Context: an optimization exercise on an open-source flow, tuned for small area and a short achievable clock period. The choices shown serve that exercise and are no tape-out recipe.
RTL that was checked went through simulation tests only; none was proved equivalent to the original.
The series may have gaps, and a smaller design here may also do less where the tests do not look.
For runs 3 to 7, only the layout was checked, not whether the RTL still works.

## flow/config.mk

```make
export PLATFORM = sky130hd
export DESIGN_NAME = CentralProcessingUnit
export DESIGN_NICKNAME = CentralProcessingUnit
export VERILOG_FILES = /design/flow/design.v
export SDC_FILE = /design/flow/constraint.sdc
export NUM_CORES = 4
export LEC_CHECK = 0
export CAP_MARGIN = 20
export CORE_MARGIN = 2
export CORE_UTILIZATION = 40
export PLACE_DENSITY = 0.6
export SLEW_MARGIN = 20
```

## flow/design.v

```verilog
parameter Z_2 = 2'bZZ;
parameter Z_4 = 4'bZZZZ;
parameter Z_8 = 8'bZZZZZZZZ;
parameter Z_16 = 16'bZZZZZZZZZZZZZZZZ;
parameter IDLE = 2'b00;
parameter WRITE_CONTROL = 2'b01;
parameter READ_CONTROL = 2'b10;
parameter REG_SP = 4'b1000;
parameter REG_EPC = 4'b1001;
parameter REG_ESP = 4'b1010;
parameter REG_IH = 4'b1011;
parameter REG_RA = 4'b1100;
parameter OP_ADDIU = 5'b01001;
parameter OP_ADDIU3 = 5'b01000;
parameter OP_B = 5'b00010;
parameter OP_BEQZ = 5'b00100;
parameter OP_BNEZ = 5'b00101;
parameter OP_LI = 5'b01101;
parameter OP_LW = 5'b10011;
parameter OP_SW = 5'b11011;
parameter OP_ADDSP3 = 5'b00000;
parameter OP_CMPI = 5'b01110;
parameter OP_LW_SP = 5'b10010;
parameter OP_SW_SP = 5'b11010;
parameter OP_INT = 5'b11111;
parameter OP_BTEQZ_PREFIX = 5'b01100;
parameter OP_BTEQZ_SUFFIX = 3'b000;
parameter OP_ADDSP_PREFIX = 5'b01100;
parameter OP_ADDSP_SUFFIX = 3'b011;
parameter OP_MTSP_PREFIX = 5'b01100;
parameter OP_MTSP_SUFFIX = 3'b100;
parameter OP_AND_PREFIX = 5'b11101;
parameter OP_AND_SUFFIX = 5'b01100;
parameter OP_CMP_PREFIX = 5'b11101;
parameter OP_CMP_SUFFIX = 5'b01010;
parameter OP_OR_PREFIX = 5'b11101;
parameter OP_OR_SUFFIX = 5'b01101;
parameter OP_NOT_PREFIX = 5'b11101;
parameter OP_NOT_SUFFIX = 5'b01111;
parameter OP_SLLV_PREFIX = 5'b11101;
parameter OP_SLLV_SUFFIX = 5'b00100;
parameter OP_SLTU_PREFIX = 5'b11101;
parameter OP_SLTU_SUFFIX = 5'b00011;
parameter OP_JR_PREFIX = 5'b11101;
parameter OP_JR_MIDFIX = 3'b000;
parameter OP_JR_SUFFIX = 5'b00000;
parameter OP_MFPC_PREFIX = 5'b11101;
parameter OP_MFPC_MIDFIX = 3'b010;
parameter OP_MFPC_SUFFIX = 5'b00000;
parameter OP_JALR_PREFIX = 5'b11101;
parameter OP_JALR_MIDFIX = 3'b110;
parameter OP_JALR_SUFFIX = 5'b00000;
parameter OP_JRRA_PREFIX = 5'b11101;
parameter OP_JRRA_MIDFIX = 3'b001;
parameter OP_JRRA_SUFFIX = 5'b00000;
parameter OP_MFIH_PREFIX = 5'b11110;
parameter OP_MFIH_SUFFIX = 8'b00000000;
parameter OP_MTIH_PREFIX = 5'b11110;
parameter OP_MTIH_SUFFIX = 8'b00000001;
parameter OP_SLL_PREFIX = 5'b00110;
parameter OP_SLL_SUFFIX = 2'b00;
parameter OP_SRA_PREFIX = 5'b00110;
parameter OP_SRA_SUFFIX = 2'b11;
parameter OP_SUBU_PREFIX = 5'b11100;
parameter OP_SUBU_SUFFIX = 2'b11;
parameter OP_ADDU_PREFIX = 5'b11100;
parameter OP_ADDU_SUFFIX = 2'b01;
parameter OP_NOP = 16'b0000100000000000;
module ByPass (
  input [3:0] sourceAddress,
  input [15:0] sourceValue,
  input [3:0] updatedAddress,
  input [15:0] updatedValue,
  output [15:0] selectedValue
);
assign selectedValue = updatedAddress == sourceAddress ? updatedValue : sourceValue;
endmodule
module Forwarder (
	input clk,
	input rst,
	input [15:0] in,
	output reg [15:0] out
);
reg [15:0] temp;
always @ (negedge clk or negedge rst) begin
	if (!rst) begin
		temp <= 0;
	end else begin
		temp <= in;
	end
end
always @ (posedge clk or negedge rst) begin
	if (!rst) begin
		out <= 0;
	end else begin
		out <= temp;
	end
end
endmodule
module Forwarder4Bit (
	input clk,
	input rst,
	input [3:0] in,
	output reg [3:0] out
);
reg [3:0] temp;
always @ (negedge clk or negedge rst) begin
	if (!rst) begin
		temp <= 0;
	end else begin
		temp <= in;
	end
end
always @ (posedge clk or negedge rst) begin
	if (!rst) begin
		out <= 0;
	end else begin
		out <= temp;
	end
end
endmodule
module InterruptSelector (
  input [15:0] normalInstruction,
  input [15:0] interruptInstruction,
  input interruptSignal,
  output [15:0] selectedInstruction
);
assign selectedInstruction = interruptSignal ? interruptInstruction : normalInstruction;
endmodule
module HardwareInterruptHandler (
  input clock, 
  input reset,
  input interruptSignal,
  input handInterruptSignalIn,
  output interruptSignalOut
);
reg [3:0] handSignalCache;
always @ (posedge clock or negedge reset) begin
  if (!reset) begin
    handSignalCache <= 4'b1111;
  end else begin
    handSignalCache[0] <= handSignalCache[1];
    handSignalCache[1] <= handSignalCache[2];
    handSignalCache[2] <= handSignalCache[3];
    handSignalCache[3] <= handInterruptSignalIn;
  end
end
assign interruptSignalOut = (handSignalCache[0] && handSignalCache[1] && !handSignalCache[2] && !handSignalCache[3]) ?  1'b1   :  interruptSignal;
endmodule
module InterruptHandler (
  input clock,
  input reset,
  input [3:0] interruptIndexIn,
  input interruptSignalIn,
  output reg interruptSignalOut,
  output reg [15:0] interruptInstructionOut
);
parameter OP_ADDIU = 5'b01001;
parameter OP_ADDIU3 = 5'b01000;
parameter OP_B = 5'b00010;
parameter OP_BEQZ = 5'b00100;
parameter OP_BNEZ = 5'b00101;
parameter OP_LI = 5'b01101;
parameter OP_LW = 5'b10011;
parameter OP_SW = 5'b11011;
parameter OP_ADDSP3 = 5'b00000;
parameter OP_CMPI = 5'b01110;
parameter OP_LW_SP = 5'b10010;
parameter OP_SW_SP = 5'b11010;
parameter OP_INT = 5'b11111;
parameter OP_BTEQZ_PREFIX = 5'b01100;
parameter OP_BTEQZ_SUFFIX = 3'b000;
parameter OP_ADDSP_PREFIX = 5'b01100;
parameter OP_ADDSP_SUFFIX = 3'b011;
parameter OP_MTSP_PREFIX = 5'b01100;
parameter OP_MTSP_SUFFIX = 3'b100;
parameter OP_AND_PREFIX = 5'b11101;
parameter OP_AND_SUFFIX = 5'b01100;
parameter OP_CMP_PREFIX = 5'b11101;
parameter OP_CMP_SUFFIX = 5'b01010;
parameter OP_OR_PREFIX = 5'b11101;
parameter OP_OR_SUFFIX = 5'b01101;
parameter OP_NOT_PREFIX = 5'b11101;
parameter OP_NOT_SUFFIX = 5'b01111;
parameter OP_SLLV_PREFIX = 5'b11101;
parameter OP_SLLV_SUFFIX = 5'b00100;
parameter OP_SLTU_PREFIX = 5'b11101;
parameter OP_SLTU_SUFFIX = 5'b00011;
parameter OP_JR_PREFIX = 5'b11101;
parameter OP_JR_MIDFIX = 3'b000;
parameter OP_JR_SUFFIX = 5'b00000;
parameter OP_MFPC_PREFIX = 5'b11101;
parameter OP_MFPC_MIDFIX = 3'b010;
parameter OP_MFPC_SUFFIX = 5'b00000;
parameter OP_JALR_PREFIX = 5'b11101;
parameter OP_JALR_MIDFIX = 3'b110;
parameter OP_JALR_SUFFIX = 5'b00000;
parameter OP_JRRA_PREFIX = 5'b11101;
parameter OP_JRRA_MIDFIX = 3'b001;
parameter OP_JRRA_SUFFIX = 5'b00000;
parameter OP_MFIH_PREFIX = 5'b11110;
parameter OP_MFIH_SUFFIX = 8'b00000000;
parameter OP_MTIH_PREFIX = 5'b11110;
parameter OP_MTIH_SUFFIX = 8'b00000001;
parameter OP_SLL_PREFIX = 5'b00110;
parameter OP_SLL_SUFFIX = 2'b00;
parameter OP_SRA_PREFIX = 5'b00110;
parameter OP_SRA_SUFFIX = 2'b11;
parameter OP_SUBU_PREFIX = 5'b11100;
parameter OP_SUBU_SUFFIX = 2'b11;
parameter OP_ADDU_PREFIX = 5'b11100;
parameter OP_ADDU_SUFFIX = 2'b01;
parameter OP_NOP = 16'b0000100000000000;
reg [3:0] interruptState;
reg [3:0] interruptIndex;
reg insideInterrupt;
localparam STATE_TOTAL = 10;
always @ (negedge clock or negedge reset) begin
  if (!reset) begin
    interruptState <= 1;
    interruptIndex <= 0;
    insideInterrupt <= 0;
  end else begin
    if (interruptSignalIn == 1 && insideInterrupt == 0 && interruptState == 1) begin
      interruptIndex <= interruptIndexIn;
      insideInterrupt <= 1;
    end else if (interruptState < STATE_TOTAL && insideInterrupt == 1) begin
      interruptState <= interruptState + 1;
    end else if (interruptState == STATE_TOTAL) begin
      interruptState <= 1;
      insideInterrupt <= 0;
      interruptIndex <= 0;
    end
  end
end
always @ (posedge clock or negedge reset) begin
  if (!reset) begin
    interruptInstructionOut <= OP_NOP;
    interruptSignalOut <= 0;
  end else begin
    if (insideInterrupt == 1) begin 
	    interruptInstructionOut <= {8'hF8, interruptState, interruptIndex};
		  interruptSignalOut <= 1;
	  end else begin
	    interruptInstructionOut <= OP_NOP;
		  interruptSignalOut <= 0;
	  end
  end
end
endmodule
module InstructionFetcher (
	input clk,
	input rst,
	input [15:0] current_PC,  
	input [15:0] mem_read,  
	output reg [15:0] current_IR_addr,
	output reg [15:0] current_IR
);
parameter OP_ADDIU = 5'b01001;
parameter OP_ADDIU3 = 5'b01000;
parameter OP_B = 5'b00010;
parameter OP_BEQZ = 5'b00100;
parameter OP_BNEZ = 5'b00101;
parameter OP_LI = 5'b01101;
parameter OP_LW = 5'b10011;
parameter OP_SW = 5'b11011;
parameter OP_ADDSP3 = 5'b00000;
parameter OP_CMPI = 5'b01110;
parameter OP_LW_SP = 5'b10010;
parameter OP_SW_SP = 5'b11010;
parameter OP_INT = 5'b11111;
parameter OP_BTEQZ_PREFIX = 5'b01100;
parameter OP_BTEQZ_SUFFIX = 3'b000;
parameter OP_ADDSP_PREFIX = 5'b01100;
parameter OP_ADDSP_SUFFIX = 3'b011;
parameter OP_MTSP_PREFIX = 5'b01100;
parameter OP_MTSP_SUFFIX = 3'b100;
parameter OP_AND_PREFIX = 5'b11101;
parameter OP_AND_SUFFIX = 5'b01100;
parameter OP_CMP_PREFIX = 5'b11101;
parameter OP_CMP_SUFFIX = 5'b01010;
parameter OP_OR_PREFIX = 5'b11101;
parameter OP_OR_SUFFIX = 5'b01101;
parameter OP_NOT_PREFIX = 5'b11101;
parameter OP_NOT_SUFFIX = 5'b01111;
parameter OP_SLLV_PREFIX = 5'b11101;
parameter OP_SLLV_SUFFIX = 5'b00100;
parameter OP_SLTU_PREFIX = 5'b11101;
parameter OP_SLTU_SUFFIX = 5'b00011;
parameter OP_JR_PREFIX = 5'b11101;
parameter OP_JR_MIDFIX = 3'b000;
parameter OP_JR_SUFFIX = 5'b00000;
parameter OP_MFPC_PREFIX = 5'b11101;
parameter OP_MFPC_MIDFIX = 3'b010;
parameter OP_MFPC_SUFFIX = 5'b00000;
parameter OP_JALR_PREFIX = 5'b11101;
parameter OP_JALR_MIDFIX = 3'b110;
parameter OP_JALR_SUFFIX = 5'b00000;
parameter OP_JRRA_PREFIX = 5'b11101;
parameter OP_JRRA_MIDFIX = 3'b001;
parameter OP_JRRA_SUFFIX = 5'b00000;
parameter OP_MFIH_PREFIX = 5'b11110;
parameter OP_MFIH_SUFFIX = 8'b00000000;
parameter OP_MTIH_PREFIX = 5'b11110;
parameter OP_MTIH_SUFFIX = 8'b00000001;
parameter OP_SLL_PREFIX = 5'b00110;
parameter OP_SLL_SUFFIX = 2'b00;
parameter OP_SRA_PREFIX = 5'b00110;
parameter OP_SRA_SUFFIX = 2'b11;
parameter OP_SUBU_PREFIX = 5'b11100;
parameter OP_SUBU_SUFFIX = 2'b11;
parameter OP_ADDU_PREFIX = 5'b11100;
parameter OP_ADDU_SUFFIX = 2'b01;
parameter OP_NOP = 16'b0000100000000000;
always @ (negedge clk) begin
	current_IR_addr <= current_PC;
end
always @ (negedge rst or posedge clk) begin
	if (!rst) begin
		current_IR <= OP_NOP;
	end else begin
		current_IR <= mem_read;
	end
end
endmodule
module InstructionDecoder (
  input clock,
  input reset,
  input [15:0] currentInstruction,
  output reg [3:0] firstRegisiterAddress,
  output reg [3:0] secondRegisiterAddress,   
  output reg [3:0] targetRegisiterAddress,
  output reg [2:0] jumpControl,
  output reg [3:0] interruptIndex,
  output reg interruptSignal,
  output reg interruptInstructionSignal
);
parameter OP_ADDIU = 5'b01001;
parameter OP_ADDIU3 = 5'b01000;
parameter OP_B = 5'b00010;
parameter OP_BEQZ = 5'b00100;
parameter OP_BNEZ = 5'b00101;
parameter OP_LI = 5'b01101;
parameter OP_LW = 5'b10011;
parameter OP_SW = 5'b11011;
parameter OP_ADDSP3 = 5'b00000;
parameter OP_CMPI = 5'b01110;
parameter OP_LW_SP = 5'b10010;
parameter OP_SW_SP = 5'b11010;
parameter OP_INT = 5'b11111;
parameter OP_BTEQZ_PREFIX = 5'b01100;
parameter OP_BTEQZ_SUFFIX = 3'b000;
parameter OP_ADDSP_PREFIX = 5'b01100;
parameter OP_ADDSP_SUFFIX = 3'b011;
parameter OP_MTSP_PREFIX = 5'b01100;
parameter OP_MTSP_SUFFIX = 3'b100;
parameter OP_AND_PREFIX = 5'b11101;
parameter OP_AND_SUFFIX = 5'b01100;
parameter OP_CMP_PREFIX = 5'b11101;
parameter OP_CMP_SUFFIX = 5'b01010;
parameter OP_OR_PREFIX = 5'b11101;
parameter OP_OR_SUFFIX = 5'b01101;
parameter OP_NOT_PREFIX = 5'b11101;
parameter OP_NOT_SUFFIX = 5'b01111;
parameter OP_SLLV_PREFIX = 5'b11101;
parameter OP_SLLV_SUFFIX = 5'b00100;
parameter OP_SLTU_PREFIX = 5'b11101;
parameter OP_SLTU_SUFFIX = 5'b00011;
parameter OP_JR_PREFIX = 5'b11101;
parameter OP_JR_MIDFIX = 3'b000;
parameter OP_JR_SUFFIX = 5'b00000;
parameter OP_MFPC_PREFIX = 5'b11101;
parameter OP_MFPC_MIDFIX = 3'b010;
parameter OP_MFPC_SUFFIX = 5'b00000;
parameter OP_JALR_PREFIX = 5'b11101;
parameter OP_JALR_MIDFIX = 3'b110;
parameter OP_JALR_SUFFIX = 5'b00000;
parameter OP_JRRA_PREFIX = 5'b11101;
parameter OP_JRRA_MIDFIX = 3'b001;
parameter OP_JRRA_SUFFIX = 5'b00000;
parameter OP_MFIH_PREFIX = 5'b11110;
parameter OP_MFIH_SUFFIX = 8'b00000000;
parameter OP_MTIH_PREFIX = 5'b11110;
parameter OP_MTIH_SUFFIX = 8'b00000001;
parameter OP_SLL_PREFIX = 5'b00110;
parameter OP_SLL_SUFFIX = 2'b00;
parameter OP_SRA_PREFIX = 5'b00110;
parameter OP_SRA_SUFFIX = 2'b11;
parameter OP_SUBU_PREFIX = 5'b11100;
parameter OP_SUBU_SUFFIX = 2'b11;
parameter OP_ADDU_PREFIX = 5'b11100;
parameter OP_ADDU_SUFFIX = 2'b01;
parameter OP_NOP = 16'b0000100000000000;
parameter Z_2 = 2'bZZ;
parameter Z_4 = 4'bZZZZ;
parameter Z_8 = 8'bZZZZZZZZ;
parameter Z_16 = 16'bZZZZZZZZZZZZZZZZ;
parameter IDLE = 2'b00;
parameter WRITE_CONTROL = 2'b01;
parameter READ_CONTROL = 2'b10;
parameter REG_SP = 4'b1000;
parameter REG_EPC = 4'b1001;
parameter REG_ESP = 4'b1010;
parameter REG_IH = 4'b1011;
parameter REG_RA = 4'b1100;
localparam NONE_CONTROL = 3'b000;
localparam B_CONTROL = 3'b001;
localparam BEQZ_CONTROL = 3'b010;
localparam BNEZ_CONTROL = 3'b011;
localparam BTEQZ_CONTROL = 3'b100;
localparam JR_CONTROL = 3'b101;
localparam JALR_CONTROL = 3'b110;
localparam JRRA_CONTROL = 3'b111;
reg [15:0] instruction;
wire [3:0] firstParameter = {1'b0, instruction[10:8]};
wire [3:0] secondParameter = {1'b0, instruction[7:5]};
wire [3:0] thirdParameter = {1'b0, instruction[4:2]};
always @ (negedge clock or negedge reset) begin
  if (!reset) begin
    instruction <= OP_NOP;
  end else begin
    instruction <= currentInstruction;
  end
end
always @ (posedge clock or negedge reset) begin
  firstRegisiterAddress <= 0;
  secondRegisiterAddress <= 0;
  targetRegisiterAddress <= 4'hf;
  interruptSignal <= 0;
  interruptIndex <= 0;
  interruptInstructionSignal <= 0;
  jumpControl <= NONE_CONTROL;
  if (!reset) begin
    firstRegisiterAddress <= 0;
    secondRegisiterAddress <= 0;
    interruptSignal <= 0;
    interruptIndex <= 0;
    interruptInstructionSignal <= 0;
    targetRegisiterAddress <= 4'hf;
    jumpControl <= NONE_CONTROL;
  end else begin
    case (instruction[15:11])
      OP_ADDIU: begin
        targetRegisiterAddress <= firstParameter;
        firstRegisiterAddress <= firstParameter;
      end
      OP_ADDIU3: begin
        targetRegisiterAddress <= secondParameter;
        firstRegisiterAddress <= firstParameter;
      end
      OP_B: begin
        jumpControl <= B_CONTROL;
      end
      OP_BEQZ: begin
        jumpControl <= BEQZ_CONTROL;
        firstRegisiterAddress <= firstParameter;
      end
      OP_BNEZ: begin
        jumpControl <= BNEZ_CONTROL;
        firstRegisiterAddress <= firstParameter;
      end
      OP_LI: begin
        targetRegisiterAddress <= firstParameter;
      end
      OP_LW: begin
        targetRegisiterAddress <= secondParameter;
        firstRegisiterAddress <= firstParameter;
      end
      OP_SW: begin
        firstRegisiterAddress <= firstParameter;
        secondRegisiterAddress <= secondParameter;
      end
      OP_ADDSP3: begin
        targetRegisiterAddress <= firstParameter;
        secondRegisiterAddress <= REG_SP;
      end
      OP_CMPI: begin
        firstRegisiterAddress <= firstParameter;
      end
      OP_LW_SP: begin
        targetRegisiterAddress <= firstParameter;
        secondRegisiterAddress <= REG_SP;
      end
      OP_SW_SP: begin
        firstRegisiterAddress <= firstParameter;
        secondRegisiterAddress <= REG_SP;
      end
      OP_INT: begin
        case (instruction[7:4])
          0: begin
            interruptSignal <= 1;
            interruptIndex <= instruction[3:0];
          end
          1: begin 
            targetRegisiterAddress <= REG_EPC;
          end
          2: begin
            targetRegisiterAddress <= REG_ESP;
            firstRegisiterAddress <= REG_SP;
          end
          3: begin
            targetRegisiterAddress <= REG_SP;
          end
          4: begin
            firstRegisiterAddress <= REG_EPC;
            secondRegisiterAddress <= REG_SP;
          end
          5: begin
            secondRegisiterAddress <= REG_SP;
          end
          6: begin
            firstRegisiterAddress <= REG_ESP;
            secondRegisiterAddress <= REG_SP;
          end
          7: begin
				interruptInstructionSignal <= 1;
            firstRegisiterAddress <= REG_IH;
          end
        endcase
      end
      5'b01100: begin
        case (instruction[10:8])
          OP_BTEQZ_SUFFIX: begin
            jumpControl <= BTEQZ_CONTROL;
          end
          OP_ADDSP_SUFFIX: begin
            targetRegisiterAddress <= REG_SP;
            secondRegisiterAddress <= REG_SP;
          end
          OP_MTSP_SUFFIX: begin
            targetRegisiterAddress <= REG_SP;
            secondRegisiterAddress <= secondParameter;
          end
        endcase
      end
      5'b11101: begin
        case (instruction[4:0])
          OP_AND_SUFFIX: begin
            targetRegisiterAddress <= firstParameter;
            firstRegisiterAddress  <= firstParameter;
            secondRegisiterAddress <= secondParameter;
          end
          OP_CMP_SUFFIX: begin
            firstRegisiterAddress <= firstParameter;
            secondRegisiterAddress <= secondParameter;
          end
          OP_OR_SUFFIX: begin
            targetRegisiterAddress <= firstParameter;
            firstRegisiterAddress <= firstParameter;
            secondRegisiterAddress <= secondParameter;
          end
          OP_NOT_SUFFIX: begin
            targetRegisiterAddress <= firstParameter;
            secondRegisiterAddress <= secondParameter;
          end
          OP_SLLV_SUFFIX: begin
            targetRegisiterAddress <= secondParameter;
            firstRegisiterAddress <= firstParameter;
            secondRegisiterAddress <= secondParameter;
          end
          OP_SLTU_SUFFIX: begin
            firstRegisiterAddress <= firstParameter;
            secondRegisiterAddress <= secondParameter;
          end
          5'b00000: begin
            case (instruction[7:5])
              OP_JR_MIDFIX: begin
				    jumpControl <= JR_CONTROL;
                firstRegisiterAddress <= firstParameter;
              end
              OP_MFPC_MIDFIX: begin
                targetRegisiterAddress <= firstParameter;
              end
              OP_JALR_MIDFIX: begin
				    jumpControl <= JALR_CONTROL;
                targetRegisiterAddress <= REG_RA;
                firstRegisiterAddress <= firstParameter;
              end
              OP_JRRA_MIDFIX: begin
				    jumpControl <= JRRA_CONTROL;
                firstRegisiterAddress <= REG_RA;
              end
            endcase
          end
        endcase
      end
      5'b11110: begin
        case (instruction[7:0])
          OP_MFIH_SUFFIX: begin
            targetRegisiterAddress <= firstParameter;
            firstRegisiterAddress <= REG_IH;
          end
          OP_MTIH_SUFFIX: begin
            targetRegisiterAddress <= REG_IH;
            firstRegisiterAddress <= firstParameter;
          end
        endcase
      end
      5'b00110: begin
        case (instruction[1:0])
          OP_SLL_SUFFIX: begin
            targetRegisiterAddress <= firstParameter;
            secondRegisiterAddress <= secondParameter;
          end
          OP_SRA_SUFFIX: begin
            targetRegisiterAddress <= firstParameter;
            secondRegisiterAddress <= secondParameter;
          end
        endcase
      end
      5'b11100: begin
        case (instruction[1:0])
          OP_SUBU_SUFFIX: begin
            targetRegisiterAddress <= thirdParameter;
            firstRegisiterAddress <= firstParameter;
            secondRegisiterAddress <= secondParameter;
          end
          OP_ADDU_SUFFIX: begin
            targetRegisiterAddress <= thirdParameter;
            firstRegisiterAddress <= firstParameter;
            secondRegisiterAddress <= secondParameter;
          end
        endcase
      end
      default: begin
      end
    endcase
  end
end
endmodule
module ProgramCounterAdder (
  input clock,
  input reset,
  input [15:0] currentPC,
  input [15:0] currentInstruction,
  input [15:0] finalRegisterValue,
  input t,
  input interruptSignal,
  input interruptInstructionSignal,
  input [2:0] jumpControl,
  output [15:0] nextPC
);
localparam NONE_CONTROL = 3'b000;
localparam B_CONTROL = 3'b001;
localparam BEQZ_CONTROL = 3'b010;
localparam BNEZ_CONTROL = 3'b011;
localparam BTEQZ_CONTROL = 3'b100;
localparam JR_CONTROL = 3'b101;
reg [15:0] instruction, jumpPC;
reg [15:0] programCounterRegister;
reg jump;
wire [15:0] immediateSignExtend_8bit = {instruction[7] ? 8'hff : 8'h00, instruction[7:0]};
wire [15:0] immediateSignExtend_11bit = {instruction[10] ?  5'b11111 : 5'b00000, instruction[10:0]};
always @ (negedge clock or negedge reset) begin
  if (!reset) begin
    instruction <= 16'h8000;  
    programCounterRegister <= 16'hffff;  
  end else begin
    instruction <= currentInstruction;
    programCounterRegister <= currentPC;
  end
end
always @ (*) begin
  jumpPC = 0;
  jump = 0;
  if (!reset) begin
    jumpPC = 0;
    jump = 0;
  end else begin
    case (jumpControl)
      NONE_CONTROL: begin
        jumpPC = 0;
        jump = 0;
      end
      B_CONTROL: begin
        jumpPC = programCounterRegister + immediateSignExtend_11bit;
        jump = 1;
      end
      BEQZ_CONTROL: begin
        if (finalRegisterValue == 0) begin
          jumpPC = programCounterRegister + immediateSignExtend_8bit;
          jump = 1;
        end
      end
      BNEZ_CONTROL: begin
        if (finalRegisterValue != 0) begin
          jumpPC = programCounterRegister + immediateSignExtend_8bit;
          jump = 1;
        end
      end
      BTEQZ_CONTROL: begin
        if (t == 0) begin
          jumpPC = programCounterRegister + immediateSignExtend_8bit;
          jump = 1;
        end
      end
      JR_CONTROL: begin
        jumpPC = finalRegisterValue;
        jump = 1;
      end
    endcase
  end
end
assign nextPC = interruptInstructionSignal ? finalRegisterValue : (interruptSignal ? programCounterRegister : (jump ? jumpPC : programCounterRegister + 1));
endmodule
module ArithmeticLogicalUnit (
  input clock,
  input reset,
  input [15:0] finalFirstRegisterValue,
  input [15:0] finalSecondRegisterValue,
  input [15:0] currentProgramCounter,
  input [15:0] currentInstruction,
  output reg [15:0] targetValue,
  output reg tRead
);
reg tWriteEnable;
reg tToWrite;
reg [15:0] programCounter;
reg [15:0] instruction;
reg [15:0] firstRegisterValue;
reg [15:0] secondRegisterValue;
wire [15:0] immediateSignExtend_8bit = {instruction[7] ? 8'hff : 8'h00, instruction[7:0]};
wire [15:0] immediateSignExtend_11bit = {instruction[10] ?  5'b11111 : 5'b00000, instruction[10:0]};
wire [15:0] immediateZeroExtend_8bit = {8'h00, instruction[7:0]};
wire [15:0] immediateSignExtend_4bit = {instruction[3] ? 12'hfff : 12'h000, instruction[3:0]};
wire [3:0] shiftImmediate = instruction[4:2] ? instruction[4:2] : 8;
parameter OP_ADDIU = 5'b01001;
parameter OP_ADDIU3 = 5'b01000;
parameter OP_B = 5'b00010;
parameter OP_BEQZ = 5'b00100;
parameter OP_BNEZ = 5'b00101;
parameter OP_LI = 5'b01101;
parameter OP_LW = 5'b10011;
parameter OP_SW = 5'b11011;
parameter OP_ADDSP3 = 5'b00000;
parameter OP_CMPI = 5'b01110;
parameter OP_LW_SP = 5'b10010;
parameter OP_SW_SP = 5'b11010;
parameter OP_INT = 5'b11111;
parameter OP_BTEQZ_PREFIX = 5'b01100;
parameter OP_BTEQZ_SUFFIX = 3'b000;
parameter OP_ADDSP_PREFIX = 5'b01100;
parameter OP_ADDSP_SUFFIX = 3'b011;
parameter OP_MTSP_PREFIX = 5'b01100;
parameter OP_MTSP_SUFFIX = 3'b100;
parameter OP_AND_PREFIX = 5'b11101;
parameter OP_AND_SUFFIX = 5'b01100;
parameter OP_CMP_PREFIX = 5'b11101;
parameter OP_CMP_SUFFIX = 5'b01010;
parameter OP_OR_PREFIX = 5'b11101;
parameter OP_OR_SUFFIX = 5'b01101;
parameter OP_NOT_PREFIX = 5'b11101;
parameter OP_NOT_SUFFIX = 5'b01111;
parameter OP_SLLV_PREFIX = 5'b11101;
parameter OP_SLLV_SUFFIX = 5'b00100;
parameter OP_SLTU_PREFIX = 5'b11101;
parameter OP_SLTU_SUFFIX = 5'b00011;
parameter OP_JR_PREFIX = 5'b11101;
parameter OP_JR_MIDFIX = 3'b000;
parameter OP_JR_SUFFIX = 5'b00000;
parameter OP_MFPC_PREFIX = 5'b11101;
parameter OP_MFPC_MIDFIX = 3'b010;
parameter OP_MFPC_SUFFIX = 5'b00000;
parameter OP_JALR_PREFIX = 5'b11101;
parameter OP_JALR_MIDFIX = 3'b110;
parameter OP_JALR_SUFFIX = 5'b00000;
parameter OP_JRRA_PREFIX = 5'b11101;
parameter OP_JRRA_MIDFIX = 3'b001;
parameter OP_JRRA_SUFFIX = 5'b00000;
parameter OP_MFIH_PREFIX = 5'b11110;
parameter OP_MFIH_SUFFIX = 8'b00000000;
parameter OP_MTIH_PREFIX = 5'b11110;
parameter OP_MTIH_SUFFIX = 8'b00000001;
parameter OP_SLL_PREFIX = 5'b00110;
parameter OP_SLL_SUFFIX = 2'b00;
parameter OP_SRA_PREFIX = 5'b00110;
parameter OP_SRA_SUFFIX = 2'b11;
parameter OP_SUBU_PREFIX = 5'b11100;
parameter OP_SUBU_SUFFIX = 2'b11;
parameter OP_ADDU_PREFIX = 5'b11100;
parameter OP_ADDU_SUFFIX = 2'b01;
parameter OP_NOP = 16'b0000100000000000;
parameter Z_2 = 2'bZZ;
parameter Z_4 = 4'bZZZZ;
parameter Z_8 = 8'bZZZZZZZZ;
parameter Z_16 = 16'bZZZZZZZZZZZZZZZZ;
parameter IDLE = 2'b00;
parameter WRITE_CONTROL = 2'b01;
parameter READ_CONTROL = 2'b10;
parameter REG_SP = 4'b1000;
parameter REG_EPC = 4'b1001;
parameter REG_ESP = 4'b1010;
parameter REG_IH = 4'b1011;
parameter REG_RA = 4'b1100;
always @ (negedge clock or negedge reset) begin
  if (!reset) begin
    programCounter <= 0;
    instruction <= OP_NOP;
    firstRegisterValue <= 0;
    secondRegisterValue <= 0;
  end else begin
    programCounter <= currentProgramCounter;
    instruction <= currentInstruction;
    firstRegisterValue <= finalFirstRegisterValue;
    secondRegisterValue <= finalSecondRegisterValue;
  end
end
always @(posedge clock or negedge reset) begin
  if (!reset) begin
    tWriteEnable <= 1;
    tToWrite <= 0;
    targetValue <= 0;
    tRead <= 0;
  end else begin
    case (instruction[15:11])
      OP_ADDIU: begin
        targetValue <= firstRegisterValue + immediateSignExtend_8bit;
      end
      OP_ADDIU3: begin
        targetValue <= firstRegisterValue + immediateSignExtend_4bit;
      end
      OP_LI: begin
        targetValue <= immediateZeroExtend_8bit;
      end
      OP_SW: begin
        targetValue <= secondRegisterValue;
      end		  
      OP_ADDSP3: begin
        targetValue <= secondRegisterValue + immediateSignExtend_8bit;
      end
      OP_CMPI: begin
        tToWrite <= firstRegisterValue != immediateSignExtend_8bit;
        if (tWriteEnable) tRead <= firstRegisterValue != immediateSignExtend_8bit;
        tWriteEnable <= 0;
      end
      OP_SW_SP: begin
		    targetValue <= firstRegisterValue;
		  end
      OP_INT: begin
        case (instruction[7:4])
          1: begin 
            targetValue <= programCounter;
          end
          2: begin
            targetValue <= firstRegisterValue;
          end
          3: begin
            targetValue <= 16'hBF20;
          end
          4: begin
            targetValue <= firstRegisterValue;
          end 
          5: begin
            targetValue <= instruction[3:0];
          end
          6: begin
            targetValue <= firstRegisterValue;
          end 
        endcase
      end
      5'b01100: begin
        case (instruction[10:8])
          OP_ADDSP_SUFFIX: begin
            targetValue <= secondRegisterValue + immediateSignExtend_8bit;
          end
          OP_MTSP_SUFFIX: begin
            targetValue <= secondRegisterValue;
          end
        endcase
      end
      5'b11101: begin
        case (instruction[4:0])
          OP_AND_SUFFIX: begin
            targetValue <= firstRegisterValue & secondRegisterValue;
          end
          OP_CMP_SUFFIX: begin
            tToWrite <= firstRegisterValue != secondRegisterValue;
            if (tWriteEnable) tRead <= firstRegisterValue != secondRegisterValue;
            tWriteEnable <= 0;
          end
          OP_OR_SUFFIX: begin
            targetValue <= firstRegisterValue | secondRegisterValue;
          end
          OP_NOT_SUFFIX: begin
            targetValue <= ~secondRegisterValue;
          end
          OP_SLLV_SUFFIX: begin
            targetValue <= secondRegisterValue << firstRegisterValue;
          end
          OP_SLTU_SUFFIX: begin
            tToWrite <= $unsigned(firstRegisterValue) < $unsigned(secondRegisterValue);
            if (tWriteEnable) tRead <= $unsigned(firstRegisterValue) < $unsigned(secondRegisterValue);
            tWriteEnable <= 0;
          end
          5'b00000: begin
            case (instruction[7:5])
              OP_MFPC_MIDFIX: begin
                targetValue <= programCounter;
              end
              OP_JALR_MIDFIX: begin
                targetValue <= programCounter;
              end
            endcase
          end
        endcase
      end
      5'b11110: begin
        case (instruction[7:0])
          OP_MFIH_SUFFIX: begin
            targetValue <= firstRegisterValue;
          end
          OP_MTIH_SUFFIX: begin
            targetValue <= firstRegisterValue;
          end
        endcase
      end
      5'b00110: begin
        case (instruction[1:0])
          OP_SLL_SUFFIX: begin
            targetValue <= secondRegisterValue << shiftImmediate;
          end
          OP_SRA_SUFFIX: begin
            targetValue <= secondRegisterValue >>> shiftImmediate;
          end
        endcase
      end
      5'b11100: begin
        case (instruction[1:0])
          OP_SUBU_SUFFIX: begin
            targetValue <= firstRegisterValue - secondRegisterValue;
          end
          OP_ADDU_SUFFIX: begin
            targetValue <= firstRegisterValue + secondRegisterValue;
          end
        endcase
      end
      default: begin
			tWriteEnable <= 1;
			targetValue <= 0;
      end
    endcase
  end
end
endmodule
module MemoryAddressCalculator (
	input clk,
	input rst,
	input [15:0] instruction_in,
	input [15:0] first_register_value,
	input [15:0] second_reigster_value,
	output reg [1:0] memory_control,
	output reg [15:0] memory_address
);
wire [15:0] immediate_from_5;
wire [15:0] immediate_from_8;
reg [15:0] instruction;
reg [15:0] rm_1, rm_2;
parameter OP_ADDIU = 5'b01001;
parameter OP_ADDIU3 = 5'b01000;
parameter OP_B = 5'b00010;
parameter OP_BEQZ = 5'b00100;
parameter OP_BNEZ = 5'b00101;
parameter OP_LI = 5'b01101;
parameter OP_LW = 5'b10011;
parameter OP_SW = 5'b11011;
parameter OP_ADDSP3 = 5'b00000;
parameter OP_CMPI = 5'b01110;
parameter OP_LW_SP = 5'b10010;
parameter OP_SW_SP = 5'b11010;
parameter OP_INT = 5'b11111;
parameter OP_BTEQZ_PREFIX = 5'b01100;
parameter OP_BTEQZ_SUFFIX = 3'b000;
parameter OP_ADDSP_PREFIX = 5'b01100;
parameter OP_ADDSP_SUFFIX = 3'b011;
parameter OP_MTSP_PREFIX = 5'b01100;
parameter OP_MTSP_SUFFIX = 3'b100;
parameter OP_AND_PREFIX = 5'b11101;
parameter OP_AND_SUFFIX = 5'b01100;
parameter OP_CMP_PREFIX = 5'b11101;
parameter OP_CMP_SUFFIX = 5'b01010;
parameter OP_OR_PREFIX = 5'b11101;
parameter OP_OR_SUFFIX = 5'b01101;
parameter OP_NOT_PREFIX = 5'b11101;
parameter OP_NOT_SUFFIX = 5'b01111;
parameter OP_SLLV_PREFIX = 5'b11101;
parameter OP_SLLV_SUFFIX = 5'b00100;
parameter OP_SLTU_PREFIX = 5'b11101;
parameter OP_SLTU_SUFFIX = 5'b00011;
parameter OP_JR_PREFIX = 5'b11101;
parameter OP_JR_MIDFIX = 3'b000;
parameter OP_JR_SUFFIX = 5'b00000;
parameter OP_MFPC_PREFIX = 5'b11101;
parameter OP_MFPC_MIDFIX = 3'b010;
parameter OP_MFPC_SUFFIX = 5'b00000;
parameter OP_JALR_PREFIX = 5'b11101;
parameter OP_JALR_MIDFIX = 3'b110;
parameter OP_JALR_SUFFIX = 5'b00000;
parameter OP_JRRA_PREFIX = 5'b11101;
parameter OP_JRRA_MIDFIX = 3'b001;
parameter OP_JRRA_SUFFIX = 5'b00000;
parameter OP_MFIH_PREFIX = 5'b11110;
parameter OP_MFIH_SUFFIX = 8'b00000000;
parameter OP_MTIH_PREFIX = 5'b11110;
parameter OP_MTIH_SUFFIX = 8'b00000001;
parameter OP_SLL_PREFIX = 5'b00110;
parameter OP_SLL_SUFFIX = 2'b00;
parameter OP_SRA_PREFIX = 5'b00110;
parameter OP_SRA_SUFFIX = 2'b11;
parameter OP_SUBU_PREFIX = 5'b11100;
parameter OP_SUBU_SUFFIX = 2'b11;
parameter OP_ADDU_PREFIX = 5'b11100;
parameter OP_ADDU_SUFFIX = 2'b01;
parameter OP_NOP = 16'b0000100000000000;
parameter Z_2 = 2'bZZ;
parameter Z_4 = 4'bZZZZ;
parameter Z_8 = 8'bZZZZZZZZ;
parameter Z_16 = 16'bZZZZZZZZZZZZZZZZ;
parameter IDLE = 2'b00;
parameter WRITE_CONTROL = 2'b01;
parameter READ_CONTROL = 2'b10;
parameter REG_SP = 4'b1000;
parameter REG_EPC = 4'b1001;
parameter REG_ESP = 4'b1010;
parameter REG_IH = 4'b1011;
parameter REG_RA = 4'b1100;
assign immediate_from_5 = {instruction[4]? 11'b11111111111: 11'b00000000000, instruction[4:0]};
assign immediate_from_8 = {instruction[7]? 8'hFF: 8'h00, instruction[7:0]};
always @ (negedge clk or negedge rst) begin
	if (!rst) begin
		instruction <= 16'b0000100000000000;
		rm_1 <= 0;
		rm_2 <= 0;
	end else begin
		instruction <= instruction_in;
		rm_1 <= first_register_value;
		rm_2 <= second_reigster_value;
	end
end
always @ (posedge clk or negedge rst) begin
	if (!rst) begin
		memory_address <= 16'hFFFF;
		memory_control <= IDLE;
	end else begin
		case (instruction[15:11])
			OP_LW_SP: begin
				memory_address <= rm_2 + immediate_from_8;
				memory_control <= READ_CONTROL;
			end
			OP_LW: begin
				memory_address <= rm_1 + immediate_from_5;
				memory_control <= READ_CONTROL;
			end
			OP_SW_SP: begin
				memory_address <= rm_2 + immediate_from_8;
				memory_control <= WRITE_CONTROL;
			end
			OP_SW: begin
				memory_address <= rm_1 + immediate_from_5;
				memory_control <= WRITE_CONTROL;
			end
      OP_INT: begin
        case (instruction[7:4])
          4: begin
            memory_address <= rm_2;
            memory_control <= WRITE_CONTROL;
          end
          5: begin
            memory_address <= rm_2 + 1;
            memory_control <= WRITE_CONTROL;
          end
          6: begin
            memory_address <= rm_2 + 2;
            memory_control <= WRITE_CONTROL;
          end 
        endcase
      end
			default begin
				memory_address <= 16'hFFFF;
				memory_control <= IDLE;
			end
		endcase
	end
end
endmodule
module MemoryInterface (
	input clk,
	input rst,
	input [15:0] memory_address_from_cpu,
	input [15:0] target_value_from_cpu,
	input [1:0] memory_control_signal_from_cpu,
	input [15:0] data_fetched_from_memory,
	output reg [15:0] memory_address_to_memory,
	output [15:0] data_fetched_to_cpu,
	output reg [1:0] memory_control_signal_to_memory,
	output reg [15:0] target_value_to_memory
);
reg [15:0] memory_address_temp;
reg [1:0] memory_control_signal_temp;
reg [15:0] target_value_temp;
assign data_fetched_to_cpu = data_fetched_from_memory;
always @ (negedge clk or negedge rst) begin
	if (!rst) begin
		memory_address_temp <= 0;
		memory_control_signal_temp <= 0;
		target_value_temp <= 0;
	end else begin
		memory_address_temp <= memory_address_from_cpu;
		memory_control_signal_temp <= memory_control_signal_from_cpu;
		target_value_temp <= target_value_from_cpu;
	end
end
always @ (posedge clk or negedge rst) begin
	if (!rst) begin
		memory_address_to_memory <= 0;
		memory_control_signal_to_memory <= 0;
		target_value_to_memory <= 0;
	end else begin
		memory_address_to_memory <= memory_address_temp;
		memory_control_signal_to_memory <= memory_control_signal_temp;
		target_value_to_memory <= target_value_temp;
	end
end
endmodule
module Selector (
  input clk, rst,
  input [1:0] memory_control,
  input [15:0] mem_data_read,
  input [15:0] alu_cal_result,
  output [15:0] select_cal_result
);
reg [15:0] temp_result;
reg [1:0] memory_control_temp;
always @ (negedge clk or negedge rst) begin
  if (!rst) begin
    temp_result <= 0;
    memory_control_temp <= 0;
  end
  else begin
    temp_result <= alu_cal_result;
	 memory_control_temp <= memory_control;
  end
end
assign select_cal_result = memory_control_temp[1]? mem_data_read : temp_result;
endmodule
module Register (
  input clock,
  input reset,
  input [3:0] firstRegisterAddress,
  input [3:0] secondRegisterAddress,
  input [3:0] targetRegisterAddress,
  input [15:0] targetValue,
  output [15:0] firstRegisterValueOrigin,
  output [15:0] secondRegisterValueOrigin,
  output [175:0] debug_registers
);
reg [207:0] registers;
assign debug_registers = {
    registers[0*16 +: 16],
    registers[1*16 +: 16],
    registers[2*16 +: 16],
    registers[3*16 +: 16],
    registers[4*16 +: 16],
    registers[5*16 +: 16],
    registers[6*16 +: 16],
    registers[7*16 +: 16],
    registers[8*16 +: 16],
    registers[9*16 +: 16],
    registers[10*16 +: 16]
};
assign firstRegisterValueOrigin = firstRegisterAddress <= 12 ? registers[firstRegisterAddress*16 +: 16] : 16'h0000;
assign secondRegisterValueOrigin = secondRegisterAddress <= 12 ? registers[secondRegisterAddress*16 +: 16] : 16'h0000;
always @ (negedge clock, negedge reset) begin
  if (!reset) begin
    registers <= 0;
  end else begin
    if (targetRegisterAddress <= 12) begin
      registers[targetRegisterAddress*16 +: 16] <= targetValue;
    end
  end
end
endmodule
module CentralProcessingUnit (
  input clock,
  input reset,
  input handInterruptSignalIn,
  input [15:0] IF_memory_read,
  output [15:0] IF_address,
  input [15:0] MEM_memory_read,
  output [1:0] MEM_memory_control,
  output [15:0] MEM_memory_address,
  output [15:0] MEM_target_value,
  output [175:0] register_value
);
wire [15:0] programCounter_0;   
wire [15:0] programCounter_1;   
wire [15:0] programCounter_2;   
wire [15:0] programCounter_3;   
wire [15:0] programCounter_4;   
wire [15:0] programCounter_5;   
wire [15:0] instruction_1_origin;
wire [15:0] instruction_1_selected;
wire [15:0] instruction_2;
wire [15:0] instruction_3;
wire [15:0] instruction_4;
wire [3:0] firstRegisterAddress;
wire [15:0] firstRegisterValueOrigin;
wire [15:0] firstRegisterValueMiddle;
wire [15:0] firstRegisterValueFinal;
wire [3:0] secondRegisterAddress;
wire [15:0] secondRegisterValueOrigin;
wire [15:0] secondRegisterValueMiddle;
wire [15:0] secondRegisterValueFinal;
wire [3:0] targetRegisterAddress_2;
wire [3:0] targetRegisterAddress_3;
wire [3:0] targetRegisterAddress_4;
wire [15:0] targetValue_3;
wire [15:0] targetValue_4;
wire t;
wire [2:0] jumpControl;
wire [1:0] memoryControl;
wire [15:0] dataMemoryAddress;
wire [15:0] dataFetched;
wire [3:0] interruptIndex;
wire interruptSignalDecoder;
wire interruptSignalHandler;
wire interruptSignalHardware;
wire interruptInstructionSignal;
wire [15:0] interruptInstruction;
ProgramCounterAdder pcAdder (
  clock,
  reset,
  programCounter_0,
  instruction_1_selected,
  firstRegisterValueFinal,
  t,
  interruptSignalHandler,
  interruptInstructionSignal,
  jumpControl,
  programCounter_0
);
InstructionFetcher fetcher (
  .clk(clock),
  .rst(reset),
  .current_PC(programCounter_0),
  .mem_read(IF_memory_read),
  .current_IR_addr(IF_address),
  .current_IR(instruction_1_origin)
);
InstructionDecoder decoder (
  clock,
  reset,
  instruction_1_selected,
  firstRegisterAddress,
  secondRegisterAddress,
  targetRegisterAddress_2,
  jumpControl,
  interruptIndex,
  interruptSignalDecoder,
  interruptInstructionSignal
);
InterruptHandler handler (
  clock,
  reset,
  interruptIndex,
  interruptSignalHardware,
  interruptSignalHandler,
  interruptInstruction
);
InterruptSelector interruptSelector (
  instruction_1_origin,
  interruptInstruction,
  interruptSignalHandler,
  instruction_1_selected
);
HardwareInterruptHandler hardwareHandler (
  clock, 
  reset,
  interruptSignalDecoder,
  handInterruptSignalIn,
  interruptSignalHardware
);
Forwarder programCounterForwarder_2 (
  clock,
  reset,
  programCounter_0,
  programCounter_2
);
Forwarder instructionForwarder_2 (
  clock,
  reset,
  instruction_1_selected,
  instruction_2
);
ByPass firstRegisiterByPass_II (
  firstRegisterAddress,
  firstRegisterValueOrigin,
  targetRegisterAddress_4,
  targetValue_4,
  firstRegisterValueMiddle
);
ByPass firstRegisiterByPass_I (
  firstRegisterAddress,
  firstRegisterValueMiddle,
  targetRegisterAddress_3,
  targetValue_3,
  firstRegisterValueFinal
);
ByPass secondRegisterByPass_II (
  secondRegisterAddress,
  secondRegisterValueOrigin,
  targetRegisterAddress_4,
  targetValue_4,
  secondRegisterValueMiddle
);
ByPass secondRegisterByPass_I (
  secondRegisterAddress,
  secondRegisterValueMiddle,
  targetRegisterAddress_3,
  targetValue_3,
  secondRegisterValueFinal
);
ArithmeticLogicalUnit alu (
  clock,
  reset,
  firstRegisterValueFinal,
  secondRegisterValueFinal,
  programCounter_2,
  instruction_2,
  targetValue_3,
  t
);
MemoryAddressCalculator addressCalculator (
  clock,
  reset,
  instruction_2,
  firstRegisterValueFinal,
  secondRegisterValueFinal,
  memoryControl,
  dataMemoryAddress
);
Forwarder4Bit targetRegisterAddressForwarder_3 (
  clock,
  reset,
  targetRegisterAddress_2,
  targetRegisterAddress_3
);
MemoryInterface memoryCommunicator (
  .clk(clock),
  .rst(reset),
  .memory_address_from_cpu(dataMemoryAddress),  
  .target_value_from_cpu(targetValue_3), 
  .memory_control_signal_from_cpu(memoryControl),  
  .data_fetched_from_memory(MEM_memory_read),
  .memory_address_to_memory(MEM_memory_address),
  .memory_control_signal_to_memory(MEM_memory_control),
  .target_value_to_memory(MEM_target_value),
  .data_fetched_to_cpu(dataFetched)     
);
Selector selector (
  .clk(clock),
  .rst(reset),
  .memory_control(memoryControl),
  .mem_data_read(dataFetched),
  .alu_cal_result(targetValue_3),
  .select_cal_result(targetValue_4)
);
Forwarder4Bit targetRegisterAddressForwarder_4 (
  clock,
  reset,
  targetRegisterAddress_3,
  targetRegisterAddress_4
);
Register register (
  clock,
  reset,
  firstRegisterAddress,
  secondRegisterAddress,
  targetRegisterAddress_4,
  targetValue_4,
  firstRegisterValueOrigin,
  secondRegisterValueOrigin,
  register_value
);
endmodule
```

## flow/constraint.sdc

```tcl
create_clock -name core_clock -period 11.0 [get_ports {clock}]
set_input_delay 2.2000 -clock core_clock [delete_from_list [all_inputs] [get_ports {clock}]]
set_output_delay 2.2000 -clock core_clock [all_outputs]
set_load 0.01 [all_outputs]
```

## flow/run.sh

```bash
#!/bin/bash
# synth_recipe.tcl (not shown) runs the flow's synth.tcl, then flattens the netlist and writes it again
# the make line also repeats each setting of config.mk as NAME=value (left out here)
make -C /OpenROAD-flow-scripts/flow DESIGN_CONFIG=/design/flow/config.mk WORK_HOME=/design/flow/orfs CLKGATE_MAP_FILE= SYNTH_SCRIPT=/design/flow/synth_recipe.tcl finish
```

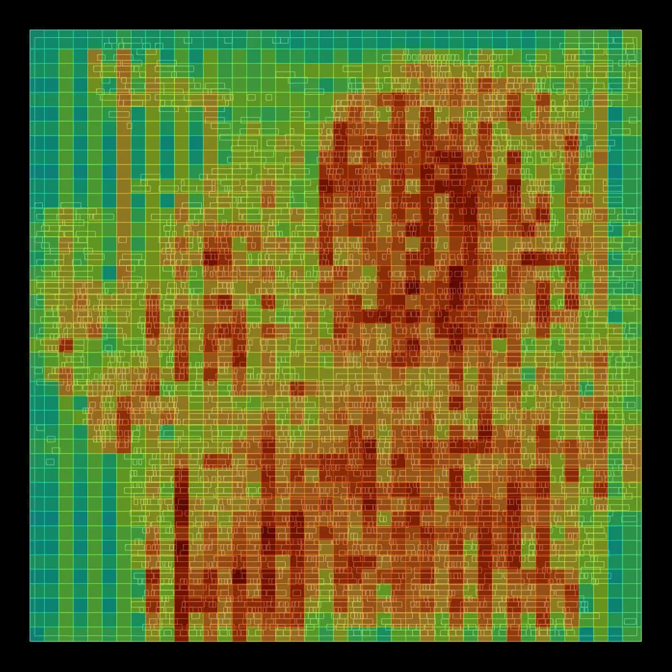
Fig. 1. Track usage over the die (run 1).
most used routing layer: met2
GRT met1 Usage: 0.410
met3 Use GR: 0.0650
post-layout util: 0.463

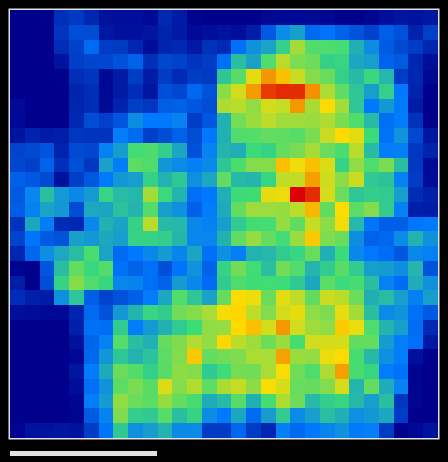
Fig. 2. Wiring heat map (run 1).
Bar = 100 µm. The die is cut into 29 by 29 equal tiles; dark blue is low, red is high, scaled to the fullest tile. Values are wire area over tile area, all layers added.
- nearly empty tiles: 11%
- fullest tile: 0.75
- emptiest ninth of the die: top left
Tot GR Track Use: 0.289
Wirelength per Cell: 26.7 µm
DRT Wirelength: 125 mm
DR vias: 28332

==> impl_metrics.tcl, run 1 <==
set metrics [dict create \
    bufAreaShareNonClock 0.0916 \
    clk_path_buf_depth 3 \
    holdWs_ns 0.357 \
    synth_compound_area_frac 0.190 \
    critPathCapture "programCounterForwarder_2.temp[1]" \
    io_buffers 260 \
    synth_top_area_frac 0.266 \
    crit_path_start "MEM_memory_read[15]" \
    dieWidth_um 292 \
    slew_headroom 0.240 \
    drive_above_1_share 0.120 \
    largest_reg_flops 208 \
    routed-wl-met2_mm 54.6 \
    met1_length_mm 53.2 \
    synth_area_leaders "dfrtn_1 (27%), dfrtp_1 (10%), mux4_2 (5.9%)" \
    r2r_end "programCounterForwarder_2.temp[1]" \
    worstMarginPinSlew_ns 1.14 \
    synth_mux_area_frac 0.0958 \
    maxSlewViolCount 0 \
    n_all_buffers 369 \
    cp.required_ns 5.89 \
    dp_hpwl_mm 93.0 \
    antenna_found_initial 4 \
    syn_area_mm2 0.0332 \
    first_iter_violations 3477 \
    ios 261 \
    critPathBufInv 3 \
    die_h_um 292 \
    yosysMostFrequentCell "nand2_1" \
    outcome "complete, no violations" \
    grt_max_degree 153 \
    n_tap_cell 1070 \
    start_kind "input port" \
]
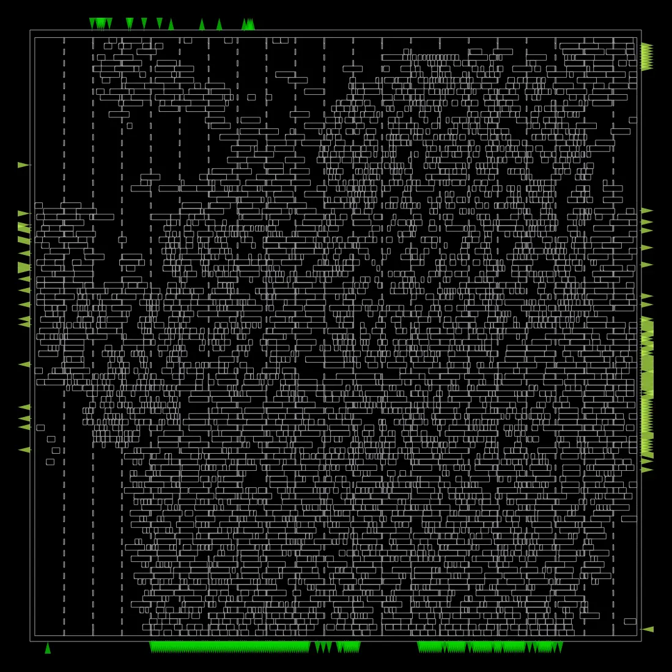
Fig. 3. Placed standard cells (run 1).
Finished Layout Cells: 4698
Fillers: 7798
row cnt: 105
CORE AREA: 0.0821 mm²
sequential cell area share: 0.360

Fig. 4: run 1, routed clock nets over the placement
Bar = 100 µm.
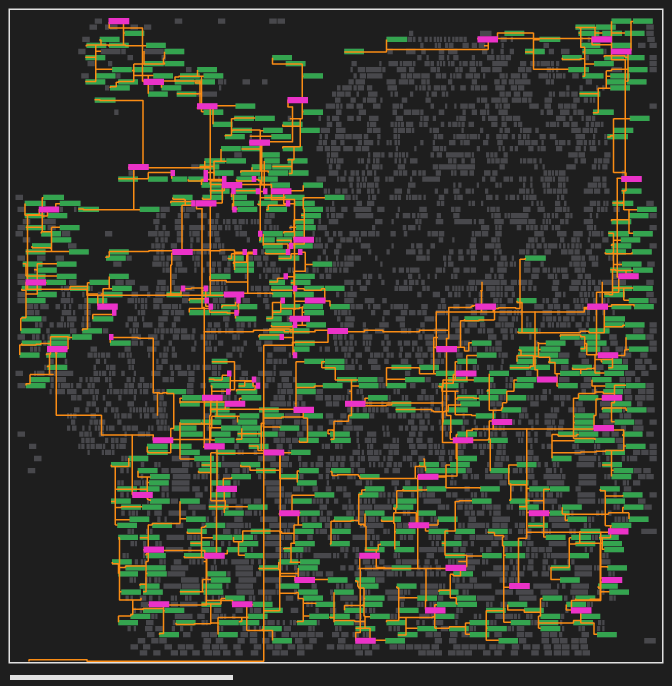

## Run 2: files that changed since run 1, shown whole
==> flow/design.v <==
module CentralProcessingUnit (
  input clock,
  input reset,
  input handInterruptSignalIn,
  input [15:0] IF_memory_read,
  output [15:0] IF_address,
  input [15:0] MEM_memory_read,
  output reg [1:0] MEM_memory_control,
  output reg [15:0] MEM_memory_address,
  output reg [15:0] MEM_target_value,
  output [175:0] register_value
);
localparam [15:0] NOP = 16'h0800;
reg [15:0] fetched;         
reg [15:0] inst;            
reg [15:0] pc;              
reg        inInt;          
reg [3:0]  istate;
reg [3:0]  iindex;
reg [3:0]  handCache;
reg [15:0] aluResult;       
reg        tFlag;
reg        tWriteEnable;
reg [15:0] dataAddress;     
reg [1:0]  dataControl;
reg [3:0]  target3;         
reg [3:0]  target4;         
reg [207:0] regs;           
wire [15:0] selected = inInt ? {8'hF8, istate, iindex} : fetched;
reg [3:0] fa, sa, ta;
reg [2:0] jc;
reg [3:0] decIndex;
reg       decInt, decIntJump;
wire [3:0] p1 = {1'b0, inst[10:8]};
wire [3:0] p2 = {1'b0, inst[7:5]};
wire [3:0] p3 = {1'b0, inst[4:2]};
always @(*) begin
  fa = 0; sa = 0; ta = 4'hf; jc = 0; decIndex = 0; decInt = 0; decIntJump = 0;
  case (inst[15:11])
    5'b01001: begin ta = p1; fa = p1; end                  
    5'b01000: begin ta = p2; fa = p1; end                  
    5'b00010: jc = 3'd1;                                   
    5'b00100: begin jc = 3'd2; fa = p1; end                
    5'b00101: begin jc = 3'd3; fa = p1; end                
    5'b01101: ta = p1;                                     
    5'b10011: begin ta = p2; fa = p1; end                  
    5'b11011: begin fa = p1; sa = p2; end                  
    5'b00000: begin ta = p1; sa = 4'd8; end                
    5'b01110: fa = p1;                                     
    5'b10010: begin ta = p1; sa = 4'd8; end                
    5'b11010: begin fa = p1; sa = 4'd8; end                
    5'b11111: case (inst[7:4])                             
      4'd0: begin decInt = 1; decIndex = inst[3:0]; end
      4'd1: ta = 4'd9;
      4'd2: begin ta = 4'd10; fa = 4'd8; end
      4'd3: ta = 4'd8;
      4'd4: begin fa = 4'd9; sa = 4'd8; end
      4'd5: sa = 4'd8;
      4'd6: begin fa = 4'd10; sa = 4'd8; end
      4'd7: begin decIntJump = 1; fa = 4'd11; end
      default: ;
    endcase
    5'b01100: case (inst[10:8])
      3'b000: jc = 3'd4;                                   
      3'b011: begin ta = 4'd8; sa = 4'd8; end              
      3'b100: begin ta = 4'd8; sa = p2; end                
      default: ;
    endcase
    5'b11101: case (inst[4:0])
      5'b01100: begin ta = p1; fa = p1; sa = p2; end       
      5'b01010: begin fa = p1; sa = p2; end                
      5'b01101: begin ta = p1; fa = p1; sa = p2; end       
      5'b01111: begin ta = p1; sa = p2; end                
      5'b00100: begin ta = p2; fa = p1; sa = p2; end       
      5'b00011: begin fa = p1; sa = p2; end                
      5'b00000: case (inst[7:5])
        3'b000: begin jc = 3'd5; fa = p1; end              
        3'b010: ta = p1;                                   
        3'b110: begin jc = 3'd6; ta = 4'd12; fa = p1; end  
        3'b001: begin jc = 3'd7; fa = 4'd12; end           
        default: ;
      endcase
      default: ;
    endcase
    5'b11110: case (inst[7:0])
      8'h00: begin ta = p1; fa = 4'd11; end                
      8'h01: begin ta = 4'd11; fa = p1; end                
      default: ;
    endcase
    5'b00110: case (inst[1:0])
      2'b00, 2'b11: begin ta = p1; sa = p2; end            
      default: ;
    endcase
    5'b11100: case (inst[1:0])
      2'b11, 2'b01: begin ta = p3; fa = p1; sa = p2; end   
      default: ;
    endcase
    default: ;
  endcase
end
wire [15:0] wbValue = MEM_memory_control[1] ? MEM_memory_read : MEM_target_value;
function [15:0] readReg(input [3:0] a, input [207:0] r);
  readReg = (a <= 12) ? r[a*16 +: 16] : 16'h0000;
endfunction
wire [15:0] rf1 = readReg(fa, regs);
wire [15:0] rf2 = readReg(sa, regs);
wire [15:0] op1 = (fa == target3) ? aluResult : (fa == target4) ? wbValue : rf1;
wire [15:0] op2 = (sa == target3) ? aluResult : (sa == target4) ? wbValue : rf2;
wire [15:0] imm8s  = {{8{inst[7]}}, inst[7:0]};
wire [15:0] imm11s = {{5{inst[10]}}, inst[10:0]};
reg jump;
always @(*) begin
  case (jc)
    3'd1: jump = 1;
    3'd2: jump = (op1 == 0);
    3'd3: jump = (op1 != 0);
    3'd4: jump = (tFlag == 0);
    3'd5: jump = 1;
    default: jump = 0;
  endcase
end
wire [15:0] branchTarget = pc + (jc == 3'd1 ? imm11s : imm8s);
wire [15:0] jumpTarget = (jc == 3'd5) ? op1 : branchTarget;
wire [15:0] nextPC = decIntJump ? op1 : (inInt ? pc : (jump ? jumpTarget : pc + 16'd1));
assign IF_address = nextPC;
wire [15:0] imm4s = {{12{inst[3]}}, inst[3:0]};
wire [15:0] imm8z = {8'h00, inst[7:0]};
wire [15:0] imm5s = {{11{inst[4]}}, inst[4:0]};
wire [3:0] shiftImm = inst[4:2] ? {1'b0, inst[4:2]} : 4'd8;
reg [15:0] aluNext;
reg tNext, tweNext;
always @(*) begin
  aluNext = aluResult; tNext = tFlag; tweNext = tWriteEnable;
  case (inst[15:11])
    5'b01001: aluNext = op1 + imm8s;
    5'b01000: aluNext = op1 + imm4s;
    5'b01101: aluNext = imm8z;
    5'b11011: aluNext = op2;
    5'b00000: aluNext = op2 + imm8s;
    5'b01110: begin if (tWriteEnable) tNext = op1 != imm8s; tweNext = 0; end
    5'b11010: aluNext = op1;
    5'b11111: case (inst[7:4])
      4'd1: aluNext = pc;
      4'd2, 4'd4, 4'd6: aluNext = op1;
      4'd3: aluNext = 16'hBF20;
      4'd5: aluNext = {12'h000, inst[3:0]};
      default: ;
    endcase
    5'b01100: case (inst[10:8])
      3'b011: aluNext = op2 + imm8s;
      3'b100: aluNext = op2;
      default: ;
    endcase
    5'b11101: case (inst[4:0])
      5'b01100: aluNext = op1 & op2;
      5'b01010: begin if (tWriteEnable) tNext = op1 != op2; tweNext = 0; end
      5'b01101: aluNext = op1 | op2;
      5'b01111: aluNext = ~op2;
      5'b00100: aluNext = op2 << op1;
      5'b00011: begin if (tWriteEnable) tNext = op1 < op2; tweNext = 0; end
      5'b00000: case (inst[7:5])
        3'b010, 3'b110: aluNext = pc;
        default: ;
      endcase
      default: ;
    endcase
    5'b11110: case (inst[7:0])
      8'h00, 8'h01: aluNext = op1;
      default: ;
    endcase
    5'b00110: case (inst[1:0])
      2'b00: aluNext = op2 << shiftImm;
      2'b11: aluNext = op2 >> shiftImm;
      default: ;
    endcase
    5'b11100: case (inst[1:0])
      2'b11: aluNext = op1 - op2;
      2'b01: aluNext = op1 + op2;
      default: ;
    endcase
    default: begin tweNext = 1; aluNext = 0; end
  endcase
end
reg [15:0] addrNext;
reg [1:0] ctlNext;
always @(*) begin
  addrNext = dataAddress; ctlNext = dataControl;
  case (inst[15:11])
    5'b10010: begin addrNext = op2 + imm8s; ctlNext = 2'b10; end
    5'b10011: begin addrNext = op1 + imm5s; ctlNext = 2'b10; end
    5'b11010: begin addrNext = op2 + imm8s; ctlNext = 2'b01; end
    5'b11011: begin addrNext = op1 + imm5s; ctlNext = 2'b01; end
    5'b11111: case (inst[7:4])
      4'd4: begin addrNext = op2; ctlNext = 2'b01; end
      4'd5: begin addrNext = op2 + 16'd1; ctlNext = 2'b01; end
      4'd6: begin addrNext = op2 + 16'd2; ctlNext = 2'b01; end
      default: ;
    endcase
    default: begin addrNext = 16'hFFFF; ctlNext = 2'b00; end
  endcase
end
wire handEdge = handCache[0] & handCache[1] & ~handCache[2] & ~handCache[3];
wire intRequest = handEdge | decInt;
always @(posedge clock or negedge reset) begin
  if (!reset) begin
    fetched <= NOP;
    inst <= NOP;
    pc <= 16'hFFFF;
    inInt <= 0;
    istate <= 4'd1;
    iindex <= 0;
    handCache <= 4'b1111;
    aluResult <= 0;
    tFlag <= 0;
    tWriteEnable <= 1;
    dataAddress <= 16'hFFFF;
    dataControl <= 0;
    target3 <= 0;
    target4 <= 0;
    MEM_memory_address <= 0;
    MEM_memory_control <= 0;
    MEM_target_value <= 0;
  end else begin
    fetched <= IF_memory_read;
    inst <= selected;
    pc <= nextPC;
    if (intRequest && !inInt && istate == 4'd1) begin
      iindex <= decIndex;
      inInt <= 1;
    end else if (istate < 4'd10 && inInt) begin
      istate <= istate + 4'd1;
    end else if (istate == 4'd10) begin
      istate <= 4'd1;
      inInt <= 0;
      iindex <= 0;
    end
    handCache <= {handInterruptSignalIn, handCache[3:1]};
    aluResult <= aluNext;
    tFlag <= tNext;
    tWriteEnable <= tweNext;
    dataAddress <= addrNext;
    dataControl <= ctlNext;
    target3 <= ta;
    target4 <= target3;
    MEM_memory_address <= dataAddress;
    MEM_memory_control <= dataControl;
    MEM_target_value <= aluResult;
  end
end
reg [207:0] regsNext;
integer k;
always @(*) begin
  regsNext = regs;
  for (k = 0; k <= 12; k = k + 1)
    if (target4 == k) regsNext[k*16 +: 16] = wbValue;
end
always @(posedge clock or negedge reset) begin
  if (!reset) regs <= 0;
  else regs <= regsNext;
end
assign register_value = {
  regsNext[0*16 +: 16], regsNext[1*16 +: 16], regsNext[2*16 +: 16], regsNext[3*16 +: 16],
  regsNext[4*16 +: 16], regsNext[5*16 +: 16], regsNext[6*16 +: 16], regsNext[7*16 +: 16],
  regsNext[8*16 +: 16], regsNext[9*16 +: 16], regsNext[10*16 +: 16]
};
endmodule
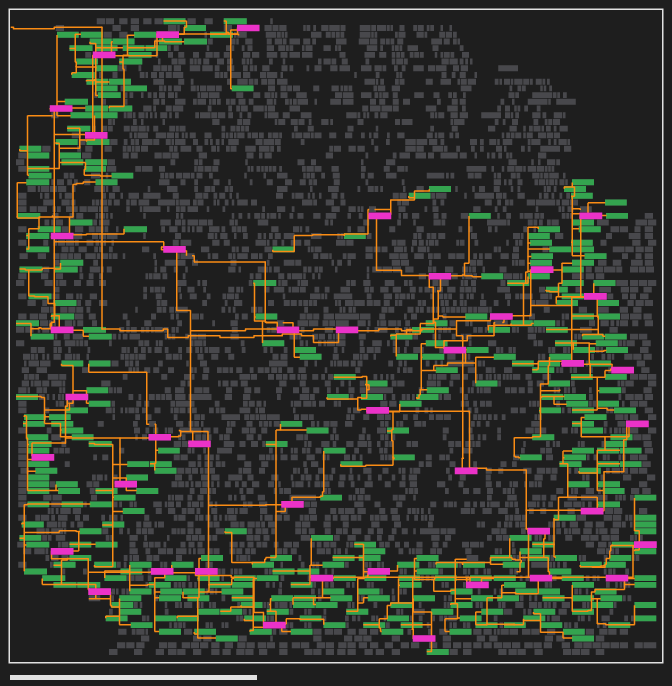
Fig. 5. Routed clock nets over the placement (run 2).
Bar = 100 µm.
- magenta: cells driving clock nets (count 42)
- green: flip-flops (count 347)
- orange: clock wires (length 5290 µm)
- routed clock nets: 43
- flops lie: widely spread
Skew-Pair Late Insertion Delay: 0.60 ns

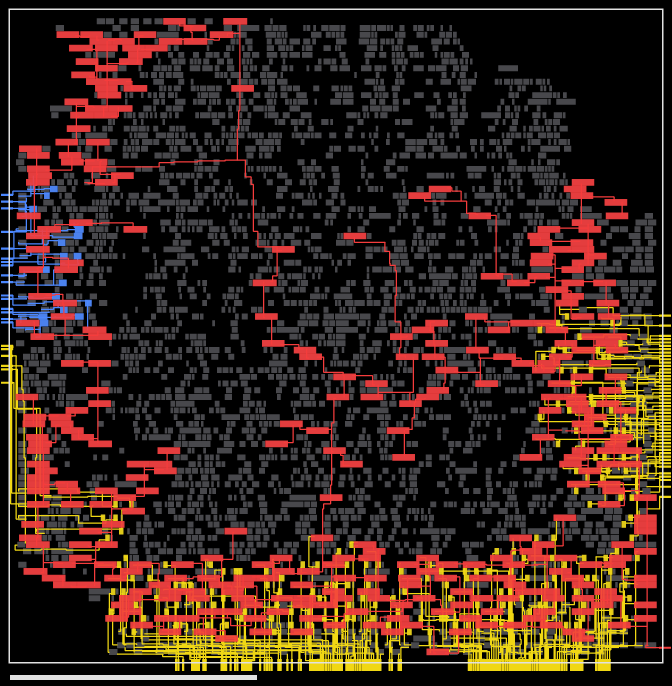
Fig. 6. Nets reached from selected ports (run 2).
Bar = 100 µm.
- red: reset (bits 1; direction input; edge right; end cells 347; buffers 4; wire 2910 µm)
- blue: IF_address (bits 16; direction output; edge left; end cells 16; buffers 16; wire 500 µm)
- yellow: register_value (bits 176; direction output; edge 123 bottom, 47 right, 6 left; end cells 176; buffers 176; wire 8180 µm)
# IOs: 261
Port Buffers: 260

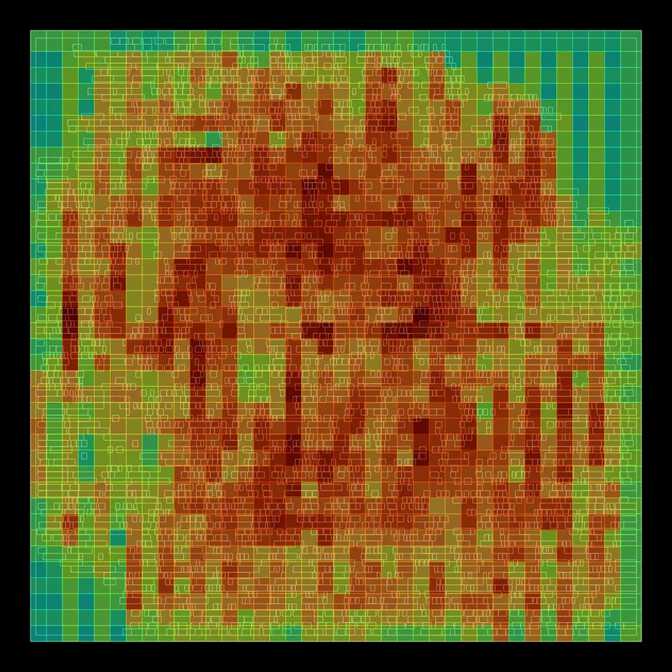
Fig. 7. Track usage over the die (run 2).
Wirelength per Cell: 31.5 µm
GRT met1 Usage: 0.540
M2 GR Usage: 0.553
met3 Use GR: 0.105

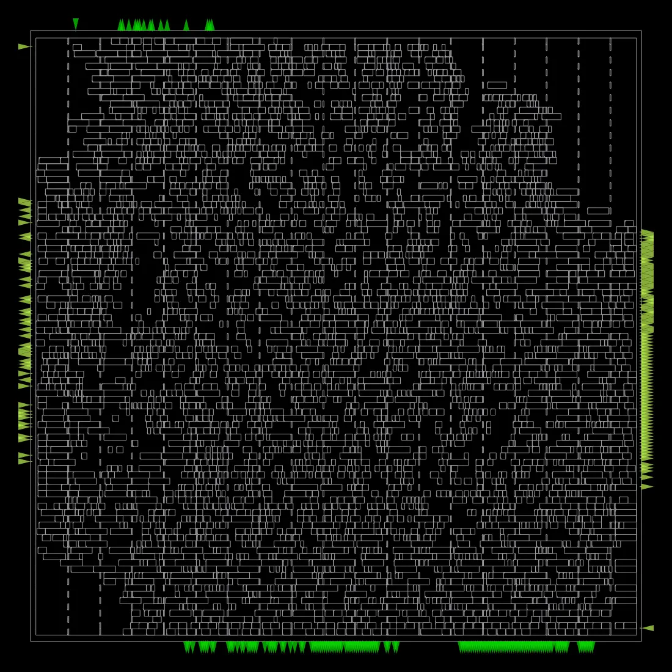
Fig. 8. Placed standard cells (run 2).
Finished Layout Cells: 4399
row cnt: 95
Fillers: 6510
tapcell count: 873

==> run 2 against run 1 <==
  * First-iteration DRC count grew 25%
  * Global-route usage increased by 9.4 points
  * Still clean
  * Cell count shrank 6.4%
  * Worst hold slack gained 0.0075 ns
  * Non-clock buffer count grew 24
  * Clock skew fell by 0.060 ns
  * Register-to-register slack better by 0.88 ns
  * Highest routed layer unchanged
  * Routed wire length increased by 11%
  * Die area decreased by 18%
  * Via count grew 5.0%
==> impl_metrics.tcl, run 2 <==
set metrics [dict create \
    numCtsBuffers 42 \
    regArea_mm2 0.00874 \
    seq_area_frac 0.270 \
    cts_root_buffer "clkbuf_16" \
    grt_usage 0.383 \
    n_all_buffers 393 \
    cp.required_ns 8.80 \
    largest_reg_flops 208 \
    first_iter_violations 4341 \
    wl_mm 138 \
    syn_area_mm2 0.0271 \
    synth_top_area_frac 0.283 \
    final_util 0.481 \
    routed-wl-met2_mm 57.6 \
    dp_hpwl_mm 104 \
    fin_ws_ns 0.368 \
    start_kind "flip-flop" \
    synth_top_family_by_area "compound AO/OA/AOI/OAI gates" \
    regMostFlops "regs" \
    yosysMostFrequentCell "nor2_1" \
    critPathBufInv 4 \
    met1_length_mm 56.8 \
    post_synth_num_cell_types 103 \
    crit_path_start "inst[1]" \
    critPathCapture "IF_address[2]" \
    drive_above_1_share 0.110 \
    grt_max_degree 145 \
    holdWs_ns 0.365 \
    r2r_end "aluResult[13]" \
    antenna_found_initial 4 \
    clk_path_buf_depth 3 \
    core_mm2 0.0672 \
    synth_compound_area_frac 0.284 \
    post-cts-setup-buffers 0 \
    vias 29753 \
    die_h_um 264 \
    synth_mux_area_frac 0.0642 \
    outcome "complete, no violations" \
    top_usage_layer "met2" \
    multi_input_gates 2616 \
    worstMarginPinSlew_ns 1.21 \
    slew_headroom 0.193 \
    min_to "handCache[1]" \
    dieArea_mm2 0.0699 \
    maxSlewViolCount 0 \
    bufAreaShareNonClock 0.112 \
    synth_area_leaders "dfrtp_1 (28%), a21oi_1 (6.6%), ha_1 (5.3%)" \
    dieWidth_um 264 \
    finish.instance_area_mm2 0.0323 \
]
Fig. 9: run 2, metal 1
Cells faint in the background.
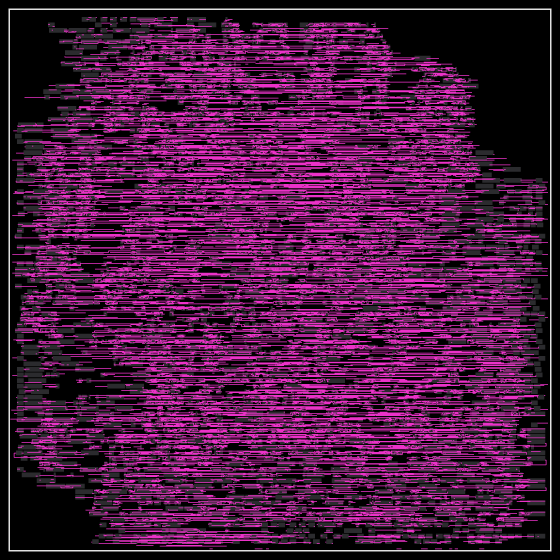

==> run 3: a larger rewrite; changed files in full <==
==> flow/design.v <==
module CentralProcessingUnit (
  input clock,
  input reset,
  input handInterruptSignalIn,
  input [15:0] IF_memory_read,
  output [15:0] IF_address,
  input [15:0] MEM_memory_read,
  output reg [1:0] MEM_memory_control,
  output reg [15:0] MEM_memory_address,
  output reg [15:0] MEM_target_value,
  output [175:0] register_value
);
localparam [15:0] NOP = 16'h0800;
reg [15:0] fetched;         
reg [15:0] inst;            
reg [15:0] pc;              
reg        inInt;          
reg [3:0]  istate;
reg [3:0]  iindex;
reg [3:0]  handCache;
reg [15:0] aluResult;       
reg        tFlag;
reg        tWriteEnable;
reg [15:0] dataAddress;     
reg [1:0]  dataControl;
reg [3:0]  target3;         
reg [3:0]  target4;         
reg [207:0] regs;           
wire [15:0] selected = inInt ? {8'hF8, istate, iindex} : fetched;
reg [3:0] fa, sa, ta;
reg [2:0] jc;
reg [3:0] decIndex;
reg       decInt, decIntJump;
wire [3:0] p1 = {1'b0, inst[10:8]};
wire [3:0] p2 = {1'b0, inst[7:5]};
wire [3:0] p3 = {1'b0, inst[4:2]};
always @(*) begin
  fa = 0; sa = 0; ta = 4'hf; jc = 0; decIndex = 0; decInt = 0; decIntJump = 0;
  case (inst[15:11])
    5'b01001: begin ta = p1; fa = p1; end                  
    5'b01000: begin ta = p2; fa = p1; end                  
    5'b00010: jc = 3'd1;                                   
    5'b00100: begin jc = 3'd2; fa = p1; end                
    5'b00101: begin jc = 3'd3; fa = p1; end                
    5'b01101: ta = p1;                                     
    5'b10011: begin ta = p2; fa = p1; end                  
    5'b11011: begin fa = p1; sa = p2; end                  
    5'b00000: begin ta = p1; sa = 4'd8; end                
    5'b01110: fa = p1;                                     
    5'b10010: begin ta = p1; sa = 4'd8; end                
    5'b11010: begin fa = p1; sa = 4'd8; end                
    5'b11111: case (inst[7:4])                             
      4'd0: begin decInt = 1; decIndex = inst[3:0]; end
      4'd1: ta = 4'd9;
      4'd2: begin ta = 4'd10; fa = 4'd8; end
      4'd3: ta = 4'd8;
      4'd4: begin fa = 4'd9; sa = 4'd8; end
      4'd5: sa = 4'd8;
      4'd6: begin fa = 4'd10; sa = 4'd8; end
      4'd7: begin decIntJump = 1; fa = 4'd11; end
      default: ;
    endcase
    5'b01100: case (inst[10:8])
      3'b000: jc = 3'd4;                                   
      3'b011: begin ta = 4'd8; sa = 4'd8; end              
      3'b100: begin ta = 4'd8; sa = p2; end                
      default: ;
    endcase
    5'b11101: case (inst[4:0])
      5'b01100: begin ta = p1; fa = p1; sa = p2; end       
      5'b01010: begin fa = p1; sa = p2; end                
      5'b01101: begin ta = p1; fa = p1; sa = p2; end       
      5'b01111: begin ta = p1; sa = p2; end                
      5'b00100: begin ta = p2; fa = p1; sa = p2; end       
      5'b00011: begin fa = p1; sa = p2; end                
      5'b00000: case (inst[7:5])
        3'b000: begin jc = 3'd5; fa = p1; end              
        3'b010: ta = p1;                                   
        3'b110: begin jc = 3'd6; ta = 4'd12; fa = p1; end  
        3'b001: begin jc = 3'd7; fa = 4'd12; end           
        default: ;
      endcase
      default: ;
    endcase
    5'b11110: case (inst[7:0])
      8'h00: begin ta = p1; fa = 4'd11; end                
      8'h01: begin ta = 4'd11; fa = p1; end                
      default: ;
    endcase
    5'b00110: case (inst[1:0])
      2'b00, 2'b11: begin ta = p1; sa = p2; end            
      default: ;
    endcase
    5'b11100: case (inst[1:0])
      2'b11, 2'b01: begin ta = p3; fa = p1; sa = p2; end   
      default: ;
    endcase
    default: ;
  endcase
end
wire [15:0] wbValue = MEM_memory_control[1] ? MEM_memory_read : MEM_target_value;
reg [15:0] rf1, rf2;
integer j;
always @(*) begin
  rf1 = 0; rf2 = 0;
  for (j = 0; j <= 12; j = j + 1) begin
    if (fa == j) rf1 = rf1 | regs[j*16 +: 16];
    if (sa == j) rf2 = rf2 | regs[j*16 +: 16];
  end
end
wire [15:0] op1 = (fa == target3) ? aluResult : (fa == target4) ? wbValue : rf1;
wire [15:0] op2 = (sa == target3) ? aluResult : (sa == target4) ? wbValue : rf2;
wire [15:0] imm8s  = {{8{inst[7]}}, inst[7:0]};
wire [15:0] imm11s = {{5{inst[10]}}, inst[10:0]};
reg jump;
always @(*) begin
  case (jc)
    3'd1: jump = 1;
    3'd2: jump = (op1 == 0);
    3'd3: jump = (op1 != 0);
    3'd4: jump = (tFlag == 0);
    3'd5: jump = 1;
    default: jump = 0;
  endcase
end
wire [15:0] branchTarget = pc + (jc == 3'd1 ? imm11s : imm8s);
wire [15:0] jumpTarget = (jc == 3'd5) ? op1 : branchTarget;
wire [15:0] nextPC = decIntJump ? op1 : (inInt ? pc : (jump ? jumpTarget : pc + 16'd1));
assign IF_address = nextPC;
localparam A_OP1 = 1'b0, A_OP2 = 1'b1;
localparam T_HOLD = 3'd0, T_SUM = 3'd1, T_OP1 = 3'd2, T_OP2 = 3'd3, T_PC = 3'd4,
           T_CONST = 3'd5, T_LOGIC = 3'd6, T_SHIFT = 3'd7;
reg aSel;             
reg bOp2;             
reg inv;              
reg [15:0] imm;
reg [2:0] tSel;
reg [15:0] constVal;
reg [1:0] logicOp;    
reg shRight, shVar;
reg cmpNe, cmpLt;     
reg tweSet;           
reg memOp;            
reg [1:0] memCtl;
reg memHold;          
wire [3:0] shiftImm = inst[4:2] ? {1'b0, inst[4:2]} : 4'd8;
always @(*) begin
  aSel = A_OP1; bOp2 = 0; inv = 0; imm = 0; tSel = T_HOLD; constVal = 0;
  logicOp = 0; shRight = 0; shVar = 0; cmpNe = 0; cmpLt = 0; tweSet = 0;
  memOp = 0; memCtl = 2'b00; memHold = 0;
  case (inst[15:11])
    5'b01001: begin imm = {{8{inst[7]}}, inst[7:0]}; tSel = T_SUM; end             
    5'b01000: begin imm = {{12{inst[3]}}, inst[3:0]}; tSel = T_SUM; end            
    5'b01101: begin tSel = T_CONST; constVal = {8'h00, inst[7:0]}; end             
    5'b11011: begin imm = {{11{inst[4]}}, inst[4:0]}; tSel = T_OP2;                
                    memOp = 1; memCtl = 2'b01; end
    5'b00000: begin aSel = A_OP2; imm = {{8{inst[7]}}, inst[7:0]}; tSel = T_SUM; end  
    5'b01110: begin imm = {{8{inst[7]}}, inst[7:0]}; inv = 1; cmpNe = 1; end       
    5'b11010: begin aSel = A_OP2; imm = {{8{inst[7]}}, inst[7:0]}; tSel = T_OP1;   
                    memOp = 1; memCtl = 2'b01; end
    5'b10011: begin imm = {{11{inst[4]}}, inst[4:0]}; tweSet = 1;                   
                    memOp = 1; memCtl = 2'b10; end
    5'b10010: begin aSel = A_OP2; imm = {{8{inst[7]}}, inst[7:0]}; tweSet = 1;     
                    memOp = 1; memCtl = 2'b10; end
    5'b11111: begin                                                                
      aSel = A_OP2; memHold = 1;
      case (inst[7:4])
        4'd1: tSel = T_PC;
        4'd2: tSel = T_OP1;
        4'd3: begin tSel = T_CONST; constVal = 16'hBF20; end
        4'd4: begin tSel = T_OP1; memOp = 1; memCtl = 2'b01; memHold = 0; end
        4'd5: begin tSel = T_CONST; constVal = {12'h000, inst[3:0]}; imm = 16'd1;
                    memOp = 1; memCtl = 2'b01; memHold = 0; end
        4'd6: begin tSel = T_OP1; imm = 16'd2; memOp = 1; memCtl = 2'b01; memHold = 0; end
        default: ;
      endcase
    end
    5'b01100: case (inst[10:8])
      3'b011: begin aSel = A_OP2; imm = {{8{inst[7]}}, inst[7:0]}; tSel = T_SUM; end  
      3'b100: tSel = T_OP2;                                                        
      default: ;
    endcase
    5'b11101: case (inst[4:0])
      5'b01100: begin tSel = T_LOGIC; logicOp = 0; end                             
      5'b01010: begin bOp2 = 1; inv = 1; cmpNe = 1; end                            
      5'b01101: begin tSel = T_LOGIC; logicOp = 1; end                             
      5'b01111: begin tSel = T_LOGIC; logicOp = 2; end                             
      5'b00100: begin tSel = T_SHIFT; shVar = 1; end                               
      5'b00011: begin bOp2 = 1; inv = 1; cmpLt = 1; end                            
      5'b00000: case (inst[7:5])
        3'b010, 3'b110: tSel = T_PC;                                               
        default: ;
      endcase
      default: ;
    endcase
    5'b11110: case (inst[7:0])
      8'h00, 8'h01: tSel = T_OP1;                                                  
      default: ;
    endcase
    5'b00110: case (inst[1:0])
      2'b00: tSel = T_SHIFT;                                                       
      2'b11: begin tSel = T_SHIFT; shRight = 1; end                                
      default: ;
    endcase
    5'b11100: case (inst[1:0])
      2'b11: begin bOp2 = 1; inv = 1; tSel = T_SUM; end                            
      2'b01: begin bOp2 = 1; tSel = T_SUM; end                                     
      default: ;
    endcase
    default: tweSet = 1;                                                           
  endcase
end
wire [15:0] addA = (aSel == A_OP2) ? op2 : op1;
wire [15:0] addB = (bOp2 ? op2 : imm) ^ {16{inv}};
wire [16:0] sum = {1'b0, addA} + {1'b0, addB} + {16'h0000, inv};
function [15:0] rev16(input [15:0] x);
  integer b;
  for (b = 0; b < 16; b = b + 1) rev16[b] = x[15 - b];
endfunction
wire [15:0] shIn = shRight ? rev16(op2) : op2;
wire [3:0] shAmt = shVar ? op1[3:0] : shiftImm;
wire shZero = shVar & (|op1[15:4]);
wire [15:0] shl = shZero ? 16'h0000 : (shIn << shAmt);
wire [15:0] shOut = shRight ? rev16(shl) : shl;
wire [15:0] logicOut = (logicOp == 2'd0) ? (op1 & op2) : (logicOp == 2'd1) ? (op1 | op2) : ~op2;
reg [15:0] aluNext;
always @(*) begin
  case (tSel)
    T_SUM: aluNext = sum[15:0];
    T_OP1: aluNext = op1;
    T_OP2: aluNext = op2;
    T_PC: aluNext = pc;
    T_CONST: aluNext = constVal;
    T_LOGIC: aluNext = logicOut;
    T_SHIFT: aluNext = shOut;
    default: aluNext = aluResult;
  endcase
  if (tweSet) aluNext = 0;
end
wire cmpResult = cmpLt ? ~sum[16] : (|sum[15:0]);
wire cmp = cmpNe | cmpLt;
wire tNext = (cmp & tWriteEnable) ? cmpResult : tFlag;
wire tweNext = tweSet ? 1'b1 : (cmp ? 1'b0 : tWriteEnable);
wire [15:0] addrNext = memOp ? sum[15:0] : dataAddress;
wire [1:0] ctlNext = memHold ? dataControl : memCtl;
wire handEdge = handCache[0] & handCache[1] & ~handCache[2] & ~handCache[3];
wire intRequest = handEdge | decInt;
always @(posedge clock or negedge reset) begin
  if (!reset) begin
    fetched <= NOP;
    inst <= NOP;
    pc <= 16'hFFFF;
    inInt <= 0;
    istate <= 4'd1;
    iindex <= 0;
    handCache <= 4'b1111;
    aluResult <= 0;
    tFlag <= 0;
    tWriteEnable <= 1;
    dataControl <= 0;
    target3 <= 0;
    target4 <= 0;
    MEM_memory_control <= 0;
    MEM_target_value <= 0;
  end else begin
    fetched <= IF_memory_read;
    inst <= selected;
    pc <= nextPC;
    if (intRequest && !inInt && istate == 4'd1) begin
      iindex <= decIndex;
      inInt <= 1;
    end else if (istate < 4'd10 && inInt) begin
      istate <= istate + 4'd1;
    end else if (istate == 4'd10) begin
      istate <= 4'd1;
      inInt <= 0;
      iindex <= 0;
    end
    handCache <= {handInterruptSignalIn, handCache[3:1]};
    aluResult <= aluNext;
    tFlag <= tNext;
    tWriteEnable <= tweNext;
    dataControl <= ctlNext;
    target3 <= ta;
    target4 <= target3;
    MEM_memory_control <= dataControl;
    MEM_target_value <= aluResult;
  end
end
always @(posedge clock) begin
  dataAddress <= addrNext;
  MEM_memory_address <= dataAddress;
end
wire [15:0] wbGated = reset ? wbValue : 16'h0000;
reg [207:0] regsNext;
integer k;
always @(*) begin
  regsNext = regs;
  for (k = 0; k <= 12; k = k + 1)
    if (target4 == k || !reset) regsNext[k*16 +: 16] = wbGated;
end
always @(posedge clock) regs <= regsNext;
assign register_value = {
  regsNext[0*16 +: 16], regsNext[1*16 +: 16], regsNext[2*16 +: 16], regsNext[3*16 +: 16],
  regsNext[4*16 +: 16], regsNext[5*16 +: 16], regsNext[6*16 +: 16], regsNext[7*16 +: 16],
  regsNext[8*16 +: 16], regsNext[9*16 +: 16], regsNext[10*16 +: 16]
};
endmodule
==> flow/config.mk <==
export PLATFORM = sky130hd
export DESIGN_NAME = CentralProcessingUnit
export DESIGN_NICKNAME = CentralProcessingUnit
export VERILOG_FILES = /design/flow/design.v
export SDC_FILE = /design/flow/constraint.sdc
export NUM_CORES = 4
export LEC_CHECK = 0
export ABC_CLOCK_PERIOD_IN_PS = 6000
export CAP_MARGIN = 20
export CORE_MARGIN = 2
export CORE_UTILIZATION = 40
export PLACE_DENSITY = 0.6
export SETUP_SLACK_MARGIN = 4
export SLEW_MARGIN = 20
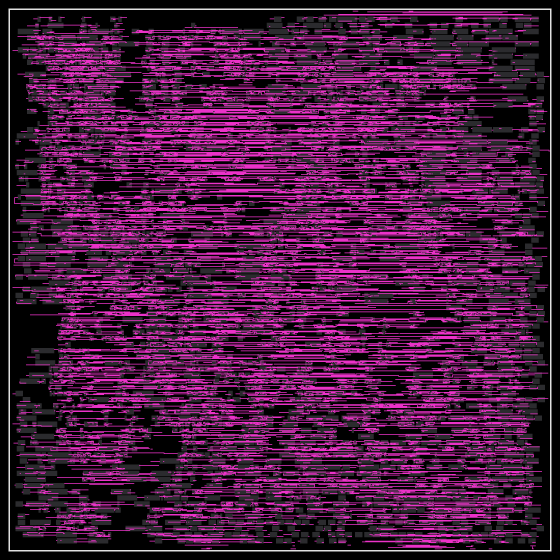
Fig. 10. Metal 1 (run 3).
Cells faint in the background.
- nets with wire on the layer: 2722
- main direction: horizontal
- wire length on this layer: 46.3 mm
- longest straight run: 101 µm
DR vias: 24114
DRT Wirelength: 117 mm
GRT met1 Usage: 0.516

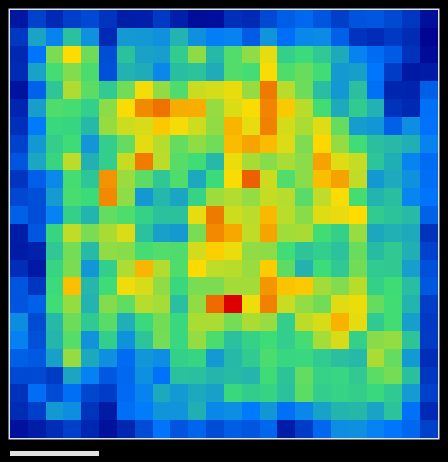
Fig. 11. Wiring heat map (run 3).
Bar = 50 µm. The die is cut into 24 by 24 equal tiles; dark blue is low, red is high, scaled to the fullest tile. Values are wire area over tile area, all layers added.
- nearly empty tiles: 0.20%
- densest ninth of the die: middle
- fullest tile: 0.81
- mean over tiles: 0.35
Wirelength per Cell: 32.2 µm
Tot GR Track Use: 0.401

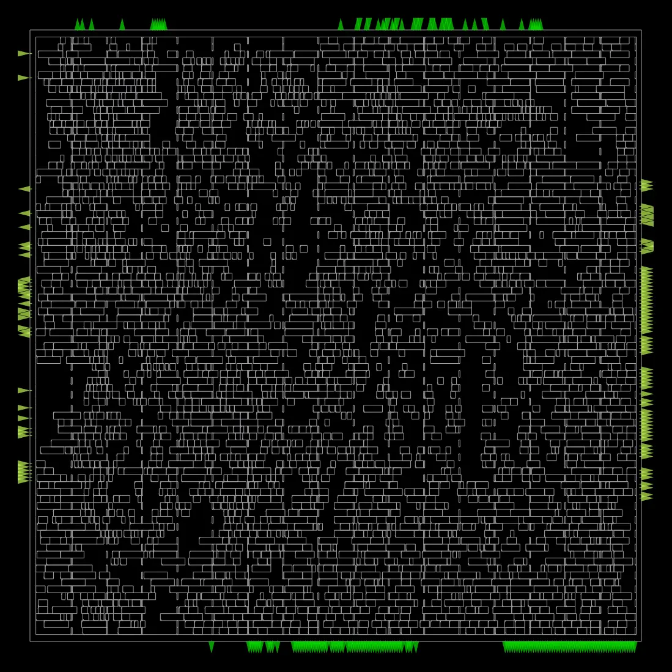
Fig. 12. Placed standard cells (run 3).
row cnt: 86
Fillers: 5049

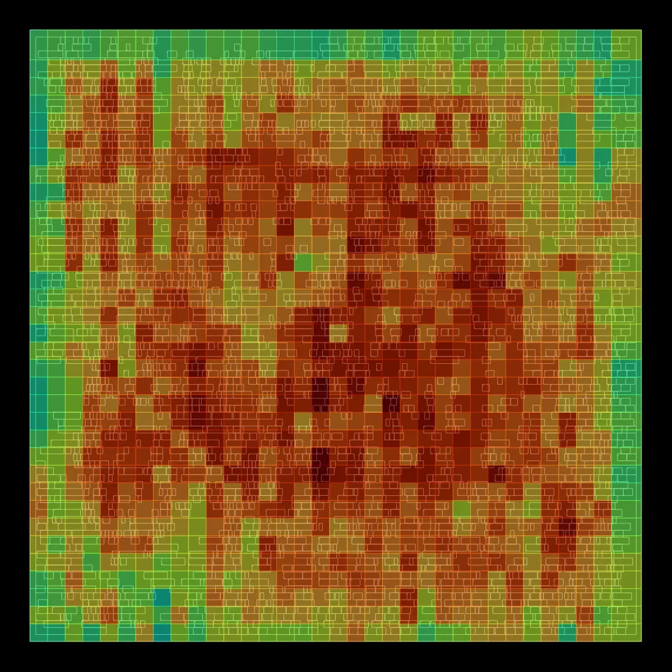
Fig. 13. Track usage over the die (run 3).
M2 GR Usage: 0.638
met3 Use GR: 0.0819
post-layout util: 0.532

==> run 3 against run 2 <==
  * Via count shrank 19%
  * Die area shrank 18%
  * Synthesized cell count shrank 24%
  * Worst hold slack lost 0.023 ns
  * Synthesized area shrank 18%
  * Setup slack gained 2.4 ns
  * Flip-flop and latch count is the same
==> impl_metrics.tcl, run 3 <==
set metrics [dict create \
    outcome "complete, no violations" \
    finish.instance_area_mm2 0.0293 \
    dp_hpwl_mm 86.0 \
    die_h_um 239 \
    synth_top_family_by_area "compound AO/OA/AOI/OAI gates" \
    post-cts-setup-buffers 106 \
    multi_input_gates 1953 \
    fin_ws_ns 2.76 \
    slew_headroom 0.247 \
    numCtsBuffers 40 \
    min_to "MEM_memory_address[10]" \
    yosysMostFrequentCell "nand2_1" \
    largest_reg_flops 208 \
    worstMarginPinSlew_ns 1.13 \
    finalNonFillerCells 3642 \
    dieWidth_um 239 \
    bufAreaShareNonClock 0.151 \
    seq_area_frac 0.274 \
    core_mm2 0.0550 \
    maxSlewViolCount 0 \
    n_tap_cell 748 \
    routed-wl-met2_mm 52.9 \
    synth_area_leaders "dfxtp_1 (17%), dfrtp_1 (9.4%), o211a_1 (8.2%)" \
    met1_length_mm 46.3 \
    io_buffers 260 \
    synth_top_area_frac 0.173 \
    crit_path_start "inst[0]" \
    syn_area_mm2 0.0222 \
    synth_compound_area_frac 0.297 \
    dieArea_mm2 0.0573 \
    clk_path_buf_depth 3 \
]
--- run 4 (diff from run 3) ---
--- a/flow/design.v
+++ b/flow/design.v
@@ -27,16 +27,17 @@
 reg [3:0]  target4;         
 reg [207:0] regs;           
 wire [15:0] selected = inInt ? {8'hF8, istate, iindex} : fetched;
-reg [3:0] fa, sa, ta;
-reg [2:0] jc;
-reg [3:0] decIndex;
-reg       decInt, decIntJump;
-wire [3:0] p1 = {1'b0, inst[10:8]};
-wire [3:0] p2 = {1'b0, inst[7:5]};
-wire [3:0] p3 = {1'b0, inst[4:2]};
-always @(*) begin
+function [20:0] decode(input [15:0] i);
+  reg [3:0] fa, sa, ta, p1, p2, p3;
+  reg [2:0] jc;
+  reg [3:0] decIndex;
+  reg decInt, decIntJump;
+  begin
+  p1 = {1'b0, i[10:8]};
+  p2 = {1'b0, i[7:5]};
+  p3 = {1'b0, i[4:2]};
   fa = 0; sa = 0; ta = 4'hf; jc = 0; decIndex = 0; decInt = 0; decIntJump = 0;
-  case (inst[15:11])
+  case (i[15:11])
     5'b01001: begin ta = p1; fa = p1; end                  
     5'b01000: begin ta = p2; fa = p1; end                  
     5'b00010: jc = 3'd1;                                   
@@ -49,8 +50,8 @@
     5'b01110: fa = p1;                                     
     5'b10010: begin ta = p1; sa = 4'd8; end                
     5'b11010: begin fa = p1; sa = 4'd8; end                
-    5'b11111: case (inst[7:4])                             
-      4'd0: begin decInt = 1; decIndex = inst[3:0]; end
+    5'b11111: case (i[7:4])                             
+      4'd0: begin decInt = 1; decIndex = i[3:0]; end
       4'd1: ta = 4'd9;
       4'd2: begin ta = 4'd10; fa = 4'd8; end
       4'd3: ta = 4'd8;
@@ -60,20 +61,20 @@
       4'd7: begin decIntJump = 1; fa = 4'd11; end
       default: ;
     endcase
-    5'b01100: case (inst[10:8])
+    5'b01100: case (i[10:8])
       3'b000: jc = 3'd4;                                   
       3'b011: begin ta = 4'd8; sa = 4'd8; end              
       3'b100: begin ta = 4'd8; sa = p2; end                
       default: ;
     endcase
-    5'b11101: case (inst[4:0])
+    5'b11101: case (i[4:0])
       5'b01100: begin ta = p1; fa = p1; sa = p2; end       
       5'b01010: begin fa = p1; sa = p2; end                
       5'b01101: begin ta = p1; fa = p1; sa = p2; end       
       5'b01111: begin ta = p1; sa = p2; end                
       5'b00100: begin ta = p2; fa = p1; sa = p2; end       
       5'b00011: begin fa = p1; sa = p2; end                
-      5'b00000: case (inst[7:5])
+      5'b00000: case (i[7:5])
         3'b000: begin jc = 3'd5; fa = p1; end              
         3'b010: ta = p1;                                   
         3'b110: begin jc = 3'd6; ta = 4'd12; fa = p1; end  
@@ -82,50 +83,57 @@
       endcase
       default: ;
     endcase
-    5'b11110: case (inst[7:0])
+    5'b11110: case (i[7:0])
       8'h00: begin ta = p1; fa = 4'd11; end                
       8'h01: begin ta = 4'd11; fa = p1; end                
       default: ;
     endcase
-    5'b00110: case (inst[1:0])
+    5'b00110: case (i[1:0])
       2'b00, 2'b11: begin ta = p1; sa = p2; end            
       default: ;
     endcase
-    5'b11100: case (inst[1:0])
+    5'b11100: case (i[1:0])
       2'b11, 2'b01: begin ta = p3; fa = p1; sa = p2; end   
       default: ;
     endcase
     default: ;
   endcase
-end
+  decode = {fa, sa, ta, jc, decIndex, decInt, decIntJump};
+  end
+endfunction
+wire [3:0] fa, sa, ta;
+wire [2:0] jc;
+wire [3:0] decIndex;
+wire decInt, decIntJump;
+assign {fa, sa, ta, jc, decIndex, decInt, decIntJump} = decode(inst);
+wire [20:0] decNext = decode(selected);
+wire [3:0] faNext = decNext[20:17];
 wire [15:0] wbValue = MEM_memory_control[1] ? MEM_memory_read : MEM_target_value;
-reg [15:0] rf1, rf2;
-integer j;
-always @(*) begin
-  rf1 = 0; rf2 = 0;
-  for (j = 0; j <= 12; j = j + 1) begin
-    if (fa == j) rf1 = rf1 | regs[j*16 +: 16];
-    if (sa == j) rf2 = rf2 | regs[j*16 +: 16];
+function [15:0] readReg(input [3:0] a, input [207:0] r);
+  integer j;
+  begin
+    readReg = 0;
+    for (j = 0; j <= 12; j = j + 1)
+      if (a == j) readReg = readReg | r[j*16 +: 16];
   end
-end
-wire [15:0] op1 = (fa == target3) ? aluResult : (fa == target4) ? wbValue : rf1;
+endfunction
+reg [15:0] read1;
+reg byAlu1, byWb1;
+wire [15:0] read1Next = (faNext == target4) ? wbValue : readReg(faNext, regs);
+wire [15:0] rf2 = readReg(sa, regs);
+wire [15:0] op1 = byAlu1 ? aluResult : byWb1 ? wbValue : read1;
 wire [15:0] op2 = (sa == target3) ? aluResult : (sa == target4) ? wbValue : rf2;
 wire [15:0] imm8s  = {{8{inst[7]}}, inst[7:0]};
 wire [15:0] imm11s = {{5{inst[10]}}, inst[10:0]};
-reg jump;
-always @(*) begin
-  case (jc)
-    3'd1: jump = 1;
-    3'd2: jump = (op1 == 0);
-    3'd3: jump = (op1 != 0);
-    3'd4: jump = (tFlag == 0);
-    3'd5: jump = 1;
-    default: jump = 0;
-  endcase
-end
+wire zeroWb = MEM_memory_control[1] ? (MEM_memory_read == 16'h0000) : (MEM_target_value == 16'h0000);
+wire zero1 = byAlu1 ? (aluResult == 16'h0000) : byWb1 ? zeroWb : (read1 == 16'h0000);
+wire condBranch = (jc == 3'd2) | (jc == 3'd3);
+wire takenEarly = (jc == 3'd1) | ((jc == 3'd4) & ~tFlag);
+wire taken = takenEarly | ((jc == 3'd2) & zero1) | ((jc == 3'd3) & ~zero1);
+wire useOp1 = decIntJump | (~inInt & (jc == 3'd5));
 wire [15:0] branchTarget = pc + (jc == 3'd1 ? imm11s : imm8s);
-wire [15:0] jumpTarget = (jc == 3'd5) ? op1 : branchTarget;
-wire [15:0] nextPC = decIntJump ? op1 : (inInt ? pc : (jump ? jumpTarget : pc + 16'd1));
+wire [15:0] seqPC = inInt ? pc : pc + 16'd1;
+wire [15:0] nextPC = useOp1 ? op1 : ((taken & ~inInt) ? branchTarget : seqPC);
 assign IF_address = nextPC;
 localparam A_OP1 = 1'b0, A_OP2 = 1'b1;
 localparam T_HOLD = 3'd0, T_SUM = 3'd1, T_OP1 = 3'd2, T_OP2 = 3'd3, T_PC = 3'd4,
@@ -260,6 +268,8 @@
     dataControl <= 0;
     target3 <= 0;
     target4 <= 0;
+    byAlu1 <= 1;
+    byWb1 <= 1;
     MEM_memory_control <= 0;
     MEM_target_value <= 0;
   end else begin
@@ -283,11 +293,14 @@
     dataControl <= ctlNext;
     target3 <= ta;
     target4 <= target3;
+    byAlu1 <= (faNext == ta);
+    byWb1 <= (faNext == target3);
     MEM_memory_control <= dataControl;
     MEM_target_value <= aluResult;
   end
 end
 always @(posedge clock) begin
+  read1 <= read1Next;
   dataAddress <= addrNext;
   MEM_memory_address <= dataAddress;
 end
==> run 4 against run 3 <==
  * Still clean on timing, DRC and antenna
  * Flip-flop and latch count grew 18
  * Sequential share of layout area increased by 2.3 points
  * Critical endpoint is now IF_address[8]
  * Routed wire length is 12% lower
  * Cell count decreased by 0.85%
  * Largest cell class unchanged
  * Die area grew 1.2%
  * Highest routed layer is now met4
==> impl_metrics.tcl, run 4 <==
set metrics [dict create \
    bufAreaShareNonClock 0.133 \
    holdWs_ns 0.339 \
    maxSlewViolCount 0 \
    fill_cells 5231 \
    antenna_found_initial 1 \
    regArea_mm2 0.00838 \
    start_kind "input port" \
    crit_path_start "MEM_memory_read[9]" \
    floorplan.rows 86 \
    n_tap_cell 748 \
    drive_above_1_share 0.142 \
    dieArea_mm2 0.0580 \
    critPathBufInv 6 \
    regMostFlops "regs" \
    wl_mm 103 \
    slew_headroom 0.168 \
    ios 261 \
    min_to "MEM_memory_address[1]" \
    worstMarginPinSlew_ns 1.25 \
    dp_hpwl_mm 74.1 \
    outcome "complete, no violations" \
    yosysMostFrequentCell "nand2_1" \
    post-cts-setup-buffers 44 \
    routed-wl-met2_mm 44.0 \
    fin_ws_ns 3.71 \
    vias 23200 \
    top_usage_layer "met2" \
    multi_input_gates 1958 \
    use_met2 0.514 \
    numCtsBuffers 43 \
    synth_top_area_frac 0.186 \
    synth_area_leaders "dfxtp_1 (19%), dfrtp_1 (9.3%), o211a_1 (7.9%)" \
    met1_length_mm 44.0 \
]
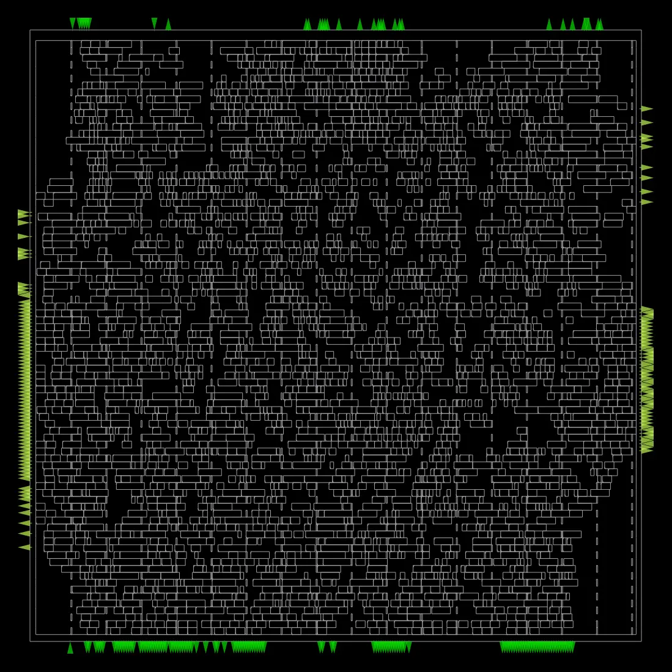
Fig. 14. Placed standard cells (run 4).
CORE AREA: 0.0553 mm²
sequential cell area share: 0.298
Finished Layout Cells: 3611
post-layout util: 0.509
Seq Cell Count: 365

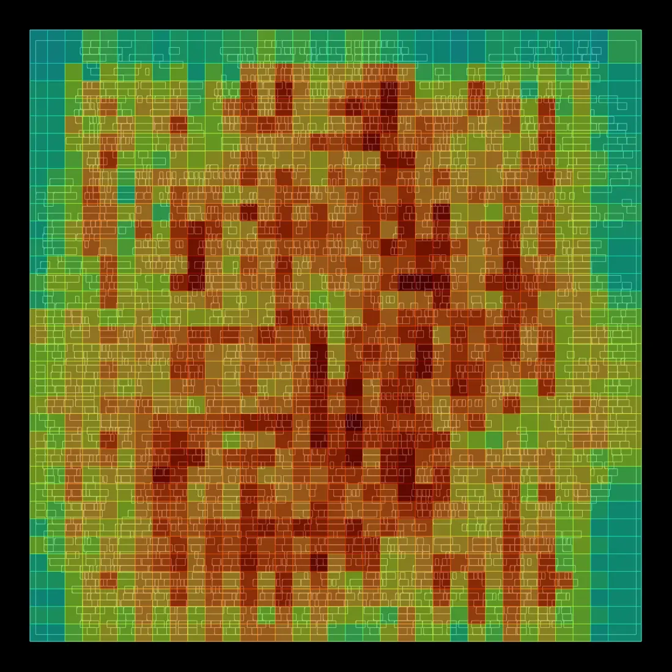
Fig. 15. Track usage over the die (run 4).
Tot GR Track Use: 0.344
met3 Use GR: 0.0812
Wirelength per Cell: 28.6 µm
GRT met1 Usage: 0.486

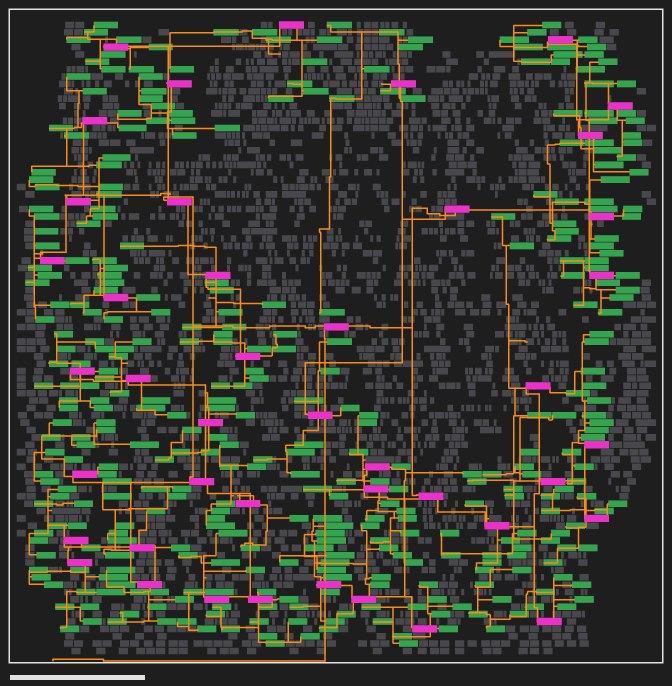
Fig. 16. Routed clock nets over the placement (run 4).
Bar = 50 µm.
- orange: clock wires (length 5580 µm)
- magenta: cells driving clock nets (count 43)
- green: flip-flops (count 365)
- flops lie: widely spread
- routed clock nets: 44
Skew-Pair Late Insertion Delay: 0.61 ns
final setup skew: 0.0346 ns

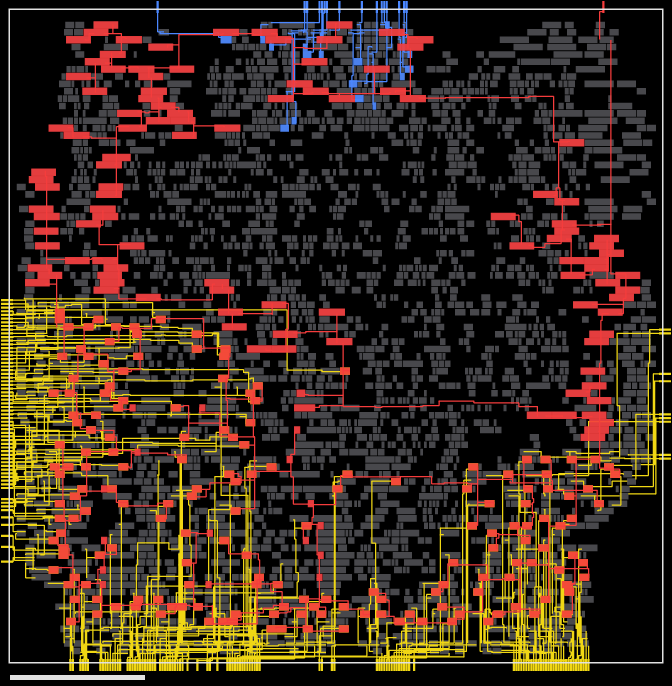
Fig. 17. Nets reached from selected ports (run 4).
Bar = 50 µm.
- blue: IF_address (bits 16; direction output; edge top; end cells 16; buffers 16; wire 528 µm)
- red: reset (bits 1; direction input; edge top; end cells 303; buffers 4; wire 2930 µm)
- yellow: register_value (bits 176; direction output; edge 106 bottom, 61 left, 9 right; end cells 176; buffers 176; wire 9760 µm)

--- run 5 (diff from run 4) ---
--- a/flow/design.v
+++ b/flow/design.v
@@ -121,19 +121,26 @@
 reg byAlu1, byWb1;
 wire [15:0] read1Next = (faNext == target4) ? wbValue : readReg(faNext, regs);
 wire [15:0] rf2 = readReg(sa, regs);
-wire [15:0] op1 = byAlu1 ? aluResult : byWb1 ? wbValue : read1;
 wire [15:0] op2 = (sa == target3) ? aluResult : (sa == target4) ? wbValue : rf2;
 wire [15:0] imm8s  = {{8{inst[7]}}, inst[7:0]};
 wire [15:0] imm11s = {{5{inst[10]}}, inst[10:0]};
-wire zeroWb = MEM_memory_control[1] ? (MEM_memory_read == 16'h0000) : (MEM_target_value == 16'h0000);
-wire zero1 = byAlu1 ? (aluResult == 16'h0000) : byWb1 ? zeroWb : (read1 == 16'h0000);
-wire condBranch = (jc == 3'd2) | (jc == 3'd3);
+wire selM1 = ~byAlu1 & byWb1 & MEM_memory_control[1];        
+wire [15:0] op1Early = byAlu1 ? aluResult : byWb1 ? MEM_target_value : read1;
+wire [15:0] op1 = selM1 ? MEM_memory_read : op1Early;
+wire zeroEarly = (op1Early == 16'h0000);
+wire nonzeroM = |MEM_memory_read;
+wire isBeqz = (jc == 3'd2);
+wire isBnez = (jc == 3'd3);
 wire takenEarly = (jc == 3'd1) | ((jc == 3'd4) & ~tFlag);
-wire taken = takenEarly | ((jc == 3'd2) & zero1) | ((jc == 3'd3) & ~zero1);
+wire takenIfZero = takenEarly | isBeqz;
+wire takenIfNonzero = takenEarly | isBnez;
+wire takenE = zeroEarly ? takenIfZero : takenIfNonzero;
+wire taken = selM1 ? (nonzeroM ? takenIfNonzero : takenIfZero) : takenE;
 wire useOp1 = decIntJump | (~inInt & (jc == 3'd5));
 wire [15:0] branchTarget = pc + (jc == 3'd1 ? imm11s : imm8s);
 wire [15:0] seqPC = inInt ? pc : pc + 16'd1;
-wire [15:0] nextPC = useOp1 ? op1 : ((taken & ~inInt) ? branchTarget : seqPC);
+wire [15:0] pcEarly = useOp1 ? op1Early : ((taken & ~inInt) ? branchTarget : seqPC);
+wire [15:0] nextPC = (useOp1 & selM1) ? MEM_memory_read : pcEarly;
 assign IF_address = nextPC;
 localparam A_OP1 = 1'b0, A_OP2 = 1'b1;
 localparam T_HOLD = 3'd0, T_SUM = 3'd1, T_OP1 = 3'd2, T_OP2 = 3'd3, T_PC = 3'd4,
==> flow/flow/run.sh (new file) <==
#!/bin/bash
# Standard layout, run whole; its output goes to standard.log here.
set -e
bash standard.sh > standard.log 2>&1
==> flow/standard.sh (new file) <==
#!/bin/bash
# synth_recipe.tcl (not shown) runs the flow's synth.tcl, then flattens the netlist and writes it again
# the make line also repeats each setting of config.mk as NAME=value (left out here)
make -C /OpenROAD-flow-scripts/flow DESIGN_CONFIG=/design/flow/config.mk WORK_HOME=/design/flow/orfs CLKGATE_MAP_FILE= SYNTH_SCRIPT=/design/flow/synth_recipe.tcl "${@:-finish}"
removed: flow/run.sh
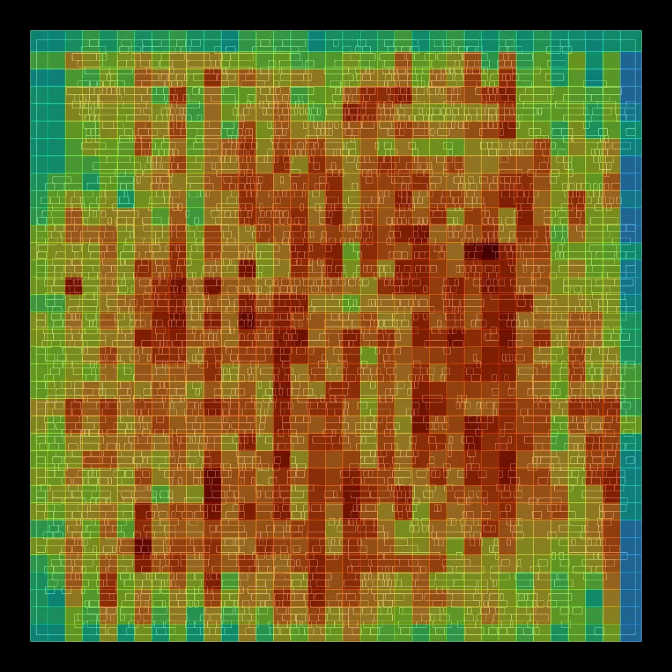
Fig. 18. Track usage over the die (run 5).
post-layout util: 0.497
met3 Use GR: 0.0715

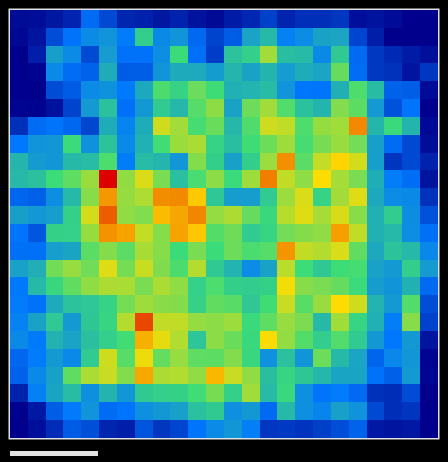
Fig. 19. Wiring heat map (run 5).
Bar = 50 µm. The die is cut into 24 by 24 equal tiles; dark blue is low, red is high, scaled to the fullest tile. Values are wire area over tile area, all layers added.
- densest ninth of the die: middle
- emptiest ninth of the die: top left
- fullest tile: 0.75
DRT Wirelength: 105 mm
Tot GR Track Use: 0.343
DR vias: 22980
Wirelength per Cell: 29.5 µm

==> run 5 against run 4 <==
  * Global-route usage shrank 0.11 points
  * Sequential share of layout area is 0.11 points higher
  * Setup slack better by 0.43 ns
  * Cell count is 1.0% lower
  * Maximum frequency up 6.3%
  * Via count shrank 0.95%
  * Non-clock buffer count decreased by 44
  * Clock-buffer cell count unchanged
  * Register-to-register slack better by 0.14 ns
  * Die area up 1.8%
  * Critical path type unchanged
==> impl_metrics.tcl, run 5 <==
set metrics [dict create \
    regMostFlops "regs" \
    maxSlewViolCount 0 \
    post-cts-setup-buffers 5 \
    finalNonFillerCells 3575 \
    synth_compound_area_frac 0.288 \
    worstPathMaxFanout 5 \
    clk_latency_ns 0.61 \
    clk_path_buf_depth 3 \
    routed-wl-met2_mm 46.7 \
    dieWidth_um 243 \
    core_mm2 0.0564 \
    largest_reg_flops 208 \
    seq_cell_count 365 \
    cp.required_ns 8.80 \
    synth_mux_area_frac 0.0821 \
    critPathBufInv 3 \
    io_buffers 260 \
    use_met2 0.534 \
    top_usage_layer "met2" \
    synth_top_family_by_area "compound AO/OA/AOI/OAI gates" \
    antenna_found_initial 3 \
    min_to "MEM_memory_address[12]" \
    critPathCapture "IF_address[8]" \
    grt_max_degree 91 \
    regArea_mm2 0.00837 \
    yosysMostFrequentCell "nand2_1" \
    die_h_um 243 \
    bufAreaShareNonClock 0.119 \
    finish.instance_area_mm2 0.0280 \
    first_iter_violations 2802 \
    seq_area_frac 0.299 \
    multi_input_gates 1970 \
    worstMarginPinSlew_ns 1.17 \
    ios 261 \
    start_kind "input port" \
    n_tap_cell 756 \
    dp_hpwl_mm 79.2 \
    synth_area_leaders "dfxtp_1 (18%), dfrtp_1 (9.1%), o211a_1 (7.8%)" \
    cts_root_buffer "clkbuf_16" \
    crit_path_start "MEM_memory_read[13]" \
    numCtsBuffers 43 \
    hold_depth 0 \
    fin_ws_ns 4.14 \
    r2r_end "tFlag" \
    syn_area_mm2 0.0228 \
    outcome "complete, no violations" \
    n_all_buffers 360 \
    dieArea_mm2 0.0590 \
    floorplan.rows 87 \
    slew_headroom 0.214 \
    holdWs_ns 0.338 \
]
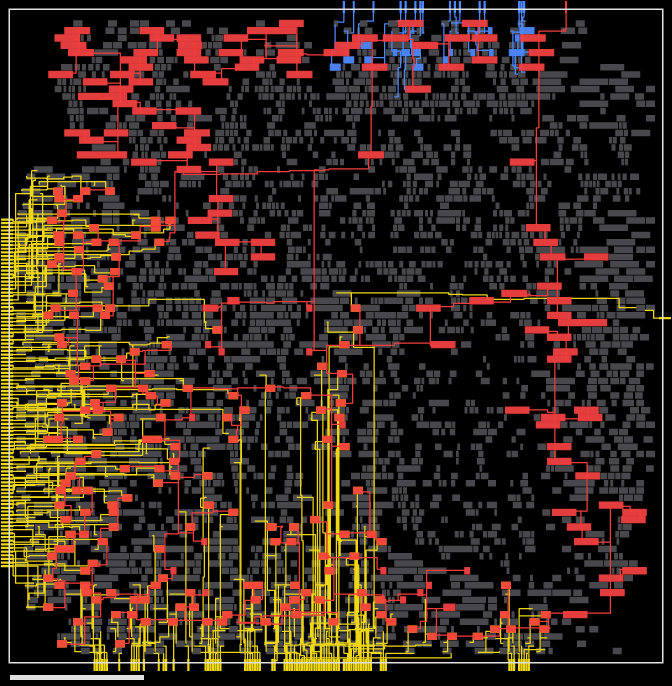
Fig. 20. Nets reached from selected ports (run 5).
Bar = 50 µm.
- blue: IF_address (bits 16; direction output; edge top; end cells 16; buffers 16; wire 429 µm)
- yellow: register_value (bits 176; direction output; edge 96 left, 79 bottom, 1 right; end cells 176; buffers 176; wire 8650 µm)
- red: reset (bits 1; direction input; edge top; end cells 303; buffers 4; wire 2940 µm)

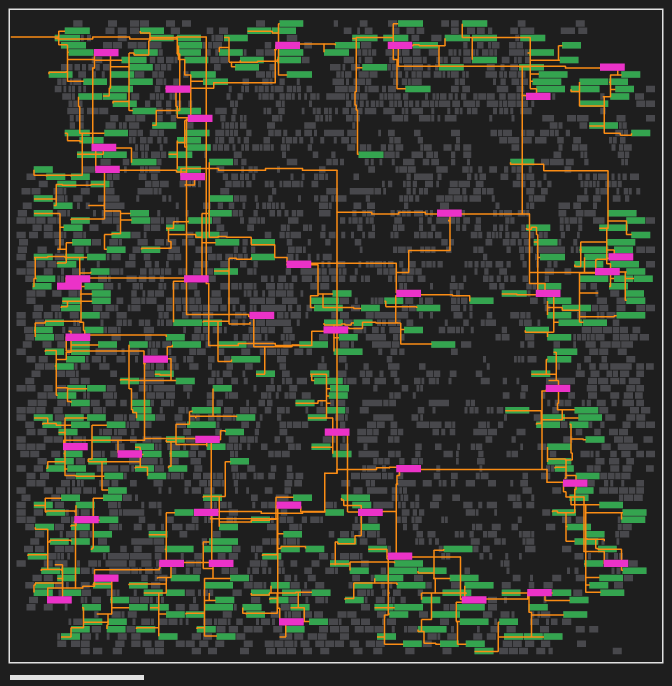
Fig. 21. Routed clock nets over the placement (run 5).
Bar = 50 µm.
- green: flip-flops (count 365)
- magenta: cells driving clock nets (count 43)
- orange: clock wires (length 5420 µm)
- flops lie: widely spread
final setup skew: 0.0282 ns

--- run 6 (diff from run 5) ---
==> flow/flow/run.sh (replaced) <==
#!/bin/bash
# The standard layout, with the port buffers made from the smallest buffer cell
# instead of ORFS's default pick (a delay cell). Every port still gets a buffer.
set -e
export BUFFER_PORTS_ARGS="-buffer_cell sky130_fd_sc_hd__buf_1"
bash standard.sh > standard.log 2>&1
--- a/flow/config.mk
+++ b/flow/config.mk
@@ -5,10 +5,11 @@
 export SDC_FILE = /design/flow/constraint.sdc
 export NUM_CORES = 4
 export LEC_CHECK = 0
-export ABC_CLOCK_PERIOD_IN_PS = 6000
+export ABC_AREA = 1
 export CAP_MARGIN = 20
 export CORE_MARGIN = 2
-export CORE_UTILIZATION = 40
+export CORE_UTILIZATION = 50
+export CTS_BUF_LIST = sky130_fd_sc_hd__clkbuf_8
 export PLACE_DENSITY = 0.6
 export SETUP_SLACK_MARGIN = 4
 export SLEW_MARGIN = 20
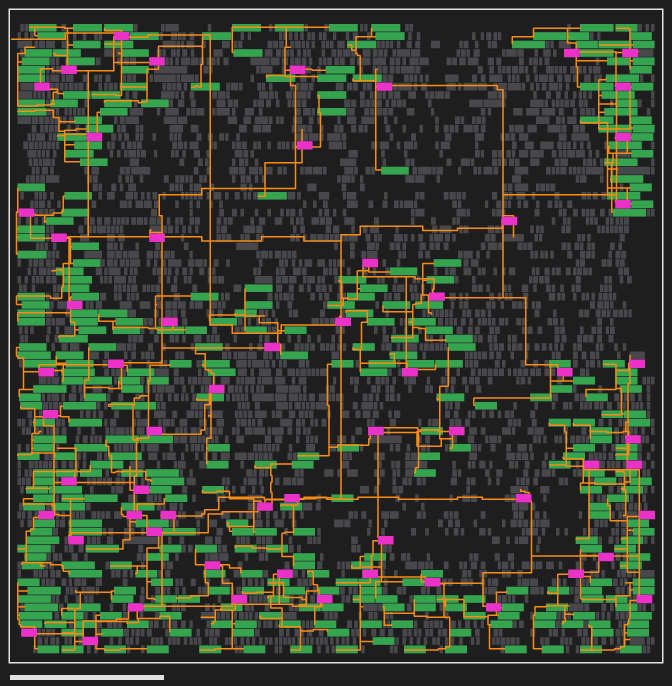
Fig. 22. Routed clock nets over the placement (run 6).
Bar = 50 µm.
- magenta: cells driving clock nets (count 61)
- green: flip-flops (count 365)
- orange: clock wires (length 5260 µm)
- routed clock nets: 62
Skew-Pair Late Insertion Delay: 0.74 ns
final setup skew: 0.0422 ns

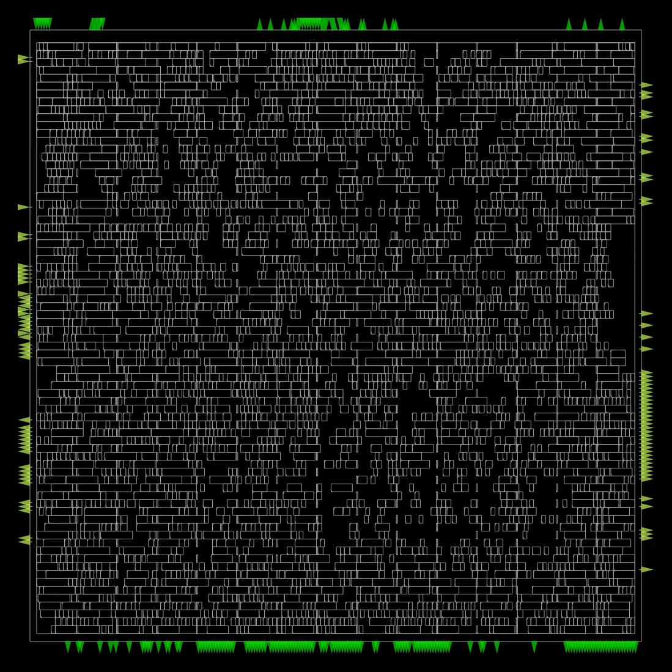
Fig. 23. Placed standard cells (run 6).
sequential cell area share: 0.341
post-layout util: 0.582

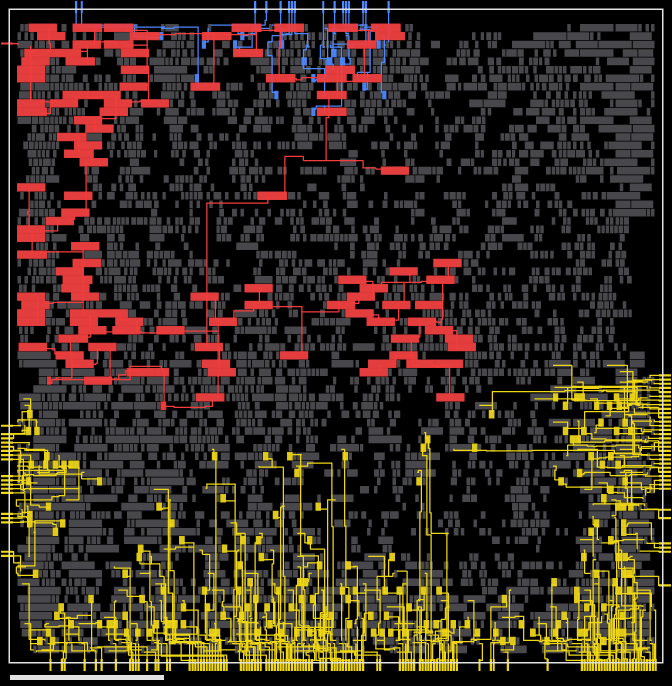
Fig. 24. Nets reached from selected ports (run 6).
Bar = 50 µm.
- blue: IF_address (bits 16; direction output; edge top; end cells 16; buffers 16; wire 506 µm)
- yellow: register_value (bits 176; direction output; edge 124 bottom, 34 right, 18 left; end cells 176; buffers 176; wire 6010 µm)
- red: reset (bits 1; direction input; edge left; end cells 112; buffers 2; wire 1000 µm)

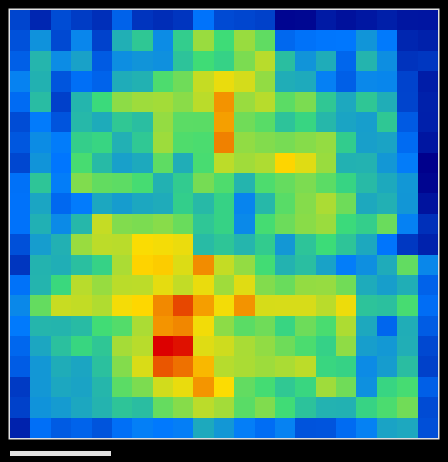
Fig. 25. Wiring heat map (run 6).
Bar = 50 µm. The die is cut into 21 by 21 equal tiles; dark blue is low, red is high, scaled to the fullest tile. Values are wire area over tile area, all layers added.
Wirelength per Cell: 25.5 µm
DRT Wirelength: 99.8 mm
DR vias: 24549
Tot GR Track Use: 0.436

==> run 6 against run 5 <==
  * Die area decreased by 25%
  * Routed wire length decreased by 5.3%
  * Non-clock buffer count decreased by 47
  * Clock-buffer cell count increased by 17
  * Maximum frequency decreased by 2.6%
  * Critical path depth decreased by 5
  * Critical endpoint is now register_value[68]
  * Core utilization increased by 8.5 points
  * Worst hold slack improved by 0.0025 ns
  * Global-route usage increased by 9.3 points
==> impl_metrics.tcl, run 6 <==
set metrics [dict create \
    syn_area_mm2 0.0214 \
    multi_input_gates 2192 \
    synth_top_area_frac 0.194 \
    post_synth_num_cell_types 72 \
    yosysMostFrequentCell "nand2_1" \
    dieWidth_um 211 \
    slew_headroom 0.198 \
    n_tap_cell 539 \
    regArea_mm2 0.00837 \
    regMostFlops "regs" \
    dieArea_mm2 0.0446 \
    first_iter_violations 4112 \
    critPathCapture "register_value[68]" \
    seq_cell_count 365 \
    clk_path_buf_depth 3 \
    use_met3 0.164 \
    dp_hpwl_mm 77.1 \
    numCtsBuffers 61 \
    ios 261 \
    finish.instance_area_mm2 0.0245 \
    bufAreaShareNonClock 0.0571 \
    routed-wl-met2_mm 39.7 \
    outcome "complete, no violations" \
    finalNonFillerCells 3920 \
    hold_depth 0 \
    post-cts-setup-buffers 0 \
    largest_reg_flops 208 \
    io_buffers 260 \
    met1_length_mm 41.1 \
    min_to "MEM_memory_address[5]" \
    critPathBufInv 5 \
    die_h_um 211 \
]
--- run 7 (diff from run 6) ---
--- a/flow/design.v
+++ b/flow/design.v
@@ -117,15 +117,15 @@
       if (a == j) readReg = readReg | r[j*16 +: 16];
   end
 endfunction
-reg [15:0] read1;
+reg [3:0] faReg;
 reg byAlu1, byWb1;
-wire [15:0] read1Next = (faNext == target4) ? wbValue : readReg(faNext, regs);
+wire [15:0] rf1 = readReg(faReg, regs);
 wire [15:0] rf2 = readReg(sa, regs);
 wire [15:0] op2 = (sa == target3) ? aluResult : (sa == target4) ? wbValue : rf2;
 wire [15:0] imm8s  = {{8{inst[7]}}, inst[7:0]};
 wire [15:0] imm11s = {{5{inst[10]}}, inst[10:0]};
 wire selM1 = ~byAlu1 & byWb1 & MEM_memory_control[1];        
-wire [15:0] op1Early = byAlu1 ? aluResult : byWb1 ? MEM_target_value : read1;
+wire [15:0] op1Early = byAlu1 ? aluResult : byWb1 ? MEM_target_value : rf1;
 wire [15:0] op1 = selM1 ? MEM_memory_read : op1Early;
 wire zeroEarly = (op1Early == 16'h0000);
 wire nonzeroM = |MEM_memory_read;
@@ -228,15 +228,17 @@
 wire [15:0] addA = (aSel == A_OP2) ? op2 : op1;
 wire [15:0] addB = (bOp2 ? op2 : imm) ^ {16{inv}};
 wire [16:0] sum = {1'b0, addA} + {1'b0, addB} + {16'h0000, inv};
-function [15:0] rev16(input [15:0] x);
-  integer b;
-  for (b = 0; b < 16; b = b + 1) rev16[b] = x[15 - b];
-endfunction
-wire [15:0] shIn = shRight ? rev16(op2) : op2;
-wire [3:0] shAmt = shVar ? op1[3:0] : shiftImm;
+wire [3:0] shK = shVar ? op1[3:0] : shiftImm;
+wire [3:0] shRot = shRight ? (4'd0 - shK) : shK;
+wire [31:0] shDouble = {op2, op2} << shRot;
+wire [15:0] shRotated = shDouble[31:16];
 wire shZero = shVar & (|op1[15:4]);
-wire [15:0] shl = shZero ? 16'h0000 : (shIn << shAmt);
-wire [15:0] shOut = shRight ? rev16(shl) : shl;
+reg [15:0] shMask;
+integer m;
+always @(*)
+  for (m = 0; m < 16; m = m + 1)
+    shMask[m] = ~shZero & (shRight ? (m + shK < 16) : (m >= shK));
+wire [15:0] shOut = shRotated & shMask;
 wire [15:0] logicOut = (logicOp == 2'd0) ? (op1 & op2) : (logicOp == 2'd1) ? (op1 | op2) : ~op2;
 reg [15:0] aluNext;
 always @(*) begin
@@ -277,6 +279,7 @@
     target4 <= 0;
     byAlu1 <= 1;
     byWb1 <= 1;
+    faReg <= 0;
     MEM_memory_control <= 0;
     MEM_target_value <= 0;
   end else begin
@@ -301,13 +304,13 @@
     target3 <= ta;
     target4 <= target3;
     byAlu1 <= (faNext == ta);
+    faReg <= faNext;
     byWb1 <= (faNext == target3);
     MEM_memory_control <= dataControl;
     MEM_target_value <= aluResult;
   end
 end
 always @(posedge clock) begin
-  read1 <= read1Next;
   dataAddress <= addrNext;
   MEM_memory_address <= dataAddress;
 end
--- a/flow/config.mk
+++ b/flow/config.mk
@@ -11,5 +11,5 @@
 export CORE_UTILIZATION = 50
 export CTS_BUF_LIST = sky130_fd_sc_hd__clkbuf_8
 export PLACE_DENSITY = 0.6
-export SETUP_SLACK_MARGIN = 4
+export SETUP_SLACK_MARGIN = 5
 export SLEW_MARGIN = 20
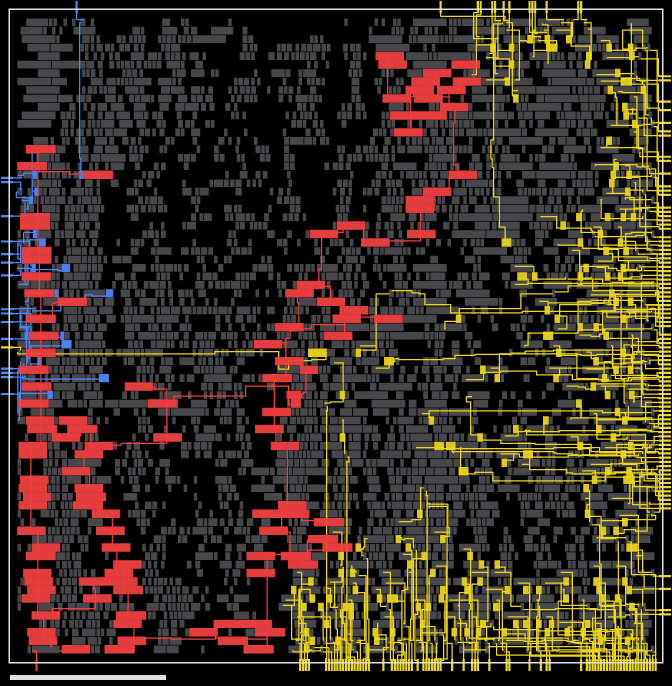
Fig. 26. Nets reached from selected ports (run 7).
Bar = 50 µm.
- red: reset (bits 1; direction input; edge bottom; end cells 116; buffers 2; wire 882 µm)
- yellow: register_value (bits 176; direction output; edge 87 right, 75 bottom, 13 top, 1 left; end cells 176; buffers 176; wire 6550 µm)
- blue: IF_address (bits 16; direction output; edge 15 left, 1 top; end cells 16; buffers 16; wire 454 µm)

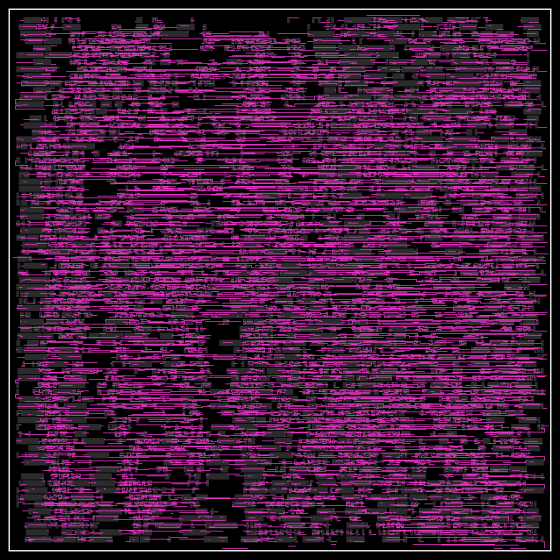
Fig. 27. Metal 1 (run 7).
Cells faint in the background.
GRT met1 Usage: 0.523
DRT Wirelength: 95.0 mm
DR vias: 24185

==> run 7 against run 6 <==
  * Cell area up 5.1%
  * Non-clock buffer count up 84
  * Setup slack better by 0.37 ns
  * Synthesized cell count down 0.65%
  * Maximum frequency up 5.6%
  * Critical endpoint is now IF_address[13]
  * Largest cell class unchanged
  * Critical path depth up 12
  * Register-to-register slack better by 0.63 ns
  * First-iteration DRC count down 17%
  * Worst hold slack worse by 0.00084 ns
  * Cell count up 1.6%
==> impl_metrics.tcl, run 7 <==
set metrics [dict create \
    fin_ws_ns 4.33 \
    drive_above_1_share 0.156 \
    outcome "complete, no violations" \
    grt_max_degree 65 \
    core_mm2 0.0418 \
    numCtsBuffers 60 \
    io_buffers 260 \
    seq_area_frac 0.316 \
    routed-wl-met2_mm 42.0 \
    finalNonFillerCells 3984 \
    cts_root_buffer "clkbuf_8" \
    regMostFlops "regs" \
    bufAreaShareNonClock 0.0886 \
    ios 261 \
    slew_headroom 0.279 \
    start_kind "flip-flop" \
    maxSlewViolCount 0 \
    worstPathMaxFanout 6 \
    n_all_buffers 397 \
    synth_compound_area_frac 0.185 \
    dp_hpwl_mm 70.4 \
    synth_mux_area_frac 0.000475 \
    crit_path_start "faReg[2]" \
    seq_cell_count 353 \
    worstMarginPinSlew_ns 1.08 \
    critPathBufInv 3 \
    critPathCapture "IF_address[13]" \
    n_tap_cell 539 \
    clk_path_buf_depth 3 \
    dieArea_mm2 0.0438 \
    largest_reg_flops 208 \
    syn_area_mm2 0.0211 \
    multi_input_gates 2220 \
    finish.instance_area_mm2 0.0258 \
    use_met2 0.671 \
    r2r_end "tFlag" \
    synth_area_leaders "dfxtp_1 (18%), nand2_1 (14%), dfrtp_1 (10%)" \
    holdWs_ns 0.340 \
    dieWidth_um 209 \
    met1_length_mm 35.2 \
    hold_depth 0 \
    first_iter_violations 3409 \
    use_met3 0.0805 \
]
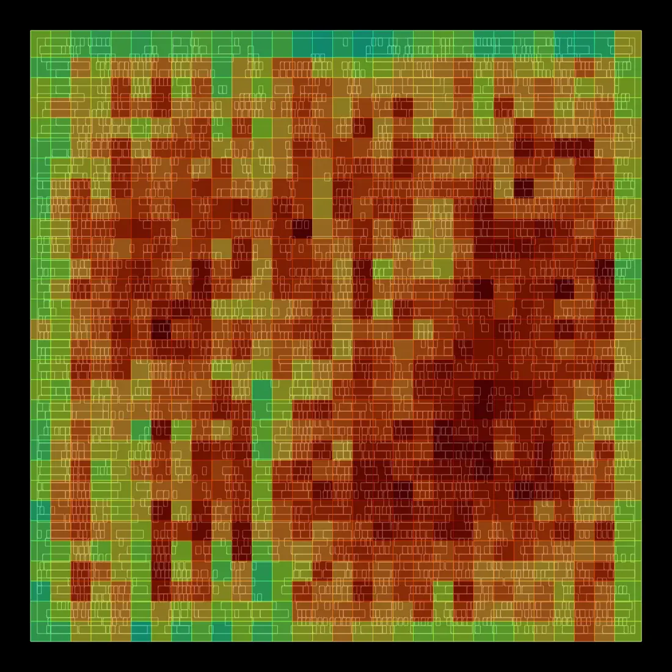
Fig. 28. Track usage over the die (run 7).
Wirelength per Cell: 23.8 µm
post-layout util: 0.618
Tot GR Track Use: 0.424

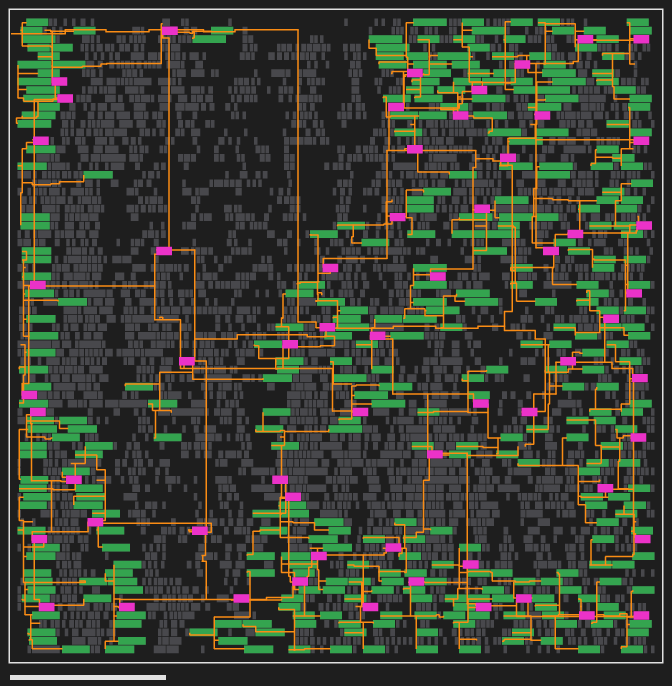
Fig. 29. Routed clock nets over the placement (run 7).
Bar = 50 µm.
- green: flip-flops (count 353)
- orange: clock wires (length 5240 µm)
- magenta: cells driving clock nets (count 60)
- flops lie: widely spread
final setup skew: 0.0515 ns
Skew-Pair Late Insertion Delay: 0.73 ns

--- run 8 (diff from run 7) ---
--- a/flow/design.v
+++ b/flow/design.v
@@ -117,30 +117,44 @@
       if (a == j) readReg = readReg | r[j*16 +: 16];
   end
 endfunction
-reg [3:0] faReg;
 reg byAlu1, byWb1;
-wire [15:0] rf1 = readReg(faReg, regs);
+reg [12:0] rsel1;
+reg [15:0] rf1;
+reg zeroRf1;                  
+integer q;
+always @(*) begin
+  rf1 = 0; zeroRf1 = 0;
+  for (q = 0; q <= 12; q = q + 1) begin
+    rf1 = rf1 | (regs[q*16 +: 16] & {16{rsel1[q]}});
+    zeroRf1 = zeroRf1 | (rsel1[q] & ~|regs[q*16 +: 16]);
+  end
+end
 wire [15:0] rf2 = readReg(sa, regs);
 wire [15:0] op2 = (sa == target3) ? aluResult : (sa == target4) ? wbValue : rf2;
 wire [15:0] imm8s  = {{8{inst[7]}}, inst[7:0]};
 wire [15:0] imm11s = {{5{inst[10]}}, inst[10:0]};
-wire selM1 = ~byAlu1 & byWb1 & MEM_memory_control[1];        
-wire [15:0] op1Early = byAlu1 ? aluResult : byWb1 ? MEM_target_value : rf1;
+wire selM1 = byWb1 & MEM_memory_control[1];        
+wire selV1 = byWb1 & ~MEM_memory_control[1];
+wire [15:0] op1Early = ({16{byAlu1}} & aluResult) | ({16{selV1}} & MEM_target_value) | rf1;
 wire [15:0] op1 = selM1 ? MEM_memory_read : op1Early;
-wire zeroEarly = (op1Early == 16'h0000);
+wire zeroEarly = (byAlu1 & ~|aluResult) | (selV1 & ~|MEM_target_value) | zeroRf1;
 wire nonzeroM = |MEM_memory_read;
 wire isBeqz = (jc == 3'd2);
 wire isBnez = (jc == 3'd3);
 wire takenEarly = (jc == 3'd1) | ((jc == 3'd4) & ~tFlag);
 wire takenIfZero = takenEarly | isBeqz;
 wire takenIfNonzero = takenEarly | isBnez;
-wire takenE = zeroEarly ? takenIfZero : takenIfNonzero;
-wire taken = selM1 ? (nonzeroM ? takenIfNonzero : takenIfZero) : takenE;
 wire useOp1 = decIntJump | (~inInt & (jc == 3'd5));
 wire [15:0] branchTarget = pc + (jc == 3'd1 ? imm11s : imm8s);
 wire [15:0] seqPC = inInt ? pc : pc + 16'd1;
-wire [15:0] pcEarly = useOp1 ? op1Early : ((taken & ~inInt) ? branchTarget : seqPC);
-wire [15:0] nextPC = (useOp1 & selM1) ? MEM_memory_read : pcEarly;
+wire [15:0] pcTaken = useOp1 ? op1Early : (inInt ? seqPC : branchTarget);
+wire [15:0] pcNotTaken = useOp1 ? op1Early : seqPC;
+wire takenE = zeroEarly ? takenIfZero : takenIfNonzero;
+wire takenWhenNonzero = selM1 ? takenIfNonzero : takenE;
+wire takenWhenZero = selM1 ? takenIfZero : takenE;
+wire [15:0] pcWhenNonzero = takenWhenNonzero ? pcTaken : pcNotTaken;
+wire [15:0] pcWhenZero = takenWhenZero ? pcTaken : pcNotTaken;
+wire [15:0] nextPC = (useOp1 & selM1) ? MEM_memory_read : (nonzeroM ? pcWhenNonzero : pcWhenZero);
 assign IF_address = nextPC;
 localparam A_OP1 = 1'b0, A_OP2 = 1'b1;
 localparam T_HOLD = 3'd0, T_SUM = 3'd1, T_OP1 = 3'd2, T_OP2 = 3'd3, T_PC = 3'd4,
@@ -271,17 +285,15 @@
     istate <= 4'd1;
     iindex <= 0;
     handCache <= 4'b1111;
-    aluResult <= 0;
     tFlag <= 0;
     tWriteEnable <= 1;
     dataControl <= 0;
-    target3 <= 0;
-    target4 <= 0;
-    byAlu1 <= 1;
-    byWb1 <= 1;
-    faReg <= 0;
+    target3 <= 4'hf;    
+    target4 <= 4'hf;
+    byAlu1 <= 0;
+    byWb1 <= 0;
+    rsel1 <= 0;
     MEM_memory_control <= 0;
-    MEM_target_value <= 0;
   end else begin
     fetched <= IF_memory_read;
     inst <= selected;
@@ -297,20 +309,21 @@
       iindex <= 0;
     end
     handCache <= {handInterruptSignalIn, handCache[3:1]};
-    aluResult <= aluNext;
     tFlag <= tNext;
     tWriteEnable <= tweNext;
     dataControl <= ctlNext;
     target3 <= ta;
     target4 <= target3;
     byAlu1 <= (faNext == ta);
-    faReg <= faNext;
-    byWb1 <= (faNext == target3);
+    byWb1 <= (faNext != ta) & (faNext == target3);
+    for (q = 0; q <= 12; q = q + 1)
+      rsel1[q] <= (faNext != ta) & (faNext != target3) & (faNext == q);
     MEM_memory_control <= dataControl;
-    MEM_target_value <= aluResult;
   end
 end
 always @(posedge clock) begin
+  aluResult <= aluNext;
+  MEM_target_value <= aluResult;
   dataAddress <= addrNext;
   MEM_memory_address <= dataAddress;
 end
--- a/flow/config.mk
+++ b/flow/config.mk
@@ -13,3 +13,4 @@
 export PLACE_DENSITY = 0.6
 export SETUP_SLACK_MARGIN = 5
 export SLEW_MARGIN = 20
+export TNS_END_PERCENT = 0
==> run 8 against run 7 <==
  * Highest routed layer is now met5
  * Via count is 6.8% higher
  * Synthesized cell count up 2.2%
  * Sequential share of layout area grew 0.80 points
  * Global-route usage increased by 3.2 points
  * Die area grew 2.8%
  * Cell count grew 1.1%
  * Largest cell class unchanged
  * Clock-buffer cell count rose by 7
==> impl_metrics.tcl, run 8 <==
set metrics [dict create \
    post-cts-setup-buffers 30 \
    clk_path_buf_depth 3 \
    die_h_um 212 \
    critPathBufInv 2 \
    post_synth_num_cell_types 74 \
    regArea_mm2 0.00823 \
    io_buffers 260 \
    dieWidth_um 212 \
    first_iter_violations 4301 \
    numCtsBuffers 60 \
    regMostFlops "regs" \
    slew_headroom 0.198 \
    maxSlewViolCount 0 \
    outcome "complete, no violations" \
    yosysMostFrequentCell "nand2_1" \
    synth_mux_area_frac 0.00185 \
    cp.required_ns 8.80 \
    core_mm2 0.0430 \
    antenna_found_initial 2 \
    cts_root_buffer "clkbuf_8" \
    worstMarginPinSlew_ns 1.20 \
    finish.instance_area_mm2 0.0254 \
    hold_depth 0 \
    synth_top_area_frac 0.207 \
    min_to "MEM_memory_address[1]" \
    worstPathMaxFanout 8 \
    fin_ws_ns 4.54 \
    use_met2 0.621 \
    syn_area_mm2 0.0217 \
    crit_path_start "regs[102]" \
    final_util 0.590 \
    ios 261 \
]
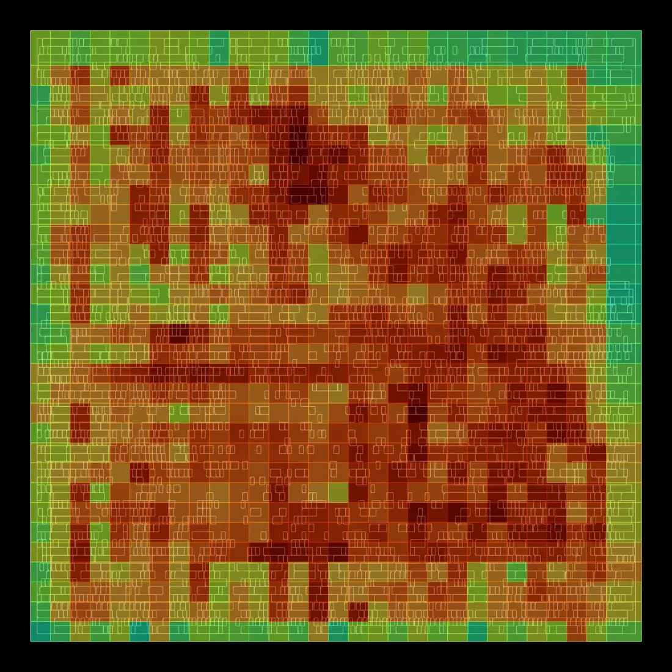
Fig. 30. Track usage over the die (run 8).
Tot GR Track Use: 0.455
met3 Use GR: 0.188
most used routing layer: met1

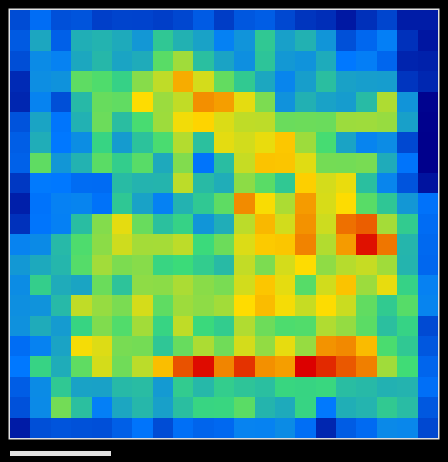
Fig. 31. Wiring heat map (run 8).
Bar = 50 µm. The die is cut into 21 by 21 equal tiles; dark blue is low, red is high, scaled to the fullest tile. Values are wire area over tile area, all layers added.
- nearly empty tiles: 0.90%
- fullest tile: 0.95
- mean over tiles: 0.43
- emptiest ninth of the die: top right
DR vias: 25841
Wirelength per Cell: 26.3 µm
DRT Wirelength: 106 mm

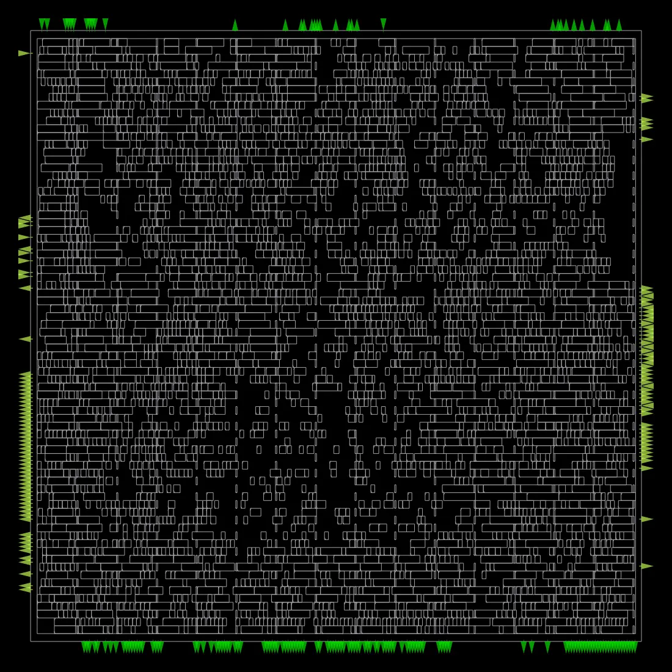
Fig. 32. Placed standard cells (run 8).
Fillers: 4153
Seq Cell Count: 362
row cnt: 76
Finished Layout Cells: 4028
tapcell count: 585

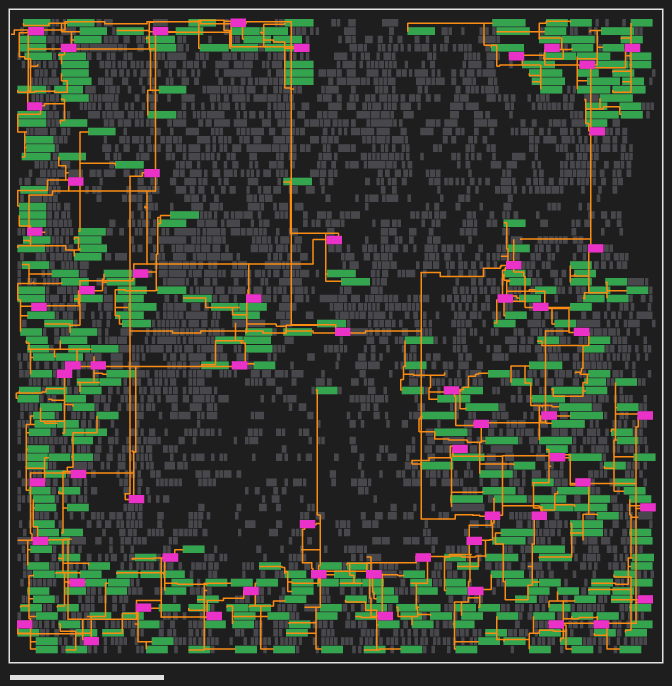
Fig. 33. Routed clock nets over the placement (run 8).
Bar = 50 µm.
- green: flip-flops (count 362)
- orange: clock wires (length 4950 µm)
- magenta: cells driving clock nets (count 60)
- routed clock nets: 61
- flops lie: widely spread
Skew-Pair Late Insertion Delay: 0.71 ns

Fig. 34: run 8, metal 1
Cells faint in the background.
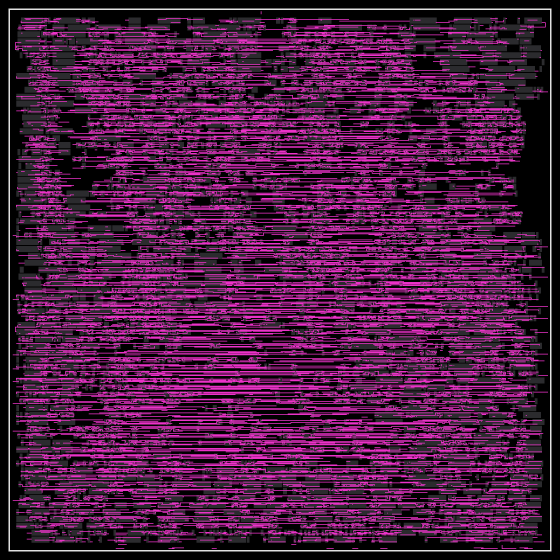

--- run 9 (diff from run 8) ---
--- a/flow/config.mk
+++ b/flow/config.mk
@@ -10,6 +10,8 @@
 export CORE_MARGIN = 2
 export CORE_UTILIZATION = 50
 export CTS_BUF_LIST = sky130_fd_sc_hd__clkbuf_8
+export CTS_CLUSTER_DIAMETER = 50
+export CTS_CLUSTER_SIZE = 16
 export PLACE_DENSITY = 0.6
 export SETUP_SLACK_MARGIN = 5
 export SLEW_MARGIN = 20
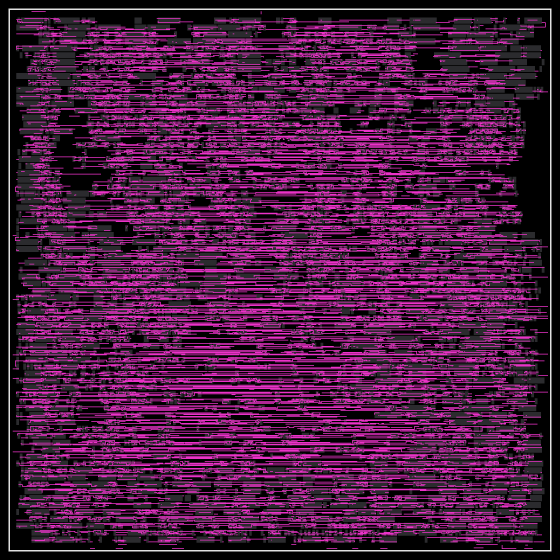
Fig. 35. Metal 1 (run 9).
Cells faint in the background.
GRT met1 Usage: 0.634
DR vias: 25723
DRT Wirelength: 106 mm

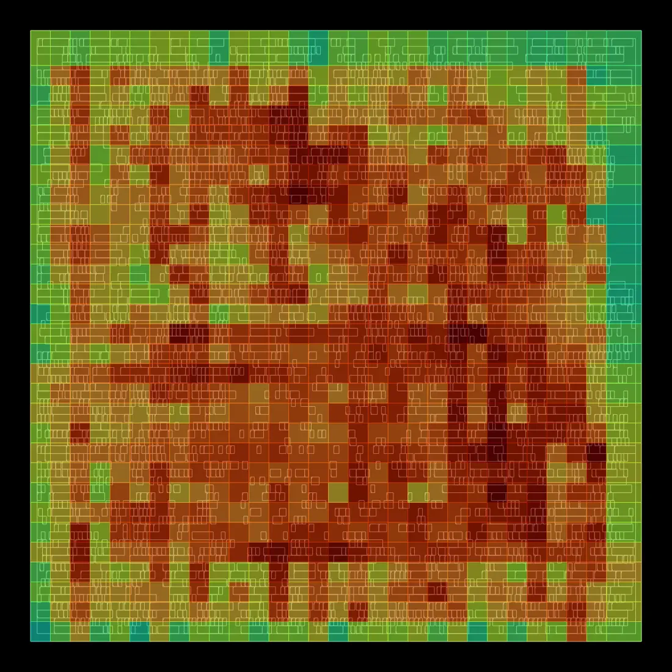
Fig. 36. Track usage over the die (run 9).
Tot GR Track Use: 0.453
met3 Use GR: 0.187
Wirelength per Cell: 26.5 µm
post-layout util: 0.582

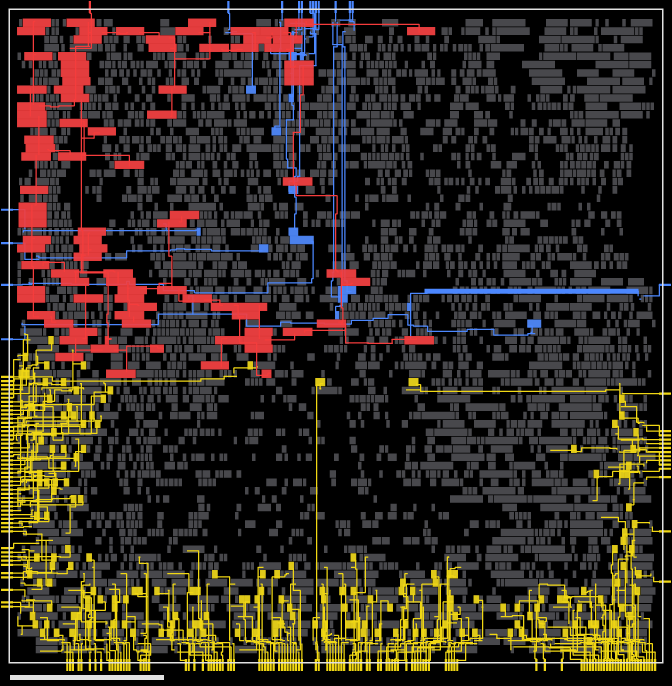
Fig. 37. Nets reached from selected ports (run 9).
Bar = 50 µm.
- red: reset (bits 1; direction input; edge top; end cells 93; buffers 2; wire 876 µm)
- yellow: register_value (bits 176; direction output; edge 114 bottom, 48 left, 14 right; end cells 176; buffers 176; wire 5150 µm)
- blue: IF_address (bits 16; direction output; edge 11 top, 4 left, 1 right; end cells 16; buffers 17; wire 1230 µm)

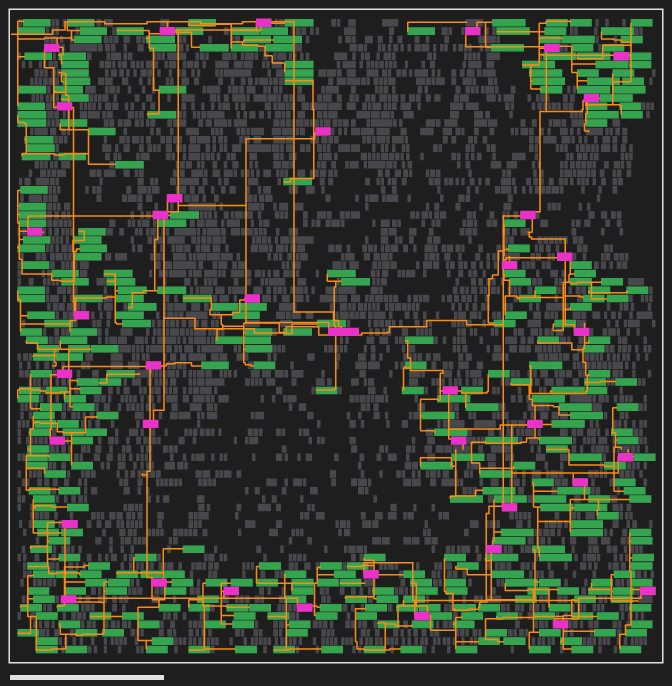
Fig. 38. Routed clock nets over the placement (run 9).
Bar = 50 µm.
- green: flip-flops (count 362)
- orange: clock wires (length 4580 µm)
- magenta: cells driving clock nets (count 40)
- routed clock nets: 41
Skew-Pair Late Insertion Delay: 0.67 ns

==> run 9 against run 8 <==
  * Still clean on timing, DRC and antenna
  * Die area did not move
  * Maximum frequency grew 0.72%
  * Synthesized cell count stayed put
  * Core utilization fell by 0.80 points
  * Routed wire length down 0.31%
  * Non-clock buffer count grew 3
  * Critical path depth shrank 4
  * Flip-flop and latch count did not move
  * Setup slack improved by 0.046 ns
  * Clock-buffer cell count fell by 29
  * Register-to-register slack worse by 0.07 ns
  * Critical path type unchanged
==> impl_metrics.tcl, run 9 <==
set metrics [dict create \
    finalNonFillerCells 3990 \
    dieArea_mm2 0.0450 \
    cp.required_ns 8.80 \
    synth_top_area_frac 0.207 \
    synth_area_leaders "dfxtp_1 (21%), nand2_1 (14%), o21ai_0 (8.4%)" \
    routed-wl-met2_mm 41.3 \
    worstMarginPinSlew_ns 1.14 \
    finish.instance_area_mm2 0.0250 \
    fill_cells 4172 \
    first_iter_violations 4338 \
    fin_ws_ns 4.59 \
    synth_top_area_cell "dfxtp_1" \
    dp_hpwl_mm 82.4 \
    largest_reg_flops 208 \
    cts_root_buffer "clkbuf_8" \
    post_synth_num_cell_types 74 \
    holdWs_ns 0.328 \
    largest_class "multi-input gates" \
    r2r_end "aluResult[5]" \
    seq_cell_count 362 \
    multi_input_gates 2303 \
    hold_depth 0 \
    synth_compound_area_frac 0.184 \
    die_h_um 212 \
    met1_length_mm 41.6 \
    antenna_found_initial 2 \
    maxSlewViolCount 0 \
    ys_seq_area_frac 0.379 \
    skew_ns 0.0683 \
    holdBufCountCts 0 \
    n_tap_cell 585 \
    core_mm2 0.0430 \
    synth_top_family_by_area "simple AND/OR/NAND/NOR gates" \
    min_to "MEM_memory_address[1]" \
    synth_mux_area_frac 0.00185 \
    critPathCapture "IF_address[12]" \
    syn_area_mm2 0.0217 \
    grt_max_degree 51 \
    post-cts-setup-buffers 29 \
    io_buffers 260 \
    start_kind "flip-flop" \
    async_flop_share 0.249 \
    drive_above_1_share 0.117 \
    regArea_mm2 0.00823 \
    top_usage_layer "met1" \
    regMostFlops "regs" \
    outcome "complete, no violations" \
    floorplan.rows 76 \
    use_met2 0.615 \
    yosysMostFrequentCell "nand2_1" \
    rsz0062_at_grt "yes" \
    worstPathMaxFanout 12 \
]
--- run 10 (diff from run 9) ---
==> flow/flow/run.sh (replaced) <==
#!/bin/bash
# Standard layout with two changes:
#  - synthesis maps the logic with a stronger ABC area script (flow/abc_area.script);
#    everything else in synthesis, registers included, is the standard one;
#  - the port buffers use the smallest buffer cell. Every port still gets a buffer.
# Each step's full output goes to a log file of its own in this folder.
set -e
HERE=$(pwd)
rm -rf "$HERE/scripts"
cp -r "$FLOW_HOME/scripts" "$HERE/scripts"
cp "$HERE/flow/abc_area.script" "$HERE/scripts/abc_area.script"
export BUFFER_PORTS_ARGS="-buffer_cell sky130_fd_sc_hd__buf_1"
bash standard.sh SCRIPTS_DIR="$HERE/scripts" synth > synth.log 2>&1
bash standard.sh finish > standard.log 2>&1
==> flow/flow/abc_area.script (new file) <==
strash
ifraig
dc2
dch -f
map -a -B 0.9
topo
strash
dc2
dch -f
map -a -B 0.9
topo
strash
dch -f
map -a -B 0.9
topo
stime -c
buffer -c
upsize -c
dnsize -c
--- a/flow/config.mk
+++ b/flow/config.mk
@@ -10,8 +10,6 @@
 export CORE_MARGIN = 2
 export CORE_UTILIZATION = 50
 export CTS_BUF_LIST = sky130_fd_sc_hd__clkbuf_8
-export CTS_CLUSTER_DIAMETER = 50
-export CTS_CLUSTER_SIZE = 16
 export PLACE_DENSITY = 0.6
 export SETUP_SLACK_MARGIN = 5
 export SLEW_MARGIN = 20
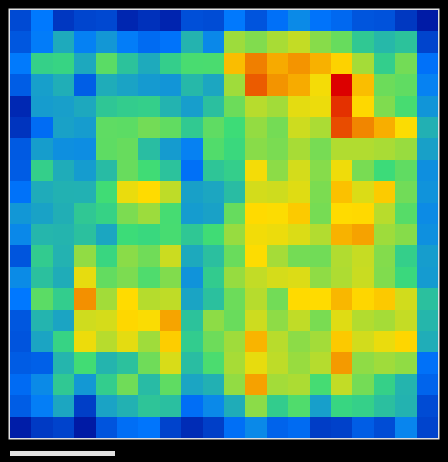
Fig. 39. Wiring heat map (run 10).
Bar = 50 µm. The die is cut into 20 by 20 equal tiles; dark blue is low, red is high, scaled to the fullest tile. Values are wire area over tile area, all layers added.
- fullest tile: 1.0
- densest ninth of the die: right middle
- tiles over half the peak: 50%
- emptiest ninth of the die: top left
Tot GR Track Use: 0.519
DRT Wirelength: 111 mm
Wirelength per Cell: 31.8 µm
DR vias: 24053

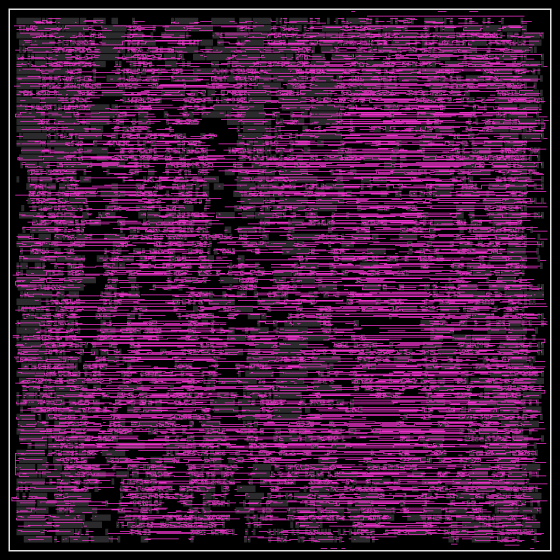
Fig. 40. Metal 1 (run 10).
Cells faint in the background.
- longest straight run: 72.2 µm
- main direction: horizontal
- nets with wire on the layer: 2818
- share of all routed wire: 34%
GRT met1 Usage: 0.602

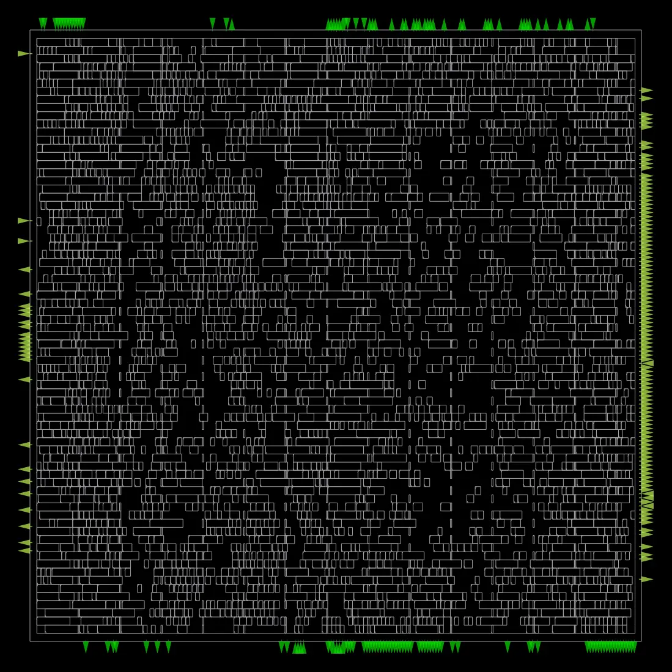
Fig. 41. Placed standard cells (run 10).
post-layout util: 0.599
Finished Layout Cells: 3495
row cnt: 73

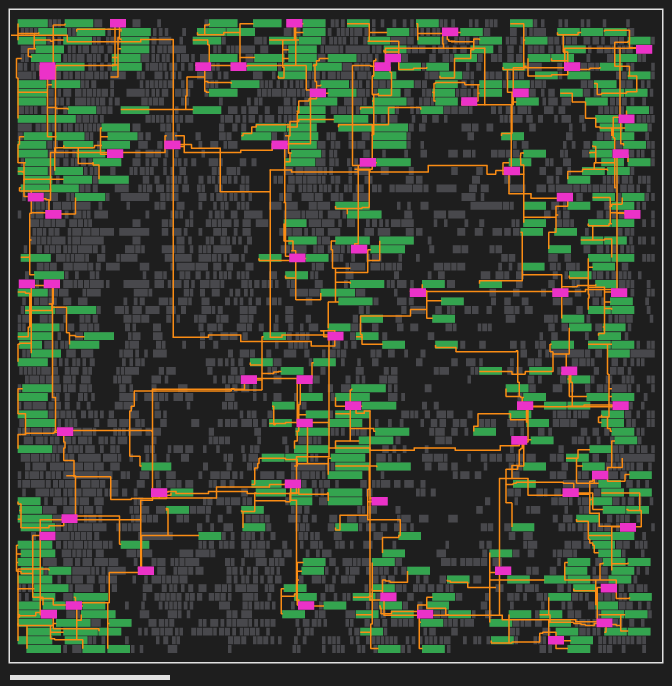
Fig. 42. Routed clock nets over the placement (run 10).
Bar = 50 µm.
final setup skew: 0.0693 ns
Skew-Pair Late Insertion Delay: 0.75 ns

==> run 10 against run 9 <==
  * Flip-flop and latch count stayed put
  * Still clean on timing, DRC and antenna
  * Critical path depth stayed put
  * Register-to-register slack worse by 0.62 ns
  * Critical path type unchanged
  * Via count is 6.5% lower
==> impl_metrics.tcl, run 10 <==
set metrics [dict create \
    worstPathMaxFanout 9 \
    synth_area_leaders "dfxtp_1 (22%), inv_1 (7.7%), o22ai_1 (7.3%)" \
    outcome "complete, no violations" \
    slew_headroom 0.0875 \
    min_to "MEM_memory_address[15]" \
    r2r_end "aluResult[15]" \
    synth_compound_area_frac 0.267 \
    synth_mux_area_frac 0.00525 \
    syn_area_mm2 0.0200 \
    dp_hpwl_mm 83.6 \
    ios 261 \
    cts_root_buffer "clkbuf_8" \
    holdWs_ns 0.332 \
    synth_top_family_by_area "compound AO/OA/AOI/OAI gates" \
    synth_top_area_frac 0.224 \
    critPathBufInv 2 \
    seq_area_frac 0.347 \
    first_iter_violations 3636 \
    multi_input_gates 1706 \
    use_met2 0.773 \
    clk_path_buf_depth 3 \
    largest_class "multi-input gates" \
    regMostFlops "regs" \
    regArea_mm2 0.00822 \
    grt_max_degree 70 \
    n_all_buffers 357 \
    critPathCapture "IF_address[12]" \
    numCtsBuffers 60 \
    worstMarginPinSlew_ns 1.36 \
    start_kind "flip-flop" \
    use_met3 0.182 \
    seq_cell_count 362 \
    fin_ws_ns 3.84 \
    die_h_um 204 \
    n_tap_cell 525 \
    routed-wl-met2_mm 46.7 \
    post-cts-setup-buffers 33 \
    bufAreaShareNonClock 0.0727 \
    finish.instance_area_mm2 0.0237 \
    yosysMostFrequentCell "inv_1" \
    cp.required_ns 8.80 \
    post_synth_num_cell_types 65 \
    io_buffers 260 \
    synth_top_area_cell "dfxtp_1" \
    hold_depth 0 \
    largest_reg_flops 208 \
    fill_cells 3572 \
]
Fig. 43: run 10, nets reached from selected ports
Bar = 50 µm.
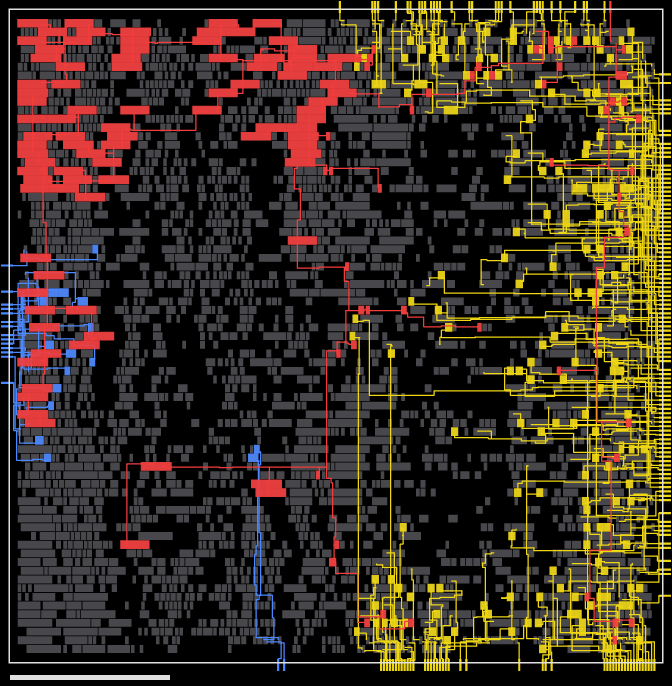

--- run 11 (diff from run 10) ---
--- a/flow/design.v
+++ b/flow/design.v
@@ -118,7 +118,12 @@
   end
 endfunction
 reg byAlu1, byWb1;
-reg [12:0] rsel1;
+reg [3:0] fa1;                
+wire [12:0] rsel1;
+genvar g1;
+generate for (g1 = 0; g1 <= 12; g1 = g1 + 1) begin : rsel1Decode
+  assign rsel1[g1] = ~byAlu1 & ~byWb1 & (fa1 == g1);
+end endgenerate
 reg [15:0] rf1;
 reg zeroRf1;                  
 integer q;
@@ -292,7 +297,7 @@
     target4 <= 4'hf;
     byAlu1 <= 0;
     byWb1 <= 0;
-    rsel1 <= 0;
+    fa1 <= 4'hf;
     MEM_memory_control <= 0;
   end else begin
     fetched <= IF_memory_read;
@@ -316,8 +321,7 @@
     target4 <= target3;
     byAlu1 <= (faNext == ta);
     byWb1 <= (faNext != ta) & (faNext == target3);
-    for (q = 0; q <= 12; q = q + 1)
-      rsel1[q] <= (faNext != ta) & (faNext != target3) & (faNext == q);
+    fa1 <= faNext;
     MEM_memory_control <= dataControl;
   end
 end
@@ -327,13 +331,15 @@
   dataAddress <= addrNext;
   MEM_memory_address <= dataAddress;
 end
-wire [15:0] wbGated = reset ? wbValue : 16'h0000;
+reg resetSeen;
+always @(posedge clock) resetSeen <= ~reset;
+wire [15:0] wbGated = resetSeen ? 16'h0000 : wbValue;
 reg [207:0] regsNext;
 integer k;
 always @(*) begin
   regsNext = regs;
   for (k = 0; k <= 12; k = k + 1)
-    if (target4 == k || !reset) regsNext[k*16 +: 16] = wbGated;
+    if (target4 == k || resetSeen) regsNext[k*16 +: 16] = wbGated;
 end
 always @(posedge clock) regs <= regsNext;
 assign register_value = {
==> flow/flow/run.sh (replaced) <==
#!/bin/bash
set -e
export BUFFER_PORTS_ARGS="-buffer_cell sky130_fd_sc_hd__buf_1"
export CTS_ARGS="-sink_clustering_enable -repair_clock_nets -sink_clustering_size 16 -sink_clustering_max_diameter 50 -buf_list sky130_fd_sc_hd__clkbuf_8 -dont_use_dummy_load"
bash standard.sh > standard.log 2>&1
--- a/flow/config.mk
+++ b/flow/config.mk
@@ -8,9 +8,8 @@
 export ABC_AREA = 1
 export CAP_MARGIN = 20
 export CORE_MARGIN = 2
-export CORE_UTILIZATION = 50
-export CTS_BUF_LIST = sky130_fd_sc_hd__clkbuf_8
-export PLACE_DENSITY = 0.6
+export CORE_UTILIZATION = 60
+export PLACE_DENSITY = 0.65
 export SETUP_SLACK_MARGIN = 5
 export SLEW_MARGIN = 20
 export TNS_END_PERCENT = 0
removed: flow/flow/abc_area.script
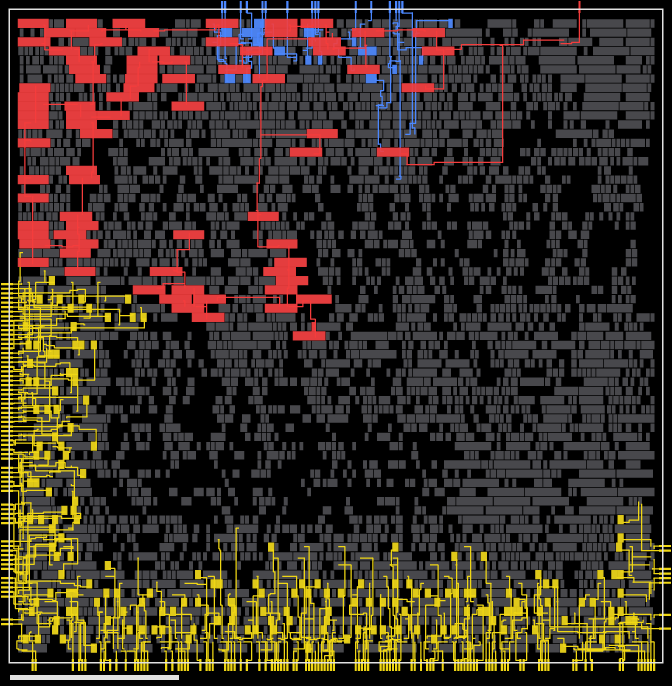
Fig. 44. Nets reached from selected ports (run 11).
Bar = 50 µm.
- blue: IF_address (bits 16; direction output; edge top; end cells 16; buffers 17; wire 557 µm)
- red: reset (bits 1; direction input; edge top; end cells 82; buffers 2; wire 726 µm)
- yellow: register_value (bits 176; direction output; edge 104 bottom, 64 left, 8 right; end cells 176; buffers 176; wire 4660 µm)

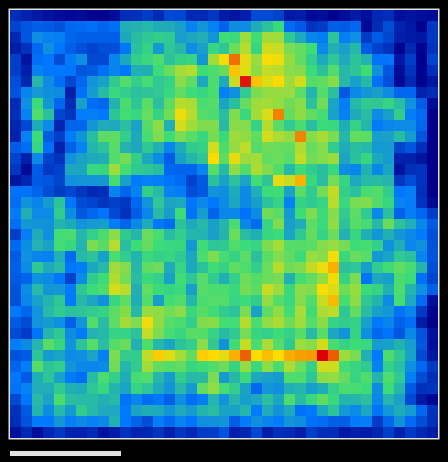
Fig. 45. Wiring heat map (run 11).
Bar = 50 µm. The die is cut into 39 by 39 equal tiles; dark blue is low, red is high, scaled to the fullest tile. Values are wire area over tile area, all layers added.
- nearly empty tiles: 1.4%
- tiles over half the peak: 27%
- densest ninth of the die: top middle
DRT Wirelength: 99.0 mm
Wirelength per Cell: 25.7 µm
DR vias: 26011
Tot GR Track Use: 0.506

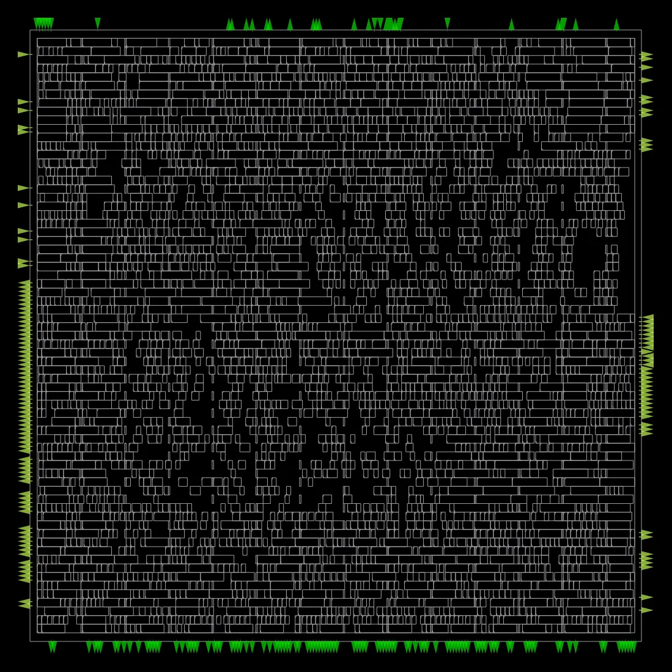
Fig. 46. Placed standard cells (run 11).
Seq Cell Count: 354
sequential cell area share: 0.326
post-layout util: 0.696
CORE AREA: 0.0354 mm²

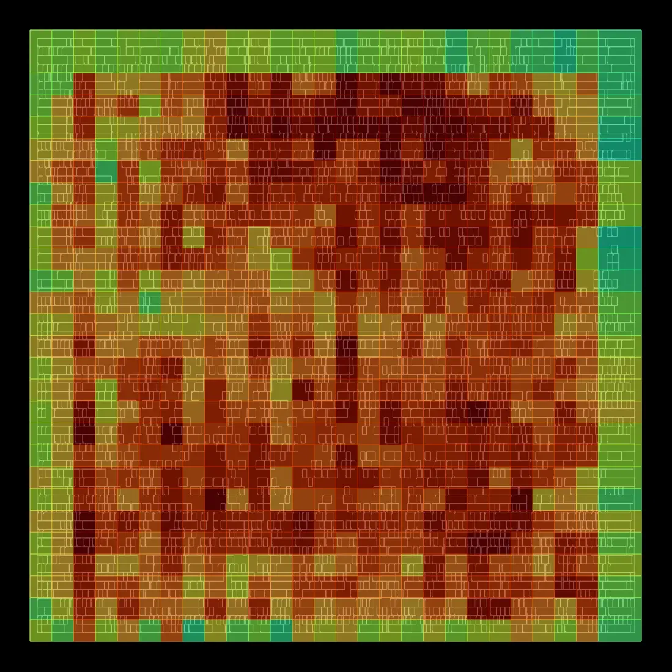
Fig. 47. Track usage over the die (run 11).
M2 GR Usage: 0.724
most used routing layer: met2

==> run 11 against run 10 <==
  * Still clean
  * Non-clock buffer count grew 23
  * Synthesized area increased by 7.1%
  * Flip-flop and latch count is 8 lower
  * Register-to-register slack better by 0.36 ns
  * Core utilization increased by 9.7 points
  * Cell count is 10% higher
  * Critical path depth rose by 2
  * Clock-buffer cell count fell by 34
  * Critical path type unchanged
  * Largest cell class unchanged
  * Highest routed layer unchanged
==> impl_metrics.tcl, run 11 <==
set metrics [dict create \
    slew_headroom 0.188 \
    finalNonFillerCells 3853 \
    holdBufCountCts 0 \
    io_buffers 260 \
    cp.required_ns 8.80 \
    floorplan.rows 69 \
    antenna_found_initial 6 \
    die_h_um 193 \
    largest_reg_flops 208 \
    async_flop_share 0.229 \
    fin_ws_ns 4.47 \
    synth_mux_area_frac 0.00140 \
    maxSlewViolCount 0 \
    numCtsBuffers 37 \
    synth_top_area_cell "dfxtp_1" \
    regMostFlops "regs" \
    ios 261 \
    finish.instance_area_mm2 0.0246 \
    routed-wl-met2_mm 39.5 \
    clk_path_buf_depth 3 \
    grt_max_degree 72 \
    syn_area_mm2 0.0214 \
    start_kind "flip-flop" \
    skew_ns 0.0864 \
    first_iter_violations 4536 \
    cts_root_buffer "clkbuf_8" \
    synth_top_family_by_area "simple AND/OR/NAND/NOR gates" \
    hold_depth 0 \
    dieWidth_um 193 \
    drive_above_1_share 0.112 \
    n_tap_cell 461 \
    met1_length_mm 34.6 \
    regArea_mm2 0.00803 \
    clk_latency_ns 0.68 \
    dieArea_mm2 0.0373 \
    multi_input_gates 2246 \
    r2r_end "pc[10]" \
    post_synth_num_cell_types 72 \
    ys_seq_area_frac 0.374 \
    post-cts-setup-buffers 53 \
    largest_class "multi-input gates" \
    fill_cells 3042 \
    critPathCapture "IF_address[7]" \
    worstPathMaxFanout 12 \
    use_met3 0.205 \
    synth_compound_area_frac 0.182 \
    outcome "complete, no violations" \
]
Fig. 48: run 11, routed clock nets over the placement
Bar = 50 µm.
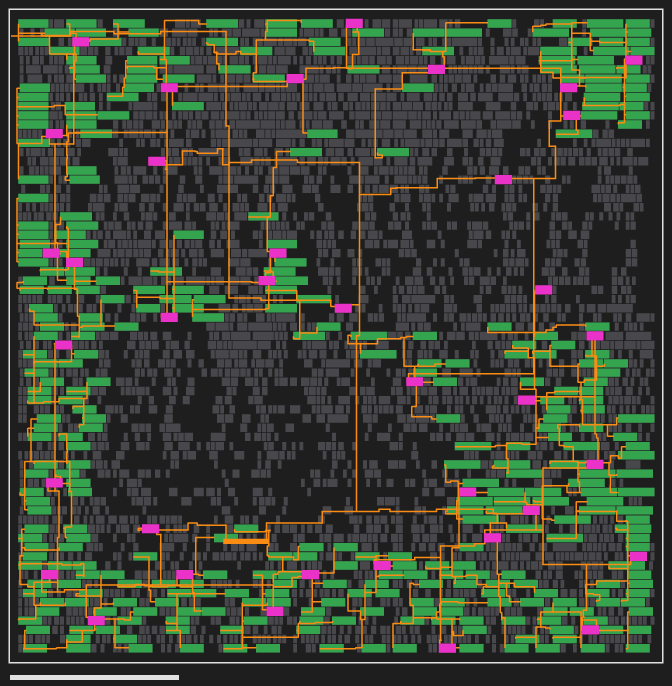

--- run 12 (diff from run 11) ---
--- a/flow/config.mk
+++ b/flow/config.mk
@@ -8,8 +8,8 @@
 export ABC_AREA = 1
 export CAP_MARGIN = 20
 export CORE_MARGIN = 2
-export CORE_UTILIZATION = 60
-export PLACE_DENSITY = 0.65
+export CORE_UTILIZATION = 55
+export PLACE_DENSITY = 0.6
 export SETUP_SLACK_MARGIN = 5
 export SLEW_MARGIN = 20
 export TNS_END_PERCENT = 0
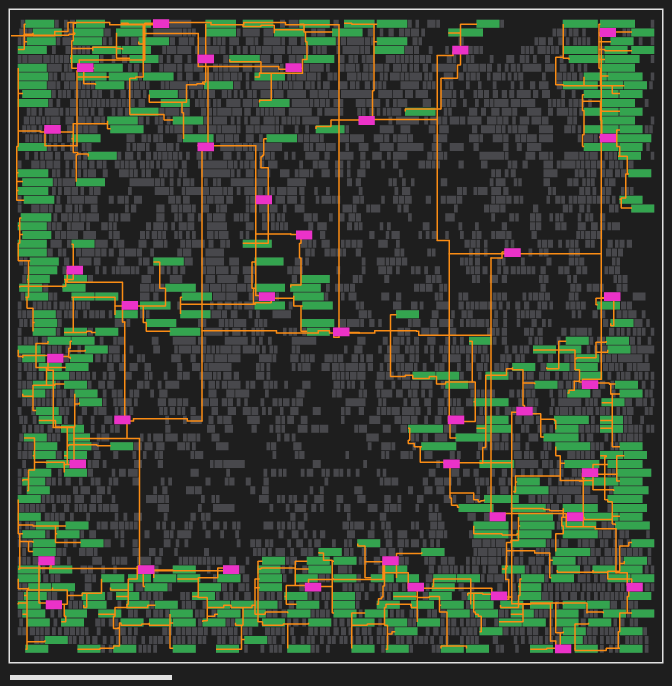
Fig. 49. Routed clock nets over the placement (run 12).
Bar = 50 µm.
- green: flip-flops (count 354)
- magenta: cells driving clock nets (count 38)
- orange: clock wires (length 4300 µm)
- flops lie: widely spread
Skew-Pair Late Insertion Delay: 0.64 ns
final setup skew: 0.0810 ns

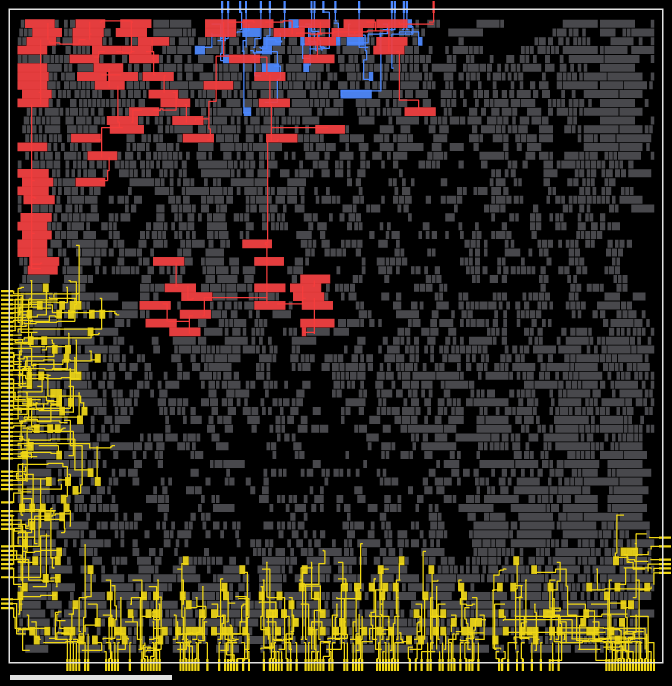
Fig. 50. Nets reached from selected ports (run 12).
Bar = 50 µm.
- blue: IF_address (bits 16; direction output; edge top; end cells 16; buffers 16; wire 439 µm)
- red: reset (bits 1; direction input; edge top; end cells 82; buffers 2; wire 604 µm)
- yellow: register_value (bits 176; direction output; edge 110 bottom, 60 left, 6 right; end cells 176; buffers 176; wire 4800 µm)

==> run 12 against run 11 <==
  * Register-to-register slack better by 0.46 ns
  * Synthesized area did not move
  * Maximum frequency rose by 2.6%
  * Critical path type is now input port to output pin
  * Largest cell class unchanged
==> impl_metrics.tcl, run 12 <==
set metrics [dict create \
    rsz0062_at_grt "yes" \
    use_met2 0.693 \
    start_kind "input port" \
    numCtsBuffers 38 \
    crit_path_start "MEM_memory_read[7]" \
    yosysMostFrequentCell "nand2_1" \
    fin_ws_ns 4.64 \
    cts_root_buffer "clkbuf_8" \
    seq_cell_count 354 \
    multi_input_gates 2247 \
    fill_cells 3466 \
    ys_seq_area_frac 0.374 \
    n_all_buffers 367 \
    first_iter_violations 4638 \
    regMostFlops "regs" \
    routed-wl-met2_mm 42.0 \
    n_tap_cell 518 \
    grt_max_degree 74 \
    synth_mux_area_frac 0.00140 \
    floorplan.rows 72 \
    bufAreaShareNonClock 0.0770 \
    min_to "MEM_memory_address[0]" \
    clk_path_buf_depth 3 \
    worstMarginPinSlew_ns 1.14 \
    wl_mm 102 \
    holdBufCountCts 0 \
    syn_area_mm2 0.0214 \
    outcome "complete, no violations" \
    synth_top_area_frac 0.210 \
    synth_top_area_cell "dfxtp_1" \
    largest_class "multi-input gates" \
    regArea_mm2 0.00804 \
    top_usage_layer "met2" \
    met1_length_mm 37.4 \
    finish.instance_area_mm2 0.0249 \
    synth_compound_area_frac 0.182 \
    dp_hpwl_mm 78.5 \
]
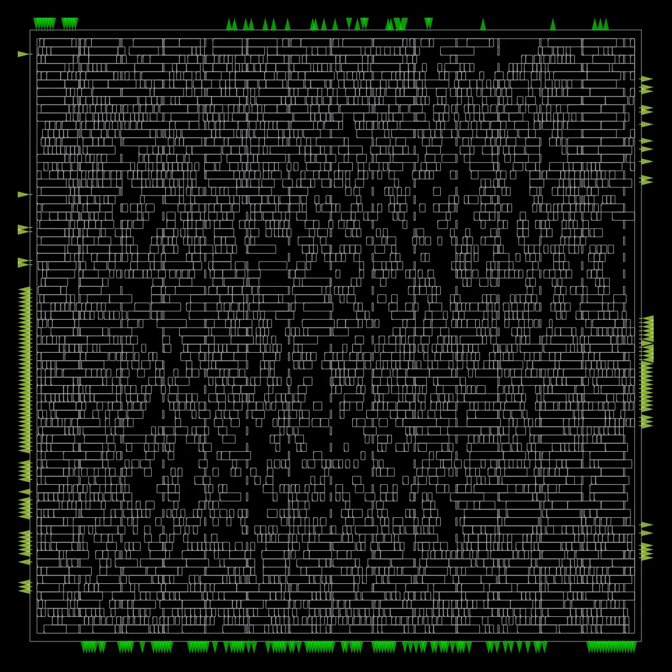
Fig. 51. Placed standard cells (run 12).
Finished Layout Cells: 3899
sequential cell area share: 0.323

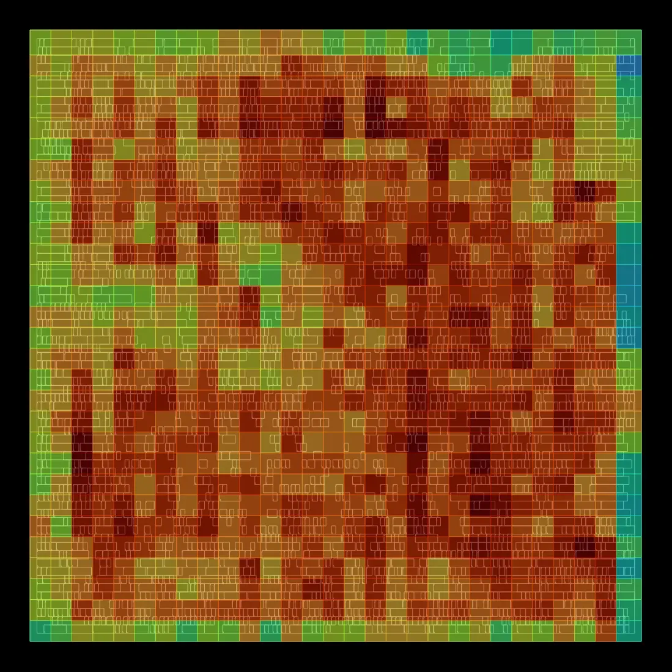
Fig. 52. Track usage over the die (run 12).
Tot GR Track Use: 0.478
met3 Use GR: 0.170

Fig. 53: run 12, wiring heat map
Bar = 50 µm. The die is cut into 20 by 20 equal tiles; dark blue is low, red is high, scaled to the fullest tile. Values are wire area over tile area, all layers added.
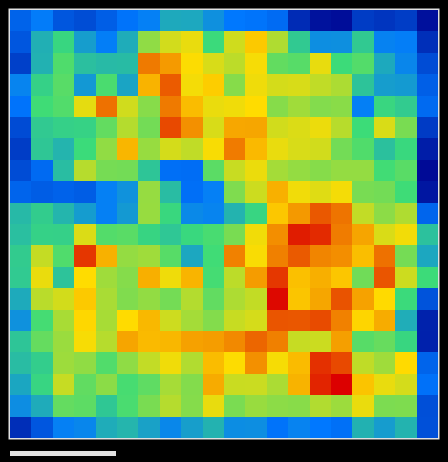

--- run 13 (diff from run 12) ---
--- a/flow/config.mk
+++ b/flow/config.mk
@@ -12,4 +12,4 @@
 export PLACE_DENSITY = 0.6
 export SETUP_SLACK_MARGIN = 5
 export SLEW_MARGIN = 20
-export TNS_END_PERCENT = 0
+export TNS_END_PERCENT = 10
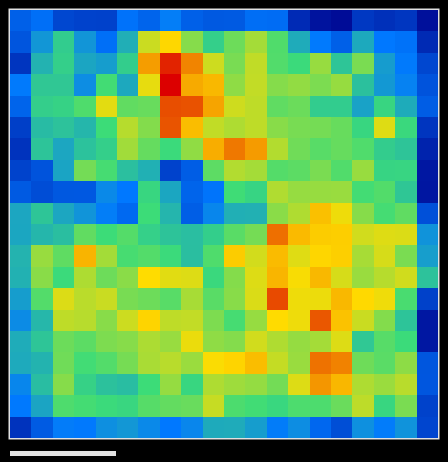
Fig. 54. Wiring heat map (run 13).
Bar = 50 µm. The die is cut into 20 by 20 equal tiles; dark blue is low, red is high, scaled to the fullest tile. Values are wire area over tile area, all layers added.
DR vias: 25672
Wirelength per Cell: 26.4 µm
Tot GR Track Use: 0.479
DRT Wirelength: 103 mm

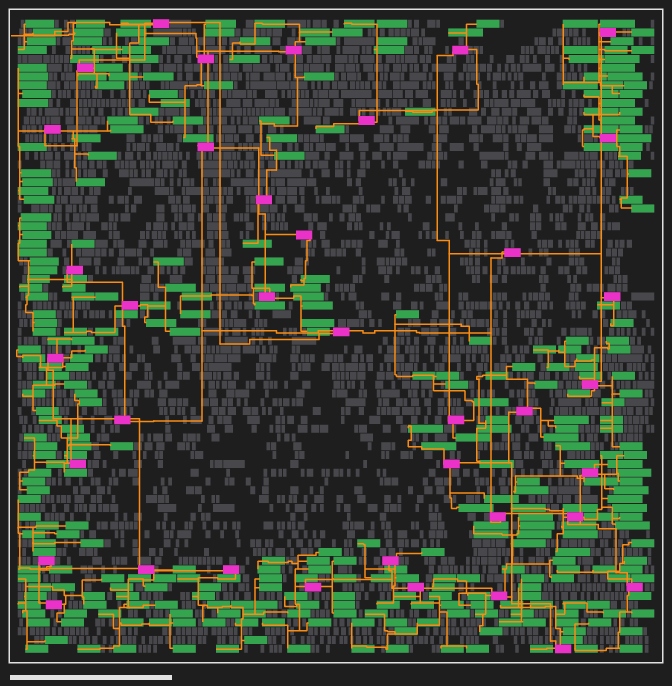
Fig. 55. Routed clock nets over the placement (run 13).
Bar = 50 µm.
- orange: clock wires (length 4350 µm)
- green: flip-flops (count 354)
- magenta: cells driving clock nets (count 38)
- routed clock nets: 39
final setup skew: 0.0852 ns

==> run 13 against run 12 <==
  * Critical path depth grew 3
  * Via count grew 0.78%
  * Core utilization grew 0.37 points
  * Highest routed layer unchanged
  * Still clean on timing, DRC and antenna
  * Critical endpoint is now IF_address[5]
  * Die area is the same
==> impl_metrics.tcl, run 13 <==
set metrics [dict create \
    dp_hpwl_mm 78.5 \
    drive_above_1_share 0.128 \
    finish.instance_area_mm2 0.0250 \
    slew_headroom 0.224 \
    regMostFlops "regs" \
    core_mm2 0.0386 \
    die_h_um 201 \
    met1_length_mm 37.7 \
    critPathBufInv 5 \
    r2r_end "tFlag" \
    outcome "complete, no violations" \
    multi_input_gates 2247 \
    post-cts-setup-buffers 23 \
    rsz0062_at_grt "yes" \
    top_usage_layer "met2" \
    yosysMostFrequentCell "nand2_1" \
    largest_reg_flops 208 \
    holdBufCountCts 0 \
    synth_top_area_frac 0.210 \
    worstPathMaxFanout 6 \
    synth_top_family_by_area "simple AND/OR/NAND/NOR gates" \
    antenna_found_initial 5 \
    fill_cells 3444 \
    worstMarginPinSlew_ns 1.15 \
    largest_class "multi-input gates" \
    seq_area_frac 0.321 \
    synth_top_area_cell "dfxtp_1" \
    cts_root_buffer "clkbuf_8" \
    regArea_mm2 0.00804 \
    syn_area_mm2 0.0214 \
    n_tap_cell 518 \
    numCtsBuffers 38 \
    ys_seq_area_frac 0.374 \
    floorplan.rows 72 \
    ios 261 \
    io_buffers 260 \
    n_all_buffers 370 \
    synth_compound_area_frac 0.182 \
    routed-wl-met2_mm 42.1 \
    use_met2 0.696 \
    finalNonFillerCells 3902 \
    fin_ws_ns 4.65 \
]
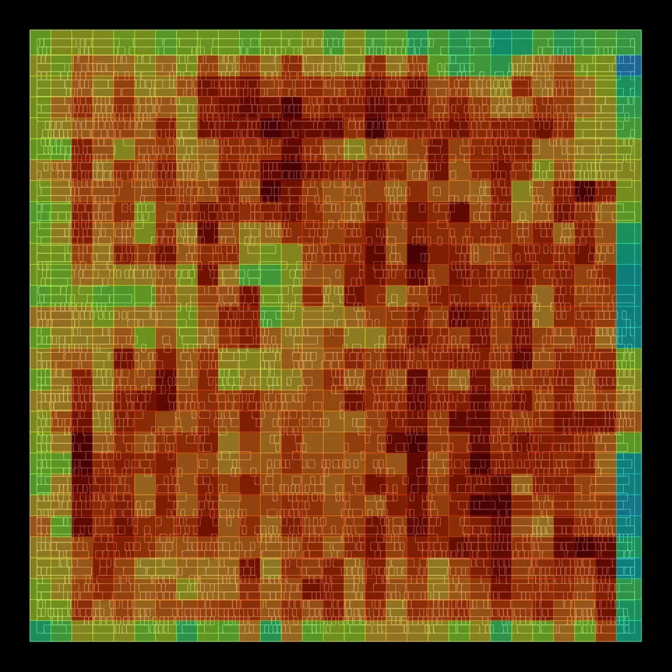
Fig. 56. Track usage over the die (run 13).
GRT met1 Usage: 0.630
post-layout util: 0.649

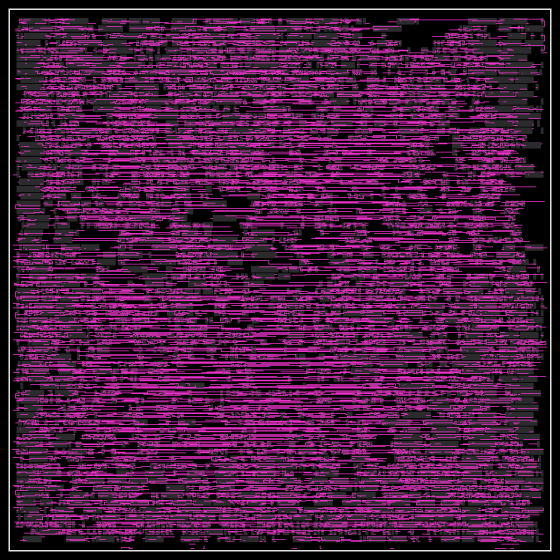
Fig. 57. Metal 1 (run 13).
Cells faint in the background.

--- run 14 (diff from run 13) ---
--- a/flow/config.mk
+++ b/flow/config.mk
@@ -8,8 +8,8 @@
 export ABC_AREA = 1
 export CAP_MARGIN = 20
 export CORE_MARGIN = 2
-export CORE_UTILIZATION = 55
+export CORE_UTILIZATION = 50
 export PLACE_DENSITY = 0.6
 export SETUP_SLACK_MARGIN = 5
 export SLEW_MARGIN = 20
-export TNS_END_PERCENT = 10
+export TNS_END_PERCENT = 0
==> run 14 against run 13 <==
  * Maximum frequency up 0.55%
  * Sequential share of layout area up 0.32 points
  * Critical endpoint is now IF_address[2]
  * Clock skew down 0.0092 ns
  * Highest routed layer unchanged
  * Largest cell class unchanged
  * Die area is 9.8% higher
  * Non-clock buffer count is 8 lower
  * Clock-buffer cell count decreased by 2
  * First-iteration DRC count is 9.5% lower
  * Synthesized area did not move
  * Cell count up 0.18%
  * Critical path type is now flip-flop to output pin
==> impl_metrics.tcl, run 14 <==
set metrics [dict create \
    dieWidth_um 211 \
    maxSlewViolCount 0 \
    grt_max_degree 69 \
    met1_length_mm 39.7 \
    hold_depth 0 \
    clk_latency_ns 0.65 \
    fill_cells 3957 \
    largest_reg_flops 208 \
    post-cts-setup-buffers 24 \
    first_iter_violations 4136 \
    antenna_found_initial 5 \
    io_buffers 260 \
    r2r_end "tFlag" \
    crit_path_start "fa1[1]" \
    die_h_um 211 \
    cp.required_ns 8.80 \
    regMostFlops "regs" \
    outcome "complete, no violations" \
    syn_area_mm2 0.0214 \
    ys_seq_area_frac 0.374 \
    synth_mux_area_frac 0.00140 \
    cts_root_buffer "clkbuf_8" \
    holdBufCountCts 0 \
    seq_cell_count 354 \
    clk_path_buf_depth 3 \
    largest_class "multi-input gates" \
    finish.instance_area_mm2 0.0248 \
    bufAreaShareNonClock 0.0776 \
    post_synth_num_cell_types 72 \
    holdWs_ns 0.348 \
    synth_compound_area_frac 0.182 \
    synth_top_area_frac 0.210 \
    worstMarginPinSlew_ns 1.16 \
    numCtsBuffers 36 \
    routed-wl-met2_mm 41.3 \
    async_flop_share 0.229 \
    dieArea_mm2 0.0445 \
    drive_above_1_share 0.116 \
    yosysMostFrequentCell "nand2_1" \
    min_to "MEM_memory_address[6]" \
    critPathCapture "IF_address[2]" \
]
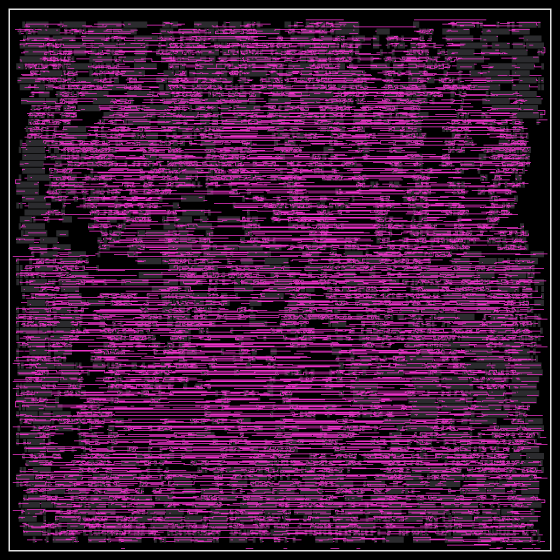
Fig. 58. Metal 1 (run 14).
Cells faint in the background.
- nets with wire on the layer: 3203
- main direction: horizontal
- longest straight run: 91.1 µm
- wire length on this layer: 39.7 mm
- share of all routed wire: 39%
DR vias: 25239
GRT met1 Usage: 0.617
DRT Wirelength: 102 mm

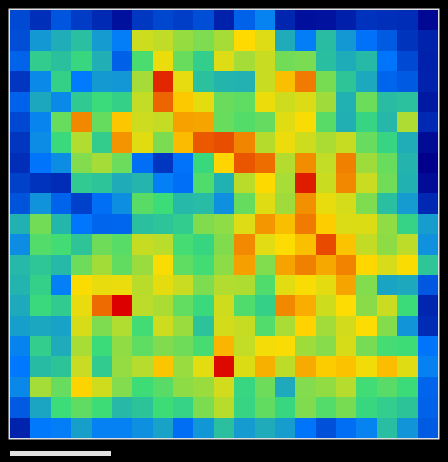
Fig. 59. Wiring heat map (run 14).
Bar = 50 µm. The die is cut into 21 by 21 equal tiles; dark blue is low, red is high, scaled to the fullest tile. Values are wire area over tile area, all layers added.
- fullest tile: 0.83
- mean over tiles: 0.42
- tiles over half the peak: 54%
- nearly empty tiles: 0.50%
Tot GR Track Use: 0.443
Wirelength per Cell: 26.2 µm

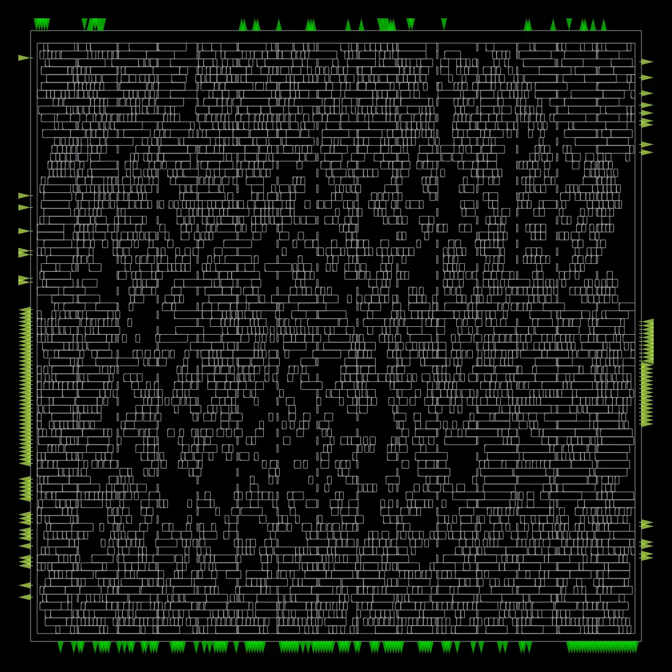
Fig. 60. Placed standard cells (run 14).
Finished Layout Cells: 3909
sequential cell area share: 0.324
row cnt: 75
CORE AREA: 0.0421 mm²
tapcell count: 539

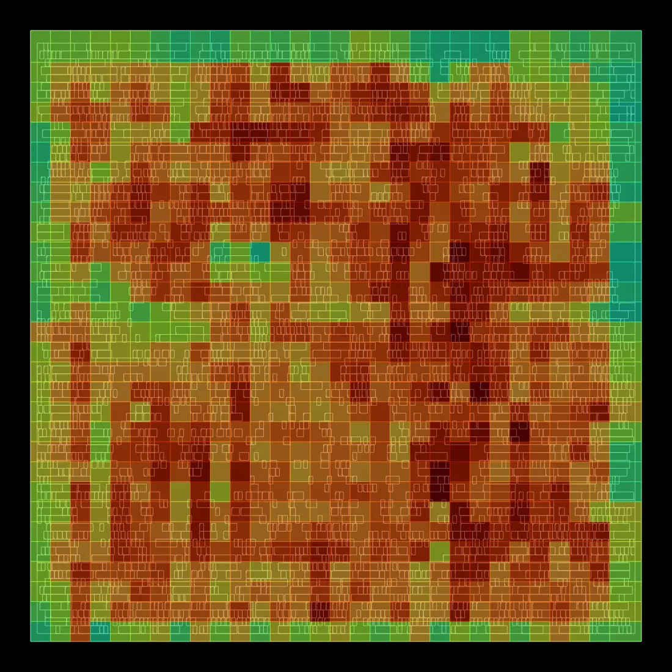
Fig. 61. Track usage over the die (run 14).
post-layout util: 0.588
met3 Use GR: 0.128
M2 GR Usage: 0.624

Fig. 62: run 14, routed clock nets over the placement
Bar = 50 µm.
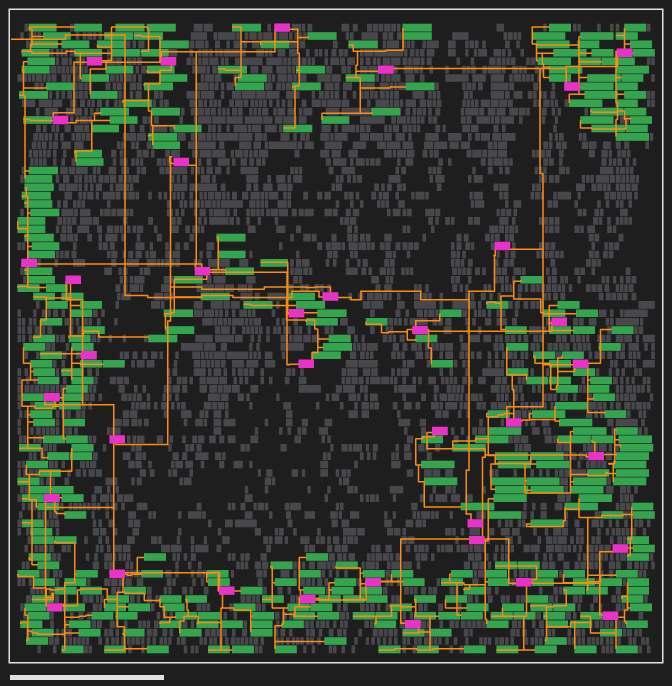

--- run 15 (diff from run 14) ---
--- a/flow/config.mk
+++ b/flow/config.mk
@@ -9,7 +9,7 @@
 export CAP_MARGIN = 20
 export CORE_MARGIN = 2
 export CORE_UTILIZATION = 50
-export PLACE_DENSITY = 0.6
+export PLACE_DENSITY = 0.68
 export SETUP_SLACK_MARGIN = 5
 export SLEW_MARGIN = 20
 export TNS_END_PERCENT = 0
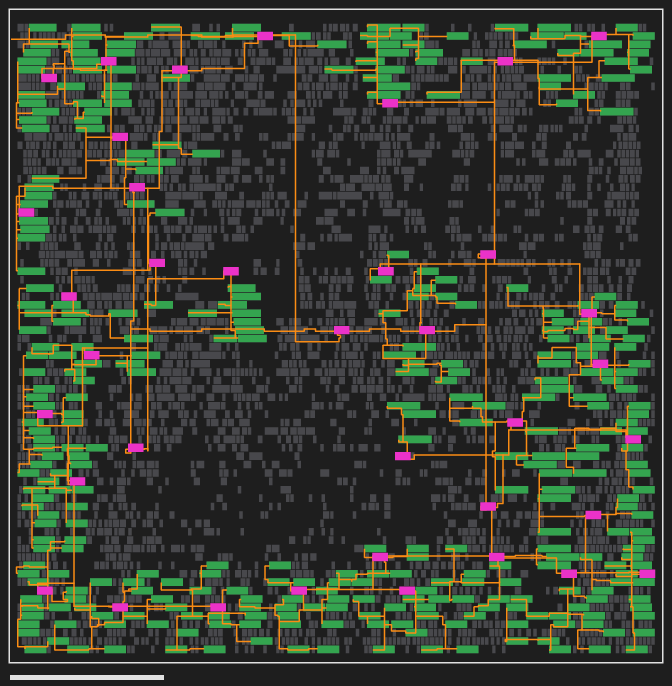
Fig. 63. Routed clock nets over the placement (run 15).
Bar = 50 µm.

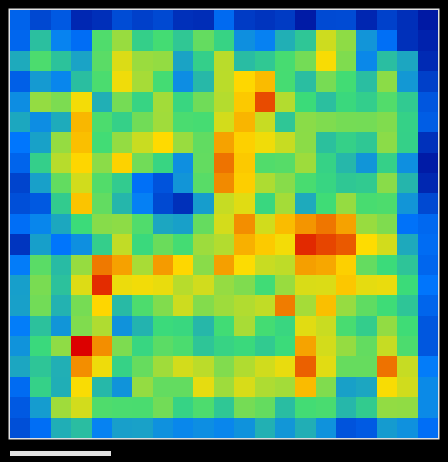
Fig. 64. Wiring heat map (run 15).
Bar = 50 µm. The die is cut into 21 by 21 equal tiles; dark blue is low, red is high, scaled to the fullest tile. Values are wire area over tile area, all layers added.
- emptiest ninth of the die: top right
- densest ninth of the die: middle
- fullest tile: 0.84
- tiles over half the peak: 53%
- mean over tiles: 0.42
DRT Wirelength: 105 mm
Tot GR Track Use: 0.459
Wirelength per Cell: 27.0 µm

==> run 15 against run 14 <==
  * Clock skew up 0.015 ns
  * Critical path type is now input port to output pin
  * Non-clock buffer count fell by 25
  * Worst hold slack worse by 0.022 ns
  * Via count shrank 0.44%
  * Critical endpoint is now register_value[50]
  * Still clean on timing, DRC and antenna
  * Highest routed layer unchanged
==> impl_metrics.tcl, run 15 <==
set metrics [dict create \
    syn_area_mm2 0.0214 \
    synth_compound_area_frac 0.182 \
    synth_top_area_frac 0.210 \
    fin_ws_ns 4.56 \
    synth_top_family_by_area "simple AND/OR/NAND/NOR gates" \
    synth_mux_area_frac 0.00140 \
    first_iter_violations 4424 \
    r2r_end "tFlag" \
    clk_path_buf_depth 3 \
    cts_root_buffer "clkbuf_8" \
    multi_input_gates 2246 \
    io_buffers 260 \
    largest_class "multi-input gates" \
    ys_seq_area_frac 0.374 \
    grt_max_degree 45 \
    ios 261 \
    largest_reg_flops 208 \
    dieArea_mm2 0.0445 \
    outcome "complete, no violations" \
    cp.required_ns 8.80 \
    critPathBufInv 5 \
    slew_headroom 0.217 \
    seq_cell_count 354 \
    async_flop_share 0.229 \
]
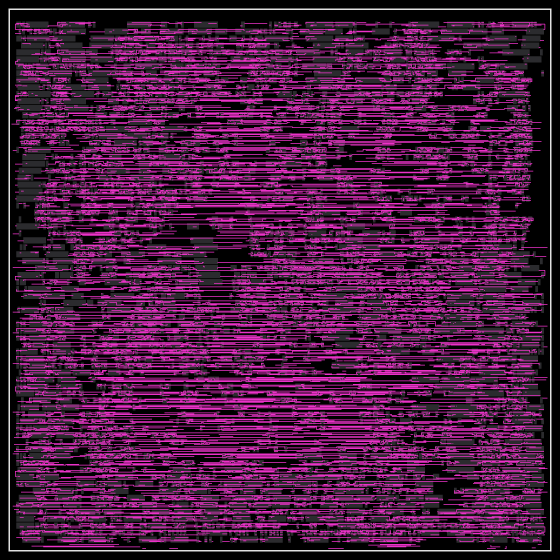
Fig. 65. Metal 1 (run 15).
Cells faint in the background.
- share of all routed wire: 40%
- wire length on this layer: 41.8 mm
- nets with wire on the layer: 3203
- longest straight run: 107 µm
- main direction: horizontal
DR vias: 25129
GRT met1 Usage: 0.645

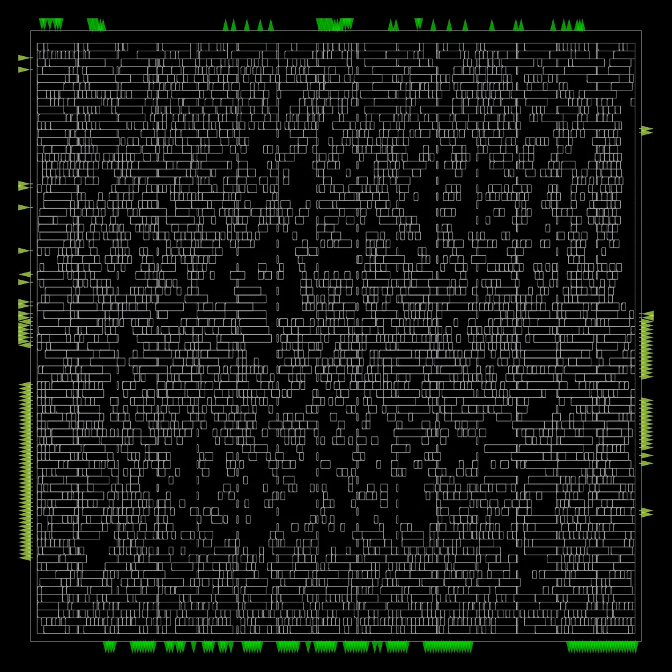
Fig. 66. Placed standard cells (run 15).
sequential cell area share: 0.332
Fillers: 4079
Finished Layout Cells: 3889
post-layout util: 0.574

--- run 16 (diff from run 15) ---
--- a/flow/config.mk
+++ b/flow/config.mk
@@ -8,8 +8,8 @@
 export ABC_AREA = 1
 export CAP_MARGIN = 20
 export CORE_MARGIN = 2
-export CORE_UTILIZATION = 50
-export PLACE_DENSITY = 0.68
+export CORE_UTILIZATION = 45
+export PLACE_DENSITY = 0.55
 export SETUP_SLACK_MARGIN = 5
 export SLEW_MARGIN = 20
 export TNS_END_PERCENT = 0
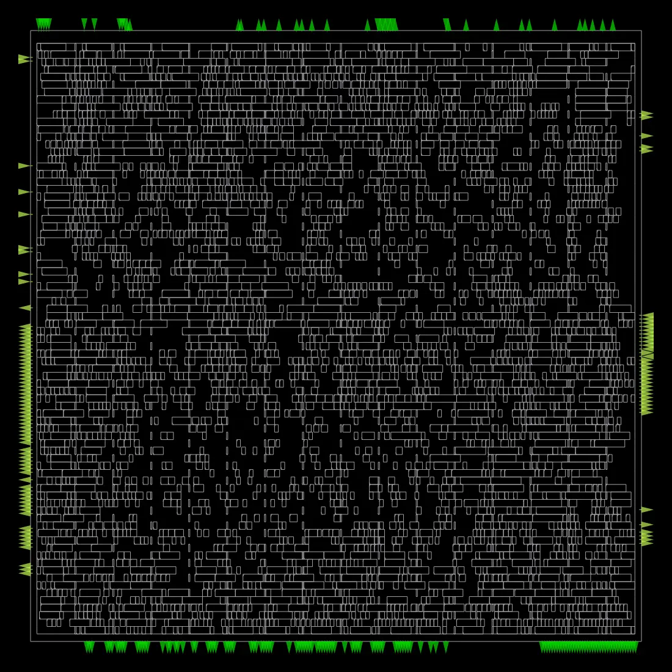
Fig. 67. Placed standard cells (run 16).
Finished Layout Cells: 3966
sequential cell area share: 0.326
CORE AREA: 0.0468 mm²

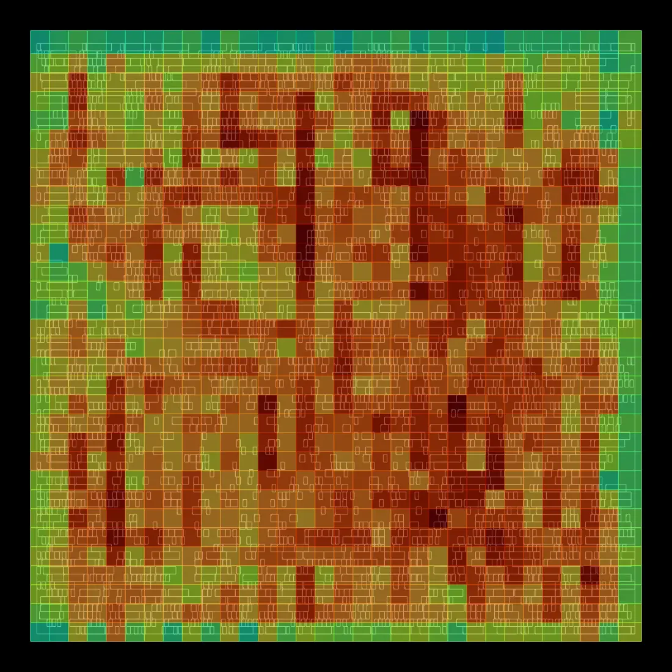
Fig. 68. Track usage over the die (run 16).
GRT met1 Usage: 0.582
post-layout util: 0.528

==> run 16 against run 15 <==
  * Critical endpoint is now IF_address[14]
  * Still clean
  * Maximum frequency up 2.1%
  * Setup slack better by 0.13 ns
  * Clock-buffer cell count up 1
  * Cell count up 2.0%
==> impl_metrics.tcl, run 16 <==
set metrics [dict create \
    wl_mm 107 \
    crit_path_start "MEM_memory_read[14]" \
    grt_max_degree 64 \
    rsz0062_at_grt "yes" \
    use_met2 0.608 \
    outcome "complete, no violations" \
    use_met3 0.106 \
    hold_depth 0 \
    n_tap_cell 607 \
    bufAreaShareNonClock 0.0699 \
    dp_hpwl_mm 83.9 \
    critPathBufInv 5 \
    cp.required_ns 8.80 \
    numCtsBuffers 38 \
    fill_cells 4690 \
    die_h_um 222 \
    worstPathMaxFanout 4 \
    r2r_end "tFlag" \
    clk_path_buf_depth 3 \
    async_flop_share 0.229 \
    finish.instance_area_mm2 0.0247 \
    top_usage_layer "met2" \
    io_buffers 260 \
    floorplan.rows 79 \
    syn_area_mm2 0.0214 \
    maxSlewViolCount 0 \
    largest_class "multi-input gates" \
    grt_usage 0.414 \
    min_to "MEM_memory_address[6]" \
    n_all_buffers 348 \
    holdWs_ns 0.335 \
    routed-wl-met2_mm 44.6 \
    cts_root_buffer "clkbuf_8" \
    synth_mux_area_frac 0.00140 \
    critPathCapture "IF_address[14]" \
    dieArea_mm2 0.0494 \
    synth_top_family_by_area "simple AND/OR/NAND/NOR gates" \
    seq_cell_count 354 \
    regArea_mm2 0.00803 \
    fin_ws_ns 4.69 \
    multi_input_gates 2246 \
    holdBufCountCts 0 \
]
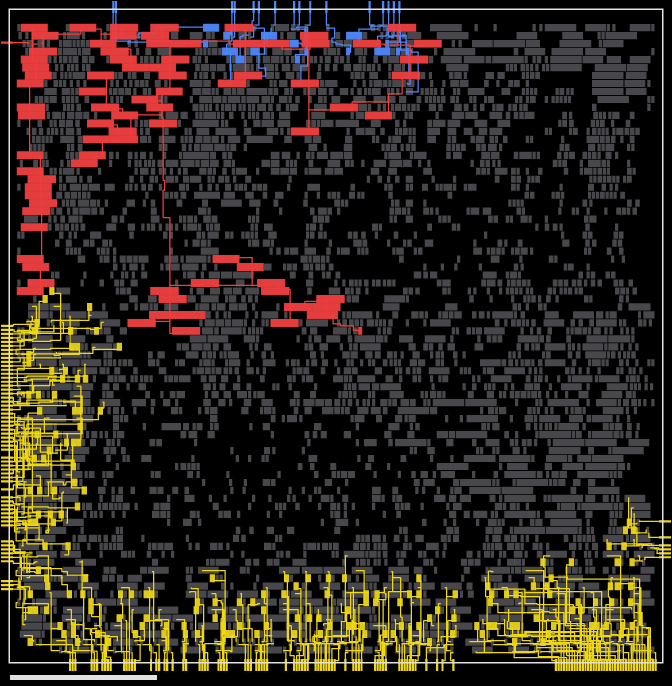
Fig. 69. Nets reached from selected ports (run 16).
Bar = 50 µm.

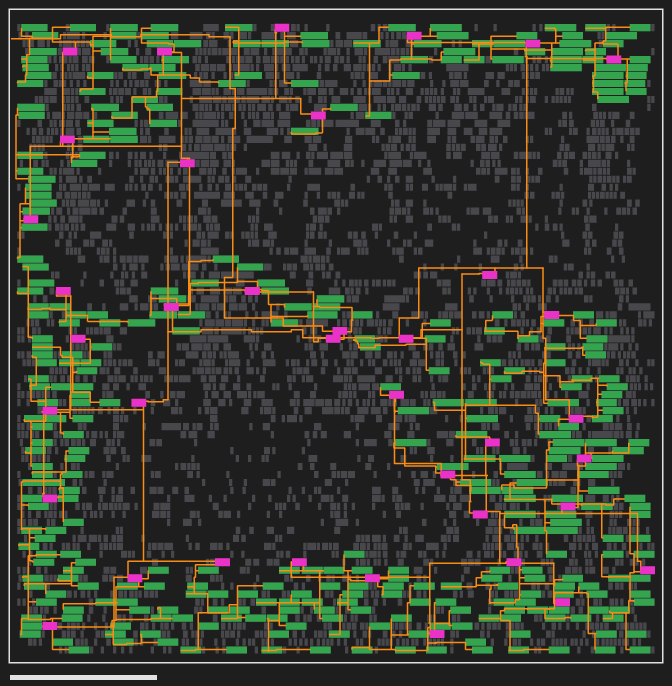
Fig. 70. Routed clock nets over the placement (run 16).
Bar = 50 µm.
- green: flip-flops (count 354)
- orange: clock wires (length 4550 µm)
- magenta: cells driving clock nets (count 38)
- flops lie: widely spread
final setup skew: 0.106 ns
Skew-Pair Late Insertion Delay: 0.68 ns

--- run 17 (diff from run 16) ---
--- a/flow/config.mk
+++ b/flow/config.mk
@@ -9,7 +9,7 @@
 export CAP_MARGIN = 20
 export CORE_MARGIN = 2
 export CORE_UTILIZATION = 45
-export PLACE_DENSITY = 0.55
+export PLACE_DENSITY = 0.65
 export SETUP_SLACK_MARGIN = 5
 export SLEW_MARGIN = 20
 export TNS_END_PERCENT = 0
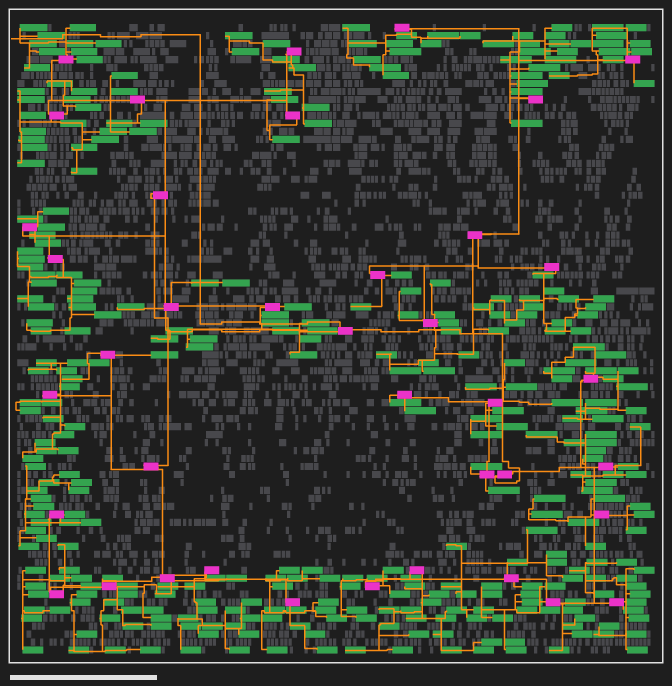
Fig. 71. Routed clock nets over the placement (run 17).
Bar = 50 µm.
- green: flip-flops (count 354)
- orange: clock wires (length 4360 µm)
- magenta: cells driving clock nets (count 39)
- flops lie: widely spread
Skew-Pair Late Insertion Delay: 0.67 ns
final setup skew: 0.115 ns

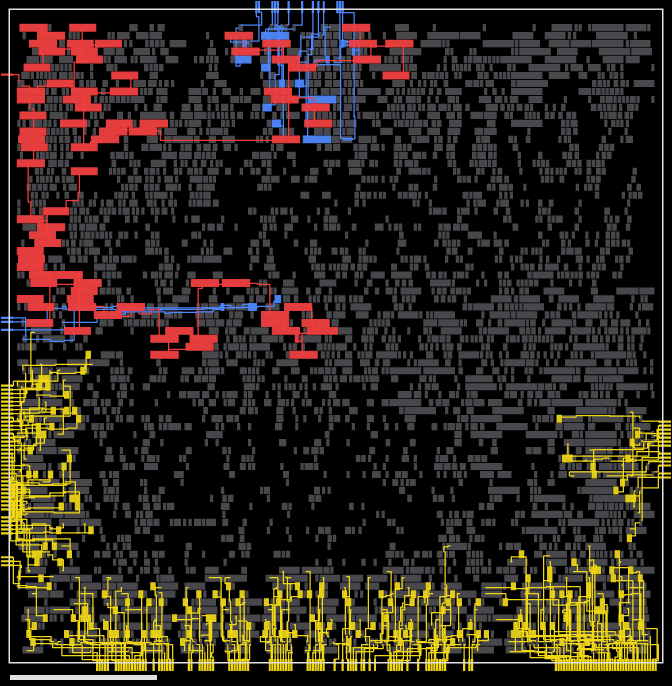
Fig. 72. Nets reached from selected ports (run 17).
Bar = 50 µm.

==> run 17 against run 16 <==
  * Still clean on timing, DRC and antenna
  * First-iteration DRC count grew 10%
  * Via count grew 1.4%
  * Clock skew grew 0.0094 ns
  * Clock-buffer cell count grew 1
==> impl_metrics.tcl, run 17 <==
set metrics [dict create \
    clk_path_buf_depth 3 \
    largest_reg_flops 208 \
    routed-wl-met2_mm 43.1 \
    finish.instance_area_mm2 0.0247 \
    synth_mux_area_frac 0.00140 \
    maxSlewViolCount 0 \
    min_to "target4[2]" \
    synth_area_leaders "dfxtp_1 (21%), nand2_1 (13%), o21ai_0 (8.1%)" \
    syn_area_mm2 0.0214 \
    rsz0062_at_grt "yes" \
    holdBufCountCts 0 \
    bufAreaShareNonClock 0.0810 \
    start_kind "input port" \
    worstPathMaxFanout 11 \
    cts_root_buffer "clkbuf_8" \
    async_flop_share 0.229 \
    seq_cell_count 354 \
    die_h_um 222 \
    cp.required_ns 8.80 \
    outcome "complete, no violations" \
    largest_class "multi-input gates" \
    regArea_mm2 0.00803 \
    synth_top_area_cell "dfxtp_1" \
]
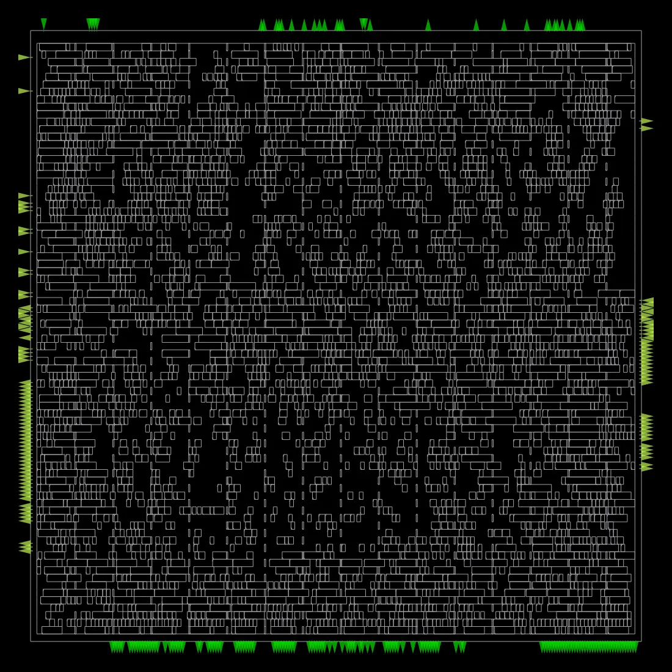
Fig. 73. Placed standard cells (run 17).
sequential cell area share: 0.325
Fillers: 4670

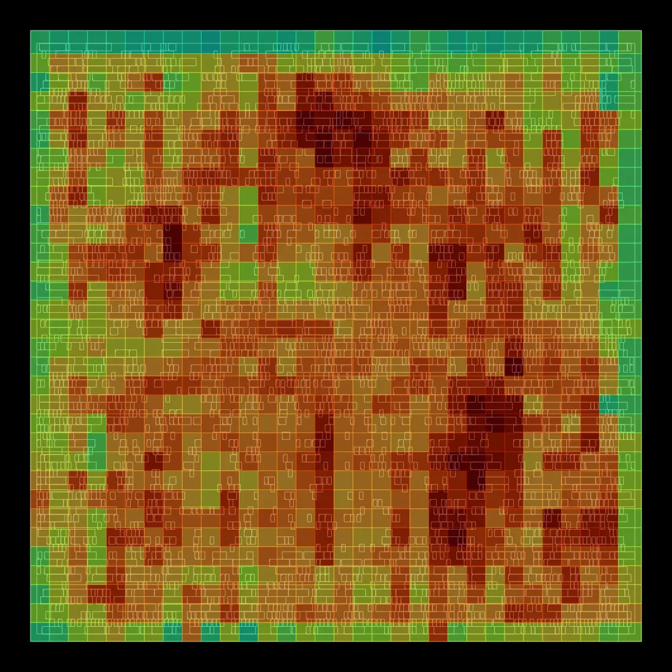
Fig. 74. Track usage over the die (run 17).
met3 Use GR: 0.122
GRT met1 Usage: 0.591
Tot GR Track Use: 0.418
M2 GR Usage: 0.591

--- run 18 (diff from run 17) ---
--- a/flow/config.mk
+++ b/flow/config.mk
@@ -8,8 +8,8 @@
 export ABC_AREA = 1
 export CAP_MARGIN = 20
 export CORE_MARGIN = 2
-export CORE_UTILIZATION = 45
-export PLACE_DENSITY = 0.65
+export CORE_UTILIZATION = 40
+export PLACE_DENSITY = 0.5
 export SETUP_SLACK_MARGIN = 5
 export SLEW_MARGIN = 20
 export TNS_END_PERCENT = 0
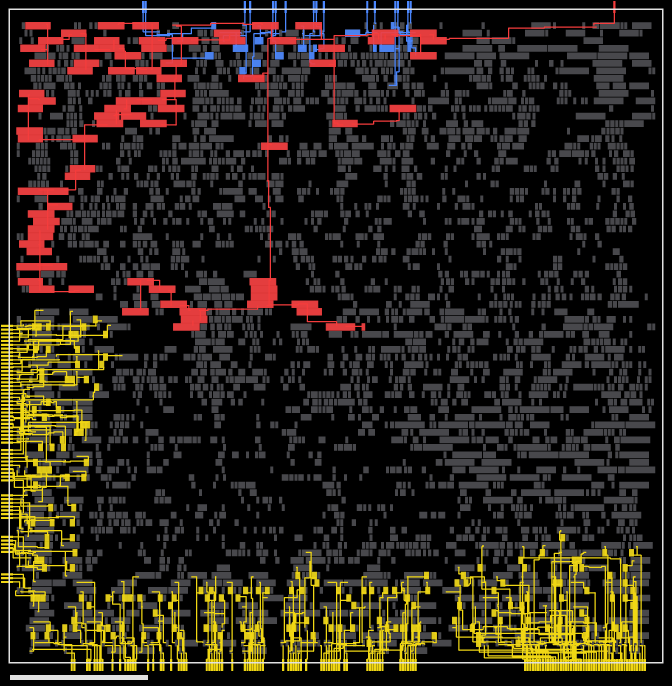
Fig. 75. Nets reached from selected ports (run 18).
Bar = 50 µm.
- yellow: register_value (bits 176; direction output; edge 120 bottom, 56 left; end cells 176; buffers 176; wire 5520 µm)
- red: reset (bits 1; direction input; edge top; end cells 82; buffers 2; wire 779 µm)
- blue: IF_address (bits 16; direction output; edge top; end cells 16; buffers 16; wire 437 µm)

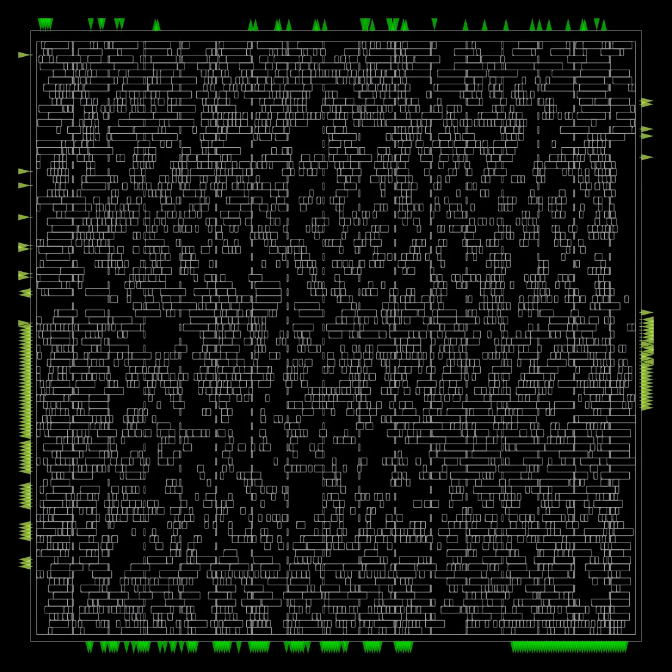
Fig. 76. Placed standard cells (run 18).
tapcell count: 688
row cnt: 84

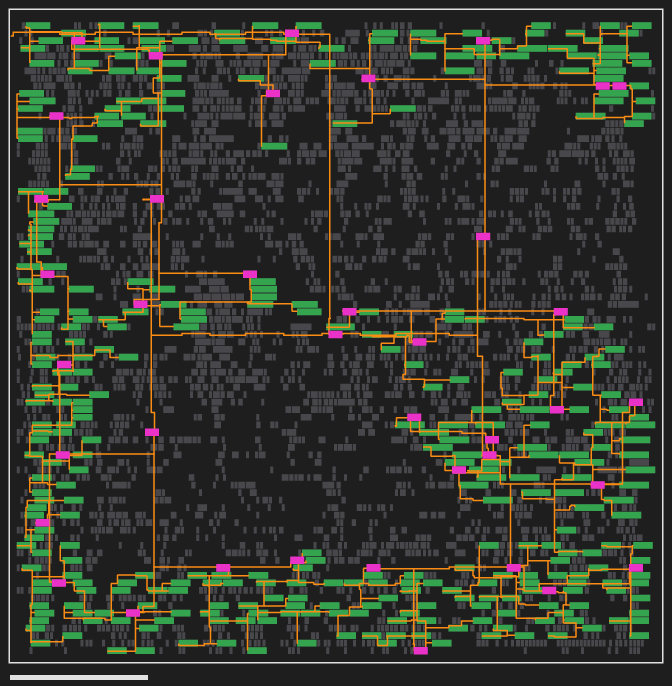
Fig. 77. Routed clock nets over the placement (run 18).
Bar = 50 µm.
final setup skew: 0.0830 ns
Skew-Pair Late Insertion Delay: 0.66 ns

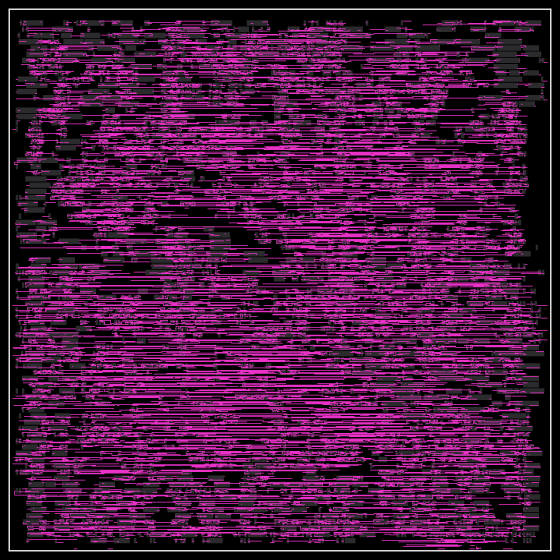
Fig. 78. Metal 1 (run 18).
Cells faint in the background.
- nets with wire on the layer: 3202
- main direction: horizontal
- share of all routed wire: 43%
- wire length on this layer: 47.3 mm
GRT met1 Usage: 0.556
DR vias: 24571
DRT Wirelength: 109 mm

==> run 18 against run 17 <==
  * Flip-flop and latch count is the same
  * Critical path depth grew 1
  * Critical path type unchanged
  * Sequential share of layout area grew 0.22 points
  * Still clean
  * Largest cell class unchanged
  * Maximum frequency grew 1.4%
  * Routed wire length grew 1.9%
  * Cell count grew 1.0%
  * Global-route usage shrank 4.0 points
==> impl_metrics.tcl, run 18 <==
set metrics [dict create \
    outcome "complete, no violations" \
    ys_seq_area_frac 0.374 \
    ios 261 \
    dp_hpwl_mm 86.5 \
    dieArea_mm2 0.0555 \
    synth_compound_area_frac 0.182 \
    antenna_found_initial 1 \
    finalNonFillerCells 4039 \
    syn_area_mm2 0.0214 \
    slew_headroom 0.184 \
    async_flop_share 0.229 \
    critPathBufInv 5 \
    bufAreaShareNonClock 0.0684 \
    multi_input_gates 2246 \
    synth_top_area_cell "dfxtp_1" \
    synth_top_area_frac 0.210 \
    min_to "MEM_memory_address[15]" \
    routed-wl-met2_mm 45.1 \
    use_met3 0.0781 \
    worstPathMaxFanout 11 \
    clk_path_buf_depth 3 \
    top_usage_layer "met1" \
    io_buffers 260 \
    cts_root_buffer "clkbuf_8" \
    wl_per_cell_um 26.9 \
    worstMarginPinSlew_ns 1.22 \
]

==> static timing again, ports no longer ideal <==
The flow's constraints put no driver on any port. The routed layouts listed below were extracted and timed again, unchanged, in two steps.
Step 1 assumes that a clkbuf_16 drives the clock port and a buf_2 every other input.
Step 2 times the ports against the registers' clock, not the clock port: input delays grow and output delays shrink by t, the midpoint of the rising clock arrivals with the driver on.
Slacks: ideal / step 1 / step 2; pairs: ideal / step 1.
run	t, ns	setup WS [ns]	cell pins on the clock port's net
run 2	0.649	0.368 / 0.298 / 0.948	1
run 3	0.649	2.758 / 2.696 / 2.790	1
run 4	0.651	3.707 / 3.676 / 3.122	1
run 5	0.655	4.138 / 4.097 / 3.863	1
run 6	0.781	3.955 / 3.923 / 3.923	1
run 7	0.762	4.330 / 4.277 / 4.489	1
run 8	0.742	4.542 / 4.487 / 4.338	1
run 9	0.695	4.588 / 4.532 / 4.383	1
run 10	0.776	3.841 / 3.781 / 3.870	1
run 11	0.686	4.475 / 4.421 / 3.901	1
run 12	0.665	4.643 / 4.609 / 4.487	1
run 13	0.658	4.651 / 4.603 / 4.444	1
run 14	0.666	4.686 / 4.631 / 4.500	1
run 15	0.673	4.561 / 4.520 / 4.520	1
run 16	0.688	4.693 / 4.650 / 4.491	1
run 17	0.672	4.564 / 4.448 / 3.921	1
run 18	0.680	4.655 / 4.624 / 4.409	1
After both steps every run listed still meets setup and hold. The setup slack of run 17, which loses most, moves by -0.116 ns with the drivers and by -0.643 ns with both steps.
